Source: an optimization exercise on an open RTL-to-GDS flow (aim: small area and a short achievable clock period). Production flows keep margins and buffers that such runs may drop.
Where RTL was checked, it was by simulation tests only, not by an equivalence proof against the original.
The series may have gaps, and a smaller design here may also do less where the tests do not look.
For run 9, only the layout was checked, not whether the RTL still works.

**design/flow/run.sh**
```bash
#!/bin/bash
# synth_recipe.tcl (not shown) runs the flow's synth.tcl, then flattens the netlist and writes it again
# the make line also repeats each setting of config.mk as NAME=value (left out here)
make -C /OpenROAD-flow-scripts/flow DESIGN_CONFIG=/design/flow/config.mk WORK_HOME=/design/flow/orfs CLKGATE_MAP_FILE= SYNTH_SCRIPT=/design/flow/synth_recipe.tcl finish
```
**design/flow/constraint.sdc**
```tcl
create_clock -name core_clock -period 24.0 [get_ports {clk}]
set_input_delay 4.8000 -clock core_clock [delete_from_list [all_inputs] [get_ports {clk}]]
set_output_delay 4.8000 -clock core_clock [all_outputs]
set_load 0.01 [all_outputs]
```
**design/flow/config.mk**
```make
export PLATFORM = sky130hd
export DESIGN_NAME = processingElement
export DESIGN_NICKNAME = processingElement
export VERILOG_FILES = /design/flow/design.v
export SDC_FILE = /design/flow/constraint.sdc
export NUM_CORES = 4
export LEC_CHECK = 0
export ABC_AREA = 1
export CAP_MARGIN = 20
export CORE_MARGIN = 2
export CORE_UTILIZATION = 40
export SLEW_MARGIN = 20
export SYNTH_HIERARCHICAL = 1
```
**design/flow/design.v**
```verilog
module floatMult (
    floatA,
    floatB,
    product,
    zero
);
    input [31:0] floatA, floatB;
    output [31:0] product;
    output zero;
    wire [24:0] fraction;
    wire [ 7:0] exponent = floatA[30:23] + floatB[30:23] + 8'd129 + fraction[24];
    mul24 MUL (
        .a({1'b1, floatA[22:0]}),
        .b({1'b1, floatB[22:0]}),
        .p(fraction)
    );
    assign zero    = (floatA == 32'd0) || (floatB == 32'd0);
    assign product = {floatA[31] ^ floatB[31], exponent,
                      fraction[24] ? fraction[23:1] : fraction[22:0]};
endmodule
module mul24 (a, b, p);
    input [23:0] a, b;
    output [24:0] p;
    wire pp1;
    wire pp2;
    wire pp3;
    wire pp4;
    wire pp5;
    wire pp6;
    wire pp7;
    wire pp8;
    wire pp9;
    wire pp10;
    wire pp11;
    wire pp12;
    wire pp13;
    wire pp14;
    wire pp15;
    wire pp16;
    wire pp17;
    wire pp18;
    wire pp19;
    wire pp20;
    wire pp21;
    wire pp22;
    wire pp23;
    wire pp24;
    wire pp25;
    wire pp26;
    wire pp27;
    wire pp28;
    wire pp29;
    wire pp30;
    wire pp31;
    wire pp32;
    wire pp33;
    wire pp34;
    wire pp35;
    wire pp36;
    wire pp37;
    wire pp38;
    wire pp39;
    wire pp40;
    wire pp41;
    wire pp42;
    wire pp43;
    wire pp44;
    wire pp45;
    wire pp46;
    wire pp47;
    wire pp48;
    wire pp49;
    wire pp50;
    wire pp51;
    wire pp52;
    wire pp53;
    wire pp54;
    wire pp55;
    wire pp56;
    wire pp57;
    wire pp58;
    wire pp59;
    wire pp60;
    wire pp61;
    wire pp62;
    wire pp63;
    wire pp64;
    wire pp65;
    wire pp66;
    wire pp67;
    wire pp68;
    wire pp69;
    wire pp70;
    wire pp71;
    wire pp72;
    wire pp73;
    wire pp74;
    wire pp75;
    wire pp76;
    wire pp77;
    wire pp78;
    wire pp79;
    wire pp80;
    wire pp81;
    wire pp82;
    wire pp83;
    wire pp84;
    wire pp85;
    wire pp86;
    wire pp87;
    wire pp88;
    wire pp89;
    wire pp90;
    wire pp91;
    wire pp92;
    wire pp93;
    wire pp94;
    wire pp95;
    wire pp96;
    wire pp97;
    wire pp98;
    wire pp99;
    wire pp100;
    wire pp101;
    wire pp102;
    wire pp103;
    wire pp104;
    wire pp105;
    wire pp106;
    wire pp107;
    wire pp108;
    wire pp109;
    wire pp110;
    wire pp111;
    wire pp112;
    wire pp113;
    wire pp114;
    wire pp115;
    wire pp116;
    wire pp117;
    wire pp118;
    wire pp119;
    wire pp120;
    wire pp121;
    wire pp122;
    wire pp123;
    wire pp124;
    wire pp125;
    wire pp126;
    wire pp127;
    wire pp128;
    wire pp129;
    wire pp130;
    wire pp131;
    wire pp132;
    wire pp133;
    wire pp134;
    wire pp135;
    wire pp136;
    wire pp137;
    wire pp138;
    wire pp139;
    wire pp140;
    wire pp141;
    wire pp142;
    wire pp143;
    wire pp144;
    wire pp145;
    wire pp146;
    wire pp147;
    wire pp148;
    wire pp149;
    wire pp150;
    wire pp151;
    wire pp152;
    wire pp153;
    wire pp154;
    wire pp155;
    wire pp156;
    wire pp157;
    wire pp158;
    wire pp159;
    wire pp160;
    wire pp161;
    wire pp162;
    wire pp163;
    wire pp164;
    wire pp165;
    wire pp166;
    wire pp167;
    wire pp168;
    wire pp169;
    wire pp170;
    wire pp171;
    wire pp172;
    wire pp173;
    wire pp174;
    wire pp175;
    wire pp176;
    wire pp177;
    wire pp178;
    wire pp179;
    wire pp180;
    wire pp181;
    wire pp182;
    wire pp183;
    wire pp184;
    wire pp185;
    wire pp186;
    wire pp187;
    wire pp188;
    wire pp189;
    wire pp190;
    wire pp191;
    wire pp192;
    wire pp193;
    wire pp194;
    wire pp195;
    wire pp196;
    wire pp197;
    wire pp198;
    wire pp199;
    wire pp200;
    wire pp201;
    wire pp202;
    wire pp203;
    wire pp204;
    wire pp205;
    wire pp206;
    wire pp207;
    wire pp208;
    wire pp209;
    wire pp210;
    wire pp211;
    wire pp212;
    wire pp213;
    wire pp214;
    wire pp215;
    wire pp216;
    wire pp217;
    wire pp218;
    wire pp219;
    wire pp220;
    wire pp221;
    wire pp222;
    wire pp223;
    wire pp224;
    wire pp225;
    wire pp226;
    wire pp227;
    wire pp228;
    wire pp229;
    wire pp230;
    wire pp231;
    wire pp232;
    wire pp233;
    wire pp234;
    wire pp235;
    wire pp236;
    wire pp237;
    wire pp238;
    wire pp239;
    wire pp240;
    wire pp241;
    wire pp242;
    wire pp243;
    wire pp244;
    wire pp245;
    wire pp246;
    wire pp247;
    wire pp248;
    wire pp249;
    wire pp250;
    wire pp251;
    wire pp252;
    wire pp253;
    wire pp254;
    wire pp255;
    wire pp256;
    wire pp257;
    wire pp258;
    wire pp259;
    wire pp260;
    wire pp261;
    wire pp262;
    wire pp263;
    wire pp264;
    wire pp265;
    wire pp266;
    wire pp267;
    wire pp268;
    wire pp269;
    wire pp270;
    wire pp271;
    wire pp272;
    wire pp273;
    wire pp274;
    wire pp275;
    wire pp276;
    wire pp277;
    wire pp278;
    wire pp279;
    wire pp280;
    wire pp281;
    wire pp282;
    wire pp283;
    wire pp284;
    wire pp285;
    wire pp286;
    wire pp287;
    wire pp288;
    wire pp289;
    wire pp290;
    wire pp291;
    wire pp292;
    wire pp293;
    wire pp294;
    wire pp295;
    wire pp296;
    wire pp297;
    wire pp298;
    wire pp299;
    wire pp300;
    wire pp301;
    wire pp302;
    wire pp303;
    wire pp304;
    wire pp305;
    wire pp306;
    wire pp307;
    wire pp308;
    wire pp309;
    wire pp310;
    wire pp311;
    wire pp312;
    wire pp313;
    wire pp314;
    wire pp315;
    wire pp316;
    wire pp317;
    wire pp318;
    wire pp319;
    wire pp320;
    wire pp321;
    wire pp322;
    wire pp323;
    wire pp324;
    wire pp325;
    wire pp326;
    wire pp327;
    wire pp328;
    wire pp329;
    wire pp330;
    wire pp331;
    wire pp332;
    wire pp333;
    wire pp334;
    wire pp335;
    wire pp336;
    wire pp337;
    wire pp338;
    wire pp339;
    wire pp340;
    wire pp341;
    wire pp342;
    wire pp343;
    wire pp344;
    wire pp345;
    wire pp346;
    wire pp347;
    wire pp348;
    wire pp349;
    wire pp350;
    wire pp351;
    wire pp352;
    wire pp353;
    wire pp354;
    wire pp355;
    wire pp356;
    wire pp357;
    wire pp358;
    wire pp359;
    wire pp360;
    wire pp361;
    wire pp362;
    wire pp363;
    wire pp364;
    wire pp365;
    wire pp366;
    wire pp367;
    wire pp368;
    wire pp369;
    wire pp370;
    wire pp371;
    wire pp372;
    wire pp373;
    wire pp374;
    wire pp375;
    wire pp376;
    wire pp377;
    wire pp378;
    wire pp379;
    wire pp380;
    wire pp381;
    wire pp382;
    wire pp383;
    wire pp384;
    wire pp385;
    wire pp386;
    wire pp387;
    wire pp388;
    wire pp389;
    wire pp390;
    wire pp391;
    wire pp392;
    wire pp393;
    wire pp394;
    wire pp395;
    wire pp396;
    wire pp397;
    wire pp398;
    wire pp399;
    wire pp400;
    wire pp401;
    wire pp402;
    wire pp403;
    wire pp404;
    wire pp405;
    wire pp406;
    wire pp407;
    wire pp408;
    wire pp409;
    wire pp410;
    wire pp411;
    wire pp412;
    wire pp413;
    wire pp414;
    wire pp415;
    wire pp416;
    wire pp417;
    wire pp418;
    wire pp419;
    wire pp420;
    wire pp421;
    wire pp422;
    wire pp423;
    wire pp424;
    wire pp425;
    wire pp426;
    wire pp427;
    wire pp428;
    wire pp429;
    wire pp430;
    wire pp431;
    wire pp432;
    wire pp433;
    wire pp434;
    wire pp435;
    wire pp436;
    wire pp437;
    wire pp438;
    wire pp439;
    wire pp440;
    wire pp441;
    wire pp442;
    wire pp443;
    wire pp444;
    wire pp445;
    wire pp446;
    wire pp447;
    wire pp448;
    wire pp449;
    wire pp450;
    wire pp451;
    wire pp452;
    wire pp453;
    wire pp454;
    wire pp455;
    wire pp456;
    wire pp457;
    wire pp458;
    wire pp459;
    wire pp460;
    wire pp461;
    wire pp462;
    wire pp463;
    wire pp464;
    wire pp465;
    wire pp466;
    wire pp467;
    wire pp468;
    wire pp469;
    wire pp470;
    wire pp471;
    wire pp472;
    wire pp473;
    wire pp474;
    wire pp475;
    wire pp476;
    wire pp477;
    wire pp478;
    wire pp479;
    wire pp480;
    wire pp481;
    wire pp482;
    wire pp483;
    wire pp484;
    wire pp485;
    wire pp486;
    wire pp487;
    wire pp488;
    wire pp489;
    wire pp490;
    wire pp491;
    wire pp492;
    wire pp493;
    wire pp494;
    wire pp495;
    wire pp496;
    wire pp497;
    wire pp498;
    wire pp499;
    wire pp500;
    wire pp501;
    wire pp502;
    wire pp503;
    wire pp504;
    wire pp505;
    wire pp506;
    wire pp507;
    wire pp508;
    wire pp509;
    wire pp510;
    wire pp511;
    wire pp512;
    wire pp513;
    wire pp514;
    wire pp515;
    wire pp516;
    wire pp517;
    wire pp518;
    wire pp519;
    wire pp520;
    wire pp521;
    wire pp522;
    wire pp523;
    wire pp524;
    wire pp525;
    wire pp526;
    wire pp527;
    wire pp528;
    wire pp529;
    wire pp530;
    wire pp531;
    wire pp532;
    wire pp533;
    wire pp534;
    wire pp535;
    wire pp536;
    wire pp537;
    wire pp538;
    wire pp539;
    wire pp540;
    wire pp541;
    wire pp542;
    wire pp543;
    wire pp544;
    wire pp545;
    wire pp546;
    wire pp547;
    wire pp548;
    wire pp549;
    wire pp550;
    wire pp551;
    wire pp552;
    wire pp553;
    wire pp554;
    wire pp555;
    wire pp556;
    wire pp557;
    wire pp558;
    wire pp559;
    wire pp560;
    wire pp561;
    wire pp562;
    wire pp563;
    wire pp564;
    wire pp565;
    wire pp566;
    wire pp567;
    wire pp568;
    wire pp569;
    wire pp570;
    wire pp571;
    wire pp572;
    wire pp573;
    wire pp574;
    wire pp575;
    wire pp576;
    wire s577;
    wire c578;
    wire s579;
    wire c580;
    wire s581;
    wire c582;
    wire s583;
    wire c584;
    wire s585;
    wire c586;
    wire s587;
    wire c588;
    wire s589;
    wire c590;
    wire s591;
    wire c592;
    wire s593;
    wire c594;
    wire s595;
    wire c596;
    wire s597;
    wire c598;
    wire s599;
    wire c600;
    wire s601;
    wire c602;
    wire s603;
    wire c604;
    wire s605;
    wire c606;
    wire s607;
    wire c608;
    wire s609;
    wire c610;
    wire s611;
    wire c612;
    wire s613;
    wire c614;
    wire s615;
    wire c616;
    wire s617;
    wire c618;
    wire s619;
    wire c620;
    wire s621;
    wire c622;
    wire s623;
    wire c624;
    wire s625;
    wire c626;
    wire s627;
    wire c628;
    wire s629;
    wire c630;
    wire s631;
    wire c632;
    wire s633;
    wire c634;
    wire s635;
    wire c636;
    wire s637;
    wire c638;
    wire s639;
    wire c640;
    wire s641;
    wire c642;
    wire s643;
    wire c644;
    wire s645;
    wire c646;
    wire s647;
    wire c648;
    wire s649;
    wire c650;
    wire s651;
    wire c652;
    wire s653;
    wire c654;
    wire s655;
    wire c656;
    wire s657;
    wire c658;
    wire s659;
    wire c660;
    wire s661;
    wire c662;
    wire s663;
    wire c664;
    wire s665;
    wire c666;
    wire s667;
    wire c668;
    wire s669;
    wire c670;
    wire s671;
    wire c672;
    wire s673;
    wire c674;
    wire s675;
    wire c676;
    wire s677;
    wire c678;
    wire s679;
    wire c680;
    wire s681;
    wire c682;
    wire s683;
    wire c684;
    wire s685;
    wire c686;
    wire s687;
    wire c688;
    wire s689;
    wire c690;
    wire s691;
    wire c692;
    wire s693;
    wire c694;
    wire s695;
    wire c696;
    wire s697;
    wire c698;
    wire s699;
    wire c700;
    wire s701;
    wire c702;
    wire s703;
    wire c704;
    wire s705;
    wire c706;
    wire s707;
    wire c708;
    wire s709;
    wire c710;
    wire s711;
    wire c712;
    wire s713;
    wire c714;
    wire s715;
    wire c716;
    wire s717;
    wire c718;
    wire s719;
    wire c720;
    wire s721;
    wire c722;
    wire s723;
    wire c724;
    wire s725;
    wire c726;
    wire s727;
    wire c728;
    wire s729;
    wire c730;
    wire s731;
    wire c732;
    wire s733;
    wire c734;
    wire s735;
    wire c736;
    wire s737;
    wire c738;
    wire s739;
    wire c740;
    wire s741;
    wire c742;
    wire s743;
    wire c744;
    wire s745;
    wire c746;
    wire s747;
    wire c748;
    wire s749;
    wire c750;
    wire s751;
    wire c752;
    wire s753;
    wire c754;
    wire s755;
    wire c756;
    wire s757;
    wire c758;
    wire s759;
    wire c760;
    wire s761;
    wire c762;
    wire s763;
    wire c764;
    wire s765;
    wire c766;
    wire s767;
    wire c768;
    wire s769;
    wire c770;
    wire s771;
    wire c772;
    wire s773;
    wire c774;
    wire s775;
    wire c776;
    wire s777;
    wire c778;
    wire s779;
    wire c780;
    wire s781;
    wire c782;
    wire s783;
    wire c784;
    wire s785;
    wire c786;
    wire s787;
    wire c788;
    wire s789;
    wire c790;
    wire s791;
    wire c792;
    wire s793;
    wire c794;
    wire s795;
    wire c796;
    wire s797;
    wire c798;
    wire s799;
    wire c800;
    wire s801;
    wire c802;
    wire s803;
    wire c804;
    wire s805;
    wire c806;
    wire s807;
    wire c808;
    wire s809;
    wire c810;
    wire s811;
    wire c812;
    wire s813;
    wire c814;
    wire s815;
    wire c816;
    wire s817;
    wire c818;
    wire s819;
    wire c820;
    wire s821;
    wire c822;
    wire s823;
    wire c824;
    wire s825;
    wire c826;
    wire s827;
    wire c828;
    wire s829;
    wire c830;
    wire s831;
    wire c832;
    wire s833;
    wire c834;
    wire s835;
    wire c836;
    wire s837;
    wire c838;
    wire s839;
    wire c840;
    wire s841;
    wire c842;
    wire s843;
    wire c844;
    wire s845;
    wire c846;
    wire s847;
    wire c848;
    wire s849;
    wire c850;
    wire s851;
    wire c852;
    wire s853;
    wire c854;
    wire s855;
    wire c856;
    wire s857;
    wire c858;
    wire s859;
    wire c860;
    wire s861;
    wire c862;
    wire s863;
    wire c864;
    wire s865;
    wire c866;
    wire s867;
    wire c868;
    wire s869;
    wire c870;
    wire s871;
    wire c872;
    wire s873;
    wire c874;
    wire s875;
    wire c876;
    wire s877;
    wire c878;
    wire s879;
    wire c880;
    wire s881;
    wire c882;
    wire s883;
    wire c884;
    wire s885;
    wire c886;
    wire s887;
    wire c888;
    wire s889;
    wire c890;
    wire s891;
    wire c892;
    wire s893;
    wire c894;
    wire s895;
    wire c896;
    wire s897;
    wire c898;
    wire s899;
    wire c900;
    wire s901;
    wire c902;
    wire s903;
    wire c904;
    wire s905;
    wire c906;
    wire s907;
    wire c908;
    wire s909;
    wire c910;
    wire s911;
    wire c912;
    wire s913;
    wire c914;
    wire s915;
    wire c916;
    wire s917;
    wire c918;
    wire s919;
    wire c920;
    wire s921;
    wire c922;
    wire s923;
    wire c924;
    wire s925;
    wire c926;
    wire s927;
    wire c928;
    wire s929;
    wire c930;
    wire s931;
    wire c932;
    wire s933;
    wire c934;
    wire s935;
    wire c936;
    wire s937;
    wire c938;
    wire s939;
    wire c940;
    wire s941;
    wire c942;
    wire s943;
    wire c944;
    wire s945;
    wire c946;
    wire s947;
    wire c948;
    wire s949;
    wire c950;
    wire s951;
    wire c952;
    wire s953;
    wire c954;
    wire s955;
    wire c956;
    wire s957;
    wire c958;
    wire s959;
    wire c960;
    wire s961;
    wire c962;
    wire s963;
    wire c964;
    wire s965;
    wire c966;
    wire s967;
    wire c968;
    wire s969;
    wire c970;
    wire s971;
    wire c972;
    wire s973;
    wire c974;
    wire s975;
    wire c976;
    wire s977;
    wire c978;
    wire s979;
    wire c980;
    wire s981;
    wire c982;
    wire s983;
    wire c984;
    wire s985;
    wire c986;
    wire s987;
    wire c988;
    wire s989;
    wire c990;
    wire s991;
    wire c992;
    wire s993;
    wire c994;
    wire s995;
    wire c996;
    wire s997;
    wire c998;
    wire s999;
    wire c1000;
    wire s1001;
    wire c1002;
    wire s1003;
    wire c1004;
    wire s1005;
    wire c1006;
    wire s1007;
    wire c1008;
    wire s1009;
    wire c1010;
    wire s1011;
    wire c1012;
    wire s1013;
    wire c1014;
    wire s1015;
    wire c1016;
    wire s1017;
    wire c1018;
    wire s1019;
    wire c1020;
    wire s1021;
    wire c1022;
    wire s1023;
    wire c1024;
    wire s1025;
    wire c1026;
    wire s1027;
    wire c1028;
    wire s1029;
    wire c1030;
    wire s1031;
    wire c1032;
    wire s1033;
    wire c1034;
    wire s1035;
    wire c1036;
    wire s1037;
    wire c1038;
    wire s1039;
    wire c1040;
    wire s1041;
    wire c1042;
    wire s1043;
    wire c1044;
    wire s1045;
    wire c1046;
    wire s1047;
    wire c1048;
    wire s1049;
    wire c1050;
    wire s1051;
    wire c1052;
    wire s1053;
    wire c1054;
    wire s1055;
    wire c1056;
    wire s1057;
    wire c1058;
    wire s1059;
    wire c1060;
    wire s1061;
    wire c1062;
    wire s1063;
    wire c1064;
    wire s1065;
    wire c1066;
    wire s1067;
    wire c1068;
    wire s1069;
    wire c1070;
    wire s1071;
    wire c1072;
    wire s1073;
    wire c1074;
    wire s1075;
    wire c1076;
    wire s1077;
    wire c1078;
    wire s1079;
    wire c1080;
    wire s1081;
    wire c1082;
    wire s1083;
    wire c1084;
    wire s1085;
    wire c1086;
    wire s1087;
    wire c1088;
    wire s1089;
    wire c1090;
    wire s1091;
    wire c1092;
    wire s1093;
    wire c1094;
    wire s1095;
    wire c1096;
    wire s1097;
    wire c1098;
    wire s1099;
    wire c1100;
    wire s1101;
    wire c1102;
    wire s1103;
    wire c1104;
    wire s1105;
    wire c1106;
    wire s1107;
    wire c1108;
    wire s1109;
    wire c1110;
    wire s1111;
    wire c1112;
    wire s1113;
    wire c1114;
    wire s1115;
    wire c1116;
    wire s1117;
    wire c1118;
    wire s1119;
    wire c1120;
    wire s1121;
    wire c1122;
    wire s1123;
    wire c1124;
    wire s1125;
    wire c1126;
    wire s1127;
    wire c1128;
    wire s1129;
    wire c1130;
    wire s1131;
    wire c1132;
    wire s1133;
    wire c1134;
    wire s1135;
    wire c1136;
    wire s1137;
    wire c1138;
    wire s1139;
    wire c1140;
    wire s1141;
    wire c1142;
    wire s1143;
    wire c1144;
    wire s1145;
    wire c1146;
    wire s1147;
    wire c1148;
    wire s1149;
    wire c1150;
    wire s1151;
    wire c1152;
    wire s1153;
    wire c1154;
    wire s1155;
    wire c1156;
    wire s1157;
    wire c1158;
    wire s1159;
    wire c1160;
    wire s1161;
    wire c1162;
    wire s1163;
    wire c1164;
    wire s1165;
    wire c1166;
    wire s1167;
    wire c1168;
    wire s1169;
    wire c1170;
    wire s1171;
    wire c1172;
    wire s1173;
    wire c1174;
    wire s1175;
    wire c1176;
    wire s1177;
    wire c1178;
    wire s1179;
    wire c1180;
    wire s1181;
    wire c1182;
    wire s1183;
    wire c1184;
    wire s1185;
    wire c1186;
    wire s1187;
    wire c1188;
    wire s1189;
    wire c1190;
    wire s1191;
    wire c1192;
    wire s1193;
    wire c1194;
    wire s1195;
    wire c1196;
    wire s1197;
    wire c1198;
    wire s1199;
    wire c1200;
    wire s1201;
    wire c1202;
    wire s1203;
    wire c1204;
    wire s1205;
    wire c1206;
    wire s1207;
    wire c1208;
    wire s1209;
    wire c1210;
    wire s1211;
    wire c1212;
    wire s1213;
    wire c1214;
    wire s1215;
    wire c1216;
    wire s1217;
    wire c1218;
    wire s1219;
    wire c1220;
    wire s1221;
    wire c1222;
    wire s1223;
    wire c1224;
    wire s1225;
    wire c1226;
    wire s1227;
    wire c1228;
    wire s1229;
    wire c1230;
    wire s1231;
    wire c1232;
    wire s1233;
    wire c1234;
    wire s1235;
    wire c1236;
    wire s1237;
    wire c1238;
    wire s1239;
    wire c1240;
    wire s1241;
    wire c1242;
    wire s1243;
    wire c1244;
    wire s1245;
    wire c1246;
    wire s1247;
    wire c1248;
    wire s1249;
    wire c1250;
    wire s1251;
    wire c1252;
    wire s1253;
    wire c1254;
    wire s1255;
    wire c1256;
    wire s1257;
    wire c1258;
    wire s1259;
    wire c1260;
    wire s1261;
    wire c1262;
    wire s1263;
    wire c1264;
    wire s1265;
    wire c1266;
    wire s1267;
    wire c1268;
    wire s1269;
    wire c1270;
    wire s1271;
    wire c1272;
    wire s1273;
    wire c1274;
    wire s1275;
    wire c1276;
    wire s1277;
    wire c1278;
    wire s1279;
    wire c1280;
    wire s1281;
    wire c1282;
    wire s1283;
    wire c1284;
    wire s1285;
    wire c1286;
    wire s1287;
    wire c1288;
    wire s1289;
    wire c1290;
    wire s1291;
    wire c1292;
    wire s1293;
    wire c1294;
    wire s1295;
    wire c1296;
    wire s1297;
    wire c1298;
    wire s1299;
    wire c1300;
    wire s1301;
    wire c1302;
    wire s1303;
    wire c1304;
    wire s1305;
    wire c1306;
    wire s1307;
    wire c1308;
    wire s1309;
    wire c1310;
    wire s1311;
    wire c1312;
    wire s1313;
    wire c1314;
    wire s1315;
    wire c1316;
    wire s1317;
    wire c1318;
    wire s1319;
    wire c1320;
    wire s1321;
    wire c1322;
    wire s1323;
    wire c1324;
    wire s1325;
    wire c1326;
    wire s1327;
    wire c1328;
    wire s1329;
    wire c1330;
    wire s1331;
    wire c1332;
    wire s1333;
    wire c1334;
    wire s1335;
    wire c1336;
    wire s1337;
    wire c1338;
    wire s1339;
    wire c1340;
    wire s1341;
    wire c1342;
    wire s1343;
    wire c1344;
    wire s1345;
    wire c1346;
    wire s1347;
    wire c1348;
    wire s1349;
    wire c1350;
    wire s1351;
    wire c1352;
    wire s1353;
    wire c1354;
    wire s1355;
    wire c1356;
    wire s1357;
    wire c1358;
    wire s1359;
    wire c1360;
    wire s1361;
    wire c1362;
    wire s1363;
    wire c1364;
    wire s1365;
    wire c1366;
    wire s1367;
    wire c1368;
    wire s1369;
    wire c1370;
    wire s1371;
    wire c1372;
    wire s1373;
    wire c1374;
    wire s1375;
    wire c1376;
    wire s1377;
    wire c1378;
    wire s1379;
    wire c1380;
    wire s1381;
    wire c1382;
    wire s1383;
    wire c1384;
    wire s1385;
    wire c1386;
    wire s1387;
    wire c1388;
    wire s1389;
    wire c1390;
    wire s1391;
    wire c1392;
    wire s1393;
    wire c1394;
    wire s1395;
    wire c1396;
    wire s1397;
    wire c1398;
    wire s1399;
    wire c1400;
    wire s1401;
    wire c1402;
    wire s1403;
    wire c1404;
    wire s1405;
    wire c1406;
    wire s1407;
    wire c1408;
    wire s1409;
    wire c1410;
    wire s1411;
    wire c1412;
    wire s1413;
    wire c1414;
    wire s1415;
    wire c1416;
    wire s1417;
    wire c1418;
    wire s1419;
    wire c1420;
    wire s1421;
    wire c1422;
    wire s1423;
    wire c1424;
    wire s1425;
    wire c1426;
    wire s1427;
    wire c1428;
    wire s1429;
    wire c1430;
    wire s1431;
    wire c1432;
    wire s1433;
    wire c1434;
    wire s1435;
    wire c1436;
    wire s1437;
    wire c1438;
    wire s1439;
    wire c1440;
    wire s1441;
    wire c1442;
    wire s1443;
    wire c1444;
    wire s1445;
    wire c1446;
    wire s1447;
    wire c1448;
    wire s1449;
    wire c1450;
    wire s1451;
    wire c1452;
    wire s1453;
    wire c1454;
    wire s1455;
    wire c1456;
    wire s1457;
    wire c1458;
    wire s1459;
    wire c1460;
    wire s1461;
    wire c1462;
    wire s1463;
    wire c1464;
    wire s1465;
    wire c1466;
    wire s1467;
    wire c1468;
    wire s1469;
    wire c1470;
    wire s1471;
    wire c1472;
    wire s1473;
    wire c1474;
    wire s1475;
    wire c1476;
    wire s1477;
    wire c1478;
    wire s1479;
    wire c1480;
    wire s1481;
    wire c1482;
    wire s1483;
    wire c1484;
    wire s1485;
    wire c1486;
    wire s1487;
    wire c1488;
    wire s1489;
    wire c1490;
    wire s1491;
    wire c1492;
    wire s1493;
    wire c1494;
    wire s1495;
    wire c1496;
    wire s1497;
    wire c1498;
    wire s1499;
    wire c1500;
    wire s1501;
    wire c1502;
    wire s1503;
    wire c1504;
    wire s1505;
    wire c1506;
    wire s1507;
    wire c1508;
    wire s1509;
    wire c1510;
    wire s1511;
    wire c1512;
    wire s1513;
    wire c1514;
    wire s1515;
    wire c1516;
    wire s1517;
    wire c1518;
    wire s1519;
    wire c1520;
    wire s1521;
    wire c1522;
    wire s1523;
    wire c1524;
    wire s1525;
    wire c1526;
    wire s1527;
    wire c1528;
    wire s1529;
    wire c1530;
    wire s1531;
    wire c1532;
    wire s1533;
    wire c1534;
    wire s1535;
    wire c1536;
    wire s1537;
    wire c1538;
    wire s1539;
    wire c1540;
    wire s1541;
    wire c1542;
    wire s1543;
    wire c1544;
    wire s1545;
    wire c1546;
    wire s1547;
    wire c1548;
    wire s1549;
    wire c1550;
    wire s1551;
    wire c1552;
    wire s1553;
    wire c1554;
    wire s1555;
    wire c1556;
    wire s1557;
    wire c1558;
    wire s1559;
    wire c1560;
    wire s1561;
    wire c1562;
    wire s1563;
    wire c1564;
    wire s1565;
    wire c1566;
    wire s1567;
    wire c1568;
    wire s1569;
    wire c1570;
    wire s1571;
    wire c1572;
    wire s1573;
    wire c1574;
    wire s1575;
    wire c1576;
    wire s1577;
    wire c1578;
    wire s1579;
    wire c1580;
    wire s1581;
    wire c1582;
    wire s1583;
    wire c1584;
    wire s1585;
    wire c1586;
    wire s1587;
    wire c1588;
    wire g1589;
    wire p1590;
    wire g1591;
    wire p1592;
    wire g1593;
    wire p1594;
    wire g1595;
    wire p1596;
    wire g1597;
    wire p1598;
    wire g1599;
    wire p1600;
    wire g1601;
    wire p1602;
    wire g1603;
    wire p1604;
    wire g1605;
    wire p1606;
    wire g1607;
    wire p1608;
    wire g1609;
    wire p1610;
    wire g1611;
    wire p1612;
    wire g1613;
    wire p1614;
    wire g1615;
    wire p1616;
    wire g1617;
    wire p1618;
    wire g1619;
    wire p1620;
    wire g1621;
    wire p1622;
    wire g1623;
    wire p1624;
    wire g1625;
    wire p1626;
    wire g1627;
    wire p1628;
    wire g1629;
    wire p1630;
    wire g1631;
    wire p1632;
    wire g1633;
    wire p1634;
    wire g1635;
    wire p1636;
    wire g1637;
    wire p1638;
    wire g1639;
    wire p1640;
    wire g1641;
    wire p1642;
    wire g1643;
    wire p1644;
    wire g1645;
    wire p1646;
    wire g1647;
    wire p1648;
    wire g1649;
    wire p1650;
    wire g1651;
    wire p1652;
    wire g1653;
    wire p1654;
    wire g1655;
    wire p1656;
    wire g1657;
    wire p1658;
    wire g1659;
    wire p1660;
    wire g1661;
    wire p1662;
    wire g1663;
    wire p1664;
    wire g1665;
    wire p1666;
    wire g1667;
    wire p1668;
    wire g1669;
    wire p1670;
    wire g1671;
    wire p1672;
    wire g1673;
    wire p1674;
    wire g1675;
    wire p1676;
    wire g1677;
    wire p1678;
    wire g1679;
    wire p1680;
    wire g1681;
    wire p1682;
    wire g1683;
    wire p1684;
    wire g1685;
    wire p1686;
    wire g1687;
    wire p1688;
    wire g1689;
    wire p1690;
    wire g1691;
    wire p1692;
    wire g1693;
    wire p1694;
    wire g1695;
    wire p1696;
    wire g1697;
    wire p1698;
    wire g1699;
    wire p1700;
    wire g1701;
    wire p1702;
    wire g1703;
    wire p1704;
    wire g1705;
    wire p1706;
    wire g1707;
    wire p1708;
    wire g1709;
    wire p1710;
    wire g1711;
    wire p1712;
    wire g1713;
    wire p1714;
    wire g1715;
    wire p1716;
    wire g1717;
    wire p1718;
    wire g1719;
    wire p1720;
    wire g1721;
    wire p1722;
    wire g1723;
    wire p1724;
    wire g1725;
    wire p1726;
    wire g1727;
    wire p1728;
    wire g1729;
    wire p1730;
    wire g1731;
    wire p1732;
    wire g1733;
    wire p1734;
    wire g1735;
    wire p1736;
    wire g1737;
    wire p1738;
    wire g1739;
    wire p1740;
    wire g1741;
    wire p1742;
    wire g1743;
    wire p1744;
    wire g1745;
    wire p1746;
    wire g1747;
    wire p1748;
    wire g1749;
    wire p1750;
    wire g1751;
    wire p1752;
    wire g1753;
    wire p1754;
    wire g1755;
    wire p1756;
    wire g1757;
    wire p1758;
    wire g1759;
    wire p1760;
    wire g1761;
    wire p1762;
    wire g1763;
    wire p1764;
    wire g1765;
    wire p1766;
    wire g1767;
    wire p1768;
    wire g1769;
    wire p1770;
    wire g1771;
    wire p1772;
    wire g1773;
    wire p1774;
    wire g1775;
    wire p1776;
    wire g1777;
    wire p1778;
    wire g1779;
    wire p1780;
    wire g1781;
    wire p1782;
    wire g1783;
    wire p1784;
    wire g1785;
    wire p1786;
    wire g1787;
    wire p1788;
    wire g1789;
    wire p1790;
    wire g1791;
    wire p1792;
    wire g1793;
    wire p1794;
    wire g1795;
    wire p1796;
    wire g1797;
    wire p1798;
    wire g1799;
    wire p1800;
    wire g1801;
    wire p1802;
    wire g1803;
    wire p1804;
    wire g1805;
    wire p1806;
    wire g1807;
    wire p1808;
    wire g1809;
    wire p1810;
    wire g1811;
    wire p1812;
    wire g1813;
    wire p1814;
    wire g1815;
    wire p1816;
    wire g1817;
    wire p1818;
    wire g1819;
    wire p1820;
    wire g1821;
    wire p1822;
    wire g1823;
    wire p1824;
    wire g1825;
    wire p1826;
    wire g1827;
    wire p1828;
    wire g1829;
    wire p1830;
    wire g1831;
    wire p1832;
    wire g1833;
    wire p1834;
    wire g1835;
    wire p1836;
    wire g1837;
    wire p1838;
    wire g1839;
    wire p1840;
    wire g1841;
    wire p1842;
    wire g1843;
    wire p1844;
    wire g1845;
    wire p1846;
    wire g1847;
    wire p1848;
    wire g1849;
    wire p1850;
    wire g1851;
    wire p1852;
    wire g1853;
    wire p1854;
    wire g1855;
    wire p1856;
    wire g1857;
    wire p1858;
    wire g1859;
    wire p1860;
    assign pp1 = ~(a[0] & b[0]);
    assign pp2 = ~(a[0] & b[1]);
    assign pp3 = ~(a[0] & b[2]);
    assign pp4 = ~(a[0] & b[3]);
    assign pp5 = ~(a[0] & b[4]);
    assign pp6 = ~(a[0] & b[5]);
    assign pp7 = ~(a[0] & b[6]);
    assign pp8 = ~(a[0] & b[7]);
    assign pp9 = ~(a[0] & b[8]);
    assign pp10 = ~(a[0] & b[9]);
    assign pp11 = ~(a[0] & b[10]);
    assign pp12 = ~(a[0] & b[11]);
    assign pp13 = ~(a[0] & b[12]);
    assign pp14 = ~(a[0] & b[13]);
    assign pp15 = ~(a[0] & b[14]);
    assign pp16 = ~(a[0] & b[15]);
    assign pp17 = ~(a[0] & b[16]);
    assign pp18 = ~(a[0] & b[17]);
    assign pp19 = ~(a[0] & b[18]);
    assign pp20 = ~(a[0] & b[19]);
    assign pp21 = ~(a[0] & b[20]);
    assign pp22 = ~(a[0] & b[21]);
    assign pp23 = ~(a[0] & b[22]);
    assign pp24 = ~(a[0] & b[23]);
    assign pp25 = ~(a[1] & b[0]);
    assign pp26 = ~(a[1] & b[1]);
    assign pp27 = ~(a[1] & b[2]);
    assign pp28 = ~(a[1] & b[3]);
    assign pp29 = ~(a[1] & b[4]);
    assign pp30 = ~(a[1] & b[5]);
    assign pp31 = ~(a[1] & b[6]);
    assign pp32 = ~(a[1] & b[7]);
    assign pp33 = ~(a[1] & b[8]);
    assign pp34 = ~(a[1] & b[9]);
    assign pp35 = ~(a[1] & b[10]);
    assign pp36 = ~(a[1] & b[11]);
    assign pp37 = ~(a[1] & b[12]);
    assign pp38 = ~(a[1] & b[13]);
    assign pp39 = ~(a[1] & b[14]);
    assign pp40 = ~(a[1] & b[15]);
    assign pp41 = ~(a[1] & b[16]);
    assign pp42 = ~(a[1] & b[17]);
    assign pp43 = ~(a[1] & b[18]);
    assign pp44 = ~(a[1] & b[19]);
    assign pp45 = ~(a[1] & b[20]);
    assign pp46 = ~(a[1] & b[21]);
    assign pp47 = ~(a[1] & b[22]);
    assign pp48 = ~(a[1] & b[23]);
    assign pp49 = ~(a[2] & b[0]);
    assign pp50 = ~(a[2] & b[1]);
    assign pp51 = ~(a[2] & b[2]);
    assign pp52 = ~(a[2] & b[3]);
    assign pp53 = ~(a[2] & b[4]);
    assign pp54 = ~(a[2] & b[5]);
    assign pp55 = ~(a[2] & b[6]);
    assign pp56 = ~(a[2] & b[7]);
    assign pp57 = ~(a[2] & b[8]);
    assign pp58 = ~(a[2] & b[9]);
    assign pp59 = ~(a[2] & b[10]);
    assign pp60 = ~(a[2] & b[11]);
    assign pp61 = ~(a[2] & b[12]);
    assign pp62 = ~(a[2] & b[13]);
    assign pp63 = ~(a[2] & b[14]);
    assign pp64 = ~(a[2] & b[15]);
    assign pp65 = ~(a[2] & b[16]);
    assign pp66 = ~(a[2] & b[17]);
    assign pp67 = ~(a[2] & b[18]);
    assign pp68 = ~(a[2] & b[19]);
    assign pp69 = ~(a[2] & b[20]);
    assign pp70 = ~(a[2] & b[21]);
    assign pp71 = ~(a[2] & b[22]);
    assign pp72 = ~(a[2] & b[23]);
    assign pp73 = ~(a[3] & b[0]);
    assign pp74 = ~(a[3] & b[1]);
    assign pp75 = ~(a[3] & b[2]);
    assign pp76 = ~(a[3] & b[3]);
    assign pp77 = ~(a[3] & b[4]);
    assign pp78 = ~(a[3] & b[5]);
    assign pp79 = ~(a[3] & b[6]);
    assign pp80 = ~(a[3] & b[7]);
    assign pp81 = ~(a[3] & b[8]);
    assign pp82 = ~(a[3] & b[9]);
    assign pp83 = ~(a[3] & b[10]);
    assign pp84 = ~(a[3] & b[11]);
    assign pp85 = ~(a[3] & b[12]);
    assign pp86 = ~(a[3] & b[13]);
    assign pp87 = ~(a[3] & b[14]);
    assign pp88 = ~(a[3] & b[15]);
    assign pp89 = ~(a[3] & b[16]);
    assign pp90 = ~(a[3] & b[17]);
    assign pp91 = ~(a[3] & b[18]);
    assign pp92 = ~(a[3] & b[19]);
    assign pp93 = ~(a[3] & b[20]);
    assign pp94 = ~(a[3] & b[21]);
    assign pp95 = ~(a[3] & b[22]);
    assign pp96 = ~(a[3] & b[23]);
    assign pp97 = ~(a[4] & b[0]);
    assign pp98 = ~(a[4] & b[1]);
    assign pp99 = ~(a[4] & b[2]);
    assign pp100 = ~(a[4] & b[3]);
    assign pp101 = ~(a[4] & b[4]);
    assign pp102 = ~(a[4] & b[5]);
    assign pp103 = ~(a[4] & b[6]);
    assign pp104 = ~(a[4] & b[7]);
    assign pp105 = ~(a[4] & b[8]);
    assign pp106 = ~(a[4] & b[9]);
    assign pp107 = ~(a[4] & b[10]);
    assign pp108 = ~(a[4] & b[11]);
    assign pp109 = ~(a[4] & b[12]);
    assign pp110 = ~(a[4] & b[13]);
    assign pp111 = ~(a[4] & b[14]);
    assign pp112 = ~(a[4] & b[15]);
    assign pp113 = ~(a[4] & b[16]);
    assign pp114 = ~(a[4] & b[17]);
    assign pp115 = ~(a[4] & b[18]);
    assign pp116 = ~(a[4] & b[19]);
    assign pp117 = ~(a[4] & b[20]);
    assign pp118 = ~(a[4] & b[21]);
    assign pp119 = ~(a[4] & b[22]);
    assign pp120 = ~(a[4] & b[23]);
    assign pp121 = ~(a[5] & b[0]);
    assign pp122 = ~(a[5] & b[1]);
    assign pp123 = ~(a[5] & b[2]);
    assign pp124 = ~(a[5] & b[3]);
    assign pp125 = ~(a[5] & b[4]);
    assign pp126 = ~(a[5] & b[5]);
    assign pp127 = ~(a[5] & b[6]);
    assign pp128 = ~(a[5] & b[7]);
    assign pp129 = ~(a[5] & b[8]);
    assign pp130 = ~(a[5] & b[9]);
    assign pp131 = ~(a[5] & b[10]);
    assign pp132 = ~(a[5] & b[11]);
    assign pp133 = ~(a[5] & b[12]);
    assign pp134 = ~(a[5] & b[13]);
    assign pp135 = ~(a[5] & b[14]);
    assign pp136 = ~(a[5] & b[15]);
    assign pp137 = ~(a[5] & b[16]);
    assign pp138 = ~(a[5] & b[17]);
    assign pp139 = ~(a[5] & b[18]);
    assign pp140 = ~(a[5] & b[19]);
    assign pp141 = ~(a[5] & b[20]);
    assign pp142 = ~(a[5] & b[21]);
    assign pp143 = ~(a[5] & b[22]);
    assign pp144 = ~(a[5] & b[23]);
    assign pp145 = ~(a[6] & b[0]);
    assign pp146 = ~(a[6] & b[1]);
    assign pp147 = ~(a[6] & b[2]);
    assign pp148 = ~(a[6] & b[3]);
    assign pp149 = ~(a[6] & b[4]);
    assign pp150 = ~(a[6] & b[5]);
    assign pp151 = ~(a[6] & b[6]);
    assign pp152 = ~(a[6] & b[7]);
    assign pp153 = ~(a[6] & b[8]);
    assign pp154 = ~(a[6] & b[9]);
    assign pp155 = ~(a[6] & b[10]);
    assign pp156 = ~(a[6] & b[11]);
    assign pp157 = ~(a[6] & b[12]);
    assign pp158 = ~(a[6] & b[13]);
    assign pp159 = ~(a[6] & b[14]);
    assign pp160 = ~(a[6] & b[15]);
    assign pp161 = ~(a[6] & b[16]);
    assign pp162 = ~(a[6] & b[17]);
    assign pp163 = ~(a[6] & b[18]);
    assign pp164 = ~(a[6] & b[19]);
    assign pp165 = ~(a[6] & b[20]);
    assign pp166 = ~(a[6] & b[21]);
    assign pp167 = ~(a[6] & b[22]);
    assign pp168 = ~(a[6] & b[23]);
    assign pp169 = ~(a[7] & b[0]);
    assign pp170 = ~(a[7] & b[1]);
    assign pp171 = ~(a[7] & b[2]);
    assign pp172 = ~(a[7] & b[3]);
    assign pp173 = ~(a[7] & b[4]);
    assign pp174 = ~(a[7] & b[5]);
    assign pp175 = ~(a[7] & b[6]);
    assign pp176 = ~(a[7] & b[7]);
    assign pp177 = ~(a[7] & b[8]);
    assign pp178 = ~(a[7] & b[9]);
    assign pp179 = ~(a[7] & b[10]);
    assign pp180 = ~(a[7] & b[11]);
    assign pp181 = ~(a[7] & b[12]);
    assign pp182 = ~(a[7] & b[13]);
    assign pp183 = ~(a[7] & b[14]);
    assign pp184 = ~(a[7] & b[15]);
    assign pp185 = ~(a[7] & b[16]);
    assign pp186 = ~(a[7] & b[17]);
    assign pp187 = ~(a[7] & b[18]);
    assign pp188 = ~(a[7] & b[19]);
    assign pp189 = ~(a[7] & b[20]);
    assign pp190 = ~(a[7] & b[21]);
    assign pp191 = ~(a[7] & b[22]);
    assign pp192 = ~(a[7] & b[23]);
    assign pp193 = ~(a[8] & b[0]);
    assign pp194 = ~(a[8] & b[1]);
    assign pp195 = ~(a[8] & b[2]);
    assign pp196 = ~(a[8] & b[3]);
    assign pp197 = ~(a[8] & b[4]);
    assign pp198 = ~(a[8] & b[5]);
    assign pp199 = ~(a[8] & b[6]);
    assign pp200 = ~(a[8] & b[7]);
    assign pp201 = ~(a[8] & b[8]);
    assign pp202 = ~(a[8] & b[9]);
    assign pp203 = ~(a[8] & b[10]);
    assign pp204 = ~(a[8] & b[11]);
    assign pp205 = ~(a[8] & b[12]);
    assign pp206 = ~(a[8] & b[13]);
    assign pp207 = ~(a[8] & b[14]);
    assign pp208 = ~(a[8] & b[15]);
    assign pp209 = ~(a[8] & b[16]);
    assign pp210 = ~(a[8] & b[17]);
    assign pp211 = ~(a[8] & b[18]);
    assign pp212 = ~(a[8] & b[19]);
    assign pp213 = ~(a[8] & b[20]);
    assign pp214 = ~(a[8] & b[21]);
    assign pp215 = ~(a[8] & b[22]);
    assign pp216 = ~(a[8] & b[23]);
    assign pp217 = ~(a[9] & b[0]);
    assign pp218 = ~(a[9] & b[1]);
    assign pp219 = ~(a[9] & b[2]);
    assign pp220 = ~(a[9] & b[3]);
    assign pp221 = ~(a[9] & b[4]);
    assign pp222 = ~(a[9] & b[5]);
    assign pp223 = ~(a[9] & b[6]);
    assign pp224 = ~(a[9] & b[7]);
    assign pp225 = ~(a[9] & b[8]);
    assign pp226 = ~(a[9] & b[9]);
    assign pp227 = ~(a[9] & b[10]);
    assign pp228 = ~(a[9] & b[11]);
    assign pp229 = ~(a[9] & b[12]);
    assign pp230 = ~(a[9] & b[13]);
    assign pp231 = ~(a[9] & b[14]);
    assign pp232 = ~(a[9] & b[15]);
    assign pp233 = ~(a[9] & b[16]);
    assign pp234 = ~(a[9] & b[17]);
    assign pp235 = ~(a[9] & b[18]);
    assign pp236 = ~(a[9] & b[19]);
    assign pp237 = ~(a[9] & b[20]);
    assign pp238 = ~(a[9] & b[21]);
    assign pp239 = ~(a[9] & b[22]);
    assign pp240 = ~(a[9] & b[23]);
    assign pp241 = ~(a[10] & b[0]);
    assign pp242 = ~(a[10] & b[1]);
    assign pp243 = ~(a[10] & b[2]);
    assign pp244 = ~(a[10] & b[3]);
    assign pp245 = ~(a[10] & b[4]);
    assign pp246 = ~(a[10] & b[5]);
    assign pp247 = ~(a[10] & b[6]);
    assign pp248 = ~(a[10] & b[7]);
    assign pp249 = ~(a[10] & b[8]);
    assign pp250 = ~(a[10] & b[9]);
    assign pp251 = ~(a[10] & b[10]);
    assign pp252 = ~(a[10] & b[11]);
    assign pp253 = ~(a[10] & b[12]);
    assign pp254 = ~(a[10] & b[13]);
    assign pp255 = ~(a[10] & b[14]);
    assign pp256 = ~(a[10] & b[15]);
    assign pp257 = ~(a[10] & b[16]);
    assign pp258 = ~(a[10] & b[17]);
    assign pp259 = ~(a[10] & b[18]);
    assign pp260 = ~(a[10] & b[19]);
    assign pp261 = ~(a[10] & b[20]);
    assign pp262 = ~(a[10] & b[21]);
    assign pp263 = ~(a[10] & b[22]);
    assign pp264 = ~(a[10] & b[23]);
    assign pp265 = ~(a[11] & b[0]);
    assign pp266 = ~(a[11] & b[1]);
    assign pp267 = ~(a[11] & b[2]);
    assign pp268 = ~(a[11] & b[3]);
    assign pp269 = ~(a[11] & b[4]);
    assign pp270 = ~(a[11] & b[5]);
    assign pp271 = ~(a[11] & b[6]);
    assign pp272 = ~(a[11] & b[7]);
    assign pp273 = ~(a[11] & b[8]);
    assign pp274 = ~(a[11] & b[9]);
    assign pp275 = ~(a[11] & b[10]);
    assign pp276 = ~(a[11] & b[11]);
    assign pp277 = ~(a[11] & b[12]);
    assign pp278 = ~(a[11] & b[13]);
    assign pp279 = ~(a[11] & b[14]);
    assign pp280 = ~(a[11] & b[15]);
    assign pp281 = ~(a[11] & b[16]);
    assign pp282 = ~(a[11] & b[17]);
    assign pp283 = ~(a[11] & b[18]);
    assign pp284 = ~(a[11] & b[19]);
    assign pp285 = ~(a[11] & b[20]);
    assign pp286 = ~(a[11] & b[21]);
    assign pp287 = ~(a[11] & b[22]);
    assign pp288 = ~(a[11] & b[23]);
    assign pp289 = ~(a[12] & b[0]);
    assign pp290 = ~(a[12] & b[1]);
    assign pp291 = ~(a[12] & b[2]);
    assign pp292 = ~(a[12] & b[3]);
    assign pp293 = ~(a[12] & b[4]);
    assign pp294 = ~(a[12] & b[5]);
    assign pp295 = ~(a[12] & b[6]);
    assign pp296 = ~(a[12] & b[7]);
    assign pp297 = ~(a[12] & b[8]);
    assign pp298 = ~(a[12] & b[9]);
    assign pp299 = ~(a[12] & b[10]);
    assign pp300 = ~(a[12] & b[11]);
    assign pp301 = ~(a[12] & b[12]);
    assign pp302 = ~(a[12] & b[13]);
    assign pp303 = ~(a[12] & b[14]);
    assign pp304 = ~(a[12] & b[15]);
    assign pp305 = ~(a[12] & b[16]);
    assign pp306 = ~(a[12] & b[17]);
    assign pp307 = ~(a[12] & b[18]);
    assign pp308 = ~(a[12] & b[19]);
    assign pp309 = ~(a[12] & b[20]);
    assign pp310 = ~(a[12] & b[21]);
    assign pp311 = ~(a[12] & b[22]);
    assign pp312 = ~(a[12] & b[23]);
    assign pp313 = ~(a[13] & b[0]);
    assign pp314 = ~(a[13] & b[1]);
    assign pp315 = ~(a[13] & b[2]);
    assign pp316 = ~(a[13] & b[3]);
    assign pp317 = ~(a[13] & b[4]);
    assign pp318 = ~(a[13] & b[5]);
    assign pp319 = ~(a[13] & b[6]);
    assign pp320 = ~(a[13] & b[7]);
    assign pp321 = ~(a[13] & b[8]);
    assign pp322 = ~(a[13] & b[9]);
    assign pp323 = ~(a[13] & b[10]);
    assign pp324 = ~(a[13] & b[11]);
    assign pp325 = ~(a[13] & b[12]);
    assign pp326 = ~(a[13] & b[13]);
    assign pp327 = ~(a[13] & b[14]);
    assign pp328 = ~(a[13] & b[15]);
    assign pp329 = ~(a[13] & b[16]);
    assign pp330 = ~(a[13] & b[17]);
    assign pp331 = ~(a[13] & b[18]);
    assign pp332 = ~(a[13] & b[19]);
    assign pp333 = ~(a[13] & b[20]);
    assign pp334 = ~(a[13] & b[21]);
    assign pp335 = ~(a[13] & b[22]);
    assign pp336 = ~(a[13] & b[23]);
    assign pp337 = ~(a[14] & b[0]);
    assign pp338 = ~(a[14] & b[1]);
    assign pp339 = ~(a[14] & b[2]);
    assign pp340 = ~(a[14] & b[3]);
    assign pp341 = ~(a[14] & b[4]);
    assign pp342 = ~(a[14] & b[5]);
    assign pp343 = ~(a[14] & b[6]);
    assign pp344 = ~(a[14] & b[7]);
    assign pp345 = ~(a[14] & b[8]);
    assign pp346 = ~(a[14] & b[9]);
    assign pp347 = ~(a[14] & b[10]);
    assign pp348 = ~(a[14] & b[11]);
    assign pp349 = ~(a[14] & b[12]);
    assign pp350 = ~(a[14] & b[13]);
    assign pp351 = ~(a[14] & b[14]);
    assign pp352 = ~(a[14] & b[15]);
    assign pp353 = ~(a[14] & b[16]);
    assign pp354 = ~(a[14] & b[17]);
    assign pp355 = ~(a[14] & b[18]);
    assign pp356 = ~(a[14] & b[19]);
    assign pp357 = ~(a[14] & b[20]);
    assign pp358 = ~(a[14] & b[21]);
    assign pp359 = ~(a[14] & b[22]);
    assign pp360 = ~(a[14] & b[23]);
    assign pp361 = ~(a[15] & b[0]);
    assign pp362 = ~(a[15] & b[1]);
    assign pp363 = ~(a[15] & b[2]);
    assign pp364 = ~(a[15] & b[3]);
    assign pp365 = ~(a[15] & b[4]);
    assign pp366 = ~(a[15] & b[5]);
    assign pp367 = ~(a[15] & b[6]);
    assign pp368 = ~(a[15] & b[7]);
    assign pp369 = ~(a[15] & b[8]);
    assign pp370 = ~(a[15] & b[9]);
    assign pp371 = ~(a[15] & b[10]);
    assign pp372 = ~(a[15] & b[11]);
    assign pp373 = ~(a[15] & b[12]);
    assign pp374 = ~(a[15] & b[13]);
    assign pp375 = ~(a[15] & b[14]);
    assign pp376 = ~(a[15] & b[15]);
    assign pp377 = ~(a[15] & b[16]);
    assign pp378 = ~(a[15] & b[17]);
    assign pp379 = ~(a[15] & b[18]);
    assign pp380 = ~(a[15] & b[19]);
    assign pp381 = ~(a[15] & b[20]);
    assign pp382 = ~(a[15] & b[21]);
    assign pp383 = ~(a[15] & b[22]);
    assign pp384 = ~(a[15] & b[23]);
    assign pp385 = ~(a[16] & b[0]);
    assign pp386 = ~(a[16] & b[1]);
    assign pp387 = ~(a[16] & b[2]);
    assign pp388 = ~(a[16] & b[3]);
    assign pp389 = ~(a[16] & b[4]);
    assign pp390 = ~(a[16] & b[5]);
    assign pp391 = ~(a[16] & b[6]);
    assign pp392 = ~(a[16] & b[7]);
    assign pp393 = ~(a[16] & b[8]);
    assign pp394 = ~(a[16] & b[9]);
    assign pp395 = ~(a[16] & b[10]);
    assign pp396 = ~(a[16] & b[11]);
    assign pp397 = ~(a[16] & b[12]);
    assign pp398 = ~(a[16] & b[13]);
    assign pp399 = ~(a[16] & b[14]);
    assign pp400 = ~(a[16] & b[15]);
    assign pp401 = ~(a[16] & b[16]);
    assign pp402 = ~(a[16] & b[17]);
    assign pp403 = ~(a[16] & b[18]);
    assign pp404 = ~(a[16] & b[19]);
    assign pp405 = ~(a[16] & b[20]);
    assign pp406 = ~(a[16] & b[21]);
    assign pp407 = ~(a[16] & b[22]);
    assign pp408 = ~(a[16] & b[23]);
    assign pp409 = ~(a[17] & b[0]);
    assign pp410 = ~(a[17] & b[1]);
    assign pp411 = ~(a[17] & b[2]);
    assign pp412 = ~(a[17] & b[3]);
    assign pp413 = ~(a[17] & b[4]);
    assign pp414 = ~(a[17] & b[5]);
    assign pp415 = ~(a[17] & b[6]);
    assign pp416 = ~(a[17] & b[7]);
    assign pp417 = ~(a[17] & b[8]);
    assign pp418 = ~(a[17] & b[9]);
    assign pp419 = ~(a[17] & b[10]);
    assign pp420 = ~(a[17] & b[11]);
    assign pp421 = ~(a[17] & b[12]);
    assign pp422 = ~(a[17] & b[13]);
    assign pp423 = ~(a[17] & b[14]);
    assign pp424 = ~(a[17] & b[15]);
    assign pp425 = ~(a[17] & b[16]);
    assign pp426 = ~(a[17] & b[17]);
    assign pp427 = ~(a[17] & b[18]);
    assign pp428 = ~(a[17] & b[19]);
    assign pp429 = ~(a[17] & b[20]);
    assign pp430 = ~(a[17] & b[21]);
    assign pp431 = ~(a[17] & b[22]);
    assign pp432 = ~(a[17] & b[23]);
    assign pp433 = ~(a[18] & b[0]);
    assign pp434 = ~(a[18] & b[1]);
    assign pp435 = ~(a[18] & b[2]);
    assign pp436 = ~(a[18] & b[3]);
    assign pp437 = ~(a[18] & b[4]);
    assign pp438 = ~(a[18] & b[5]);
    assign pp439 = ~(a[18] & b[6]);
    assign pp440 = ~(a[18] & b[7]);
    assign pp441 = ~(a[18] & b[8]);
    assign pp442 = ~(a[18] & b[9]);
    assign pp443 = ~(a[18] & b[10]);
    assign pp444 = ~(a[18] & b[11]);
    assign pp445 = ~(a[18] & b[12]);
    assign pp446 = ~(a[18] & b[13]);
    assign pp447 = ~(a[18] & b[14]);
    assign pp448 = ~(a[18] & b[15]);
    assign pp449 = ~(a[18] & b[16]);
    assign pp450 = ~(a[18] & b[17]);
    assign pp451 = ~(a[18] & b[18]);
    assign pp452 = ~(a[18] & b[19]);
    assign pp453 = ~(a[18] & b[20]);
    assign pp454 = ~(a[18] & b[21]);
    assign pp455 = ~(a[18] & b[22]);
    assign pp456 = ~(a[18] & b[23]);
    assign pp457 = ~(a[19] & b[0]);
    assign pp458 = ~(a[19] & b[1]);
    assign pp459 = ~(a[19] & b[2]);
    assign pp460 = ~(a[19] & b[3]);
    assign pp461 = ~(a[19] & b[4]);
    assign pp462 = ~(a[19] & b[5]);
    assign pp463 = ~(a[19] & b[6]);
    assign pp464 = ~(a[19] & b[7]);
    assign pp465 = ~(a[19] & b[8]);
    assign pp466 = ~(a[19] & b[9]);
    assign pp467 = ~(a[19] & b[10]);
    assign pp468 = ~(a[19] & b[11]);
    assign pp469 = ~(a[19] & b[12]);
    assign pp470 = ~(a[19] & b[13]);
    assign pp471 = ~(a[19] & b[14]);
    assign pp472 = ~(a[19] & b[15]);
    assign pp473 = ~(a[19] & b[16]);
    assign pp474 = ~(a[19] & b[17]);
    assign pp475 = ~(a[19] & b[18]);
    assign pp476 = ~(a[19] & b[19]);
    assign pp477 = ~(a[19] & b[20]);
    assign pp478 = ~(a[19] & b[21]);
    assign pp479 = ~(a[19] & b[22]);
    assign pp480 = ~(a[19] & b[23]);
    assign pp481 = ~(a[20] & b[0]);
    assign pp482 = ~(a[20] & b[1]);
    assign pp483 = ~(a[20] & b[2]);
    assign pp484 = ~(a[20] & b[3]);
    assign pp485 = ~(a[20] & b[4]);
    assign pp486 = ~(a[20] & b[5]);
    assign pp487 = ~(a[20] & b[6]);
    assign pp488 = ~(a[20] & b[7]);
    assign pp489 = ~(a[20] & b[8]);
    assign pp490 = ~(a[20] & b[9]);
    assign pp491 = ~(a[20] & b[10]);
    assign pp492 = ~(a[20] & b[11]);
    assign pp493 = ~(a[20] & b[12]);
    assign pp494 = ~(a[20] & b[13]);
    assign pp495 = ~(a[20] & b[14]);
    assign pp496 = ~(a[20] & b[15]);
    assign pp497 = ~(a[20] & b[16]);
    assign pp498 = ~(a[20] & b[17]);
    assign pp499 = ~(a[20] & b[18]);
    assign pp500 = ~(a[20] & b[19]);
    assign pp501 = ~(a[20] & b[20]);
    assign pp502 = ~(a[20] & b[21]);
    assign pp503 = ~(a[20] & b[22]);
    assign pp504 = ~(a[20] & b[23]);
    assign pp505 = ~(a[21] & b[0]);
    assign pp506 = ~(a[21] & b[1]);
    assign pp507 = ~(a[21] & b[2]);
    assign pp508 = ~(a[21] & b[3]);
    assign pp509 = ~(a[21] & b[4]);
    assign pp510 = ~(a[21] & b[5]);
    assign pp511 = ~(a[21] & b[6]);
    assign pp512 = ~(a[21] & b[7]);
    assign pp513 = ~(a[21] & b[8]);
    assign pp514 = ~(a[21] & b[9]);
    assign pp515 = ~(a[21] & b[10]);
    assign pp516 = ~(a[21] & b[11]);
    assign pp517 = ~(a[21] & b[12]);
    assign pp518 = ~(a[21] & b[13]);
    assign pp519 = ~(a[21] & b[14]);
    assign pp520 = ~(a[21] & b[15]);
    assign pp521 = ~(a[21] & b[16]);
    assign pp522 = ~(a[21] & b[17]);
    assign pp523 = ~(a[21] & b[18]);
    assign pp524 = ~(a[21] & b[19]);
    assign pp525 = ~(a[21] & b[20]);
    assign pp526 = ~(a[21] & b[21]);
    assign pp527 = ~(a[21] & b[22]);
    assign pp528 = ~(a[21] & b[23]);
    assign pp529 = ~(a[22] & b[0]);
    assign pp530 = ~(a[22] & b[1]);
    assign pp531 = ~(a[22] & b[2]);
    assign pp532 = ~(a[22] & b[3]);
    assign pp533 = ~(a[22] & b[4]);
    assign pp534 = ~(a[22] & b[5]);
    assign pp535 = ~(a[22] & b[6]);
    assign pp536 = ~(a[22] & b[7]);
    assign pp537 = ~(a[22] & b[8]);
    assign pp538 = ~(a[22] & b[9]);
    assign pp539 = ~(a[22] & b[10]);
    assign pp540 = ~(a[22] & b[11]);
    assign pp541 = ~(a[22] & b[12]);
    assign pp542 = ~(a[22] & b[13]);
    assign pp543 = ~(a[22] & b[14]);
    assign pp544 = ~(a[22] & b[15]);
    assign pp545 = ~(a[22] & b[16]);
    assign pp546 = ~(a[22] & b[17]);
    assign pp547 = ~(a[22] & b[18]);
    assign pp548 = ~(a[22] & b[19]);
    assign pp549 = ~(a[22] & b[20]);
    assign pp550 = ~(a[22] & b[21]);
    assign pp551 = ~(a[22] & b[22]);
    assign pp552 = ~(a[22] & b[23]);
    assign pp553 = ~(a[23] & b[0]);
    assign pp554 = ~(a[23] & b[1]);
    assign pp555 = ~(a[23] & b[2]);
    assign pp556 = ~(a[23] & b[3]);
    assign pp557 = ~(a[23] & b[4]);
    assign pp558 = ~(a[23] & b[5]);
    assign pp559 = ~(a[23] & b[6]);
    assign pp560 = ~(a[23] & b[7]);
    assign pp561 = ~(a[23] & b[8]);
    assign pp562 = ~(a[23] & b[9]);
    assign pp563 = ~(a[23] & b[10]);
    assign pp564 = ~(a[23] & b[11]);
    assign pp565 = ~(a[23] & b[12]);
    assign pp566 = ~(a[23] & b[13]);
    assign pp567 = ~(a[23] & b[14]);
    assign pp568 = ~(a[23] & b[15]);
    assign pp569 = ~(a[23] & b[16]);
    assign pp570 = ~(a[23] & b[17]);
    assign pp571 = ~(a[23] & b[18]);
    assign pp572 = ~(a[23] & b[19]);
    assign pp573 = ~(a[23] & b[20]);
    assign pp574 = ~(a[23] & b[21]);
    assign pp575 = ~(a[23] & b[22]);
    assign pp576 = ~(a[23] & b[23]);
    fa u1 (pp20, pp43, 1'b1, s577, c578);
    fa u2 (pp21, pp44, pp67, s579, c580);
    fa u3 (pp90, pp113, 1'b1, s581, c582);
    fa u4 (pp22, pp45, pp68, s583, c584);
    fa u5 (pp91, pp114, pp137, s585, c586);
    fa u6 (pp160, pp183, 1'b1, s587, c588);
    fa u7 (pp23, pp46, pp69, s589, c590);
    fa u8 (pp92, pp115, pp138, s591, c592);
    fa u9 (pp161, pp184, pp207, s593, c594);
    fa u10 (pp230, pp253, 1'b1, s595, c596);
    fa u11 (pp24, pp47, pp70, s597, c598);
    fa u12 (pp93, pp116, pp139, s599, c600);
    fa u13 (pp162, pp185, pp208, s601, c602);
    fa u14 (pp231, pp254, pp277, s603, c604);
    fa u15 (pp300, pp323, 1'b1, s605, c606);
    fa u16 (pp48, pp71, pp94, s607, c608);
    fa u17 (pp117, pp140, pp163, s609, c610);
    fa u18 (pp186, pp209, pp232, s611, c612);
    fa u19 (pp255, pp278, pp301, s613, c614);
    fa u20 (pp324, pp347, 1'b1, s615, c616);
    fa u21 (pp72, pp95, pp118, s617, c618);
    fa u22 (pp141, pp164, pp187, s619, c620);
    fa u23 (pp210, pp233, pp256, s621, c622);
    fa u24 (pp279, pp302, pp325, s623, c624);
    fa u25 (pp96, pp119, pp142, s625, c626);
    fa u26 (pp165, pp188, pp211, s627, c628);
    fa u27 (pp234, pp257, pp280, s629, c630);
    fa u28 (pp120, pp143, pp166, s631, c632);
    fa u29 (pp189, pp212, pp235, s633, c634);
    fa u30 (pp144, pp167, pp190, s635, c636);
    fa u31 (pp14, pp37, 1'b1, s637, c638);
    fa u32 (pp15, pp38, pp61, s639, c640);
    fa u33 (pp84, pp107, 1'b1, s641, c642);
    fa u34 (pp16, pp39, pp62, s643, c644);
    fa u35 (pp85, pp108, pp131, s645, c646);
    fa u36 (pp154, pp177, 1'b1, s647, c648);
    fa u37 (pp17, pp40, pp63, s649, c650);
    fa u38 (pp86, pp109, pp132, s651, c652);
    fa u39 (pp155, pp178, pp201, s653, c654);
    fa u40 (pp224, pp247, 1'b1, s655, c656);
    fa u41 (pp18, pp41, pp64, s657, c658);
    fa u42 (pp87, pp110, pp133, s659, c660);
    fa u43 (pp156, pp179, pp202, s661, c662);
    fa u44 (pp225, pp248, pp271, s663, c664);
    fa u45 (pp294, pp317, 1'b1, s665, c666);
    fa u46 (pp19, pp42, pp65, s667, c668);
    fa u47 (pp88, pp111, pp134, s669, c670);
    fa u48 (pp157, pp180, pp203, s671, c672);
    fa u49 (pp226, pp249, pp272, s673, c674);
    fa u50 (pp295, pp318, pp341, s675, c676);
    fa u51 (pp364, pp387, 1'b1, s677, c678);
    fa u52 (s577, pp66, pp89, s679, c680);
    fa u53 (pp112, pp135, pp158, s681, c682);
    fa u54 (pp181, pp204, pp227, s683, c684);
    fa u55 (pp250, pp273, pp296, s685, c686);
    fa u56 (pp319, pp342, pp365, s687, c688);
    fa u57 (pp388, pp411, pp434, s689, c690);
    fa u58 (c578, s579, s581, s691, c692);
    fa u59 (pp136, pp159, pp182, s693, c694);
    fa u60 (pp205, pp228, pp251, s695, c696);
    fa u61 (pp274, pp297, pp320, s697, c698);
    fa u62 (pp343, pp366, pp389, s699, c700);
    fa u63 (pp412, pp435, pp458, s701, c702);
    fa u64 (c580, c582, s583, s703, c704);
    fa u65 (s585, s587, pp206, s705, c706);
    fa u66 (pp229, pp252, pp275, s707, c708);
    fa u67 (pp298, pp321, pp344, s709, c710);
    fa u68 (pp367, pp390, pp413, s711, c712);
    fa u69 (pp436, pp459, pp482, s713, c714);
    fa u70 (c584, c586, c588, s715, c716);
    fa u71 (s589, s591, s593, s717, c718);
    fa u72 (s595, pp276, pp299, s719, c720);
    fa u73 (pp322, pp345, pp368, s721, c722);
    fa u74 (pp391, pp414, pp437, s723, c724);
    fa u75 (pp460, pp483, pp506, s725, c726);
    fa u76 (c590, c592, c594, s727, c728);
    fa u77 (c596, s597, s599, s729, c730);
    fa u78 (s601, s603, s605, s731, c732);
    fa u79 (pp346, pp369, pp392, s733, c734);
    fa u80 (pp415, pp438, pp461, s735, c736);
    fa u81 (pp484, pp507, pp530, s737, c738);
    fa u82 (c598, c600, c602, s739, c740);
    fa u83 (c604, c606, s607, s741, c742);
    fa u84 (s609, s611, s613, s743, c744);
    fa u85 (s615, pp370, pp393, s745, c746);
    fa u86 (pp416, pp439, pp462, s747, c748);
    fa u87 (pp485, pp508, pp531, s749, c750);
    fa u88 (c608, c610, c612, s751, c752);
    fa u89 (c614, c616, s617, s753, c754);
    fa u90 (s619, s621, s623, s755, c756);
    fa u91 (pp348, pp371, pp394, s757, c758);
    fa u92 (pp417, pp440, pp463, s759, c760);
    fa u93 (pp486, pp509, pp532, s761, c762);
    fa u94 (c618, c620, c622, s763, c764);
    fa u95 (c624, s625, s627, s765, c766);
    fa u96 (s629, pp303, pp326, s767, c768);
    fa u97 (pp349, pp372, pp395, s769, c770);
    fa u98 (pp418, pp441, pp464, s771, c772);
    fa u99 (pp487, pp510, pp533, s773, c774);
    fa u100 (c626, c628, c630, s775, c776);
    fa u101 (s631, s633, pp258, s777, c778);
    fa u102 (pp281, pp304, pp327, s779, c780);
    fa u103 (pp350, pp373, pp396, s781, c782);
    fa u104 (pp419, pp442, pp465, s783, c784);
    fa u105 (pp488, pp511, pp534, s785, c786);
    fa u106 (c632, c634, s635, s787, c788);
    fa u107 (pp213, pp236, pp259, s789, c790);
    fa u108 (pp282, pp305, pp328, s791, c792);
    fa u109 (pp351, pp374, pp397, s793, c794);
    fa u110 (pp420, pp443, pp466, s795, c796);
    fa u111 (pp489, pp512, pp535, s797, c798);
    fa u112 (c636, pp168, pp191, s799, c800);
    fa u113 (pp214, pp237, pp260, s801, c802);
    fa u114 (pp283, pp306, pp329, s803, c804);
    fa u115 (pp352, pp375, pp398, s805, c806);
    fa u116 (pp421, pp444, pp467, s807, c808);
    fa u117 (pp490, pp513, pp536, s809, c810);
    fa u118 (pp192, pp215, pp238, s811, c812);
    fa u119 (pp261, pp284, pp307, s813, c814);
    fa u120 (pp330, pp353, pp376, s815, c816);
    fa u121 (pp399, pp422, pp445, s817, c818);
    fa u122 (pp468, pp491, pp514, s819, c820);
    fa u123 (pp216, pp239, pp262, s821, c822);
    fa u124 (pp285, pp308, pp331, s823, c824);
    fa u125 (pp354, pp377, pp400, s825, c826);
    fa u126 (pp423, pp446, pp469, s827, c828);
    fa u127 (pp240, pp263, pp286, s829, c830);
    fa u128 (pp309, pp332, pp355, s831, c832);
    fa u129 (pp378, pp401, pp424, s833, c834);
    fa u130 (pp264, pp287, pp310, s835, c836);
    fa u131 (pp333, pp356, pp379, s837, c838);
    fa u132 (pp288, pp311, pp334, s839, c840);
    fa u133 (pp10, pp33, 1'b1, s841, c842);
    fa u134 (pp11, pp34, pp57, s843, c844);
    fa u135 (pp80, pp103, 1'b1, s845, c846);
    fa u136 (pp12, pp35, pp58, s847, c848);
    fa u137 (pp81, pp104, pp127, s849, c850);
    fa u138 (pp150, pp173, 1'b1, s851, c852);
    fa u139 (pp13, pp36, pp59, s853, c854);
    fa u140 (pp82, pp105, pp128, s855, c856);
    fa u141 (pp151, pp174, pp197, s857, c858);
    fa u142 (pp220, pp243, 1'b1, s859, c860);
    fa u143 (s637, pp60, pp83, s861, c862);
    fa u144 (pp106, pp129, pp152, s863, c864);
    fa u145 (pp175, pp198, pp221, s865, c866);
    fa u146 (pp244, pp267, pp290, s867, c868);
    fa u147 (c638, s639, s641, s869, c870);
    fa u148 (pp130, pp153, pp176, s871, c872);
    fa u149 (pp199, pp222, pp245, s873, c874);
    fa u150 (pp268, pp291, pp314, s875, c876);
    fa u151 (c640, c642, s643, s877, c878);
    fa u152 (s645, s647, pp200, s879, c880);
    fa u153 (pp223, pp246, pp269, s881, c882);
    fa u154 (pp292, pp315, pp338, s883, c884);
    fa u155 (c644, c646, c648, s885, c886);
    fa u156 (s649, s651, s653, s887, c888);
    fa u157 (s655, pp270, pp293, s889, c890);
    fa u158 (pp316, pp339, pp362, s891, c892);
    fa u159 (c650, c652, c654, s893, c894);
    fa u160 (c656, s657, s659, s895, c896);
    fa u161 (s661, s663, s665, s897, c898);
    fa u162 (pp340, pp363, pp386, s899, c900);
    fa u163 (c658, c660, c662, s901, c902);
    fa u164 (c664, c666, s667, s903, c904);
    fa u165 (s669, s671, s673, s905, c906);
    fa u166 (s675, s677, pp410, s907, c908);
    fa u167 (c668, c670, c672, s909, c910);
    fa u168 (c674, c676, c678, s911, c912);
    fa u169 (s679, s681, s683, s913, c914);
    fa u170 (s685, s687, s689, s915, c916);
    fa u171 (c680, c682, c684, s917, c918);
    fa u172 (c686, c688, c690, s919, c920);
    fa u173 (s691, s693, s695, s921, c922);
    fa u174 (s697, s699, s701, s923, c924);
    fa u175 (c692, c694, c696, s925, c926);
    fa u176 (c698, c700, c702, s927, c928);
    fa u177 (s703, s705, s707, s929, c930);
    fa u178 (s709, s711, s713, s931, c932);
    fa u179 (c704, c706, c708, s933, c934);
    fa u180 (c710, c712, c714, s935, c936);
    fa u181 (s715, s717, s719, s937, c938);
    fa u182 (s721, s723, s725, s939, c940);
    fa u183 (c716, c718, c720, s941, c942);
    fa u184 (c722, c724, c726, s943, c944);
    fa u185 (s727, s729, s731, s945, c946);
    fa u186 (s733, s735, s737, s947, c948);
    fa u187 (c728, c730, c732, s949, c950);
    fa u188 (c734, c736, c738, s951, c952);
    fa u189 (s739, s741, s743, s953, c954);
    fa u190 (s745, s747, s749, s955, c956);
    fa u191 (c740, c742, c744, s957, c958);
    fa u192 (c746, c748, c750, s959, c960);
    fa u193 (s751, s753, s755, s961, c962);
    fa u194 (s757, s759, s761, s963, c964);
    fa u195 (c752, c754, c756, s965, c966);
    fa u196 (c758, c760, c762, s967, c968);
    fa u197 (s763, s765, s767, s969, c970);
    fa u198 (s769, s771, s773, s971, c972);
    fa u199 (c764, c766, c768, s973, c974);
    fa u200 (c770, c772, c774, s975, c976);
    fa u201 (s775, s777, s779, s977, c978);
    fa u202 (s781, s783, s785, s979, c980);
    fa u203 (c776, c778, c780, s981, c982);
    fa u204 (c782, c784, c786, s983, c984);
    fa u205 (s787, s789, s791, s985, c986);
    fa u206 (s793, s795, s797, s987, c988);
    fa u207 (c788, c790, c792, s989, c990);
    fa u208 (c794, c796, c798, s991, c992);
    fa u209 (s799, s801, s803, s993, c994);
    fa u210 (s805, s807, s809, s995, c996);
    fa u211 (c800, c802, c804, s997, c998);
    fa u212 (c806, c808, c810, s999, c1000);
    fa u213 (s811, s813, s815, s1001, c1002);
    fa u214 (s817, s819, pp537, s1003, c1004);
    fa u215 (c812, c814, c816, s1005, c1006);
    fa u216 (c818, c820, s821, s1007, c1008);
    fa u217 (s823, s825, s827, s1009, c1010);
    fa u218 (pp492, pp515, pp538, s1011, c1012);
    fa u219 (c822, c824, c826, s1013, c1014);
    fa u220 (c828, s829, s831, s1015, c1016);
    fa u221 (s833, pp447, pp470, s1017, c1018);
    fa u222 (pp493, pp516, pp539, s1019, c1020);
    fa u223 (c830, c832, c834, s1021, c1022);
    fa u224 (s835, s837, pp402, s1023, c1024);
    fa u225 (pp425, pp448, pp471, s1025, c1026);
    fa u226 (pp494, pp517, pp540, s1027, c1028);
    fa u227 (c836, c838, s839, s1029, c1030);
    fa u228 (pp357, pp380, pp403, s1031, c1032);
    fa u229 (pp426, pp449, pp472, s1033, c1034);
    fa u230 (pp495, pp518, pp541, s1035, c1036);
    fa u231 (c840, pp312, pp335, s1037, c1038);
    fa u232 (pp358, pp381, pp404, s1039, c1040);
    fa u233 (pp427, pp450, pp473, s1041, c1042);
    fa u234 (pp496, pp519, pp542, s1043, c1044);
    fa u235 (pp336, pp359, pp382, s1045, c1046);
    fa u236 (pp405, pp428, pp451, s1047, c1048);
    fa u237 (pp474, pp497, pp520, s1049, c1050);
    fa u238 (pp360, pp383, pp406, s1051, c1052);
    fa u239 (pp429, pp452, pp475, s1053, c1054);
    fa u240 (pp384, pp407, pp430, s1055, c1056);
    fa u241 (pp7, pp30, 1'b1, s1057, c1058);
    fa u242 (pp8, pp31, pp54, s1059, c1060);
    fa u243 (pp77, pp100, 1'b1, s1061, c1062);
    fa u244 (pp9, pp32, pp55, s1063, c1064);
    fa u245 (pp78, pp101, pp124, s1065, c1066);
    fa u246 (pp147, pp170, 1'b1, s1067, c1068);
    fa u247 (s841, pp56, pp79, s1069, c1070);
    fa u248 (pp102, pp125, pp148, s1071, c1072);
    fa u249 (pp171, pp194, pp217, s1073, c1074);
    fa u250 (c842, s843, s845, s1075, c1076);
    fa u251 (pp126, pp149, pp172, s1077, c1078);
    fa u252 (pp195, pp218, pp241, s1079, c1080);
    fa u253 (c844, c846, s847, s1081, c1082);
    fa u254 (s849, s851, pp196, s1083, c1084);
    fa u255 (pp219, pp242, pp265, s1085, c1086);
    fa u256 (c848, c850, c852, s1087, c1088);
    fa u257 (s853, s855, s857, s1089, c1090);
    fa u258 (s859, pp266, pp289, s1091, c1092);
    fa u259 (c854, c856, c858, s1093, c1094);
    fa u260 (c860, s861, s863, s1095, c1096);
    fa u261 (s865, s867, pp313, s1097, c1098);
    fa u262 (c862, c864, c866, s1099, c1100);
    fa u263 (c868, s869, s871, s1101, c1102);
    fa u264 (s873, s875, pp337, s1103, c1104);
    fa u265 (c870, c872, c874, s1105, c1106);
    fa u266 (c876, s877, s879, s1107, c1108);
    fa u267 (s881, s883, pp361, s1109, c1110);
    fa u268 (c878, c880, c882, s1111, c1112);
    fa u269 (c884, s885, s887, s1113, c1114);
    fa u270 (s889, s891, pp385, s1115, c1116);
    fa u271 (c886, c888, c890, s1117, c1118);
    fa u272 (c892, s893, s895, s1119, c1120);
    fa u273 (s897, s899, pp409, s1121, c1122);
    fa u274 (c894, c896, c898, s1123, c1124);
    fa u275 (c900, s901, s903, s1125, c1126);
    fa u276 (s905, s907, pp433, s1127, c1128);
    fa u277 (c902, c904, c906, s1129, c1130);
    fa u278 (c908, s909, s911, s1131, c1132);
    fa u279 (s913, s915, pp457, s1133, c1134);
    fa u280 (c910, c912, c914, s1135, c1136);
    fa u281 (c916, s917, s919, s1137, c1138);
    fa u282 (s921, s923, pp481, s1139, c1140);
    fa u283 (c918, c920, c922, s1141, c1142);
    fa u284 (c924, s925, s927, s1143, c1144);
    fa u285 (s929, s931, pp505, s1145, c1146);
    fa u286 (c926, c928, c930, s1147, c1148);
    fa u287 (c932, s933, s935, s1149, c1150);
    fa u288 (s937, s939, pp529, s1151, c1152);
    fa u289 (c934, c936, c938, s1153, c1154);
    fa u290 (c940, s941, s943, s1155, c1156);
    fa u291 (s945, s947, pp553, s1157, c1158);
    fa u292 (c942, c944, c946, s1159, c1160);
    fa u293 (c948, s949, s951, s1161, c1162);
    fa u294 (s953, s955, pp554, s1163, c1164);
    fa u295 (c950, c952, c954, s1165, c1166);
    fa u296 (c956, s957, s959, s1167, c1168);
    fa u297 (s961, s963, pp555, s1169, c1170);
    fa u298 (c958, c960, c962, s1171, c1172);
    fa u299 (c964, s965, s967, s1173, c1174);
    fa u300 (s969, s971, pp556, s1175, c1176);
    fa u301 (c966, c968, c970, s1177, c1178);
    fa u302 (c972, s973, s975, s1179, c1180);
    fa u303 (s977, s979, pp557, s1181, c1182);
    fa u304 (c974, c976, c978, s1183, c1184);
    fa u305 (c980, s981, s983, s1185, c1186);
    fa u306 (s985, s987, pp558, s1187, c1188);
    fa u307 (c982, c984, c986, s1189, c1190);
    fa u308 (c988, s989, s991, s1191, c1192);
    fa u309 (s993, s995, pp559, s1193, c1194);
    fa u310 (c990, c992, c994, s1195, c1196);
    fa u311 (c996, s997, s999, s1197, c1198);
    fa u312 (s1001, s1003, pp560, s1199, c1200);
    fa u313 (c998, c1000, c1002, s1201, c1202);
    fa u314 (c1004, s1005, s1007, s1203, c1204);
    fa u315 (s1009, s1011, pp561, s1205, c1206);
    fa u316 (c1006, c1008, c1010, s1207, c1208);
    fa u317 (c1012, s1013, s1015, s1209, c1210);
    fa u318 (s1017, s1019, pp562, s1211, c1212);
    fa u319 (c1014, c1016, c1018, s1213, c1214);
    fa u320 (c1020, s1021, s1023, s1215, c1216);
    fa u321 (s1025, s1027, pp563, s1217, c1218);
    fa u322 (c1022, c1024, c1026, s1219, c1220);
    fa u323 (c1028, s1029, s1031, s1221, c1222);
    fa u324 (s1033, s1035, pp564, s1223, c1224);
    fa u325 (c1030, c1032, c1034, s1225, c1226);
    fa u326 (c1036, s1037, s1039, s1227, c1228);
    fa u327 (s1041, s1043, pp565, s1229, c1230);
    fa u328 (c1038, c1040, c1042, s1231, c1232);
    fa u329 (c1044, s1045, s1047, s1233, c1234);
    fa u330 (s1049, pp543, pp566, s1235, c1236);
    fa u331 (c1046, c1048, c1050, s1237, c1238);
    fa u332 (s1051, s1053, pp498, s1239, c1240);
    fa u333 (pp521, pp544, pp567, s1241, c1242);
    fa u334 (c1052, c1054, s1055, s1243, c1244);
    fa u335 (pp453, pp476, pp499, s1245, c1246);
    fa u336 (pp522, pp545, pp568, s1247, c1248);
    fa u337 (c1056, pp408, pp431, s1249, c1250);
    fa u338 (pp454, pp477, pp500, s1251, c1252);
    fa u339 (pp523, pp546, pp569, s1253, c1254);
    fa u340 (pp432, pp455, pp478, s1255, c1256);
    fa u341 (pp501, pp524, pp547, s1257, c1258);
    fa u342 (pp456, pp479, pp502, s1259, c1260);
    fa u343 (pp5, pp28, 1'b1, s1261, c1262);
    fa u344 (pp6, pp29, pp52, s1263, c1264);
    fa u345 (pp75, pp98, 1'b1, s1265, c1266);
    fa u346 (s1057, pp53, pp76, s1267, c1268);
    fa u347 (pp99, pp122, pp145, s1269, c1270);
    fa u348 (c1058, s1059, s1061, s1271, c1272);
    fa u349 (pp123, pp146, pp169, s1273, c1274);
    fa u350 (c1060, c1062, s1063, s1275, c1276);
    fa u351 (s1065, s1067, pp193, s1277, c1278);
    fa u352 (c1064, c1066, c1068, s1279, c1280);
    fa u353 (s1069, s1071, s1073, s1281, c1282);
    fa u354 (c1070, c1072, c1074, s1283, c1284);
    fa u355 (s1075, s1077, s1079, s1285, c1286);
    fa u356 (c1076, c1078, c1080, s1287, c1288);
    fa u357 (s1081, s1083, s1085, s1289, c1290);
    fa u358 (c1082, c1084, c1086, s1291, c1292);
    fa u359 (s1087, s1089, s1091, s1293, c1294);
    fa u360 (c1088, c1090, c1092, s1295, c1296);
    fa u361 (s1093, s1095, s1097, s1297, c1298);
    fa u362 (c1094, c1096, c1098, s1299, c1300);
    fa u363 (s1099, s1101, s1103, s1301, c1302);
    fa u364 (c1100, c1102, c1104, s1303, c1304);
    fa u365 (s1105, s1107, s1109, s1305, c1306);
    fa u366 (c1106, c1108, c1110, s1307, c1308);
    fa u367 (s1111, s1113, s1115, s1309, c1310);
    fa u368 (c1112, c1114, c1116, s1311, c1312);
    fa u369 (s1117, s1119, s1121, s1313, c1314);
    fa u370 (c1118, c1120, c1122, s1315, c1316);
    fa u371 (s1123, s1125, s1127, s1317, c1318);
    fa u372 (c1124, c1126, c1128, s1319, c1320);
    fa u373 (s1129, s1131, s1133, s1321, c1322);
    fa u374 (c1130, c1132, c1134, s1323, c1324);
    fa u375 (s1135, s1137, s1139, s1325, c1326);
    fa u376 (c1136, c1138, c1140, s1327, c1328);
    fa u377 (s1141, s1143, s1145, s1329, c1330);
    fa u378 (c1142, c1144, c1146, s1331, c1332);
    fa u379 (s1147, s1149, s1151, s1333, c1334);
    fa u380 (c1148, c1150, c1152, s1335, c1336);
    fa u381 (s1153, s1155, s1157, s1337, c1338);
    fa u382 (c1154, c1156, c1158, s1339, c1340);
    fa u383 (s1159, s1161, s1163, s1341, c1342);
    fa u384 (c1160, c1162, c1164, s1343, c1344);
    fa u385 (s1165, s1167, s1169, s1345, c1346);
    fa u386 (c1166, c1168, c1170, s1347, c1348);
    fa u387 (s1171, s1173, s1175, s1349, c1350);
    fa u388 (c1172, c1174, c1176, s1351, c1352);
    fa u389 (s1177, s1179, s1181, s1353, c1354);
    fa u390 (c1178, c1180, c1182, s1355, c1356);
    fa u391 (s1183, s1185, s1187, s1357, c1358);
    fa u392 (c1184, c1186, c1188, s1359, c1360);
    fa u393 (s1189, s1191, s1193, s1361, c1362);
    fa u394 (c1190, c1192, c1194, s1363, c1364);
    fa u395 (s1195, s1197, s1199, s1365, c1366);
    fa u396 (c1196, c1198, c1200, s1367, c1368);
    fa u397 (s1201, s1203, s1205, s1369, c1370);
    fa u398 (c1202, c1204, c1206, s1371, c1372);
    fa u399 (s1207, s1209, s1211, s1373, c1374);
    fa u400 (c1208, c1210, c1212, s1375, c1376);
    fa u401 (s1213, s1215, s1217, s1377, c1378);
    fa u402 (c1214, c1216, c1218, s1379, c1380);
    fa u403 (s1219, s1221, s1223, s1381, c1382);
    fa u404 (c1220, c1222, c1224, s1383, c1384);
    fa u405 (s1225, s1227, s1229, s1385, c1386);
    fa u406 (c1226, c1228, c1230, s1387, c1388);
    fa u407 (s1231, s1233, s1235, s1389, c1390);
    fa u408 (c1232, c1234, c1236, s1391, c1392);
    fa u409 (s1237, s1239, s1241, s1393, c1394);
    fa u410 (c1238, c1240, c1242, s1395, c1396);
    fa u411 (s1243, s1245, s1247, s1397, c1398);
    fa u412 (c1244, c1246, c1248, s1399, c1400);
    fa u413 (s1249, s1251, s1253, s1401, c1402);
    fa u414 (c1250, c1252, c1254, s1403, c1404);
    fa u415 (s1255, s1257, pp570, s1405, c1406);
    fa u416 (c1256, c1258, s1259, s1407, c1408);
    fa u417 (pp525, pp548, pp571, s1409, c1410);
    fa u418 (c1260, pp480, pp503, s1411, c1412);
    fa u419 (pp526, pp549, pp572, s1413, c1414);
    fa u420 (pp504, pp527, pp550, s1415, c1416);
    fa u421 (pp4, pp27, 1'b1, s1417, c1418);
    fa u422 (s1261, pp51, pp74, s1419, c1420);
    fa u423 (c1262, s1263, s1265, s1421, c1422);
    fa u424 (c1264, c1266, s1267, s1423, c1424);
    fa u425 (c1268, c1270, s1271, s1425, c1426);
    fa u426 (c1272, c1274, s1275, s1427, c1428);
    fa u427 (c1276, c1278, s1279, s1429, c1430);
    fa u428 (c1280, c1282, s1283, s1431, c1432);
    fa u429 (c1284, c1286, s1287, s1433, c1434);
    fa u430 (c1288, c1290, s1291, s1435, c1436);
    fa u431 (c1292, c1294, s1295, s1437, c1438);
    fa u432 (c1296, c1298, s1299, s1439, c1440);
    fa u433 (c1300, c1302, s1303, s1441, c1442);
    fa u434 (c1304, c1306, s1307, s1443, c1444);
    fa u435 (c1308, c1310, s1311, s1445, c1446);
    fa u436 (c1312, c1314, s1315, s1447, c1448);
    fa u437 (c1316, c1318, s1319, s1449, c1450);
    fa u438 (c1320, c1322, s1323, s1451, c1452);
    fa u439 (c1324, c1326, s1327, s1453, c1454);
    fa u440 (c1328, c1330, s1331, s1455, c1456);
    fa u441 (c1332, c1334, s1335, s1457, c1458);
    fa u442 (c1336, c1338, s1339, s1459, c1460);
    fa u443 (c1340, c1342, s1343, s1461, c1462);
    fa u444 (c1344, c1346, s1347, s1463, c1464);
    fa u445 (c1348, c1350, s1351, s1465, c1466);
    fa u446 (c1352, c1354, s1355, s1467, c1468);
    fa u447 (c1356, c1358, s1359, s1469, c1470);
    fa u448 (c1360, c1362, s1363, s1471, c1472);
    fa u449 (c1364, c1366, s1367, s1473, c1474);
    fa u450 (c1368, c1370, s1371, s1475, c1476);
    fa u451 (c1372, c1374, s1375, s1477, c1478);
    fa u452 (c1376, c1378, s1379, s1479, c1480);
    fa u453 (c1380, c1382, s1383, s1481, c1482);
    fa u454 (c1384, c1386, s1387, s1483, c1484);
    fa u455 (c1388, c1390, s1391, s1485, c1486);
    fa u456 (c1392, c1394, s1395, s1487, c1488);
    fa u457 (c1396, c1398, s1399, s1489, c1490);
    fa u458 (c1400, c1402, s1403, s1491, c1492);
    fa u459 (c1404, c1406, s1407, s1493, c1494);
    fa u460 (c1408, c1410, s1411, s1495, c1496);
    fa u461 (c1412, c1414, s1415, s1497, c1498);
    fa u462 (c1416, pp528, pp551, s1499, c1500);
    fa u463 (pp3, pp26, 1'b1, s1501, c1502);
    fa u464 (s1417, pp50, pp73, s1503, c1504);
    fa u465 (c1418, s1419, pp97, s1505, c1506);
    fa u466 (c1420, s1421, pp121, s1507, c1508);
    fa u467 (c1422, s1423, s1269, s1509, c1510);
    fa u468 (c1424, s1425, s1273, s1511, c1512);
    fa u469 (c1426, s1427, s1277, s1513, c1514);
    fa u470 (c1428, s1429, s1281, s1515, c1516);
    fa u471 (c1430, s1431, s1285, s1517, c1518);
    fa u472 (c1432, s1433, s1289, s1519, c1520);
    fa u473 (c1434, s1435, s1293, s1521, c1522);
    fa u474 (c1436, s1437, s1297, s1523, c1524);
    fa u475 (c1438, s1439, s1301, s1525, c1526);
    fa u476 (c1440, s1441, s1305, s1527, c1528);
    fa u477 (c1442, s1443, s1309, s1529, c1530);
    fa u478 (c1444, s1445, s1313, s1531, c1532);
    fa u479 (c1446, s1447, s1317, s1533, c1534);
    fa u480 (c1448, s1449, s1321, s1535, c1536);
    fa u481 (c1450, s1451, s1325, s1537, c1538);
    fa u482 (c1452, s1453, s1329, s1539, c1540);
    fa u483 (c1454, s1455, s1333, s1541, c1542);
    fa u484 (c1456, s1457, s1337, s1543, c1544);
    fa u485 (c1458, s1459, s1341, s1545, c1546);
    fa u486 (c1460, s1461, s1345, s1547, c1548);
    fa u487 (c1462, s1463, s1349, s1549, c1550);
    fa u488 (c1464, s1465, s1353, s1551, c1552);
    fa u489 (c1466, s1467, s1357, s1553, c1554);
    fa u490 (c1468, s1469, s1361, s1555, c1556);
    fa u491 (c1470, s1471, s1365, s1557, c1558);
    fa u492 (c1472, s1473, s1369, s1559, c1560);
    fa u493 (c1474, s1475, s1373, s1561, c1562);
    fa u494 (c1476, s1477, s1377, s1563, c1564);
    fa u495 (c1478, s1479, s1381, s1565, c1566);
    fa u496 (c1480, s1481, s1385, s1567, c1568);
    fa u497 (c1482, s1483, s1389, s1569, c1570);
    fa u498 (c1484, s1485, s1393, s1571, c1572);
    fa u499 (c1486, s1487, s1397, s1573, c1574);
    fa u500 (c1488, s1489, s1401, s1575, c1576);
    fa u501 (c1490, s1491, s1405, s1577, c1578);
    fa u502 (c1492, s1493, s1409, s1579, c1580);
    fa u503 (c1494, s1495, s1413, s1581, c1582);
    fa u504 (c1496, s1497, pp573, s1583, c1584);
    fa u505 (c1498, s1499, pp574, s1585, c1586);
    fa u506 (c1500, pp552, pp575, s1587, c1588);
    wire [47:0] r0 = {1'b1, c1588, c1586, c1584, c1582, c1580, c1578, c1576, c1574, c1572, c1570, c1568, c1566, c1564, c1562, c1560, c1558, c1556, c1554, c1552, c1550, c1548, c1546, c1544, c1542, c1540, c1538, c1536, c1534, c1532, c1530, c1528, c1526, c1524, c1522, c1520, c1518, c1516, c1514, c1512, c1510, c1508, c1506, c1504, c1502, s1501, pp2, pp1};
    wire [47:0] r1 = {1'b1, pp576, s1587, s1585, s1583, s1581, s1579, s1577, s1575, s1573, s1571, s1569, s1567, s1565, s1563, s1561, s1559, s1557, s1555, s1553, s1551, s1549, s1547, s1545, s1543, s1541, s1539, s1537, s1535, s1533, s1531, s1529, s1527, s1525, s1523, s1521, s1519, s1517, s1515, s1513, s1511, s1509, s1507, s1505, s1503, pp49, pp25, 1'b1};
    wire [47:0] X = ~r0;
    wire [47:0] Y = ~r1;
    assign g1589 = X[0] & Y[0];
    assign p1590 = X[0] ^ Y[0];
    assign g1591 = X[1] & Y[1];
    assign p1592 = X[1] ^ Y[1];
    assign g1593 = X[2] & Y[2];
    assign p1594 = X[2] ^ Y[2];
    assign g1595 = X[3] & Y[3];
    assign p1596 = X[3] ^ Y[3];
    assign g1597 = X[4] & Y[4];
    assign p1598 = X[4] ^ Y[4];
    assign g1599 = X[5] & Y[5];
    assign p1600 = X[5] ^ Y[5];
    assign g1601 = X[6] & Y[6];
    assign p1602 = X[6] ^ Y[6];
    assign g1603 = X[7] & Y[7];
    assign p1604 = X[7] ^ Y[7];
    assign g1605 = X[8] & Y[8];
    assign p1606 = X[8] ^ Y[8];
    assign g1607 = X[9] & Y[9];
    assign p1608 = X[9] ^ Y[9];
    assign g1609 = X[10] & Y[10];
    assign p1610 = X[10] ^ Y[10];
    assign g1611 = X[11] & Y[11];
    assign p1612 = X[11] ^ Y[11];
    assign g1613 = X[12] & Y[12];
    assign p1614 = X[12] ^ Y[12];
    assign g1615 = X[13] & Y[13];
    assign p1616 = X[13] ^ Y[13];
    assign g1617 = X[14] & Y[14];
    assign p1618 = X[14] ^ Y[14];
    assign g1619 = X[15] & Y[15];
    assign p1620 = X[15] ^ Y[15];
    assign g1621 = X[16] & Y[16];
    assign p1622 = X[16] ^ Y[16];
    assign g1623 = X[17] & Y[17];
    assign p1624 = X[17] ^ Y[17];
    assign g1625 = X[18] & Y[18];
    assign p1626 = X[18] ^ Y[18];
    assign g1627 = X[19] & Y[19];
    assign p1628 = X[19] ^ Y[19];
    assign g1629 = X[20] & Y[20];
    assign p1630 = X[20] ^ Y[20];
    assign g1631 = X[21] & Y[21];
    assign p1632 = X[21] ^ Y[21];
    assign g1633 = X[22] & Y[22];
    assign p1634 = X[22] ^ Y[22];
    assign g1635 = X[23] & Y[23];
    assign p1636 = X[23] ^ Y[23];
    assign g1637 = X[24] & Y[24];
    assign p1638 = X[24] ^ Y[24];
    assign g1639 = X[25] & Y[25];
    assign p1640 = X[25] ^ Y[25];
    assign g1641 = X[26] & Y[26];
    assign p1642 = X[26] ^ Y[26];
    assign g1643 = X[27] & Y[27];
    assign p1644 = X[27] ^ Y[27];
    assign g1645 = X[28] & Y[28];
    assign p1646 = X[28] ^ Y[28];
    assign g1647 = X[29] & Y[29];
    assign p1648 = X[29] ^ Y[29];
    assign g1649 = X[30] & Y[30];
    assign p1650 = X[30] ^ Y[30];
    assign g1651 = X[31] & Y[31];
    assign p1652 = X[31] ^ Y[31];
    assign g1653 = X[32] & Y[32];
    assign p1654 = X[32] ^ Y[32];
    assign g1655 = X[33] & Y[33];
    assign p1656 = X[33] ^ Y[33];
    assign g1657 = X[34] & Y[34];
    assign p1658 = X[34] ^ Y[34];
    assign g1659 = X[35] & Y[35];
    assign p1660 = X[35] ^ Y[35];
    assign g1661 = X[36] & Y[36];
    assign p1662 = X[36] ^ Y[36];
    assign g1663 = X[37] & Y[37];
    assign p1664 = X[37] ^ Y[37];
    assign g1665 = X[38] & Y[38];
    assign p1666 = X[38] ^ Y[38];
    assign g1667 = X[39] & Y[39];
    assign p1668 = X[39] ^ Y[39];
    assign g1669 = X[40] & Y[40];
    assign p1670 = X[40] ^ Y[40];
    assign g1671 = X[41] & Y[41];
    assign p1672 = X[41] ^ Y[41];
    assign g1673 = X[42] & Y[42];
    assign p1674 = X[42] ^ Y[42];
    assign g1675 = X[43] & Y[43];
    assign p1676 = X[43] ^ Y[43];
    assign g1677 = X[44] & Y[44];
    assign p1678 = X[44] ^ Y[44];
    assign g1679 = X[45] & Y[45];
    assign p1680 = X[45] ^ Y[45];
    assign g1681 = X[46] & Y[46];
    assign p1682 = X[46] ^ Y[46];
    assign g1683 = X[47] & Y[47];
    assign p1684 = X[47] ^ Y[47];
    assign g1685 = g1591 | (p1592 & g1589);
    assign p1686 = p1592 & p1590;
    assign g1687 = g1595 | (p1596 & g1593);
    assign p1688 = p1596 & p1594;
    assign g1689 = g1599 | (p1600 & g1597);
    assign p1690 = p1600 & p1598;
    assign g1691 = g1603 | (p1604 & g1601);
    assign p1692 = p1604 & p1602;
    assign g1693 = g1607 | (p1608 & g1605);
    assign p1694 = p1608 & p1606;
    assign g1695 = g1611 | (p1612 & g1609);
    assign p1696 = p1612 & p1610;
    assign g1697 = g1615 | (p1616 & g1613);
    assign p1698 = p1616 & p1614;
    assign g1699 = g1619 | (p1620 & g1617);
    assign p1700 = p1620 & p1618;
    assign g1701 = g1623 | (p1624 & g1621);
    assign p1702 = p1624 & p1622;
    assign g1703 = g1627 | (p1628 & g1625);
    assign p1704 = p1628 & p1626;
    assign g1705 = g1631 | (p1632 & g1629);
    assign p1706 = p1632 & p1630;
    assign g1707 = g1635 | (p1636 & g1633);
    assign p1708 = p1636 & p1634;
    assign g1709 = g1639 | (p1640 & g1637);
    assign p1710 = p1640 & p1638;
    assign g1711 = g1643 | (p1644 & g1641);
    assign p1712 = p1644 & p1642;
    assign g1713 = g1647 | (p1648 & g1645);
    assign p1714 = p1648 & p1646;
    assign g1715 = g1651 | (p1652 & g1649);
    assign p1716 = p1652 & p1650;
    assign g1717 = g1655 | (p1656 & g1653);
    assign p1718 = p1656 & p1654;
    assign g1719 = g1659 | (p1660 & g1657);
    assign p1720 = p1660 & p1658;
    assign g1721 = g1663 | (p1664 & g1661);
    assign p1722 = p1664 & p1662;
    assign g1723 = g1667 | (p1668 & g1665);
    assign p1724 = p1668 & p1666;
    assign g1725 = g1671 | (p1672 & g1669);
    assign p1726 = p1672 & p1670;
    assign g1727 = g1675 | (p1676 & g1673);
    assign p1728 = p1676 & p1674;
    assign g1729 = g1679 | (p1680 & g1677);
    assign p1730 = p1680 & p1678;
    assign g1731 = g1683 | (p1684 & g1681);
    assign p1732 = p1684 & p1682;
    assign g1733 = g1687 | (p1688 & g1685);
    assign p1734 = p1688 & p1686;
    assign g1735 = g1691 | (p1692 & g1689);
    assign p1736 = p1692 & p1690;
    assign g1737 = g1695 | (p1696 & g1693);
    assign p1738 = p1696 & p1694;
    assign g1739 = g1699 | (p1700 & g1697);
    assign p1740 = p1700 & p1698;
    assign g1741 = g1703 | (p1704 & g1701);
    assign p1742 = p1704 & p1702;
    assign g1743 = g1707 | (p1708 & g1705);
    assign p1744 = p1708 & p1706;
    assign g1745 = g1711 | (p1712 & g1709);
    assign p1746 = p1712 & p1710;
    assign g1747 = g1715 | (p1716 & g1713);
    assign p1748 = p1716 & p1714;
    assign g1749 = g1719 | (p1720 & g1717);
    assign p1750 = p1720 & p1718;
    assign g1751 = g1723 | (p1724 & g1721);
    assign p1752 = p1724 & p1722;
    assign g1753 = g1727 | (p1728 & g1725);
    assign p1754 = p1728 & p1726;
    assign g1755 = g1731 | (p1732 & g1729);
    assign p1756 = p1732 & p1730;
    assign g1757 = g1735 | (p1736 & g1733);
    assign p1758 = p1736 & p1734;
    assign g1759 = g1739 | (p1740 & g1737);
    assign p1760 = p1740 & p1738;
    assign g1761 = g1743 | (p1744 & g1741);
    assign p1762 = p1744 & p1742;
    assign g1763 = g1747 | (p1748 & g1745);
    assign p1764 = p1748 & p1746;
    assign g1765 = g1751 | (p1752 & g1749);
    assign p1766 = p1752 & p1750;
    assign g1767 = g1755 | (p1756 & g1753);
    assign p1768 = p1756 & p1754;
    assign g1769 = g1759 | (p1760 & g1757);
    assign p1770 = p1760 & p1758;
    assign g1771 = g1763 | (p1764 & g1761);
    assign p1772 = p1764 & p1762;
    assign g1773 = g1767 | (p1768 & g1765);
    assign p1774 = p1768 & p1766;
    assign g1775 = g1771 | (p1772 & g1769);
    assign p1776 = p1772 & p1770;
    assign g1777 = g1773 | (p1774 & g1775);
    assign p1778 = p1774 & p1776;
    assign g1779 = g1761 | (p1762 & g1769);
    assign p1780 = p1762 & p1770;
    assign g1781 = g1765 | (p1766 & g1775);
    assign p1782 = p1766 & p1776;
    assign g1783 = g1737 | (p1738 & g1757);
    assign p1784 = p1738 & p1758;
    assign g1785 = g1741 | (p1742 & g1769);
    assign p1786 = p1742 & p1770;
    assign g1787 = g1745 | (p1746 & g1779);
    assign p1788 = p1746 & p1780;
    assign g1789 = g1749 | (p1750 & g1775);
    assign p1790 = p1750 & p1776;
    assign g1791 = g1753 | (p1754 & g1781);
    assign p1792 = p1754 & p1782;
    assign g1793 = g1689 | (p1690 & g1733);
    assign p1794 = p1690 & p1734;
    assign g1795 = g1693 | (p1694 & g1757);
    assign p1796 = p1694 & p1758;
    assign g1797 = g1697 | (p1698 & g1783);
    assign p1798 = p1698 & p1784;
    assign g1799 = g1701 | (p1702 & g1769);
    assign p1800 = p1702 & p1770;
    assign g1801 = g1705 | (p1706 & g1785);
    assign p1802 = p1706 & p1786;
    assign g1803 = g1709 | (p1710 & g1779);
    assign p1804 = p1710 & p1780;
    assign g1805 = g1713 | (p1714 & g1787);
    assign p1806 = p1714 & p1788;
    assign g1807 = g1717 | (p1718 & g1775);
    assign p1808 = p1718 & p1776;
    assign g1809 = g1721 | (p1722 & g1789);
    assign p1810 = p1722 & p1790;
    assign g1811 = g1725 | (p1726 & g1781);
    assign p1812 = p1726 & p1782;
    assign g1813 = g1729 | (p1730 & g1791);
    assign p1814 = p1730 & p1792;
    assign g1815 = g1593 | (p1594 & g1685);
    assign p1816 = p1594 & p1686;
    assign g1817 = g1597 | (p1598 & g1733);
    assign p1818 = p1598 & p1734;
    assign g1819 = g1601 | (p1602 & g1793);
    assign p1820 = p1602 & p1794;
    assign g1821 = g1605 | (p1606 & g1757);
    assign p1822 = p1606 & p1758;
    assign g1823 = g1609 | (p1610 & g1795);
    assign p1824 = p1610 & p1796;
    assign g1825 = g1613 | (p1614 & g1783);
    assign p1826 = p1614 & p1784;
    assign g1827 = g1617 | (p1618 & g1797);
    assign p1828 = p1618 & p1798;
    assign g1829 = g1621 | (p1622 & g1769);
    assign p1830 = p1622 & p1770;
    assign g1831 = g1625 | (p1626 & g1799);
    assign p1832 = p1626 & p1800;
    assign g1833 = g1629 | (p1630 & g1785);
    assign p1834 = p1630 & p1786;
    assign g1835 = g1633 | (p1634 & g1801);
    assign p1836 = p1634 & p1802;
    assign g1837 = g1637 | (p1638 & g1779);
    assign p1838 = p1638 & p1780;
    assign g1839 = g1641 | (p1642 & g1803);
    assign p1840 = p1642 & p1804;
    assign g1841 = g1645 | (p1646 & g1787);
    assign p1842 = p1646 & p1788;
    assign g1843 = g1649 | (p1650 & g1805);
    assign p1844 = p1650 & p1806;
    assign g1845 = g1653 | (p1654 & g1775);
    assign p1846 = p1654 & p1776;
    assign g1847 = g1657 | (p1658 & g1807);
    assign p1848 = p1658 & p1808;
    assign g1849 = g1661 | (p1662 & g1789);
    assign p1850 = p1662 & p1790;
    assign g1851 = g1665 | (p1666 & g1809);
    assign p1852 = p1666 & p1810;
    assign g1853 = g1669 | (p1670 & g1781);
    assign p1854 = p1670 & p1782;
    assign g1855 = g1673 | (p1674 & g1811);
    assign p1856 = p1674 & p1812;
    assign g1857 = g1677 | (p1678 & g1791);
    assign p1858 = p1678 & p1792;
    assign g1859 = g1681 | (p1682 & g1813);
    assign p1860 = p1682 & p1814;
    assign p[0] = p1636 ^ g1835;
    assign p[1] = p1638 ^ g1779;
    assign p[2] = p1640 ^ g1837;
    assign p[3] = p1642 ^ g1803;
    assign p[4] = p1644 ^ g1839;
    assign p[5] = p1646 ^ g1787;
    assign p[6] = p1648 ^ g1841;
    assign p[7] = p1650 ^ g1805;
    assign p[8] = p1652 ^ g1843;
    assign p[9] = p1654 ^ g1775;
    assign p[10] = p1656 ^ g1845;
    assign p[11] = p1658 ^ g1807;
    assign p[12] = p1660 ^ g1847;
    assign p[13] = p1662 ^ g1789;
    assign p[14] = p1664 ^ g1849;
    assign p[15] = p1666 ^ g1809;
    assign p[16] = p1668 ^ g1851;
    assign p[17] = p1670 ^ g1781;
    assign p[18] = p1672 ^ g1853;
    assign p[19] = p1674 ^ g1811;
    assign p[20] = p1676 ^ g1855;
    assign p[21] = p1678 ^ g1791;
    assign p[22] = p1680 ^ g1857;
    assign p[23] = p1682 ^ g1813;
    assign p[24] = p1684 ^ g1859;
endmodule
module fa (a, b, c, s, co);
    input a, b, c;
    output s, co;
    assign s  = a ^ b ^ c;
    assign co = (a & b) | (a & c) | (b & c);
endmodule
module floatAdd (
    pz,
    floatA,
    floatB,
    sum
);
    input pz;
    input [31:0] floatA, floatB;
    output reg [31:0] sum;
    wire aZero = pz || (floatA == 32'd0);
    wire bZero = (floatB == 32'd0);
    wire aGtB  = floatA[30:0] > floatB[30:0];
    wire eqOpp = (floatA[30:0] == floatB[30:0]) && (floatA[31] ^ floatB[31]);
    wire [31:0] big   = aGtB ? floatA : floatB;
    wire [31:0] sml = aGtB ? floatB : floatA;
    wire [7:0] shift = big[30:23] - sml[30:23];
    wire [23:0] fs = {1'b1, sml[22:0]} >> shift;
    wire sub = floatA[31] ^ floatB[31];
    wire [24:0] s = sub ? {2'b01, big[22:0]} - {1'b0, fs} : {2'b01, big[22:0]} + {1'b0, fs};
    reg [4:0] lz;
    integer i;
    always @(*) begin
        lz = 5'd0;
        for (i = 0; i < 24; i = i + 1)
            if (s[i]) lz = 5'd23 - i[4:0];
    end
    wire [23:0] sn = s[23:0] << lz;
    wire [7:0] expo = s[24] ? big[30:23] + 8'd1 : big[30:23] - {3'b000, lz};
    wire [22:0] mant = s[24] ? s[23:1] : sn[22:0];
    always @(*) begin
        if (aZero) sum = floatB;
        else if (bZero) sum = floatA;
        else if (eqOpp) sum = 32'd0;
        else sum = {big[31], expo, mant};
    end
endmodule
module processingElement (
    clk,
    reset,
    floatA,
    floatB,
    result
);
    input clk, reset;
    input [31:0] floatA, floatB;
    output [31:0] result;
    wire [31:0] prod;
    wire        prodZero;
    reg  [31:0] p;
    reg         pz;
    reg  [31:0] acc;
    floatMult FM (
        .floatA(floatA),
        .floatB(floatB),
        .product(prod),
        .zero(prodZero)
    );
    always @(posedge clk) p <= prod;
    always @(posedge clk or posedge reset) begin
        if (reset == 1'b1) begin
            pz  <= 1'b1;
            acc <= 32'd0;
        end else begin
            pz  <= prodZero;
            acc <= result;
        end
    end
    floatAdd FADD (
        .pz(pz),
        .floatA(p),
        .floatB(acc),
        .sum(result)
    );
endmodule
```
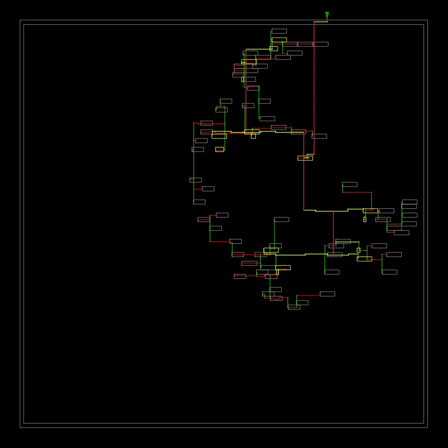
run_1/clocks.png
clkbuf count: 14
clk sinks: 65
Layout Skew: 6.40 ps
FFs & Latches: 65

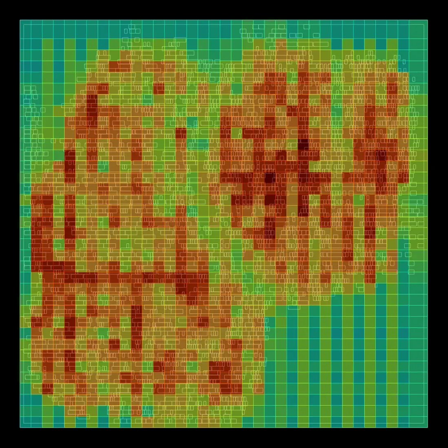
run_1/congestion.png
Most Crowded Layer GR: met2
Finished Core Util: 43.5%

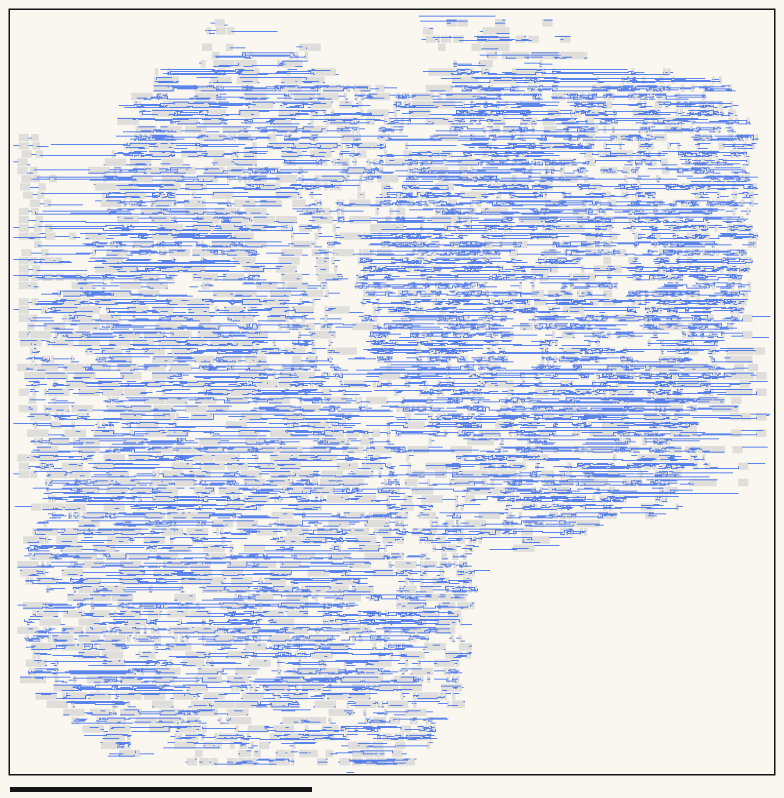
run_1/layer_met1.png
The bar under the picture is 100 um long.
wire length on this layer: 34.9 mm
nets with wire on the layer: 3527
longest straight run: 61.6 um
share of all routed wire: 42%
main direction: horizontal

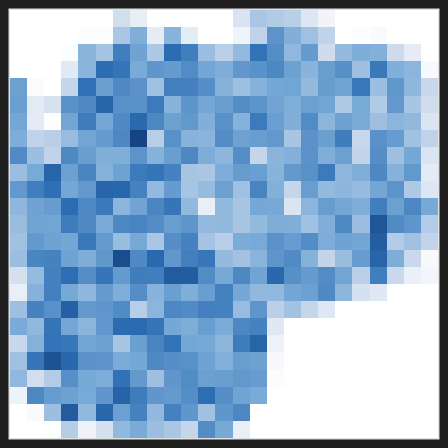
run_1/cell_density.png
25 x 25 tiles, from white (low) to dark blue (high), 0 to 100% covered.
tiles over 75% full: 4.5%
mean over tiles: 40%
densest ninth of the die: middle left

==> flow_metrics.py, run 1 <==
metrics = {
    "floorplan": {
        "rows": 91,
        "start_util_pct": 40.4,
        "die_height_um": 253,
    },
    "routing": {
        "vias_per_cell": 5.53,
        "routed_wl_um": 82400,
        "drtAntennaViolNets": 0,
        "highest_layer": "met4",
        "met2_length_um": 38400,
        "wl_per_cell_um": 20.3,
        "drc": 0,
    },
    "cells_and_area": {
        "nNonClkBuffers": 149,
        "multi_input_area_um2": 21500,
        "final_common_cell": "nand2_1",
        "inv_count": 321,
        "fill_cells": 6321,
        "seq_share_pct": 5.49,
        "register_area_um2": 1470,
        "multi_input_area_share_pct": 80.2,
        "drive_gt1_share_pct": 4.99,
        "clkCellAreaFrac_pct": 1.03,
    },
    "global_route": {
        "grt_usage_pct": 26.5,
        "met1_usage_pct": 36.0,
        "use_met2_pct": 43.6,
        "met3_usage_pct": 3.18,
        "grt.overflow.total": 0,
    },
    "setup_path": {
        "r2r_cells": 64,
        "critPathTopFamily": "simple AND/OR/NAND/NOR gates",
        "cp_common_cell": "nand2_1",
        "timing.critical_path.from": "acc[23]$_DFF_PP0_",
        "max_stage_delay_ps": 940,
        "critPathRequiredTime_ps": 19200,
        "path_depth": 65,
        "worstReg2RegStart": "acc[23]$_DFF_PP0_",
        "startpoint_type": "flop",
        "worstReg2RegEnd": "acc[30]$_DFF_PP0_",
    },
    "place": {
        "preCtsSetupSlack_ps": 6120,
        "dp_hpwl_um": 62200,
        "portBuffers": 97,
    },
    "synth": {
        "synth_top_family_by_area": "adder cells",
        "ys_async_sr_fraction_pct": 50.8,
        "synth_xor_area_share_pct": 2.25,
        "synth_compound_area_share_pct": 6.42,
        "yosysMostFrequentCell": "nand2_1",
        "synthDominantCellAreaShare_pct": 42.0,
        "yosys.area_share.simple_pct": 29.1,
        "synthMuxAreaShare_pct": 0,
        "syn-mean-instance-area_um2": 7.67,
        "synth-seq-cells": 65,
        "synth_edf_count": 0,
        "synth_fa_ha_area_share_pct": 48.2,
        "ys_seq_area_share_pct": 5.91,
        "ys_top_cells_by_area": "fa_1 42%, nand2_1 17%, ha_1 6.2%",
        "synth_common_cells": "1144 x nand2_1, 521 x fa_1, 303 x inv_1, 231 x nand3_1, 134 x nor2_1",
    },
    "clock_tree": {
        "ctsHoldBuffers": 0,
        "post_cts_resized": 0,
        "cts_root_buffer": "clkbuf_16",
        "clk_latency_ps": 360,
        "clockBufferDepth": 2,
        "clkTransAtPathRegs_ps": 60,
    },
    "sta": {
        "fmax_mhz": 54.0,
        "worst_slew_pin_slew_ps": 1080,
        "hold_slack_ps": 603,
        "rsz0062_at_grt": "false",
        "slew_violations": 0,
        "finalCriticalPeriod_ps": 18530,
    },
    "worst_hold_path": {
        "worstHoldEndpoint": "acc[20]$_DFF_PP0_",
        "hold_depth": 2,
        "hp-start": "acc[20]$_DFF_PP0_",
    },
    "run": {
        "maxCapViolCount": 0,
    },
    "status": {
        "outcome": "no timing/DRC/antenna violations",
    },
}
-- run 1: Yosys stat by module (local to each module, per instance) --
module             area (um^2)  flops+latches  copies in the design  cells
mul24                     4340              0                     1    958
fa                        20.0              0                   506      1
processingElement         1470             65                     1     66
floatAdd                  7810              0                     1   1480
floatMult                 1070              0                     1    225
-- run 1: registers in the layout, summed over array words and instances (netlist names) --
| name | cells |
|---|---|
| p | 32 |
| pz | 1 |
| acc | 32 |
-- run 1: metrics by stage --
stage | cell area [um^2] | utilization, %
2_1_floorplan | 24900 | -
3_3_place_gp | 26500 | 43.1
3_5_place_dp | 26500 | 43.1
4_1_cts | 26800 | 43.5
5_1_grt | 26800 | 43.5
6_report | 26800 | 43.5
run_1/wires.png
The bar under the picture is 100 um long.
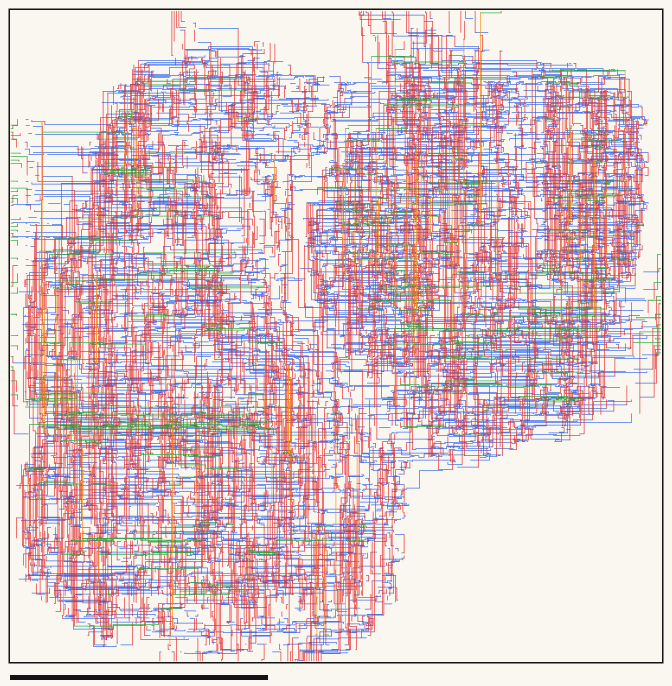

--- run 2 (diff from run 1) ---
--- a/design/flow/design.v
+++ b/design/flow/design.v
@@ -2,12 +2,14 @@
     floatA,
     floatB,
-    product,
+    sign,
+    expSum,
+    fraction,
     zero
 );
     input [31:0] floatA, floatB;
-    output [31:0] product;
+    output sign;
+    output [7:0] expSum;
+    output [24:0] fraction;
     output zero;
-    wire [24:0] fraction;
-    wire [ 7:0] exponent = floatA[30:23] + floatB[30:23] + 8'd129 + fraction[24];
     mul24 MUL (
         .a({1'b1, floatA[22:0]}),
@@ -15,7 +17,7 @@
         .p(fraction)
     );
-    assign zero    = (floatA == 32'd0) || (floatB == 32'd0);
-    assign product = {floatA[31] ^ floatB[31], exponent,
-                      fraction[24] ? fraction[23:1] : fraction[22:0]};
+    assign zero   = (floatA == 32'd0) || (floatB == 32'd0);
+    assign sign   = floatA[31] ^ floatB[31];
+    assign expSum = floatA[30:23] + floatB[30:23];
 endmodule
 module mul24 (a, b, p);
@@ -3272,39 +3274,168 @@
     assign co = (a & b) | (a & c) | (b & c);
 endmodule
+module addPrep (
+    pSign,
+    pExpSum,
+    pFrac,
+    pZero,
+    acc,
+    sL,
+    eL,
+    mL,
+    sS,
+    mS,
+    shift,
+    sub,
+    d0,
+    pass,
+    passIfZero
+);
+    input pSign, pZero;
+    input [7:0] pExpSum;
+    input [24:0] pFrac;
+    input [31:0] acc;
+    output sL, sS, sub, d0, pass, passIfZero;
+    output [7:0] eL;
+    output [22:0] mL, mS;
+    output [4:0] shift;
+    wire        hi = pFrac[24];
+    wire [22:0] pMant = hi ? pFrac[23:1] : pFrac[22:0];
+    wire [ 7:0] pExp0 = pExpSum + 8'd129;
+    wire [ 7:0] pExp1 = pExpSum + 8'd130;
+    wire [ 7:0] pExp = hi ? pExp1 : pExp0;
+    wire       accZero = (acc == 32'd0);
+    wire [7:0] eR = acc[30:23];
+    wire [8:0] dPR0 = {1'b0, pExp0} - {1'b0, eR};
+    wire [8:0] dRP0 = {1'b0, eR} - {1'b0, pExp0};
+    wire [8:0] dPR1 = {1'b0, pExp1} - {1'b0, eR};
+    wire [8:0] dRP1 = {1'b0, eR} - {1'b0, pExp1};
+    wire       pBig0 = dRP0[8];                    
+    wire       pBig1 = dRP1[8];
+    wire [7:0] absD0 = pBig0 ? dPR0[7:0] : dRP0[7:0];
+    wire [7:0] absD1 = pBig1 ? dPR1[7:0] : dRP1[7:0];
+    wire [4:0] sh0 = (|absD0[7:5]) ? 5'd31 : absD0[4:0];
+    wire [4:0] sh1 = (|absD1[7:5]) ? 5'd31 : absD1[4:0];
+    wire selP0 = ~pZero & (accZero | pBig0);
+    wire selP1 = ~pZero & (accZero | pBig1);
+    wire selP  = hi ? selP1 : selP0;
+    assign sL    = selP ? pSign : acc[31];
+    assign eL    = selP ? pExp : eR;
+    assign mL    = selP ? pMant : acc[22:0];
+    assign sS    = selP ? acc[31] : pSign;
+    assign mS    = selP ? acc[22:0] : pMant;
+    assign shift = hi ? sh1 : sh0;
+    assign sub   = pSign ^ acc[31];
+    assign d0    = hi ? (pExp1 == eR) : (pExp0 == eR);
+    assign pass  = pZero | accZero;
+    assign passIfZero = ~pSign & (hi ? (pExp1 == 8'd0) : (pExp0 == 8'd0));
+endmodule
 module floatAdd (
-    pz,
-    floatA,
-    floatB,
+    sL,
+    eL,
+    mL,
+    sS,
+    mS,
+    shift,
+    sub,
+    d0,
+    pass,
+    passIfZero,
     sum
 );
-    input pz;
-    input [31:0] floatA, floatB;
-    output reg [31:0] sum;
-    wire aZero = pz || (floatA == 32'd0);
-    wire bZero = (floatB == 32'd0);
-    wire aGtB  = floatA[30:0] > floatB[30:0];
-    wire eqOpp = (floatA[30:0] == floatB[30:0]) && (floatA[31] ^ floatB[31]);
-    wire [31:0] big   = aGtB ? floatA : floatB;
-    wire [31:0] sml = aGtB ? floatB : floatA;
-    wire [7:0] shift = big[30:23] - sml[30:23];
-    wire [23:0] fs = {1'b1, sml[22:0]} >> shift;
-    wire sub = floatA[31] ^ floatB[31];
-    wire [24:0] s = sub ? {2'b01, big[22:0]} - {1'b0, fs} : {2'b01, big[22:0]} + {1'b0, fs};
-    reg [4:0] lz;
-    integer i;
-    always @(*) begin
-        lz = 5'd0;
-        for (i = 0; i < 24; i = i + 1)
-            if (s[i]) lz = 5'd23 - i[4:0];
-    end
-    wire [23:0] sn = s[23:0] << lz;
-    wire [7:0] expo = s[24] ? big[30:23] + 8'd1 : big[30:23] - {3'b000, lz};
-    wire [22:0] mant = s[24] ? s[23:1] : sn[22:0];
-    always @(*) begin
-        if (aZero) sum = floatB;
-        else if (bZero) sum = floatA;
-        else if (eqOpp) sum = 32'd0;
-        else sum = {big[31], expo, mant};
-    end
+    input sL, sS, sub, d0, pass, passIfZero;
+    input [7:0] eL;
+    input [22:0] mL, mS;
+    input [4:0] shift;
+    output [31:0] sum;
+    wire [24:0] x = {2'b01, mL};
+    wire [24:0] y = {1'b0, 1'b1, mS} >> shift;
+    wire [24:0] q = sub ? ~y : y;
+    wire [24:0] s0, s1;
+    addc25 ADD (
+        .a (x),
+        .b (q),
+        .s0(s0),
+        .s1(s1)
+    );
+    wire        neg = sub & s1[24];
+    wire [24:0] v = ~sub ? s0 : (s1[24] ? ~s0 : s1);
+    wire        sgn = neg ? sS : sL;
+    wire        isZero = sub & d0 & (s1 == 25'd0);
+    wire [4:0] lz;
+    lzc24 LZC (
+        .d (v[23:0]),
+        .lz(lz)
+    );
+    wire [23:0] vn = v[23:0] << lz;
+    wire [ 7:0] eN = eL - {3'b000, lz};
+    wire [ 7:0] eC = eL + 8'd1;
+    wire passNow = pass | (passIfZero & (mS == 23'd0));
+    assign sum = passNow ? {sL, eL, mL} :
+                 isZero ? 32'd0 :
+                 v[24] ? {sgn, eC, v[23:1]} :
+                 {sgn, eN, vn[22:0]};
+endmodule
+module addc25 (
+    a,
+    b,
+    s0,
+    s1
+);
+    input [24:0] a, b;
+    output [24:0] s0, s1;
+    localparam W = 25;
+    localparam L = 5;
+    wire [W-1:0] p = a ^ b;
+    wire [W-1:0] G[0:2*L-1];
+    wire [W-1:0] P[0:2*L-1];
+    assign G[0] = a & b;
+    assign P[0] = p;
+    genvar l, i;
+    generate
+        for (l = 0; l < L; l = l + 1) begin : up
+            for (i = 0; i < W; i = i + 1) begin : b
+                if (((i + 1) % (2 << l)) == 0) begin : n
+                    assign G[l+1][i] = G[l][i] | (P[l][i] & G[l][i-(1<<l)]);
+                    assign P[l+1][i] = P[l][i] & P[l][i-(1<<l)];
+                end else begin : t
+                    assign G[l+1][i] = G[l][i];
+                    assign P[l+1][i] = P[l][i];
+                end
+            end
+        end
+        for (l = L - 2; l >= 0; l = l - 1) begin : dn
+            for (i = 0; i < W; i = i + 1) begin : b
+                if (((i + 1) % (2 << l)) == (1 << l) && i >= (2 << l)) begin : n
+                    assign G[2*L-1-l][i] = G[2*L-2-l][i] | (P[2*L-2-l][i] & G[2*L-2-l][i-(1<<l)]);
+                    assign P[2*L-1-l][i] = P[2*L-2-l][i] & P[2*L-2-l][i-(1<<l)];
+                end else begin : t
+                    assign G[2*L-1-l][i] = G[2*L-2-l][i];
+                    assign P[2*L-1-l][i] = P[2*L-2-l][i];
+                end
+            end
+        end
+    endgenerate
+    wire [W-1:0] gAll = G[2*L-1];
+    wire [W-1:0] pAll = P[2*L-1];
+    assign s0 = p ^ {gAll[W-2:0], 1'b0};
+    assign s1 = p ^ {gAll[W-2:0] | pAll[W-2:0], 1'b1};
+endmodule
+module lzc24 (
+    d,
+    lz
+);
+    input [23:0] d;
+    output [4:0] lz;
+    wire [31:0] x = {d, 8'hff};
+    wire z16 = ~|x[31:16];
+    wire [15:0] y16 = z16 ? x[15:0] : x[31:16];
+    wire z8 = ~|y16[15:8];
+    wire [7:0] y8 = z8 ? y16[7:0] : y16[15:8];
+    wire z4 = ~|y8[7:4];
+    wire [3:0] y4 = z4 ? y8[3:0] : y8[7:4];
+    wire z2 = ~|y4[3:2];
+    wire [1:0] y2 = z2 ? y4[1:0] : y4[3:2];
+    wire z1 = ~y2[1];
+    assign lz = {z16, z8, z4, z2, z1};
 endmodule
 module processingElement (
@@ -3318,30 +3449,73 @@
     input [31:0] floatA, floatB;
     output [31:0] result;
-    wire [31:0] prod;
-    wire        prodZero;
-    reg  [31:0] p;
-    reg         pz;
-    reg  [31:0] acc;
+    wire        pSign, pZero;
+    wire [ 7:0] pExpSum;
+    wire [24:0] pFrac;
     floatMult FM (
-        .floatA(floatA),
-        .floatB(floatB),
-        .product(prod),
-        .zero(prodZero)
+        .floatA  (floatA),
+        .floatB  (floatB),
+        .sign    (pSign),
+        .expSum  (pExpSum),
+        .fraction(pFrac),
+        .zero    (pZero)
     );
-    always @(posedge clk) p <= prod;
+    wire        nSL, nSS, nSub, nD0, nPass, nPassIfZero;
+    wire [ 7:0] nEL;
+    wire [22:0] nML, nMS;
+    wire [ 4:0] nShift;
+    addPrep PREP (
+        .pSign     (pSign),
+        .pExpSum   (pExpSum),
+        .pFrac     (pFrac),
+        .pZero     (pZero),
+        .acc       (result),
+        .sL        (nSL),
+        .eL        (nEL),
+        .mL        (nML),
+        .sS        (nSS),
+        .mS        (nMS),
+        .shift     (nShift),
+        .sub       (nSub),
+        .d0        (nD0),
+        .pass      (nPass),
+        .passIfZero(nPassIfZero)
+    );
+    reg        sL, sS, sub, d0, pass, passIfZero;
+    reg [ 7:0] eL;
+    reg [22:0] mL, mS;
+    reg [ 4:0] shift;
     always @(posedge clk or posedge reset) begin
         if (reset == 1'b1) begin
-            pz  <= 1'b1;
-            acc <= 32'd0;
+            sL   <= 1'b0;
+            eL   <= 8'd0;
+            mL   <= 23'd0;
+            pass <= 1'b1;
         end else begin
-            pz  <= prodZero;
-            acc <= result;
+            sL   <= nSL;
+            eL   <= nEL;
+            mL   <= nML;
+            pass <= nPass;
         end
     end
+    always @(posedge clk) begin
+        sS         <= nSS;
+        mS         <= nMS;
+        shift      <= nShift;
+        sub        <= nSub;
+        d0         <= nD0;
+        passIfZero <= nPassIfZero;
+    end
     floatAdd FADD (
-        .pz(pz),
-        .floatA(p),
-        .floatB(acc),
-        .sum(result)
+        .sL        (sL),
+        .eL        (eL),
+        .mL        (mL),
+        .sS        (sS),
+        .mS        (mS),
+        .shift     (shift),
+        .sub       (sub),
+        .d0        (d0),
+        .pass      (pass),
+        .passIfZero(passIfZero),
+        .sum       (result)
     );
 endmodule
--- a/design/flow/config.mk
+++ b/design/flow/config.mk
@@ -7,7 +7,7 @@
 export LEC_CHECK = 0
 export ABC_AREA = 1
-export CAP_MARGIN = 20
+export CAP_MARGIN = 80
 export CORE_MARGIN = 2
 export CORE_UTILIZATION = 40
-export SLEW_MARGIN = 20
+export SLEW_MARGIN = 80
 export SYNTH_HIERARCHICAL = 1
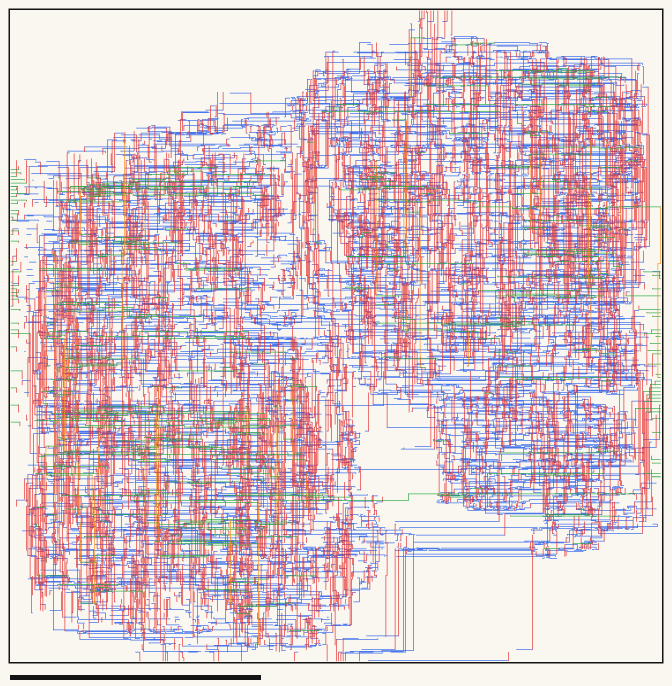
run_2/wires.png
The bar under the picture is 100 um long.
| layer | colour | wire length |
|---|---|---|
| metal 2 | red | 39.7 mm |
| metal 3 | green | 5460 um |
| metal 1 | blue | 37.5 mm |
| metal 4 | orange | 2290 um |

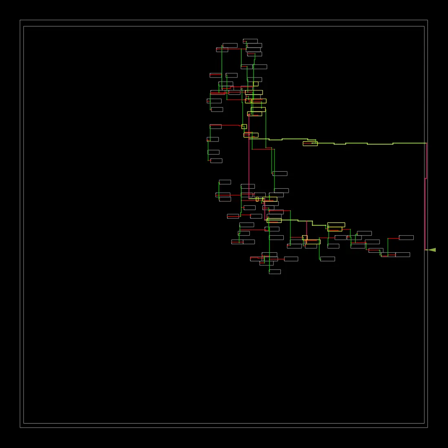
run_2/clocks.png
Layout Skew: 6.93 ps
Num CTS Buffers: 9

==> flow_metrics.py, run 2 <==
metrics = {
    "synth": {
        "synthMuxAreaShare_pct": 0.191,
        "synthDominantCellAreaShare_pct": 41.0,
        "ys_async_sr_fraction_pct": 50.8,
        "synth_compound_area_share_pct": 4.82,
        "synth_xor_area_share_pct": 3.08,
        "synth_common_cells": "1382 x nand2_1, 536 x fa_1, 310 x inv_1, 297 x nand3_1, 154 x nor2_1",
        "yosys.area_share.simple_pct": 31.7,
        "synth_top_family_by_area": "adder cells",
        "ys_top_cells_by_area": "fa_1 41%, nand2_1 20%, nand3_1 5.7%",
        "yosysMostFrequentCell": "nand2_1",
        "syn-mean-instance-area_um2": 7.42,
        "synth-seq-cells": 65,
        "ys_seq_area_share_pct": 5.61,
        "synth_fa_ha_area_share_pct": 46.3,
        "synth_edf_count": 0,
        "yosys_warnings": 8,
    },
    "cells_and_area": {
        "n_clock_buffer": 9,
        "nNonClkBuffers": 186,
        "seq_share_pct": 5.06,
        "reg_top3": "mL (23), mS (23), eL (8)",
        "final_common_cell": "nand2_1",
        "clkCellAreaFrac_pct": 1.11,
        "drive_gt1_share_pct": 7.76,
        "multi_input_area_um2": 23200,
        "fill_cells": 6543,
        "inv_count": 325,
        "numSequentialCells": 65,
        "diodes": 0,
        "register_area_um2": 1480,
        "multi_input_area_share_pct": 79.0,
    },
    "run": {
        "maxCapViolCount": 0,
    },
    "routing": {
        "routed_wl_um": 84900,
        "wl_met3_um": 5460,
        "vias_per_cell": 5.33,
        "highest_layer": "met4",
        "drc": 0,
        "wl_per_cell_um": 19.2,
        "drtAntennaViolNets": 0,
        "met2_length_um": 39700,
        "num_vias": 23600,
    },
    "setup_path": {
        "worstReg2RegStart": "shift[0]$_DFF_P_",
        "critPathRequiredTime_ps": 19200,
        "worstReg2RegEnd": "mL[16]$_DFF_PP0_",
        "critPathTopFamily": "simple AND/OR/NAND/NOR gates",
        "r2r_cells": 69,
        "timing.critical_path.from": "shift[0]$_DFF_P_",
        "max_stage_delay_ps": 580,
        "reg2reg_slack_ps": 13240,
        "cp_common_cell": "nand2_1",
        "startpoint_type": "flop",
        "cp-endpoint": "result[30]",
        "crit_path_end_kind": "output port",
        "path_buf_inv": 8,
        "path_depth": 58,
    },
    "global_route": {
        "grt_pass1_vias": 24800,
        "grt_first_pass_wirelength_um": 137000,
        "met1_usage_pct": 35.7,
        "antenna_found_initial": 0,
        "grt_usage_pct": 26.0,
        "grt.overflow.total": 0,
        "busiest_layer": "met2",
    },
    "clock_tree": {
        "clkTransAtPathRegs_ps": 60,
        "cts_root_buffer": "clkbuf_16",
        "ctsHoldBuffers": 0,
        "clk_latency_ps": 350,
        "post_cts_resized": 0,
        "cts_sinks": 65,
        "clockBufferDepth": 2,
    },
    "sta": {
        "finalCriticalPeriod_ps": 14260,
        "hold_slack_ps": 699,
        "fmax_mhz": 70.1,
        "rsz0062_at_grt": "false",
        "slew_violations": 0,
    },
    "status": {
        "outcome": "no timing/DRC/antenna violations",
    },
    "worst_hold_path": {
        "worstHoldEndpoint": "sub$_DFF_P_",
        "hp-start": "sS$_DFF_P_",
    },
    "floorplan": {
        "start_util_pct": 40.5,
        "die_x_um": 260,
        "die_height_um": 260,
    },
    "place": {
        "dp_hpwl_um": 65300,
        "portBuffers": 97,
        "routabilityCongestion": 0.949,
        "preCtsSetupSlack_ps": 10220,
    },
}
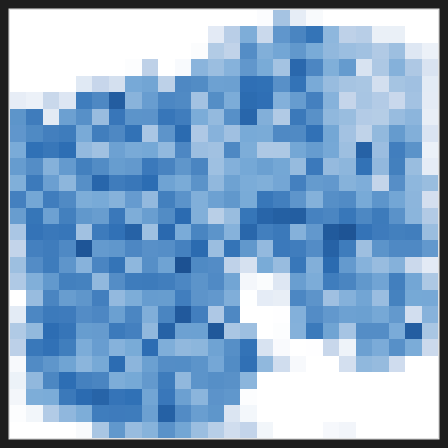
run_2/cell_density.png
26 x 26 tiles, from white (low) to dark blue (high), 0 to 100% covered.
fullest tile: 87%
emptiest ninth of the die: lower right
mean over tiles: 42%
tiles over 75% full: 5.0%
nearly empty tiles: 18%

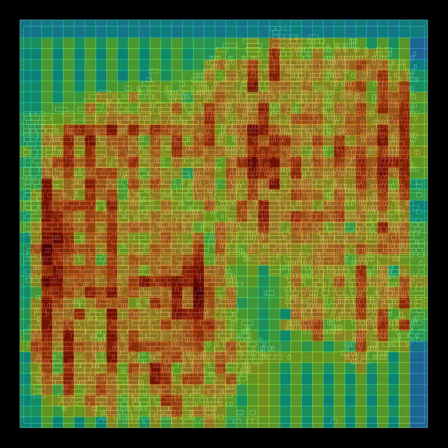
run_2/congestion.png
GR Util met3: 3.48%
met2 Use GR: 43.5%

[run 2: cell types whose count changed after synthesis, moves of 15 or more]
| cell | before | now |
|---|---|---|
| a22oi_1 | 17 | 1 |
| fa_1 | 521 | 536 |
| clkbuf_1 | 118 | 136 |
| nor2_1 | 134 | 154 |
| nand4_1 | 65 | 28 |
| xor2_1 | 43 | 69 |
| o21ai_0 | 88 | 73 |
| a21oi_1 | 118 | 69 |
| nand2_1 | 1144 | 1382 |
| nand3_1 | 231 | 297 |
[run 2: through the flow]
stage | utilization, % | instances | cell area (um^2)
3_5_place_dp | 44.5 | 4402 | 28800
2_1_floorplan | - | 3559 | 26300
4_1_cts | 45.0 | 4418 | 29100
3_3_place_gp | 43.1 | 4380 | 27900
5_1_grt | 45.4 | 4423 | 29300
6_report | 45.4 | 4423 | 29300
[run 2: Yosys stat by module, one instance, submodules excluded]
module | flip-flops and latches | times used
processingElement | 65 | 1
addc25 | 0 | 1
floatMult | 0 | 1
lzc24 | 0 | 1
fa | 0 | 506
addPrep | 0 | 1
mul24 | 0 | 1
floatAdd | 0 | 1
run_2/logic_types.png
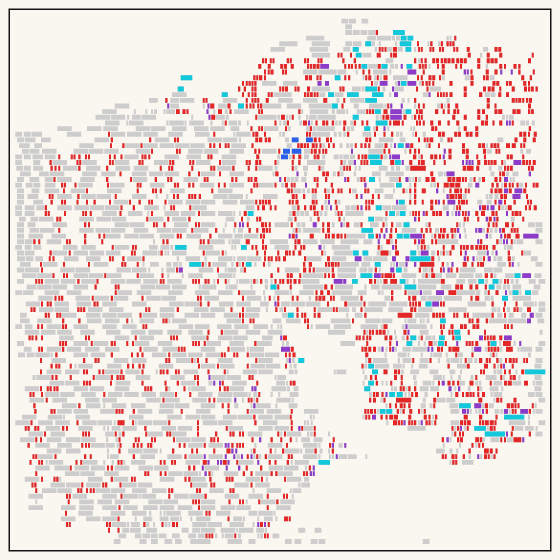

--- run 3 (diff from run 2) ---
==> design/flow/flow/run.sh (new file) <==
#!/bin/bash
# The standard layout (standard.sh: the standard flow's synthesis and ORFS flow, unchanged scripts) with
# two settings passed to ORFS's make:
#  - SETUP_SLACK_MARGIN: repair_timing aims for this much setup slack, so it sizes and buffers
#    the design's paths well beyond the 24 ns the SDC asks for (the SDC itself is unchanged);
#  - BUFFER_PORTS_ARGS: the port buffers that buffer_ports inserts on every input and output
#    are buf_4 cells instead of the delay cell it picks by default.
set -euo pipefail
bash standard.sh SETUP_SLACK_MARGIN=11 "BUFFER_PORTS_ARGS=-buffer_cell sky130_fd_sc_hd__buf_4" finish > standard_flow.log 2>&1
==> design/flow/standard.sh (new file) <==
#!/bin/bash
# synth_recipe.tcl (not shown) runs the flow's synth.tcl, then flattens the netlist and writes it again
# the make line also repeats each setting of config.mk as NAME=value (left out here)
make -C /OpenROAD-flow-scripts/flow DESIGN_CONFIG=/design/flow/config.mk WORK_HOME=/design/flow/orfs CLKGATE_MAP_FILE= SYNTH_SCRIPT=/design/flow/synth_recipe.tcl "${@:-finish}"
removed: design/flow/run.sh
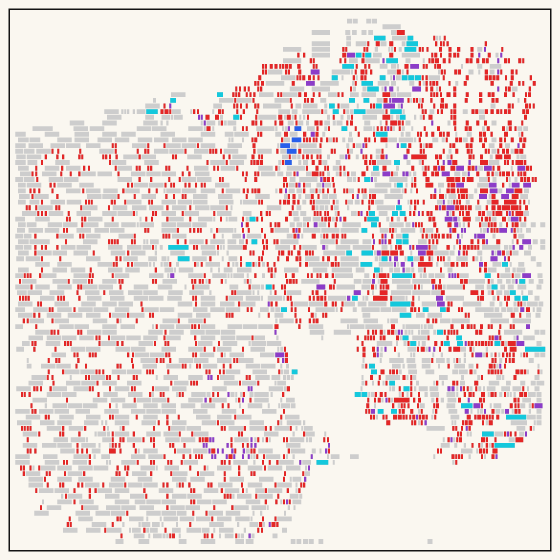
run_3/logic_types.png
| family | colour | cells | most used |
|---|---|---|---|
| xor and xnor cells | cyan | 92 | xor2_1 |
| mux cells | blue | 5 | mux2i_2 |
| nand cells | red | 1762 | nand2_1 |
| nor cells | purple | 202 | nor2_1 |

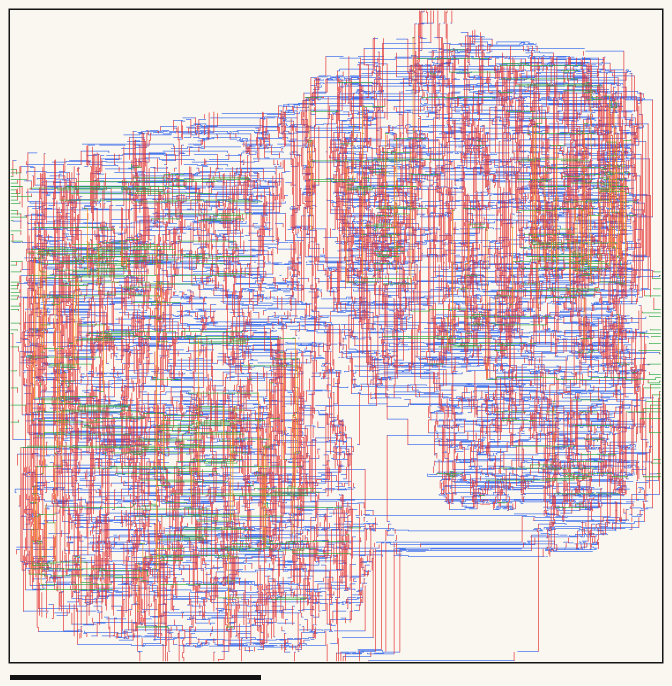
run_3/wires.png
The bar under the picture is 100 um long.
| layer | colour | wire length |
|---|---|---|
| metal 1 | blue | 37.9 mm |
| metal 3 | green | 6160 um |
| metal 2 | red | 41.8 mm |
| metal 4 | orange | 2920 um |

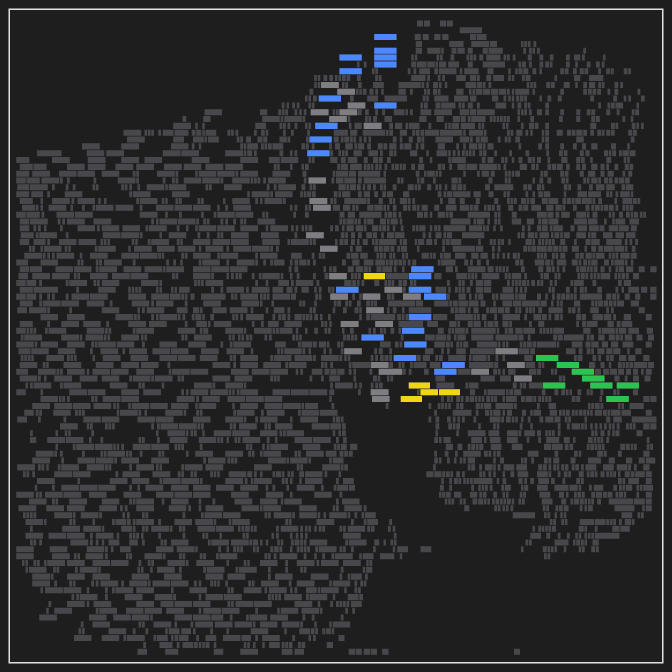
run_3/flops_by_reg.png
Other sequential cells in the stronger grey, the rest of the logic in the fainter grey.
| name in the netlist | colour | flops |
|---|---|---|
| shift | yellow | 5 |
| eL | green | 8 |
| mL | blue | 23 |
not coloured: 29

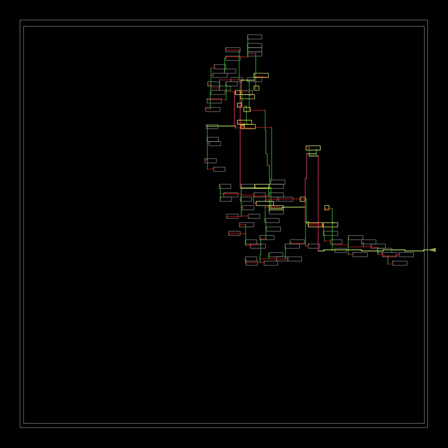
run_3/clocks.png
Layout Skew: 10.1 ps
worst-skew pair later-pin latency: 350 ps
clkbuf count: 9

==> flow_metrics.py, run 3 <==
metrics = {
    "clock_tree": {
        "cts_root_buffer": "clkbuf_16",
        "post_cts_resized": 42,
        "cts_setup_buffers": 10,
        "ctsHoldBuffers": 0,
        "clkTransAtPathRegs_ps": 60,
        "cts_sinks": 65,
        "clockBufferDepth": 2,
        "cts_made_buffers": 9,
    },
    "routing": {
        "num_vias": 24200,
        "routed_wl_um": 88800,
        "drc": 0,
        "met2_length_um": 41800,
        "wl_met3_um": 6160,
        "wl_per_cell_um": 20.0,
        "first_pass_iters": 8,
        "highest_layer": "met4",
        "drtAntennaViolNets": 0,
        "vias_per_cell": 5.44,
    },
    "synth": {
        "synthCells": 3526,
        "yosys_warnings": 8,
        "synth_common_cells": "1382 x nand2_1, 536 x fa_1, 310 x inv_1, 297 x nand3_1, 154 x nor2_1",
        "syn-mean-instance-area_um2": 7.42,
        "yosys.area_share.simple_pct": 31.7,
        "synth_edf_count": 0,
        "ys_types": 61,
        "synthDominantCellAreaShare_pct": 41.0,
        "yosysMostFrequentCell": "nand2_1",
        "synth_compound_area_share_pct": 4.82,
        "ys_async_sr_fraction_pct": 50.8,
        "ys_seq_area_share_pct": 5.61,
        "ys_top_cells_by_area": "fa_1 41%, nand2_1 20%, nand3_1 5.7%",
        "synth_top_family_by_area": "adder cells",
        "synth_xor_area_share_pct": 3.08,
        "synthMuxAreaShare_pct": 0.191,
        "syn_area_um2": 26100,
        "synth_fa_ha_area_share_pct": 46.3,
        "synth-seq-cells": 65,
    },
    "setup_path": {
        "path_class": "reg -> out",
        "crit_path_top_delay_cell": "fa_2",
        "path_buf_inv": 10,
        "r2r_cells": 68,
        "cp_common_cell": "nand2_4",
        "max_stage_delay_ps": 420,
        "cp_max_fo": 6,
        "critPathTopFamily": "simple AND/OR/NAND/NOR gates",
        "crit_path_end_kind": "output port",
        "critPathRequiredTime_ps": 19200,
        "arrival_ps": 8100,
        "startpoint_type": "flop",
        "path_depth": 56,
    },
    "run": {
        "maxCapViolCount": 0,
    },
    "global_route": {
        "grt.overflow.total": 0,
        "grt_max_degree": 41,
        "use_met2_pct": 43.5,
        "grt_pass1_vias": 24300,
        "busiest_layer": "met2",
        "met1_usage_pct": 36.5,
        "grt_usage_pct": 26.2,
        "antenna_found_initial": 0,
        "grt_first_pass_wirelength_um": 138000,
        "met3_usage_pct": 2.62,
    },
    "cells_and_area": {
        "area_growth_pct": 14.6,
        "reg_top3": "mL (23), mS (23), eL (8)",
        "final_common_cell": "nand2_1",
        "fin_util_pct": 46.4,
        "fin_area_um2": 30000,
        "fill_cells": 6470,
        "diodes": 0,
        "fin_cells": 4442,
        "final_cell_mix": "1339 x nand2_1, 532 x fa_1, 299 x inv_1",
        "drive_gt1_share_pct": 14.0,
    },
    "floorplan": {
        "die_height_um": 260,
        "fp.coreArea_um2": 64600,
        "start_util_pct": 40.5,
        "die-area_um2": 67400,
        "die_x_um": 260,
        "ios": 98,
    },
    "place": {
        "portBuffers": 97,
        "postPlaceCellArea_um2": 28200,
        "dp_hpwl_um": 65300,
        "dp_cells": 4356,
        "preCtsSetupSlack_ps": 10570,
        "routabilityCongestion": 0.958,
    },
    "worst_hold_path": {
        "hold_depth": 3,
        "hold_path.class": "reg -> reg",
    },
    "sta": {
        "slew_violations": 0,
        "setup_tns_ps": 0,
        "finalCriticalPeriod_ps": 12900,
        "fmax_mhz": 77.5,
        "hold_violations": 0,
        "hold_slack_ps": 717,
        "rsz0062_at_grt": "true",
        "setup_slack_ps": 11100,
        "setup_viol": 0,
    },
    "status": {
        "outcome": "no timing/DRC/antenna violations",
    },
}
[run 3: changes by cell type in the layout (fill, tap and decap cells not counted), moves of 12 or more]
cell / delta
buf_4: +89
clkdlybuf4s50_1: -91
ha_1: -12
nand2_1: -33
nand2_2: +19
nand2_4: +16
nor2_4: +12
o21ai_0: -18
o21ai_2: +18
[run 3: final timing paths]
path,from,end,slack [ps]
max in group asynchronous,reset,pass$_DFF_PP1_,19150
max,shift[0]$_DFF_P_,result[30],11100
min,sS$_DFF_P_,sub$_DFF_P_,720
min in group asynchronous,reset,eL[5]$_DFF_PP0_,4450
min reg2reg,sS$_DFF_P_,sub$_DFF_P_,720
max reg2reg,shift[0]$_DFF_P_,mL[13]$_DFF_PP0_,14070
[run 3: final cells by class]
class / count / area (um^2) / share of cell area [%]
clock buffers: 9 / 225 / 0.752
clock inverters: 7 / 82.6 / 0.276
inverters: 325 / 1280 / 4.29
multi-input cells: 2980 / 23800 / 79.5
flip-flops and latches: 65 / 1480 / 4.95
well taps: 855 / 1070 / 3.57
repair buffers: 198 / 1990 / 6.64
repair inverters: 3 / 21.3 / 0.0710
run_3/congestion.png
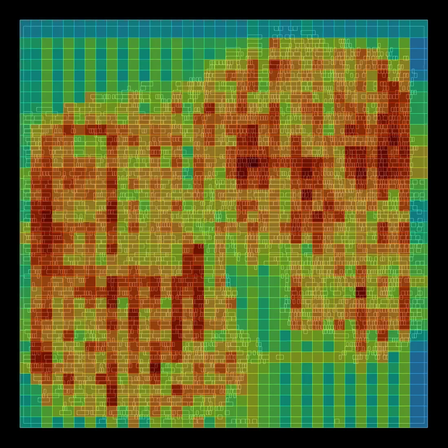

==> run 4: too many edits to list; what changed since run 3 <==
design/flow/design.v: 3521 -> 2634 lines; modules unchanged: 5
  mul24: edited, 3247 -> 2285 lines
  floatAdd: edited, 46 -> 51 lines
  addc25: edited, 45 -> 20 lines
  carry25: new, 44 lines
  expSub: new, 19 lines
  carry8: new, 32 lines
==> module expSub as of run 4 <==
module expSub (
    e,
    z,
    d
);
    input [7:0] e;
    input [4:0] z;
    output [7:0] d;
    wire [7:0] y = ~{3'b000, z};
    wire [7:0] p = e ^ y;
    wire [7:0] g = e & y;
    wire [7:0] c;
    carry8 CARRY (
        .g(g),
        .p(p),
        .c(c)
    );
    assign d = p ^ c;
endmodule
==> module addc25 as of run 4 <==
module addc25 (
    a,
    b,
    s0,
    s1
);
    input [24:0] a, b;
    output [24:0] s0, s1;
    wire [24:0] p = a ^ b;
    wire [24:0] g = a & b;
    wire [24:0] c0, c1;
    carry25 CARRY (
        .g (g),
        .p (p),
        .c0(c0),
        .c1(c1)
    );
    assign s0 = p ^ c0;
    assign s1 = p ^ c1;
endmodule
==> module floatAdd as of run 4 <==
module floatAdd (
    sL,
    eL,
    mL,
    sS,
    mS,
    shift,
    sub,
    d0,
    pass,
    passIfZero,
    sum
);
    input sL, sS, sub, d0, pass, passIfZero;
    input [7:0] eL;
    input [22:0] mL, mS;
    input [4:0] shift;
    output [31:0] sum;
    wire [24:0] x = {2'b01, mL};
    wire [24:0] y = {1'b0, 1'b1, mS} >> shift;
    wire [24:0] q = sub ? ~y : y;
    wire [24:0] s0, s1;
    addc25 ADD (
        .a (x),
        .b (q),
        .s0(s0),
        .s1(s1)
    );
    wire        neg = sub & s1[24];
    wire [24:0] v = ~sub ? s0 : (s1[24] ? ~s0 : s1);
    wire        sgn = neg ? sS : sL;
    wire        isZero = sub & d0 & (s1 == 25'd0);
    wire [4:0] lz;
    lzc24 LZC (
        .d (v[23:0]),
        .lz(lz)
    );
    wire [23:0] vn = v[23:0] << lz;
    wire [ 7:0] eN;
    expSub EXPSUB (
        .e(eL),
        .z(lz),
        .d(eN)
    );
    wire [ 7:0] eC = eL + 8'd1;
    wire passNow = pass | (passIfZero & (mS == 23'd0));
    assign sum = passNow ? {sL, eL, mL} :
                 isZero ? 32'd0 :
                 v[24] ? {sgn, eC, v[23:1]} :
                 {sgn, eN, vn[22:0]};
endmodule
==> module carry8 as of run 4 <==
module carry8 (
    g,
    p,
    c
);
    input [7:0] g, p;
    output [7:0] c;
    wire [7:0] g1, p1;
    wire [7:0] g2, p2;
    wire [7:0] g3, p3;
    wire g0i = g[0] | p[0];
    assign g1[0] = g0i;                       assign p1[0] = 1'b0;
    assign g1[1] = g[1] | (p[1] & g0i);       assign p1[1] = 1'b0;
    assign g1[2] = g[2];                      assign p1[2] = p[2];
    assign g1[3] = g[3] | (p[3] & g[2]);      assign p1[3] = p[3] & p[2];
    assign g1[4] = g[4];                      assign p1[4] = p[4];
    assign g1[5] = g[5] | (p[5] & g[4]);      assign p1[5] = p[5] & p[4];
    assign g1[6] = g[6];                      assign p1[6] = p[6];
    assign g1[7] = g[7] | (p[7] & g[6]);      assign p1[7] = p[7] & p[6];
    assign g2[1:0] = g1[1:0];                 assign p2[1:0] = p1[1:0];
    assign g2[2] = g1[2] | (p1[2] & g1[1]);   assign p2[2] = 1'b0;
    assign g2[3] = g1[3] | (p1[3] & g1[1]);   assign p2[3] = 1'b0;
    assign g2[5:4] = g1[5:4];                 assign p2[5:4] = p1[5:4];
    assign g2[6] = g1[6] | (p1[6] & g1[5]);   assign p2[6] = p1[6] & p1[5];
    assign g2[7] = g1[7] | (p1[7] & g1[5]);   assign p2[7] = p1[7] & p1[5];
    assign g3[3:0] = g2[3:0];
    assign g3[4] = g2[4] | (p2[4] & g2[3]);
    assign g3[5] = g2[5] | (p2[5] & g2[3]);
    assign g3[6] = g2[6] | (p2[6] & g2[3]);
    assign g3[7] = g2[7] | (p2[7] & g2[3]);
    assign c = {g3[6:0], 1'b1};
endmodule
==> module carry25 as of run 4 <==
module carry25 (
    g,
    p,
    c0,
    c1
);
    input [24:0] g, p;
    output [24:0] c0, c1;
    localparam W = 25;
    localparam L = 5;
    wire [W-1:0] G[0:2*L-1];
    wire [W-1:0] P[0:2*L-1];
    assign G[0] = g;
    assign P[0] = p;
    genvar l, i;
    generate
        for (l = 0; l < L; l = l + 1) begin : up
            for (i = 0; i < W; i = i + 1) begin : b
                if (((i + 1) % (2 << l)) == 0) begin : n
                    assign G[l+1][i] = G[l][i] | (P[l][i] & G[l][i-(1<<l)]);
                    assign P[l+1][i] = P[l][i] & P[l][i-(1<<l)];
                end else begin : t
                    assign G[l+1][i] = G[l][i];
                    assign P[l+1][i] = P[l][i];
                end
            end
        end
        for (l = L - 2; l >= 0; l = l - 1) begin : dn
            for (i = 0; i < W; i = i + 1) begin : b
                if (((i + 1) % (2 << l)) == (1 << l) && i >= (2 << l)) begin : n
                    assign G[2*L-1-l][i] = G[2*L-2-l][i] | (P[2*L-2-l][i] & G[2*L-2-l][i-(1<<l)]);
                    assign P[2*L-1-l][i] = P[2*L-2-l][i] & P[2*L-2-l][i-(1<<l)];
                end else begin : t
                    assign G[2*L-1-l][i] = G[2*L-2-l][i];
                    assign P[2*L-1-l][i] = P[2*L-2-l][i];
                end
            end
        end
    endgenerate
    wire [W-1:0] gAll = G[2*L-1];
    wire [W-1:0] pAll = P[2*L-1];
    assign c0 = {gAll[W-2:0], 1'b0};
    assign c1 = {gAll[W-2:0] | pAll[W-2:0], 1'b1};
endmodule
--- a/design/flow/flow/run.sh
+++ b/design/flow/flow/run.sh
@@ -7,3 +7,3 @@
 #    are buf_4 cells instead of the delay cell it picks by default.
 set -euo pipefail
-bash standard.sh SETUP_SLACK_MARGIN=11 "BUFFER_PORTS_ARGS=-buffer_cell sky130_fd_sc_hd__buf_4" finish > standard_flow.log 2>&1
+bash standard.sh SETUP_SLACK_MARGIN=12 "BUFFER_PORTS_ARGS=-buffer_cell sky130_fd_sc_hd__buf_4" finish > standard_flow.log 2>&1
--- a/design/flow/config.mk
+++ b/design/flow/config.mk
@@ -7,7 +7,7 @@
 export LEC_CHECK = 0
 export ABC_AREA = 1
-export CAP_MARGIN = 80
+export CAP_MARGIN = 60
 export CORE_MARGIN = 2
 export CORE_UTILIZATION = 40
-export SLEW_MARGIN = 80
+export SLEW_MARGIN = 60
 export SYNTH_HIERARCHICAL = 1
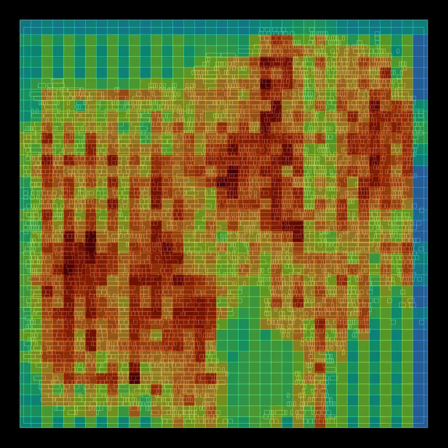
run_4/congestion.png
global-route track usage on met1: 34.7%
met2 Use GR: 44.3%
Total GRT Usage: 26.7%
GR Util met3: 2.99%

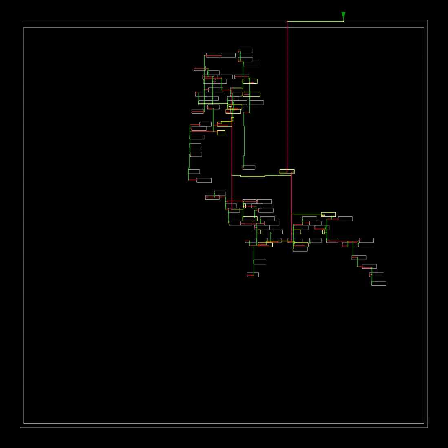
run_4/clocks.png
clkbuf count: 13
Layout Skew: 8.62 ps

==> flow_metrics.py, run 4 <==
metrics = {
    "status": {
        "outcome": "no timing/DRC/antenna violations",
    },
    "setup_path": {
        "worstReg2RegStart": "shift[0]$_DFF_P_",
        "timing.critical_path.from": "shift[0]$_DFF_P_",
        "cp_common_cell": "nand2_4",
        "worstReg2RegEnd": "shift[2]$_DFF_P_",
        "critPathTopFamily": "simple AND/OR/NAND/NOR gates",
        "cp-endpoint": "result[29]",
        "startpoint_type": "flop",
        "cp_max_fo": 12,
        "path_buf_inv": 9,
        "reg2reg_slack_ps": 14990,
        "crit_path_top_delay_cell": "ha_1",
        "path_class": "reg -> out",
        "r2r_cells": 70,
        "path_depth": 57,
        "arrival_ps": 7050,
        "max_stage_delay_ps": 400,
    },
    "clock_tree": {
        "cts_made_buffers": 9,
        "ctsHoldBuffers": 0,
        "clk_latency_ps": 350,
        "clkTransAtPathRegs_ps": 50,
        "clockBufferDepth": 2,
        "cts_sinks": 65,
    },
    "synth": {
        "ys_types": 60,
        "synthCells": 3776,
        "syn-mean-instance-area_um2": 6.82,
        "yosysMostFrequentCell": "nand2_1",
        "ys_seq_area_share_pct": 5.70,
        "synth-seq-cells": 65,
        "yosys_warnings": 8,
        "syn_area_um2": 25700,
        "ys_top_cells_by_area": "fa_1 25%, nand2_1 15%, xor2_1 12%",
    },
    "global_route": {
        "grt_first_pass_wirelength_um": 140000,
        "antenna_found_initial": 1,
        "grt_max_degree": 53,
        "grt_pass1_vias": 24400,
        "grt.overflow.total": 0,
    },
    "cells_and_area": {
        "inv_count": 501,
        "seq_share_pct": 4.95,
        "multi_input_area_um2": 22900,
        "reg_top3": "mL (23), mS (23), eL (8)",
        "area_growth_pct": 16.3,
        "final_cell_mix": "940 x nand2_1, 427 x inv_1, 336 x xor2_1",
        "drive_gt1_share_pct": 17.8,
        "top_area_cell_class": "multi-input combinational cells",
        "fin_area_um2": 29900,
        "fill_cells": 6548,
        "numSequentialCells": 65,
        "nNonClkBuffers": 243,
        "diodes": 0,
    },
    "routing": {
        "first_pass_iters": 8,
        "wl_per_cell_um": 19.7,
        "routed_wl_um": 93200,
        "drc": 0,
        "vias_per_cell": 5.49,
        "drtAntennaViolNets": 0,
        "num_vias": 25900,
    },
    "floorplan": {
        "ios": 98,
        "die-area_um2": 66400,
        "fp.coreArea_um2": 63300,
        "die_height_um": 258,
        "taps": 846,
    },
    "worst_hold_path": {
        "hold_depth": 4,
        "worstHoldEndpoint": "mL[20]$_DFF_PP0_",
        "hold_path.class": "reg -> reg",
    },
    "place": {
        "dp_cells": 4588,
        "preCtsSetupSlack_ps": 10690,
        "dp_hpwl_um": 67800,
    },
    "sta": {
        "setup_slack_ps": 12150,
        "finalCriticalPeriod_ps": 11850,
        "fmax_mhz": 84.4,
        "setup_viol": 0,
        "hold_violations": 0,
        "slew_violations": 0,
        "setup_tns_ps": 0,
    },
    "run": {
        "maxCapViolCount": 0,
    },
}
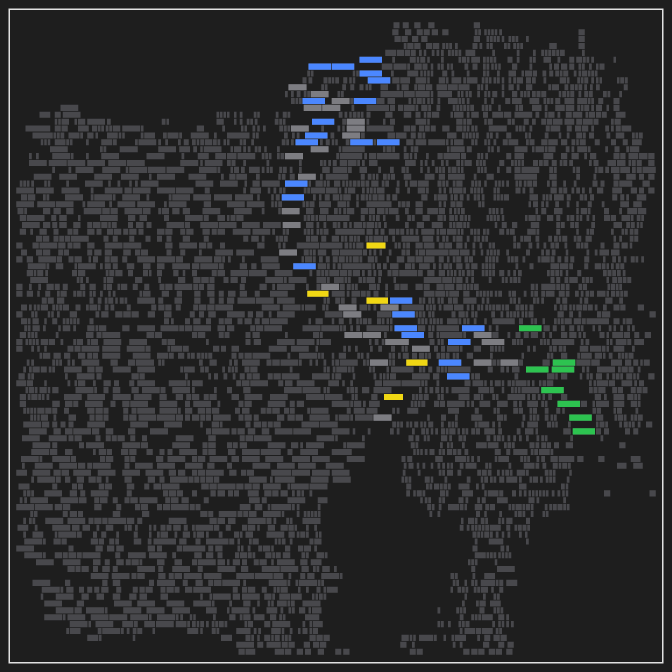
run_4/flops_by_reg.png
Other sequential cells in the stronger grey, the rest of the logic in the fainter grey.
| name in the netlist | colour | flops |
|---|---|---|
| mL | blue | 23 |
| shift | yellow | 5 |
| eL | green | 8 |
not coloured: 29

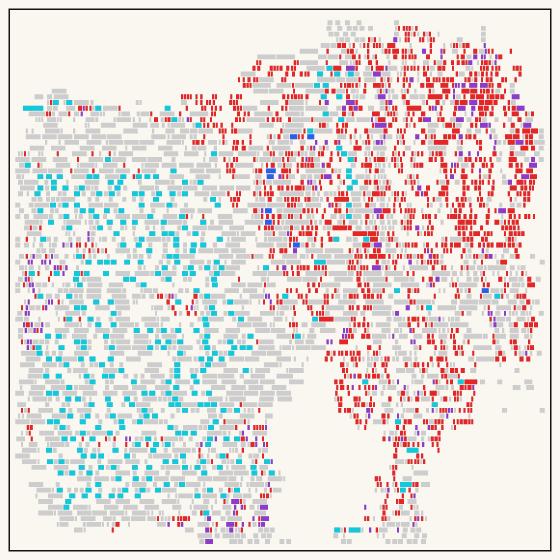
run_4/logic_types.png
| family | colour | cells | most used |
|---|---|---|---|
| nor cells | purple | 216 | nor2_1 |
| nand cells | red | 1424 | nand2_1 |
| xor and xnor cells | cyan | 346 | xor2_1 |
| mux cells | blue | 8 | mux2i_1 |

run 4: changes by cell type after synthesis, sizes merged, moves of 13 or more:
| cell | change |
|---|---|
| buf | +85 |
| or2 | +13 |
| xor2 | +271 |
| nand2 | -349 |
| xnor2 | -17 |
| clkbuf | -56 |
| fa | -209 |
| o21ai | +58 |
| nor2 | +19 |
| inv | +173 |
| o22ai | +257 |
run 4: metal layers:
layer  wire (um)  vias up  track usage (%)
met4        5140        2             12.6
li1            -    12200                -
met2       43400     1146             44.3
met1       37900    12300             34.7
met3        6640      271             2.99
met5          13        -                0
run 4: timing repair:
item,4_1_cts,5_1_grt
pin swaps,15,104
gates cloned,9,16
gates resized for setup,75,369
endpoints found under the setup margin,94,94
buffers inserted,21,69
run 4: cells by family after synthesis:
family          count (synthesis)  synth area share [%]
compound gates                529                  12.5
mux                             8                 0.311
flops                          65                  5.70
xor+xnor                      346                  11.8
other cells                     7                 0.102
fa+ha+maj                     436                  30.7
buf+inv                       722                  11.4
simple gates                 1663                  27.5
run_4/wires.png
The bar under the picture is 100 um long.
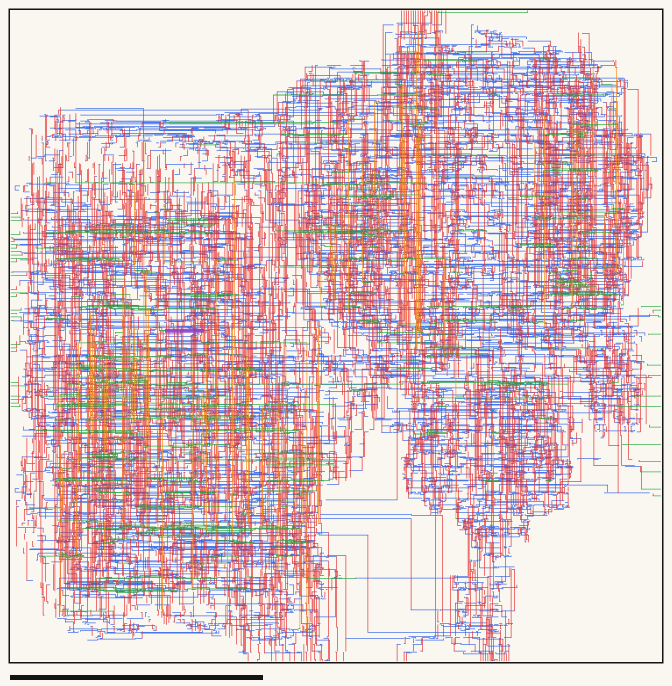

## Run 5: large edit since run 4, in outline
design/flow/design.v: 2634 -> 2634 lines; modules unchanged: 10
  mul24: edited, 2285 -> 2285 lines
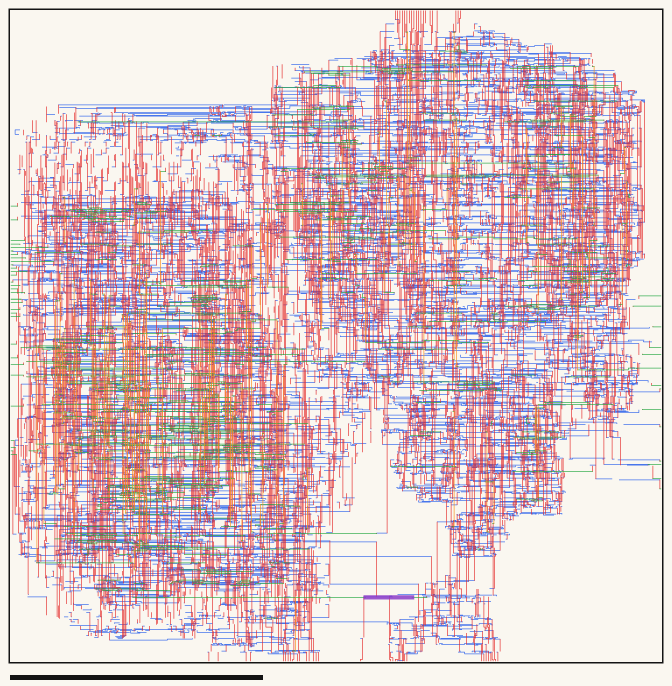
run_5/wires.png
The bar under the picture is 100 um long.
| layer | colour | wire length |
|---|---|---|
| metal 5 | purple | 18.4 um |
| metal 3 | green | 6640 um |
| metal 2 | red | 43.2 mm |
| metal 4 | orange | 4280 um |
| metal 1 | blue | 37.9 mm |

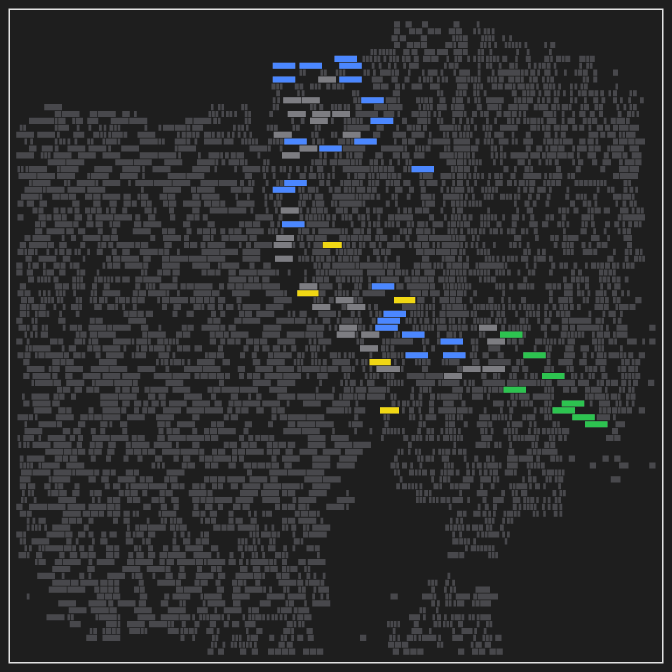
run_5/flops_by_reg.png
Other sequential cells in the stronger grey, the rest of the logic in the fainter grey.
| name in the netlist | colour | flops |
|---|---|---|
| mL | blue | 23 |
| eL | green | 8 |
| shift | yellow | 5 |
not coloured: 29

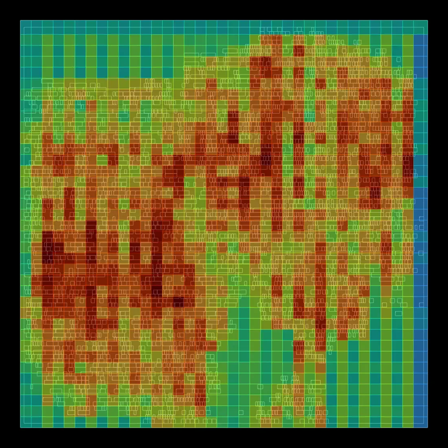
run_5/congestion.png
Total GRT Usage: 26.7%
GR Util met3: 3.67%

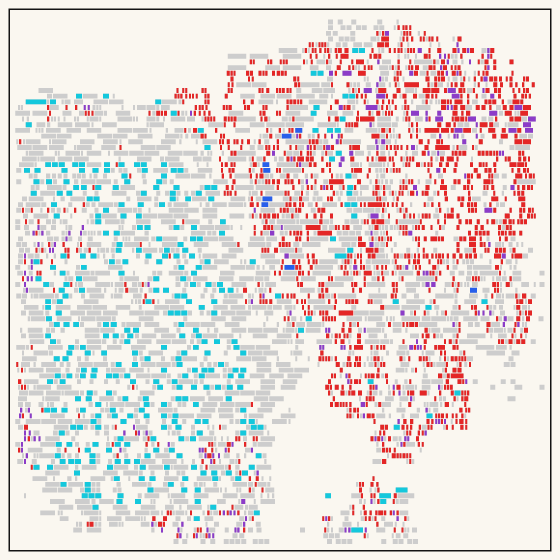
run_5/logic_types.png
| family | colour | cells | most used |
|---|---|---|---|
| nand cells | red | 1418 | nand2_1 |
| xor and xnor cells | cyan | 345 | xor2_1 |
| nor cells | purple | 215 | nor2_1 |
| mux cells | blue | 8 | mux2i_1 |

==> flow_metrics.py, run 5 <==
metrics = {
    "synth": {
        "synth_xor_area_share_pct": 11.8,
        "ys_top_cells_by_area": "fa_1 26%, nand2_1 15%, xor2_1 12%",
        "synth_top_family_by_area": "adder cells",
        "yosys.area_share.simple_pct": 27.5,
        "synthCells": 3774,
        "synth_edf_count": 0,
        "ys_async_sr_fraction_pct": 50.8,
        "ys_seq_area_share_pct": 5.72,
        "ys_types": 60,
        "syn-mean-instance-area_um2": 6.80,
        "synthMuxAreaShare_pct": 0.312,
        "yosys_warnings": 8,
        "yosysMostFrequentCell": "nand2_1",
        "synthDominantCellAreaShare_pct": 25.5,
        "synth_fa_ha_area_share_pct": 30.8,
        "syn_area_um2": 25700,
        "synth-seq-cells": 65,
        "synth_ff_type": "dfxtp_1",
        "synth_compound_area_share_pct": 12.5,
    },
    "routing": {
        "num_vias": 25800,
        "routed_wl_um": 92100,
        "drc": 0,
        "drt_iter0_drc": 2376,
        "vias_per_cell": 5.48,
        "drtAntennaViolNets": 0,
        "first_pass_iters": 5,
        "wl_per_cell_um": 19.6,
    },
    "sta": {
        "rsz0062_at_grt": "true",
        "clock_skew_ps": 7.18,
        "post-route-period-util_pct": 49.3,
        "hold_slack_ps": 693,
        "fmax_mhz": 84.4,
        "setup_viol": 0,
        "hold_violations": 0,
        "slew-limit-headroom_pct": 58.7,
        "slew_violations": 0,
        "setup_tns_ps": 0,
        "finalCriticalPeriod_ps": 11840,
        "worst_slew_pin_slew_ps": 619,
        "setup_slack_ps": 12160,
    },
    "clock_tree": {
        "post_cts_resized": 74,
        "clockBufferDepth": 2,
        "cts_sinks": 65,
        "htree_levels": 3,
        "cts_setup_buffers": 23,
        "cts_tree": "done",
        "ctsHoldBuffers": 0,
        "clk_latency_ps": 350,
        "clkTransAtPathRegs_ps": 60,
        "cts_made_buffers": 9,
    },
    "status": {
        "outcome": "no timing/DRC/antenna violations",
    },
    "global_route": {
        "grt_max_degree": 53,
        "grt_pass1_vias": 24600,
        "antenna_found_initial": 1,
        "grt.overflow.total": 0,
        "grt_first_pass_wirelength_um": 140000,
    },
    "cells_and_area": {
        "seq_share_pct": 5.03,
        "final_cell_mix": "945 x nand2_1, 432 x inv_1, 334 x xor2_1",
        "inv_count": 502,
        "multi_input_cells": 3044,
        "nNonClkBuffers": 227,
        "final_common_cell": "nand2_1",
        "fill_cells": 6437,
        "n_clock_buffer": 11,
        "multi_input_area_um2": 22600,
        "diodes": 0,
        "fin_area_um2": 29500,
        "top_area_cell_class": "multi-input combinational cells",
        "area_share_nonclk_buffers_pct": 6.85,
        "reg_top3": "mL (23), mS (23), eL (8)",
        "drive_gt1_share_pct": 16.1,
        "fin_cells": 4700,
        "numSequentialCells": 65,
        "area_growth_pct": 14.8,
    },
    "setup_path": {
        "worstReg2RegStart": "shift[0]$_DFF_P_",
        "cp_max_fo": 7,
        "crit_path_top_delay_cell": "dfxtp_4",
        "worstReg2RegEnd": "shift[2]$_DFF_P_",
        "timing.critical_path.from": "shift[0]$_DFF_P_",
        "r2r_cells": 68,
        "path_class": "reg -> out",
        "cp-endpoint": "result[22]",
        "arrival_ps": 7040,
        "startpoint_type": "flop",
        "max_stage_delay_ps": 370,
        "reg2reg_slack_ps": 14960,
    },
    "place": {
        "dp_cells": 4590,
        "routabilityCongestion": 0.968,
        "dp_hpwl_um": 68100,
        "preCtsSetupSlack_ps": 10470,
    },
    "run": {
        "maxCapViolCount": 0,
    },
    "floorplan": {
        "taps": 846,
        "die_height_um": 257,
        "rows": 92,
        "ios": 98,
        "fp.coreArea_um2": 63200,
        "die-area_um2": 66200,
    },
    "worst_hold_path": {
        "hold_path.class": "reg -> reg",
        "hold_depth": 4,
        "worstHoldEndpoint": "mL[17]$_DFF_PP0_",
    },
}
-- run 5: cell types whose count changed in the layout (fill, tap and decap cells not counted), moves of 8 or more --
cell,previous run,this run
buf_4,207,198
nand3_2,31,22
nor2_1,151,162
nor2_4,24,15
o21ai_2,46,38
-- run 5: Yosys stat by module (local to each module, per instance) --
module             cell area (um^2)  copies in the design  cells inside  flip-flops and latches
addPrep                        3210                     1           659                       0
processingElement              1470                     1            66                      65
addc25                         1160                     1           250                       0
floatMult                       633                     1           132                       0
lzc24                           472                     1            96                       0
carry25                         798                     1           162                       0
carry8                          138                     1            28                       0
fa                             20.0                   310             1                       0
mul24                          7450                     1          1186                       0
expSub                          246                     1            50                       0
floatAdd                       3880                     1           835                       0
-- run 5: critical path, delay by kind of cell, from the launching register on --
family                     cells  cell delay [ps]
and+or+nand+nor               41             4260
AOI/OAI and AO/OA              4              560
xor gates and xnor gates       1              150
adders and majority gates      1              360
DFF                            1              370
buffers and inverters          7             1000
-- run 5: routing by layer --
layer  up-vias  part of all wire, %  GRT usage (%)
li1      12100                    -              -
met1     12200                   41           34.9
met2      1118                   47           44.3
met3       244                  7.2           3.67
met4         2                  4.6           11.2
met5         -                0.020              0
run_5/cell_density.png
26 x 26 tiles, from white (low) to dark blue (high), 0 to 100% covered.
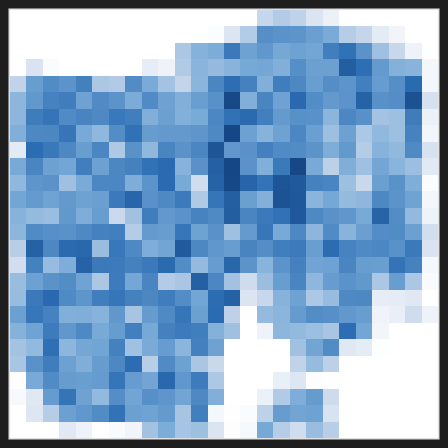

--- run 6 (diff from run 5) ---
--- a/design/flow/design.v
+++ b/design/flow/design.v
@@ -2541,14 +2541,32 @@
     output [4:0] lz;
     wire [31:0] x = {d, 8'hff};
-    wire z16 = ~|x[31:16];
-    wire [15:0] y16 = z16 ? x[15:0] : x[31:16];
-    wire z8 = ~|y16[15:8];
-    wire [7:0] y8 = z8 ? y16[7:0] : y16[15:8];
-    wire z4 = ~|y8[7:4];
-    wire [3:0] y4 = z4 ? y8[3:0] : y8[7:4];
-    wire z2 = ~|y4[3:2];
-    wire [1:0] y2 = z2 ? y4[1:0] : y4[3:2];
-    wire z1 = ~y2[1];
-    assign lz = {z16, z8, z4, z2, z1};
+    wire [15:0] v1;
+    wire [15:0] p1;
+    wire [7:0] v2;
+    wire [15:0] p2;
+    wire [3:0] v3;
+    wire [11:0] p3;
+    wire [1:0] v4;
+    wire [7:0] p4;
+    genvar i;
+    generate
+        for (i = 0; i < 16; i = i + 1) begin : l1
+            assign v1[i] = x[2*i+1] | x[2*i];
+            assign p1[i] = ~x[2*i+1];
+        end
+        for (i = 0; i < 8; i = i + 1) begin : l2
+            assign v2[i] = v1[2*i+1] | v1[2*i];
+            assign p2[2*i+1:2*i] = v1[2*i+1] ? {1'b0, p1[2*i+1]} : {1'b1, p1[2*i]};
+        end
+        for (i = 0; i < 4; i = i + 1) begin : l3
+            assign v3[i] = v2[2*i+1] | v2[2*i];
+            assign p3[3*i+2:3*i] = v2[2*i+1] ? {1'b0, p2[4*i+3:4*i+2]} : {1'b1, p2[4*i+1:4*i]};
+        end
+        for (i = 0; i < 2; i = i + 1) begin : l4
+            assign v4[i] = v3[2*i+1] | v3[2*i];
+            assign p4[4*i+3:4*i] = v3[2*i+1] ? {1'b0, p3[6*i+5:6*i+3]} : {1'b1, p3[6*i+2:6*i]};
+        end
+    endgenerate
+    assign lz = v4[1] ? {1'b0, p4[7:4]} : {1'b1, p4[3:0]};
 endmodule
 module processingElement (
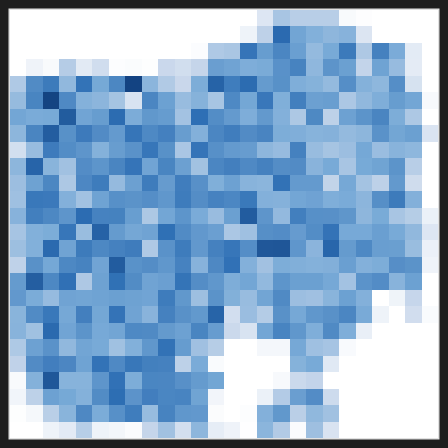
run_6/cell_density.png
26 x 26 tiles, from white (low) to dark blue (high), 0 to 100% covered.
emptiest ninth of the die: lower right
fullest tile: 92%
mean over tiles: 41%
nearly empty tiles: 18%

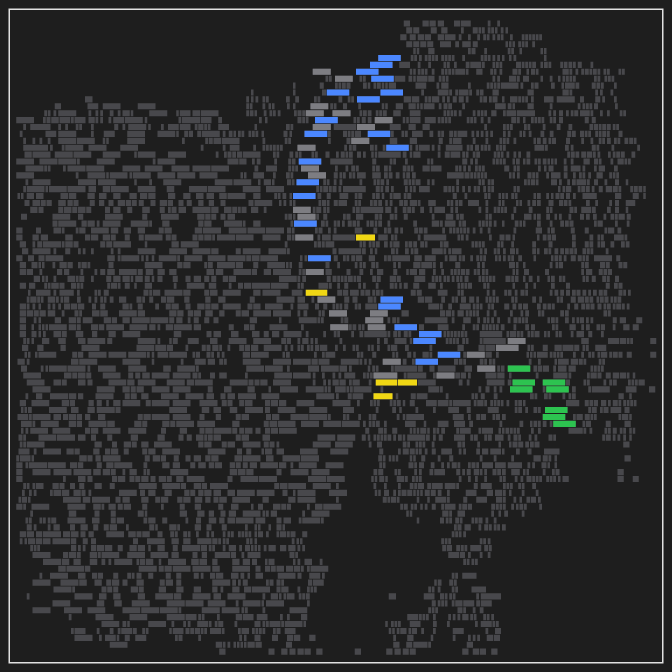
run_6/flops_by_reg.png
Other sequential cells in the stronger grey, the rest of the logic in the fainter grey.
| name in the netlist | colour | flops |
|---|---|---|
| eL | green | 8 |
| mL | blue | 23 |
| shift | yellow | 5 |
not coloured: 29

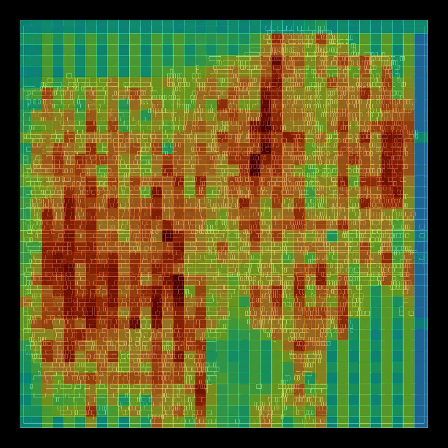
run_6/congestion.png
Finished Core Util: 44.2%
GR Util met3: 3.52%

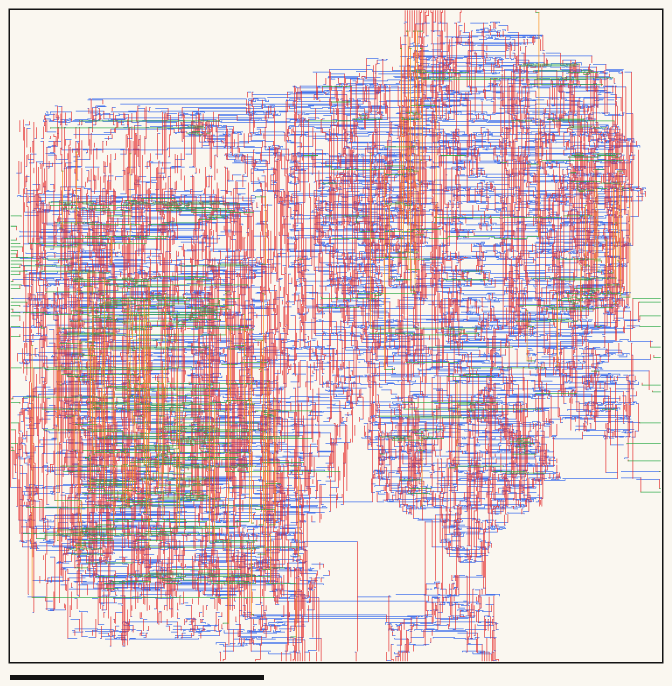
run_6/wires.png
The bar under the picture is 100 um long.
| layer | colour | wire length |
|---|---|---|
| metal 1 | blue | 37.3 mm |
| metal 2 | red | 41.7 mm |
| metal 4 | orange | 3700 um |
| metal 3 | green | 6550 um |

==> flow_metrics.py, run 6 <==
metrics = {
    "synth": {
        "synthDominantCellAreaShare_pct": 25.6,
        "ys_types": 61,
        "yosys_warnings": 8,
        "syn_area_um2": 25600,
        "synth_ff_type": "dfxtp_1",
        "synth_fa_ha_area_share_pct": 30.9,
        "ys_seq_area_share_pct": 5.74,
        "synthCells": 3758,
        "synth_edf_count": 0,
        "synth-seq-cells": 65,
        "syn-mean-instance-area_um2": 6.81,
        "synth_xor_area_share_pct": 11.8,
        "yosys.area_share.simple_pct": 27.1,
        "ys_top_cells_by_area": "fa_1 26%, nand2_1 15%, xor2_1 12%",
    },
    "clock_tree": {
        "cts_tree": "done",
        "clk_latency_ps": 340,
        "ctsHoldBuffers": 0,
        "cts_made_buffers": 9,
        "cts_setup_buffers": 2,
        "clockBufferDepth": 2,
        "post_cts_resized": 14,
    },
    "routing": {
        "wl_per_cell_um": 19.3,
        "routed_wl_um": 89200,
        "drc": 0,
        "vias_per_cell": 5.41,
        "drtAntennaViolNets": 0,
        "first_pass_iters": 5,
        "drt_iter0_drc": 2058,
    },
    "sta": {
        "fmax_mhz": 85.8,
        "post-route-period-util_pct": 48.6,
        "hold_violations": 0,
        "rsz0062_at_grt": "true",
        "worst_slew_pin_slew_ps": 602,
        "setup_slack_ps": 12340,
        "setup_tns_ps": 0,
        "finalCriticalPeriod_ps": 11660,
        "slew_violations": 0,
        "clock_skew_ps": 6.67,
    },
    "floorplan": {
        "fp.coreArea_um2": 63200,
        "die-area_um2": 66000,
        "rows": 92,
    },
    "setup_path": {
        "worstReg2RegEnd": "shift[2]$_DFF_P_",
        "max_stage_delay_ps": 510,
        "reg2reg_slack_ps": 15400,
        "worstReg2RegStart": "shift[1]$_DFF_P_",
        "path_class": "in -> reg",
        "timing.critical_path.from": "floatB[1]",
        "critPathTopFamily": "adder cells",
        "arrival_ps": 11880,
        "startpoint_type": "input pin",
        "crit_path_top_delay_cell": "fa_1",
        "cp_max_fo": 24,
    },
    "run": {
        "maxCapViolCount": 0,
    },
    "place": {
        "dp_cells": 4576,
        "routabilityCongestion": 0.968,
        "preCtsSetupSlack_ps": 11080,
        "dp_hpwl_um": 67300,
    },
    "global_route": {
        "use_met2_pct": 44.0,
        "grt_pass1_vias": 24500,
        "grt_usage_pct": 26.5,
        "busiest_layer": "met2",
        "antenna_found_initial": 0,
        "grt_max_degree": 53,
        "grt_first_pass_wirelength_um": 139000,
    },
    "cells_and_area": {
        "fin_area_um2": 27900,
        "drive_gt1_share_pct": 10.0,
        "fin_cells": 4622,
        "final_common_cell": "nand2_1",
        "fill_cells": 6641,
        "reg_top3": "mL (23), mS (23), eL (8)",
        "area_growth_pct": 9.16,
    },
    "status": {
        "outcome": "no timing/DRC/antenna violations",
    },
    "worst_hold_path": {
        "hold_path.class": "reg -> reg",
        "worstHoldEndpoint": "mL[18]$_DFF_PP0_",
        "hold_depth": 4,
    },
}
run 6: changes by cell type in the layout (fill, tap and decap cells not counted), sizes merged, moves of 4 or more:
cell | before | now
o21ai | 146 | 150
a21oi | 78 | 84
inv | 496 | 507
or2 | 25 | 21
nand3 | 292 | 288
clkbuf | 20 | 14
nor2 | 193 | 177
nand2 | 1075 | 1070
buf | 217 | 161
nand3b | 9 | 3
run 6: layout make-up:
cell class | instances | area [um^2] | area share, %
multi-input combinational | 3019 | 21800 | 77.9
inverter | 512 | 2000 | 7.15
sequential | 65 | 1480 | 5.30
timing repair buffer | 164 | 1350 | 4.82
tap | 846 | 1060 | 3.79
clock buffer | 11 | 253 | 0.905
clock inverter | 5 | 30.0 | 0.108
run 6: routing by layer:
metal  up-vias  routed length (um)
li1      11900                   -
met1     11800               37300
met2      1067               41700
met4         0                3700
met3       184                6550
met5         -                   0
run_6/logic_types.png
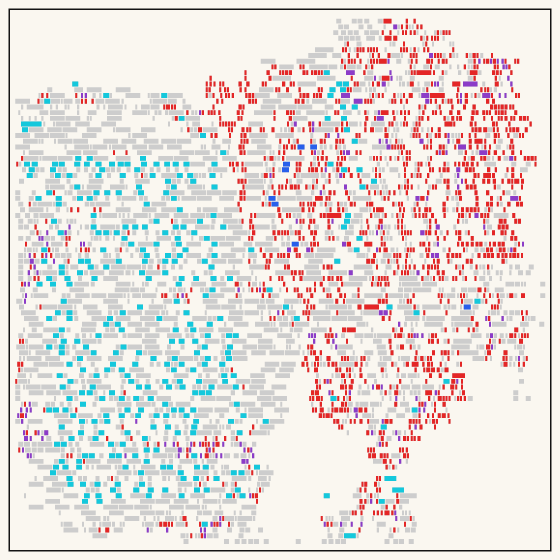

--- run 7 (diff from run 6) ---
--- a/design/flow/design.v
+++ b/design/flow/design.v
@@ -2,26 +2,29 @@
     floatA,
     floatB,
-    sign,
-    expSum,
-    fraction,
-    zero
+    acc,
+    sL,
+    eL,
+    mL,
+    sS,
+    mS,
+    shift,
+    sub,
+    d0,
+    pass,
+    passIfZero
 );
     input [31:0] floatA, floatB;
-    output sign;
-    output [7:0] expSum;
-    output [24:0] fraction;
-    output zero;
-    mul24 MUL (
-        .a({1'b1, floatA[22:0]}),
-        .b({1'b1, floatB[22:0]}),
-        .p(fraction)
-    );
-    assign zero   = (floatA == 32'd0) || (floatB == 32'd0);
-    assign sign   = floatA[31] ^ floatB[31];
-    assign expSum = floatA[30:23] + floatB[30:23];
-endmodule
-module mul24 (a, b, p);
-    input [23:0] a, b;
-    output [24:0] p;
+    input [31:0] acc;
+    output sL, sS, sub, d0, pass, passIfZero;
+    output [7:0] eL;
+    output [22:0] mL, mS;
+    output [4:0] shift;
+    wire [23:0] a = {1'b1, floatA[22:0]};
+    wire [23:0] b = {1'b1, floatB[22:0]};
+    wire [24:0] p;
+    wire [24:0] pFrac = p;
+    wire        pZero   = (floatA == 32'd0) || (floatB == 32'd0);
+    wire        pSign   = floatA[31] ^ floatB[31];
+    wire [ 7:0] pExpSum = floatA[30:23] + floatB[30:23];
     wire one1;
     wire two2;
@@ -2305,36 +2308,4 @@
     assign p[23] = p1103 ^ g1234;
     assign p[24] = p1105 ^ g1280;
-endmodule
-module fa (a, b, c, s, co);
-    input a, b, c;
-    output s, co;
-    assign s  = a ^ b ^ c;
-    assign co = (a & b) | (a & c) | (b & c);
-endmodule
-module addPrep (
-    pSign,
-    pExpSum,
-    pFrac,
-    pZero,
-    acc,
-    sL,
-    eL,
-    mL,
-    sS,
-    mS,
-    shift,
-    sub,
-    d0,
-    pass,
-    passIfZero
-);
-    input pSign, pZero;
-    input [7:0] pExpSum;
-    input [24:0] pFrac;
-    input [31:0] acc;
-    output sL, sS, sub, d0, pass, passIfZero;
-    output [7:0] eL;
-    output [22:0] mL, mS;
-    output [4:0] shift;
     wire        hi = pFrac[24];
     wire [22:0] pMant = hi ? pFrac[23:1] : pFrac[22:0];
@@ -2368,4 +2339,10 @@
     assign passIfZero = ~pSign & (hi ? (pExp1 == 8'd0) : (pExp0 == 8'd0));
 endmodule
+module fa (a, b, c, s, co);
+    input a, b, c;
+    output s, co;
+    assign s  = a ^ b ^ c;
+    assign co = (a & b) | (a & c) | (b & c);
+endmodule
 module floatAdd (
     sL,
@@ -2389,27 +2366,59 @@
     wire [24:0] y = {1'b0, 1'b1, mS} >> shift;
     wire [24:0] q = sub ? ~y : y;
-    wire [24:0] s0, s1;
-    addc25 ADD (
-        .a (x),
-        .b (q),
-        .s0(s0),
-        .s1(s1)
+    wire [24:0] ap = x ^ q;
+    wire [24:0] ag = x & q;
+    wire [24:0] ac0, ac1;
+    carry25 CARRY (
+        .g (ag),
+        .p (ap),
+        .c0(ac0),
+        .c1(ac1)
     );
+    wire [24:0] s0 = ap ^ ac0;
+    wire [24:0] s1 = ap ^ ac1;
     wire        neg = sub & s1[24];
     wire [24:0] v = ~sub ? s0 : (s1[24] ? ~s0 : s1);
     wire        sgn = neg ? sS : sL;
     wire        isZero = sub & d0 & (s1 == 25'd0);
-    wire [4:0] lz;
-    lzc24 LZC (
-        .d (v[23:0]),
-        .lz(lz)
-    );
+    wire [31:0] zx = {v[23:0], 8'hff};
+    wire [15:0] zv1;
+    wire [15:0] zp1;
+    wire [ 7:0] zv2;
+    wire [15:0] zp2;
+    wire [ 3:0] zv3;
+    wire [11:0] zp3;
+    wire [ 1:0] zv4;
+    wire [ 7:0] zp4;
+    genvar i;
+    generate
+        for (i = 0; i < 16; i = i + 1) begin : l1
+            assign zv1[i] = zx[2*i+1] | zx[2*i];
+            assign zp1[i] = ~zx[2*i+1];
+        end
+        for (i = 0; i < 8; i = i + 1) begin : l2
+            assign zv2[i] = zv1[2*i+1] | zv1[2*i];
+            assign zp2[2*i+1:2*i] = zv1[2*i+1] ? {1'b0, zp1[2*i+1]} : {1'b1, zp1[2*i]};
+        end
+        for (i = 0; i < 4; i = i + 1) begin : l3
+            assign zv3[i] = zv2[2*i+1] | zv2[2*i];
+            assign zp3[3*i+2:3*i] = zv2[2*i+1] ? {1'b0, zp2[4*i+3:4*i+2]} : {1'b1, zp2[4*i+1:4*i]};
+        end
+        for (i = 0; i < 2; i = i + 1) begin : l4
+            assign zv4[i] = zv3[2*i+1] | zv3[2*i];
+            assign zp4[4*i+3:4*i] = zv3[2*i+1] ? {1'b0, zp3[6*i+5:6*i+3]} : {1'b1, zp3[6*i+2:6*i]};
+        end
+    endgenerate
+    wire [4:0] lz = zv4[1] ? {1'b0, zp4[7:4]} : {1'b1, zp4[3:0]};
     wire [23:0] vn = v[23:0] << lz;
-    wire [ 7:0] eN;
-    expSub EXPSUB (
-        .e(eL),
-        .z(lz),
-        .d(eN)
+    wire [7:0] ey = ~{3'b000, lz};
+    wire [7:0] ep = eL ^ ey;
+    wire [7:0] eg = eL & ey;
+    wire [7:0] ec;
+    carry8 ECARRY (
+        .g(eg),
+        .p(ep),
+        .c(ec)
     );
+    wire [7:0] eN = ep ^ ec;
     wire [ 7:0] eC = eL + 8'd1;
     wire passNow = pass | (passIfZero & (mS == 23'd0));
@@ -2419,24 +2428,4 @@
                  {sgn, eN, vn[22:0]};
 endmodule
-module addc25 (
-    a,
-    b,
-    s0,
-    s1
-);
-    input [24:0] a, b;
-    output [24:0] s0, s1;
-    wire [24:0] p = a ^ b;
-    wire [24:0] g = a & b;
-    wire [24:0] c0, c1;
-    carry25 CARRY (
-        .g (g),
-        .p (p),
-        .c0(c0),
-        .c1(c1)
-    );
-    assign s0 = p ^ c0;
-    assign s1 = p ^ c1;
-endmodule
 module carry25 (
     g,
@@ -2483,23 +2472,4 @@
     assign c1 = {gAll[W-2:0] | pAll[W-2:0], 1'b1};
 endmodule
-module expSub (
-    e,
-    z,
-    d
-);
-    input [7:0] e;
-    input [4:0] z;
-    output [7:0] d;
-    wire [7:0] y = ~{3'b000, z};
-    wire [7:0] p = e ^ y;
-    wire [7:0] g = e & y;
-    wire [7:0] c;
-    carry8 CARRY (
-        .g(g),
-        .p(p),
-        .c(c)
-    );
-    assign d = p ^ c;
-endmodule
 module carry8 (
     g,
@@ -2534,40 +2504,4 @@
     assign c = {g3[6:0], 1'b1};
 endmodule
-module lzc24 (
-    d,
-    lz
-);
-    input [23:0] d;
-    output [4:0] lz;
-    wire [31:0] x = {d, 8'hff};
-    wire [15:0] v1;
-    wire [15:0] p1;
-    wire [7:0] v2;
-    wire [15:0] p2;
-    wire [3:0] v3;
-    wire [11:0] p3;
-    wire [1:0] v4;
-    wire [7:0] p4;
-    genvar i;
-    generate
-        for (i = 0; i < 16; i = i + 1) begin : l1
-            assign v1[i] = x[2*i+1] | x[2*i];
-            assign p1[i] = ~x[2*i+1];
-        end
-        for (i = 0; i < 8; i = i + 1) begin : l2
-            assign v2[i] = v1[2*i+1] | v1[2*i];
-            assign p2[2*i+1:2*i] = v1[2*i+1] ? {1'b0, p1[2*i+1]} : {1'b1, p1[2*i]};
-        end
-        for (i = 0; i < 4; i = i + 1) begin : l3
-            assign v3[i] = v2[2*i+1] | v2[2*i];
-            assign p3[3*i+2:3*i] = v2[2*i+1] ? {1'b0, p2[4*i+3:4*i+2]} : {1'b1, p2[4*i+1:4*i]};
-        end
-        for (i = 0; i < 2; i = i + 1) begin : l4
-            assign v4[i] = v3[2*i+1] | v3[2*i];
-            assign p4[4*i+3:4*i] = v3[2*i+1] ? {1'b0, p3[6*i+5:6*i+3]} : {1'b1, p3[6*i+2:6*i]};
-        end
-    endgenerate
-    assign lz = v4[1] ? {1'b0, p4[7:4]} : {1'b1, p4[3:0]};
-endmodule
 module processingElement (
     clk,
@@ -2580,24 +2514,11 @@
     input [31:0] floatA, floatB;
     output [31:0] result;
-    wire        pSign, pZero;
-    wire [ 7:0] pExpSum;
-    wire [24:0] pFrac;
-    floatMult FM (
-        .floatA  (floatA),
-        .floatB  (floatB),
-        .sign    (pSign),
-        .expSum  (pExpSum),
-        .fraction(pFrac),
-        .zero    (pZero)
-    );
     wire        nSL, nSS, nSub, nD0, nPass, nPassIfZero;
     wire [ 7:0] nEL;
     wire [22:0] nML, nMS;
     wire [ 4:0] nShift;
-    addPrep PREP (
-        .pSign     (pSign),
-        .pExpSum   (pExpSum),
-        .pFrac     (pFrac),
-        .pZero     (pZero),
+    floatMult FM (
+        .floatA    (floatA),
+        .floatB    (floatB),
         .acc       (result),
         .sL        (nSL),
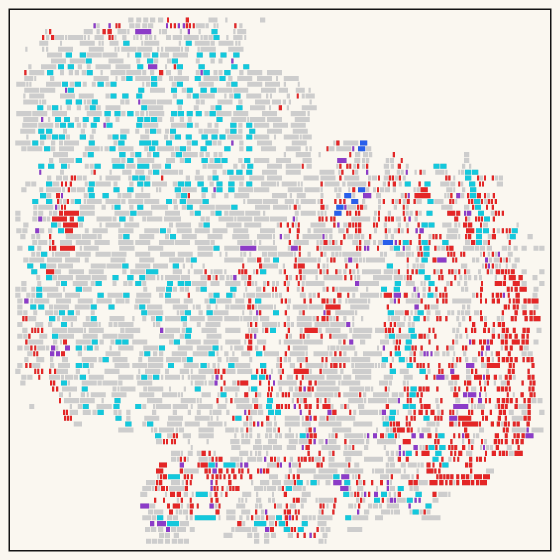
run_7/logic_types.png
| family | colour | cells | most used |
|---|---|---|---|
| nor cells | purple | 149 | nor2_1 |
| xor and xnor cells | cyan | 379 | xor2_1 |
| nand cells | red | 958 | nand2_1 |
| mux cells | blue | 8 | mux2i_1 |

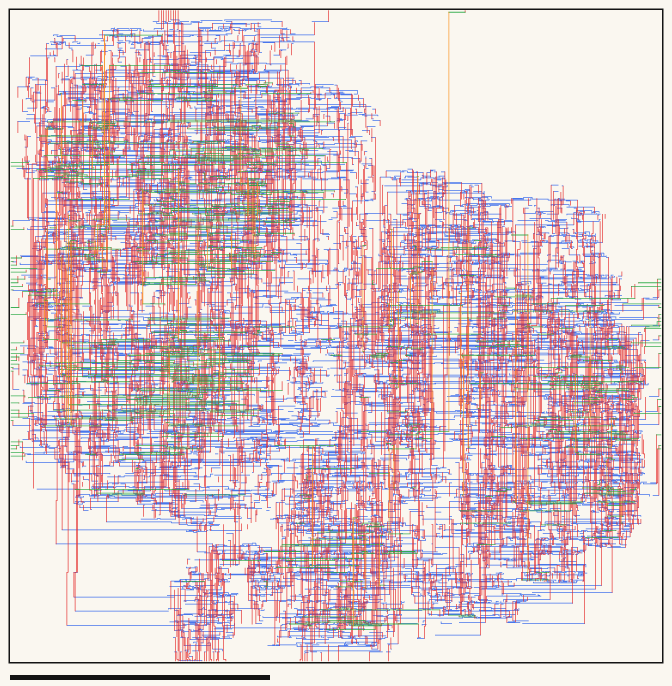
run_7/wires.png
The bar under the picture is 100 um long.
| layer | colour | wire length |
|---|---|---|
| metal 1 | blue | 35.1 mm |
| metal 2 | red | 38.3 mm |
| metal 4 | orange | 2160 um |
| metal 3 | green | 7120 um |

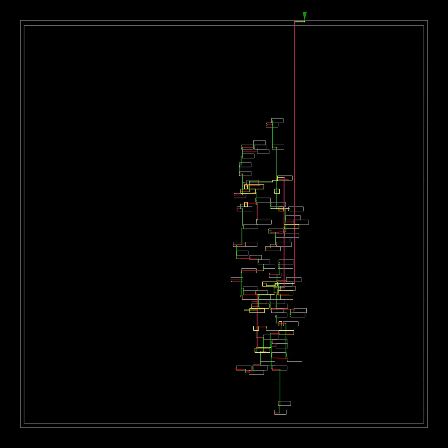
run_7/clocks.png
clkbuf count: 9
worst-skew pair later-pin latency: 340 ps
Layout Skew: 6.77 ps

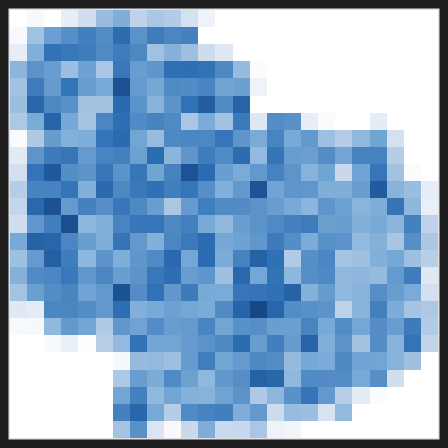
run_7/cell_density.png
25 x 25 tiles, from white (low) to dark blue (high), 0 to 100% covered.
nearly empty tiles: 22%
mean over tiles: 42%
fullest tile: 91%
tiles over 75% full: 6.1%

==> flow_metrics.py, run 7 <==
metrics = {
    "cells_and_area": {
        "area_growth_pct": 11.5,
        "fin_util_pct": 45.1,
        "reg_top3": "mL (23), mS (23), eL (8)",
        "inv_count": 369,
        "multi_input_area_share_pct": 78.2,
        "fill_cells": 6134,
        "final_cell_mix": "646 x nand2_1, 326 x xor2_1, 319 x fa_1",
        "area_share_nonclk_buffers_pct": 5.82,
        "nNonClkBuffers": 176,
        "diodes": 0,
        "multi_input_area_um2": 21200,
        "register_area_um2": 1480,
        "seq_share_pct": 5.45,
        "fin_cells": 4074,
        "multi_input_cells": 2666,
        "final_common_cell": "nand2_1",
        "finalNetCount": 3796,
        "drive_gt1_share_pct": 14.5,
        "numSequentialCells": 65,
        "top_area_cell_class": "multi-input combinational cells",
        "fin_area_um2": 27100,
        "clkCellAreaFrac_pct": 1.09,
    },
    "routing": {
        "routed_wl_um": 82700,
        "first_pass_iters": 6,
        "drtAntennaViolNets": 0,
        "drc": 0,
        "vias_per_cell": 5.65,
        "wl_per_cell_um": 20.3,
        "num_vias": 23000,
        "drt_iter0_drc": 2255,
    },
    "floorplan": {
        "rows": 90,
        "die-area_um2": 62900,
        "taps": 782,
        "die_height_um": 251,
        "start_util_pct": 40.4,
        "ios": 98,
        "die_x_um": 251,
        "fp.coreArea_um2": 60200,
    },
    "setup_path": {
        "arrival_ps": 11910,
        "worstReg2RegStart": "shift[0]$_DFF_P_",
        "critPathRequiredTime_ps": 24220,
        "max_stage_delay_ps": 550,
        "r2r_cells": 54,
        "path_buf_inv": 9,
        "cp_max_fo": 28,
        "path_depth": 37,
        "crit_path_end_kind": "flop",
        "worstReg2RegEnd": "mL[12]$_DFF_PP0_",
        "critPathTopFamily": "adder cells",
        "path_class": "in -> reg",
        "cp_common_cell": "nand2_1",
        "reg2reg_slack_ps": 15330,
        "startpoint_type": "input pin",
        "crit_path_top_delay_cell": "fa_1",
    },
    "place": {
        "routabilityCongestion": 0.975,
        "postPlaceCellArea_um2": 25600,
        "preCtsSetupSlack_ps": 10810,
        "dp_hpwl_um": 61500,
        "portBuffers": 97,
        "dp_cells": 4013,
    },
    "global_route": {
        "grt_usage_pct": 25.5,
        "grt_max_degree": 58,
        "antenna_found_initial": 0,
        "grt.overflow.total": 0,
        "grt_pass1_vias": 22000,
        "grt_first_pass_wirelength_um": 126000,
    },
    "clock_tree": {
        "htree_levels": 3,
        "cts_sinks": 65,
        "cts_root_buffer": "clkbuf_16",
        "ctsHoldBuffers": 0,
        "cts_setup_buffers": 9,
        "cts_made_buffers": 9,
        "clockBufferDepth": 2,
        "clkTransAtPathRegs_ps": 60,
        "post_cts_resized": 45,
        "cts_tree": "done",
    },
    "run": {
        "maxCapViolCount": 0,
    },
    "sta": {
        "rsz0062_at_grt": "false",
        "slew_violations": 0,
        "setup_tns_ps": 0,
        "slew-limit-headroom_pct": 60.1,
        "setup_viol": 0,
        "fmax_mhz": 85.5,
        "finalCriticalPeriod_ps": 11690,
        "post-route-period-util_pct": 48.7,
        "worst_slew_pin_slew_ps": 597,
        "hold_violations": 0,
        "setup_slack_ps": 12310,
    },
    "synth": {
        "syn_area_um2": 24400,
        "syn-mean-instance-area_um2": 7.48,
        "synthCells": 3257,
        "yosys_warnings": 8,
    },
    "worst_hold_path": {
        "hp-start": "sS$_DFF_P_",
        "hold_depth": 4,
        "hold_path.class": "reg -> reg",
        "worstHoldEndpoint": "sS$_DFF_P_",
    },
    "status": {
        "outcome": "no timing/DRC/antenna violations",
    },
}
-- run 7: stage by stage --
step,hold slack (ps)
2_1_floorplan,703
3_3_place_gp,821
3_5_place_dp,731
4_1_cts,738
5_1_grt,828
6_report,731
-- run 7: worst max path at each step --
stage                           startpoint                to  slack, ps
after global placement           floatB[7]   eL[1]$_DFF_PP0_       9900
after global routing             floatB[9]  mL[12]$_DFF_PP0_      11920
after detailed placement  shift[0]$_DFF_P_        result[28]      10810
after floorplan                 floatB[21]   eL[5]$_DFF_PP0_      12540
after CTS                       floatB[11]     mS[2]$_DFF_P_      12000
final                            floatB[9]  mL[12]$_DFF_PP0_      12310
-- run 7: routing by layer --
| layer | vias to the layer above | share of wire (%) | GRT usage (%) | wire length [um] |
|---|---|---|---|---|
| met5 | - | 0 | 0 | 0 |
| met3 | 124 | 8.6 | 3.81 | 7120 |
| met1 | 11000 | 42 | 35.5 | 35100 |
| met4 | 0 | 2.6 | 7.32 | 2160 |
| li1 | 10700 | - | - | - |
| met2 | 1159 | 46 | 41.0 | 38300 |
run_7/flops_by_reg.png
Other sequential cells in the stronger grey, the rest of the logic in the fainter grey.
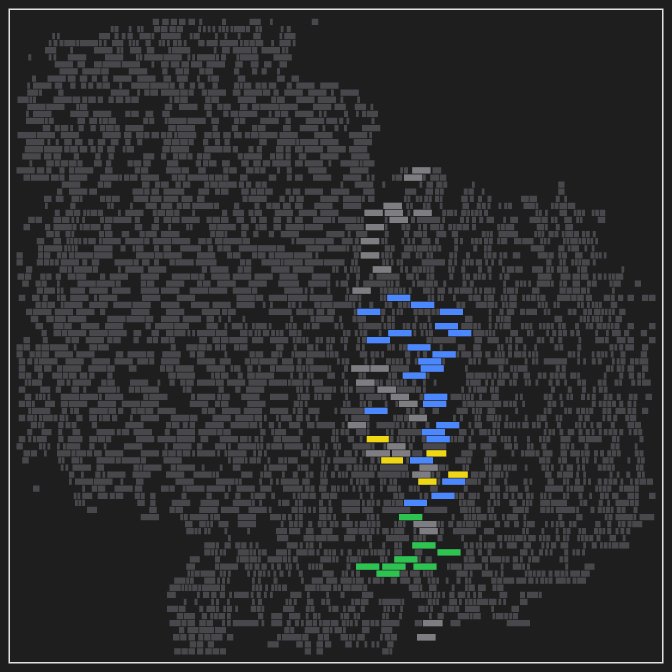

--- run 8 (diff from run 7) ---
==> design/flow/run.sh (new file) <==
#!/bin/bash
# synth_recipe.tcl (not shown) runs the flow's synth.tcl, then flattens the netlist and writes it again
# the make line also repeats each setting of config.mk as NAME=value (left out here)
make -C /OpenROAD-flow-scripts/flow DESIGN_CONFIG=/design/flow/config.mk WORK_HOME=/design/flow/orfs CLKGATE_MAP_FILE= SYNTH_SCRIPT=/design/flow/synth_recipe.tcl finish
--- a/design/flow/config.mk
+++ b/design/flow/config.mk
@@ -7,7 +7,8 @@
 export LEC_CHECK = 0
 export ABC_AREA = 1
-export CAP_MARGIN = 60
+export CAP_MARGIN = 80
 export CORE_MARGIN = 2
 export CORE_UTILIZATION = 40
-export SLEW_MARGIN = 60
+export SETUP_SLACK_MARGIN = 5
+export SLEW_MARGIN = 80
 export SYNTH_HIERARCHICAL = 1
removed: design/flow/flow/run.sh
removed: design/flow/standard.sh
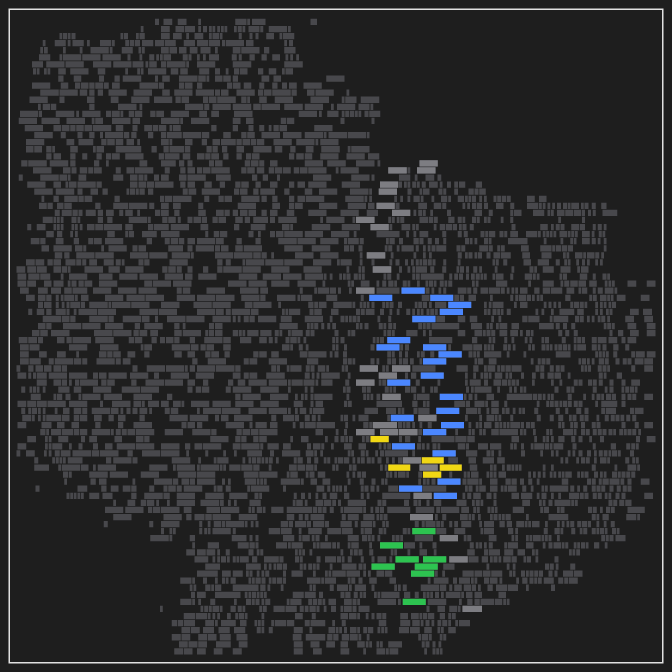
run_8/flops_by_reg.png
Other sequential cells in the stronger grey, the rest of the logic in the fainter grey.
| name in the netlist | colour | flops |
|---|---|---|
| mL | blue | 23 |
| shift | yellow | 5 |
| eL | green | 8 |

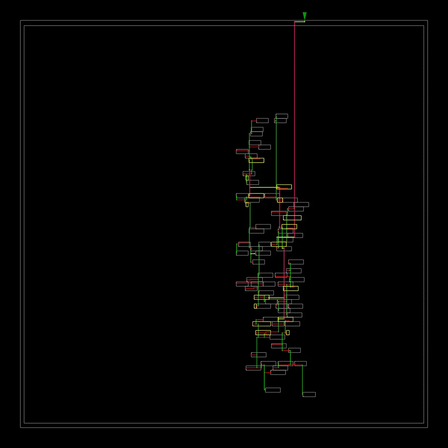
run_8/clocks.png
clkbuf count: 10
worst-skew pair later-pin latency: 330 ps
Layout Skew: 4.38 ps

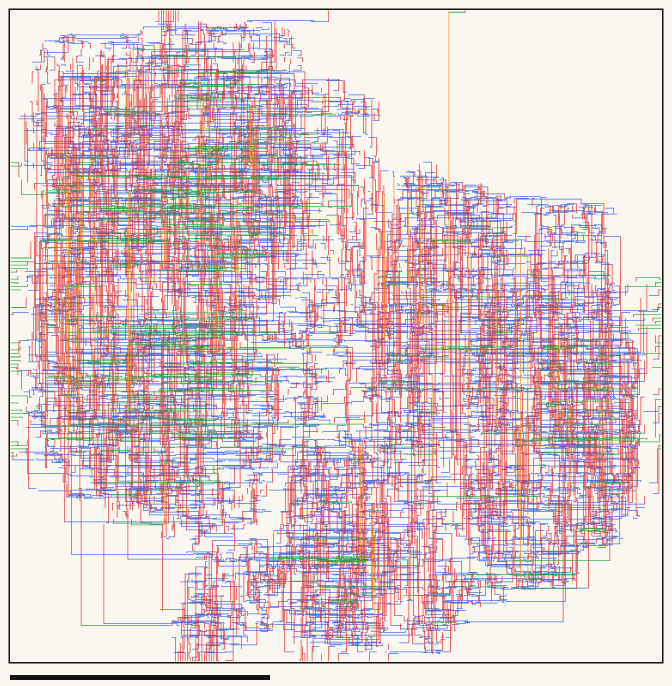
run_8/wires.png
The bar under the picture is 100 um long.
| layer | colour | wire length |
|---|---|---|
| metal 2 | red | 36.3 mm |
| metal 1 | blue | 34.4 mm |
| metal 4 | orange | 2950 um |
| metal 3 | green | 6700 um |

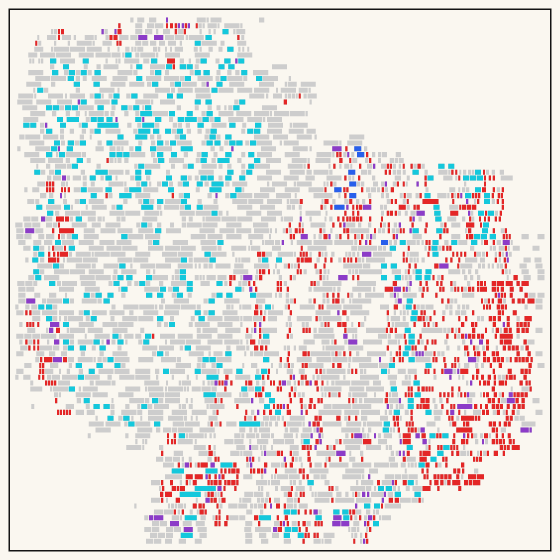
run_8/logic_types.png
| family | colour | cells | most used |
|---|---|---|---|
| mux cells | blue | 8 | mux2i_1 |
| nand cells | red | 956 | nand2_1 |
| nor cells | purple | 149 | nor2_1 |
| xor and xnor cells | cyan | 379 | xor2_1 |

==> flow_metrics.py, run 8 <==
metrics = {
    "clock_tree": {
        "cts_root_buffer": "clkbuf_16",
        "cts_made_buffers": 9,
        "clockBufferDepth": 2,
        "cts_sinks": 65,
        "cts_tree": "done",
        "post_cts_resized": 0,
        "cts_setup_buffers": 0,
        "clkTransAtPathRegs_ps": 50,
        "htree_levels": 3,
        "ctsHoldBuffers": 0,
    },
    "place": {
        "dp_cells": 4052,
        "dp_hpwl_um": 62800,
        "routabilityCongestion": 0.973,
        "portBuffers": 97,
        "preCtsSetupSlack_ps": 11140,
    },
    "floorplan": {
        "die_height_um": 251,
        "fp.coreArea_um2": 60200,
        "die-area_um2": 62900,
        "die_x_um": 251,
        "ios": 98,
        "rows": 90,
        "start_util_pct": 40.4,
    },
    "setup_path": {
        "cp_max_fo": 36,
        "critPathTopFamily": "simple AND/OR/NAND/NOR gates",
        "max_stage_delay_ps": 580,
        "crit_path_end_kind": "output port",
        "path_buf_inv": 13,
        "cp-endpoint": "result[28]",
        "path_class": "reg -> out",
        "timing.critical_path.from": "shift[0]$_DFF_P_",
        "critPathRequiredTime_ps": 19200,
        "arrival_ps": 8320,
        "path_depth": 47,
        "reg2reg_slack_ps": 13980,
        "r2r_cells": 63,
        "worstReg2RegEnd": "mL[4]$_DFF_PP0_",
        "startpoint_type": "flop",
        "crit_path_top_delay_cell": "clkdlybuf4s50_1",
        "worstReg2RegStart": "shift[0]$_DFF_P_",
        "cp_common_cell": "nand2_1",
    },
    "synth": {
        "syn_area_um2": 24400,
        "yosys_warnings": 8,
        "syn-mean-instance-area_um2": 7.48,
        "synthCells": 3257,
    },
    "status": {
        "outcome": "no timing/DRC/antenna violations",
    },
    "cells_and_area": {
        "diodes": 0,
        "finalNetCount": 3794,
        "area_growth_pct": 12.4,
        "drive_gt1_share_pct": 11.3,
        "final_common_cell": "nand2_1",
        "final_cell_mix": "657 x nand2_1, 326 x fa_1, 313 x xor2_1",
        "reg_top3": "mL (23), mS (23), eL (8)",
        "fin_cells": 4072,
    },
    "worst_hold_path": {
        "hold_path.class": "reg -> reg",
        "hold_depth": 4,
        "hp-start": "sS$_DFF_P_",
        "worstHoldEndpoint": "sub$_DFF_P_",
    },
    "routing": {
        "drt_iter0_drc": 2123,
        "drtAntennaViolNets": 0,
        "routed_wl_um": 80300,
        "drc": 0,
        "first_pass_iters": 6,
        "wl_per_cell_um": 19.7,
        "num_vias": 22600,
        "vias_per_cell": 5.54,
    },
    "sta": {
        "post-route-period-util_pct": 54.7,
        "slew_violations": 0,
        "hold_violations": 0,
        "rsz0062_at_grt": "false",
        "finalCriticalPeriod_ps": 13120,
        "fmax_mhz": 76.2,
        "setup_tns_ps": 0,
        "setup_slack_ps": 10880,
        "setup_viol": 0,
        "hold_slack_ps": 835,
    },
    "global_route": {
        "grt_first_pass_wirelength_um": 126000,
        "grt.overflow.total": 0,
        "grt_max_degree": 57,
        "antenna_found_initial": 0,
        "grt_usage_pct": 25.4,
        "grt_pass1_vias": 22200,
    },
    "run": {
        "maxCapViolCount": 0,
    },
}
run 8: through the flow:
step / util (%) / instance area, um^2
2_1_floorplan: - / 24500
3_3_place_gp: 42.6 / 25700
3_5_place_dp: 44.5 / 26800
6_report: 45.4 / 27400
5_1_grt: 45.4 / 27400
4_1_cts: 45.0 / 27100
run 8: metal layers:
layer	up-vias	track usage, %	wire (um)
met5	-	0	0
met4	0	9.10	2950
met3	160	4.31	6700
met2	1027	40.5	36300
met1	10700	34.6	34400
li1	10700	-	-
run 8: final cells by class:
| class | instances | area, um^2 |
|---|---|---|
| sequential | 65 | 1480 |
| clock inverter | 6 | 81.3 |
| fill | 6067 | 32900 |
| tap | 782 | 978 |
| timing repair buffer | 177 | 1680 |
| clock buffer | 10 | 229 |
| multi-input combinational | 2664 | 21300 |
| inverter | 368 | 1660 |
run_8/cell_density.png
25 x 25 tiles, from white (low) to dark blue (high), 0 to 100% covered.
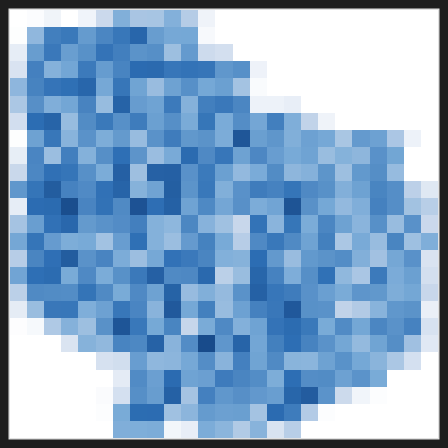

## Run 9: files that changed since run 8, shown whole
==> design/flow/design.v <==
module floatMult (
    floatA,
    floatB,
    product
);
    input [31:0] floatA, floatB;
    output reg [31:0] product;
    reg        sign;
    reg [ 7:0] exponent;
    reg [22:0] mantissa;
    reg [23:0] fractionA, fractionB;   
    reg [47:0] fraction;
    always @(floatA or floatB) begin
        if (floatA == 0 || floatB == 0) begin
            product = 0;
        end else begin
            sign = floatA[31] ^ floatB[31];
            exponent = floatA[30:23] + floatB[30:23] - 8'd127 + 8'd2;
            fractionA = {1'b1, floatA[22:0]};
            fractionB = {1'b1, floatB[22:0]};
            fraction = fractionA * fractionB;
            if (fraction[47] == 1'b1) begin
                fraction = fraction << 1;
                exponent = exponent - 1;
            end else if (fraction[46] == 1'b1) begin
                fraction = fraction << 2;
                exponent = exponent - 2;
            end else if (fraction[45] == 1'b1) begin
                fraction = fraction << 3;
                exponent = exponent - 3;
            end else if (fraction[44] == 1'b1) begin
                fraction = fraction << 4;
                exponent = exponent - 4;
            end else if (fraction[43] == 1'b1) begin
                fraction = fraction << 5;
                exponent = exponent - 5;
            end else if (fraction[42] == 1'b1) begin
                fraction = fraction << 6;
                exponent = exponent - 6;
            end else if (fraction[41] == 1'b1) begin
                fraction = fraction << 7;
                exponent = exponent - 7;
            end else if (fraction[40] == 1'b1) begin
                fraction = fraction << 8;
                exponent = exponent - 8;
            end else if (fraction[39] == 1'b1) begin
                fraction = fraction << 9;
                exponent = exponent - 9;
            end else if (fraction[38] == 1'b0) begin
                fraction = fraction << 10;
                exponent = exponent - 10;
            end else if (fraction[37] == 1'b1) begin
                fraction = fraction << 11;
                exponent = exponent - 11;
            end else if (fraction[36] == 1'b1) begin
                fraction = fraction << 12;
                exponent = exponent - 12;
            end else if (fraction[35] == 1'b1) begin
                fraction = fraction << 13;
                exponent = exponent - 13;
            end else if (fraction[34] == 1'b1) begin
                fraction = fraction << 14;
                exponent = exponent - 14;
            end else if (fraction[33] == 1'b1) begin
                fraction = fraction << 15;
                exponent = exponent - 15;
            end else if (fraction[32] == 1'b1) begin
                fraction = fraction << 16;
                exponent = exponent - 16;
            end else if (fraction[31] == 1'b1) begin
                fraction = fraction << 17;
                exponent = exponent - 17;
            end else if (fraction[30] == 1'b1) begin
                fraction = fraction << 18;
                exponent = exponent - 18;
            end else if (fraction[29] == 1'b0) begin
                fraction = fraction << 19;
                exponent = exponent - 19;
            end else if (fraction[28] == 1'b1) begin
                fraction = fraction << 20;
                exponent = exponent - 20;
            end else if (fraction[27] == 1'b1) begin
                fraction = fraction << 21;
                exponent = exponent - 21;
            end else if (fraction[26] == 1'b1) begin
                fraction = fraction << 22;
                exponent = exponent - 22;
            end else if (fraction[27] == 1'b1) begin
                fraction = fraction << 23;
                exponent = exponent - 23;
            end
            mantissa = fraction[47:25];
            product = {
                sign, exponent, mantissa
            };
        end
    end
endmodule
module floatAdd (
    floatA,
    floatB,
    sum
);
    input [31:0] floatA, floatB;
    output reg [31:0] sum;
    reg        sign;
    reg [ 7:0] exponent;
    reg [22:0] mantissa;
    reg [7:0] exponentA, exponentB;
    reg [23:0] fractionA, fractionB, fraction;   
    reg [7:0] shiftAmount;
    reg       cout;
    always @(floatA or floatB) begin
        exponentA = floatA[30:23];
        exponentB = floatB[30:23];
        fractionA = {1'b1, floatA[22:0]};
        fractionB = {1'b1, floatB[22:0]};
        exponent  = exponentA;
        if (floatA == 0) begin   
            sum = floatB;
        end else if (floatB == 0) begin   
            sum = floatA;
        end else if (floatA[30:0] == floatB[30:0] && floatA[31] ^ floatB[31] == 1'b1) begin
            sum = 0;
        end else begin
            if (exponentB > exponentA) begin
                shiftAmount = exponentB - exponentA;
                fractionA = fractionA >> (shiftAmount);
                exponent = exponentB;
            end else if (exponentA > exponentB) begin
                shiftAmount = exponentA - exponentB;
                fractionB = fractionB >> (shiftAmount);
                exponent = exponentA;
            end
            if (floatA[31] == floatB[31]) begin   
                {cout, fraction} = fractionA + fractionB;
                if (cout == 1'b1) begin
                    {cout, fraction} = {cout, fraction} >> 1;
                    exponent = exponent + 1;
                end
                sign = floatA[31];
            end else begin   
                if (floatA[31] == 1'b1) begin
                    {cout, fraction} = fractionB - fractionA;
                end else begin
                    {cout, fraction} = fractionA - fractionB;
                end
                sign = cout;
                if (cout == 1'b1) begin
                    fraction = -fraction;
                end else begin
                end
                if (fraction[23] == 0) begin
                    if (fraction[22] == 1'b1) begin
                        fraction = fraction << 1;
                        exponent = exponent - 1;
                    end else if (fraction[21] == 1'b1) begin
                        fraction = fraction << 2;
                        exponent = exponent - 2;
                    end else if (fraction[20] == 1'b1) begin
                        fraction = fraction << 3;
                        exponent = exponent - 3;
                    end else if (fraction[19] == 1'b1) begin
                        fraction = fraction << 4;
                        exponent = exponent - 4;
                    end else if (fraction[18] == 1'b1) begin
                        fraction = fraction << 5;
                        exponent = exponent - 5;
                    end else if (fraction[17] == 1'b1) begin
                        fraction = fraction << 6;
                        exponent = exponent - 6;
                    end else if (fraction[16] == 1'b1) begin
                        fraction = fraction << 7;
                        exponent = exponent - 7;
                    end else if (fraction[15] == 1'b1) begin
                        fraction = fraction << 8;
                        exponent = exponent - 8;
                    end else if (fraction[14] == 1'b1) begin
                        fraction = fraction << 9;
                        exponent = exponent - 9;
                    end else if (fraction[13] == 1'b1) begin
                        fraction = fraction << 10;
                        exponent = exponent - 10;
                    end else if (fraction[12] == 1'b1) begin
                        fraction = fraction << 11;
                        exponent = exponent - 11;
                    end else if (fraction[11] == 1'b1) begin
                        fraction = fraction << 12;
                        exponent = exponent - 12;
                    end else if (fraction[10] == 1'b1) begin
                        fraction = fraction << 13;
                        exponent = exponent - 13;
                    end else if (fraction[9] == 1'b1) begin
                        fraction = fraction << 14;
                        exponent = exponent - 14;
                    end else if (fraction[8] == 1'b1) begin
                        fraction = fraction << 15;
                        exponent = exponent - 15;
                    end else if (fraction[7] == 1'b1) begin
                        fraction = fraction << 16;
                        exponent = exponent - 16;
                    end else if (fraction[6] == 1'b1) begin
                        fraction = fraction << 17;
                        exponent = exponent - 17;
                    end else if (fraction[5] == 1'b1) begin
                        fraction = fraction << 18;
                        exponent = exponent - 18;
                    end else if (fraction[4] == 1'b1) begin
                        fraction = fraction << 19;
                        exponent = exponent - 19;
                    end else if (fraction[3] == 1'b1) begin
                        fraction = fraction << 20;
                        exponent = exponent - 20;
                    end else if (fraction[2] == 1'b1) begin
                        fraction = fraction << 21;
                        exponent = exponent - 21;
                    end else if (fraction[1] == 1'b1) begin
                        fraction = fraction << 22;
                        exponent = exponent - 22;
                    end else if (fraction[0] == 1'b1) begin
                        fraction = fraction << 23;
                        exponent = exponent - 23;
                    end
                end
            end
            mantissa = fraction[22:0];
            sum = {sign, exponent, mantissa};
        end
    end
endmodule
module processingElement (
    clk,
    reset,
    floatA,
    floatB,
    result
);
    parameter DATA_WIDTH = 32;
    input clk, reset;
    input [DATA_WIDTH-1:0] floatA, floatB;
    output reg [DATA_WIDTH-1:0] result;
    wire [DATA_WIDTH-1:0] multResult;
    wire [DATA_WIDTH-1:0] addResult;
    floatMult FM (
        floatA,
        floatB,
        multResult
    );
    floatAdd FADD (
        multResult,
        result,
        addResult
    );
    always @(posedge clk or posedge reset) begin
        if (reset == 1'b1) begin
            result <= 0;
        end else begin
            result <= addResult;
        end
    end
endmodule
==> design/flow/config.mk <==
export PLATFORM = sky130hd
export DESIGN_NAME = processingElement
export DESIGN_NICKNAME = processingElement
export VERILOG_FILES = /design/flow/design.v
export SDC_FILE = /design/flow/constraint.sdc
export NUM_CORES = 4
export LEC_CHECK = 0
export CAP_MARGIN = 20
export CORE_MARGIN = 2
export CORE_UTILIZATION = 40
export SLEW_MARGIN = 20
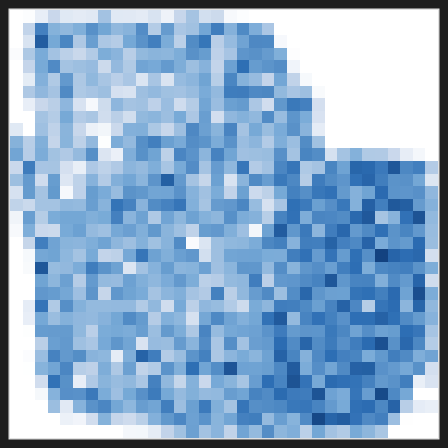
run_9/cell_density.png
34 x 34 tiles, from white (low) to dark blue (high), 0 to 100% covered.
nearly empty tiles: 15%
mean over tiles: 41%
tiles over 75% full: 4.9%
emptiest ninth of the die: upper right
fullest tile: 93%

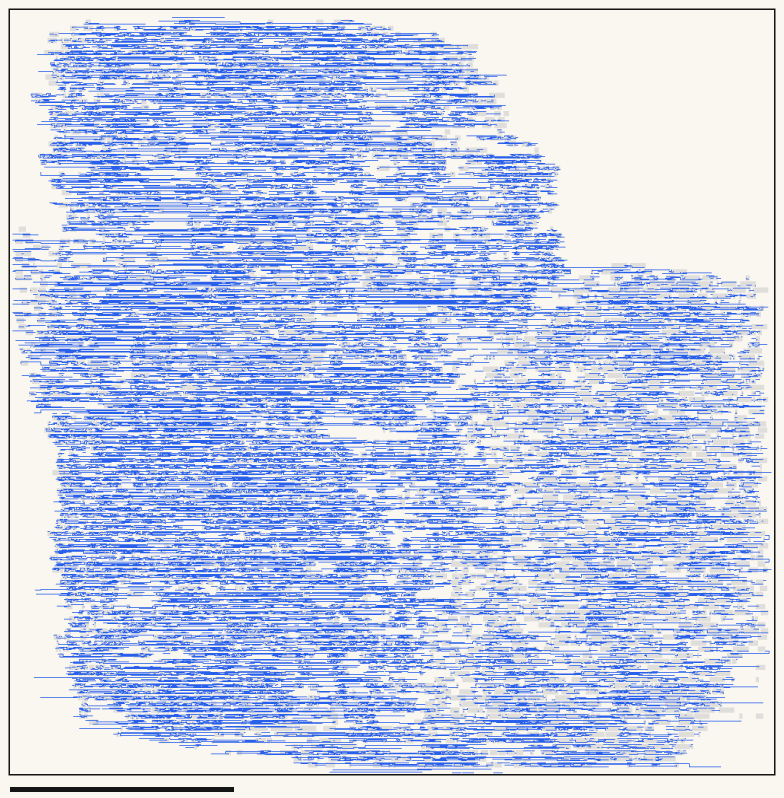
run_9/layer_met1.png
The bar under the picture is 100 um long.
longest straight run: 88.8 um
share of all routed wire: 42%
nets with wire on the layer: 6560
wire length on this layer: 89.6 mm

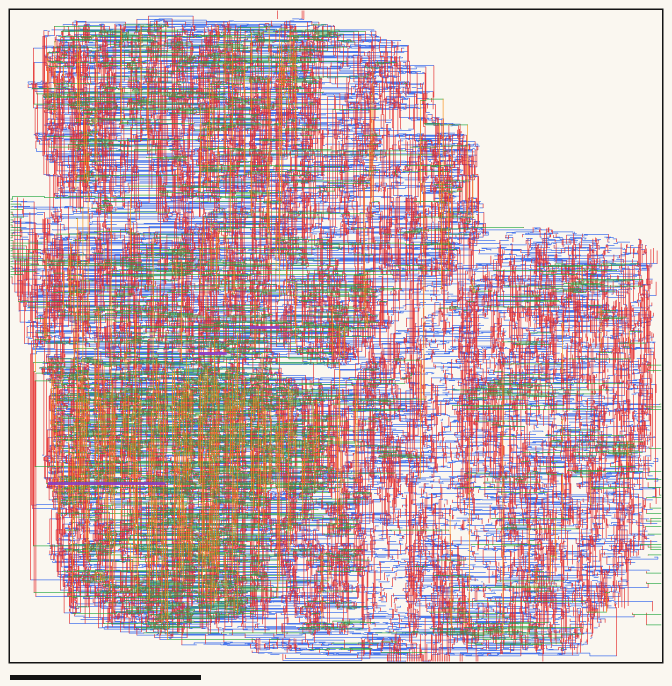
run_9/wires.png
The bar under the picture is 100 um long.
| layer | colour | wire length |
|---|---|---|
| metal 2 | red | 87.4 mm |
| metal 3 | green | 28.1 mm |
| metal 5 | purple | 86.5 um |
| metal 1 | blue | 89.6 mm |
| metal 4 | orange | 10200 um |

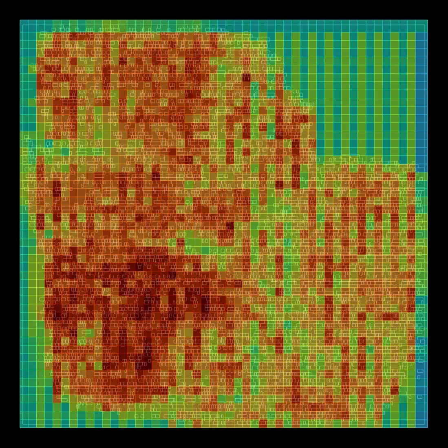
run_9/congestion.png
met2 Use GR: 51.5%
WL/cell: 27.8 um
Total GRT Usage: 35.8%

==> flow_metrics.py, run 9 <==
metrics = {
    "place": {
        "dp_cells": 7718,
        "routabilityCongestion": 1.04,
        "dp_hpwl_um": 164000,
        "postPlaceCellArea_um2": 49400,
        "portBuffers": 97,
        "preCtsSetupSlack_ps": 767,
    },
    "routing": {
        "drtAntennaViolNets": 0,
        "first_pass_iters": 8,
        "routed_wl_um": 215000,
        "drc": 0,
        "vias_per_cell": 6.62,
        "num_vias": 51200,
        "met1_length_um": 89600,
        "met2_length_um": 87400,
        "drt_iter0_drc": 8233,
        "wl_met3_um": 28100,
        "highest_layer": "met5",
    },
    "floorplan": {
        "rows": 123,
        "ios": 98,
        "fp.coreArea_um2": 113000,
        "start_util_pct": 40.4,
        "die-area_um2": 117000,
        "die_x_um": 341,
        "die_height_um": 341,
    },
    "cells_and_area": {
        "fill_cells": 11700,
        "drive_gt1_share_pct": 9.28,
        "final_cell_mix": "720 x inv_1, 566 x nand2_1, 488 x fa_1",
        "finalNetCount": 7105,
        "fin_cells": 7732,
        "area_growth_pct": 9.05,
        "final_common_cell": "inv_1",
        "reg_top3": "result (32)",
        "fin_area_um2": 49700,
        "fin_util_pct": 44.1,
    },
    "synth": {
        "yosys.area_share.simple_pct": 21.9,
        "yosysMostFrequentCell": "inv_1",
        "synth_ff_type": "dfrtp_1",
        "synthCells": 6272,
        "synthDominantCellAreaShare_pct": 21.5,
        "yosys_warnings": 3,
        "synth_fa_ha_area_share_pct": 30.3,
        "synthMuxAreaShare_pct": 2.29,
        "synth_xor_area_share_pct": 4.66,
        "syn_area_um2": 45500,
        "synth_common_cells": "720 x inv_1, 566 x nand2_1, 488 x fa_1, 420 x nor2_1, 419 x and2_1",
        "ys_async_sr_fraction_pct": 100,
        "synth_top_family_by_area": "adder cells",
        "syn-mean-instance-area_um2": 7.26,
    },
    "setup_path": {
        "max_stage_delay_ps": 1150,
        "path_depth": 59,
        "arrival_ps": 23560,
        "r2r_cells": 34,
        "cp_common_cell": "fa_1",
        "path_buf_inv": 10,
        "path_class": "in -> reg",
        "critPathRequiredTime_ps": 24230,
        "cp_max_fo": 25,
        "startpoint_type": "input pin",
        "crit_path_end_kind": "flop",
        "critPathTopFamily": "compound AO/OA/AOI/OAI gates",
        "crit_path_top_delay_cell": "clkdlybuf4s50_1",
    },
    "sta": {
        "slew_violations": 0,
        "slew-limit-headroom_pct": 16.6,
        "fmax_mhz": 42.9,
        "setup_tns_ps": 0,
        "hold_violations": 0,
        "finalCriticalPeriod_ps": 23330,
        "setup_viol": 0,
        "hold_slack_ps": 713,
        "post-route-period-util_pct": 97.2,
        "worst_slew_pin_slew_ps": 1250,
        "clock_skew_ps": 8.56,
        "setup_slack_ps": 674,
        "rsz0062_at_grt": "false",
    },
    "clock_tree": {
        "cts_tree": "done",
        "htree_levels": 2,
        "clk_latency_ps": 290,
        "cts_sinks": 32,
        "clkTransAtPathRegs_ps": 70,
        "cts_made_buffers": 5,
        "cts_root_buffer": "clkbuf_16",
        "ctsHoldBuffers": 0,
        "clockBufferDepth": 2,
    },
    "global_route": {
        "antenna_found_initial": 3,
        "met3_usage_pct": 9.50,
        "grt.overflow.total": 0,
        "met1_usage_pct": 51.1,
        "grt_max_degree": 44,
        "busiest_layer": "met2",
        "grt_pass1_vias": 48600,
        "grt_first_pass_wirelength_um": 322000,
    },
    "worst_hold_path": {
        "hold_path.class": "reg -> reg",
        "hold_depth": 2,
    },
    "status": {
        "outcome": "no timing/DRC/antenna violations",
    },
    "run": {
        "maxCapViolCount": 0,
    },
}
[run 9: final timing paths]
check / endpoint / slack [ps] / startpoint
hold reg to reg: result[0]$_DFFE_PP0P_ / 710 / result[0]$_DFFE_PP0P_
hold / removal: result[0]$_DFFE_PP0P_ / 710 / result[0]$_DFFE_PP0P_
setup reg to reg: result[28]$_DFFE_PP0P_ / 14010 / result[25]$_DFFE_PP0P_
setup / recovery: result[28]$_DFFE_PP0P_ / 670 / floatA[14]
max in group asynchronous: result[31]$_DFFE_PP0P_ / 18710 / reset
min in group asynchronous: result[29]$_DFFE_PP0P_ / 4930 / reset
[run 9: layout make-up]
class | instances | area, um^2 | area share (%)
Antenna cell | 1 | 2.50 | 0.00504
Clock buffer | 5 | 125 | 0.252
Clock inverter | 3 | 23.8 | 0.0479
Inverter | 729 | 2740 | 5.51
Multi-Input combinational cell | 4985 | 40000 | 80.7
Sequential cell | 32 | 801 | 1.61
Tap cell | 1500 | 1880 | 3.78
Timing Repair Buffer | 477 | 4040 | 8.13
[run 9: repair_timing]
action | CTS | global route
gates resized for setup | 0 | 24
buffers inserted | 0 | 5
setup endpoints to repair | 0 | 20

## Gallery

The clock network.
Plate I
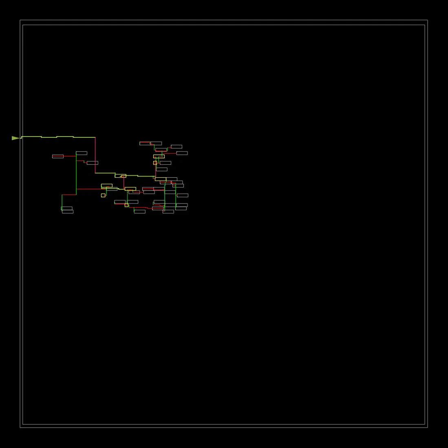
Plate II
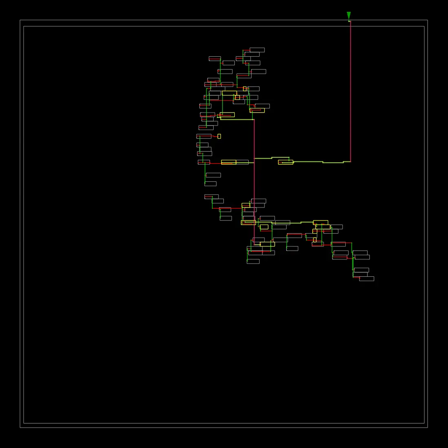
- Plate II = run 6
- Plate I = run 9

[what the ideal ports hide]
No port has a modelled driver above. Below, the same layouts with a new extraction and two added sets of constraints. Step 1 (the two cells are an assumption about what drives the block):
set clk [get_ports {clk}]
set_driving_cell -lib_cell sky130_fd_sc_hd__clkbuf_16 $clk
set_driving_cell -lib_cell sky130_fd_sc_hd__buf_2 [delete_from_list [all_inputs] $clk]
Step 2, shift: input delay + t, output delay - t, t = (earliest + latest rising clock arrival at the registers) / 2. This alone moves slack from input paths to output paths. Slacks: ideal / step 1 / step 2; pairs: ideal / step 1.
run | t (ns) | setup slack, ns | latest minus earliest clock arrival (ns) | slew at the worst register clock pin (ns) | worst slew at a driven data input, ns
run 1 | 0.398 | 5.472 / 5.431 / 5.828 | 0.007 / 0.007 | 0.06 / 0.06 | 0.04
run 2 | 0.390 | 9.740 / 9.693 / 10.083 | 0.007 / 0.007 | 0.07 / 0.07 | 0.06
run 3 | 0.395 | 11.104 / 11.054 / 11.449 | 0.010 / 0.010 | 0.07 / 0.07 | 0.07
run 4 | 0.392 | 12.148 / 12.100 / 11.891 | 0.008 / 0.008 | 0.06 / 0.06 | 0.04
run 5 | 0.394 | 12.157 / 12.107 / 11.893 | 0.007 / 0.007 | 0.06 / 0.06 | 0.04
run 6 | 0.387 | 12.344 / 12.368 / 11.982 | 0.006 / 0.007 | 0.06 / 0.06 | 0.06
run 7 | 0.387 | 12.308 / 12.269 / 11.952 | 0.007 / 0.007 | 0.06 / 0.06 | 0.06
run 8 | 0.372 | 10.882 / 10.833 / 11.205 | 0.004 / 0.004 | 0.05 / 0.05 | 0.06
run 9 | 0.329 | 0.674 / 0.691 / 0.362 | 0.009 / 0.008 | 0.07 / 0.07 | 0.05
After both steps every run listed still meets setup and hold. The setup slack of run 6, which loses most, moves by +0.024 ns with the drivers and by -0.362 ns with both steps.
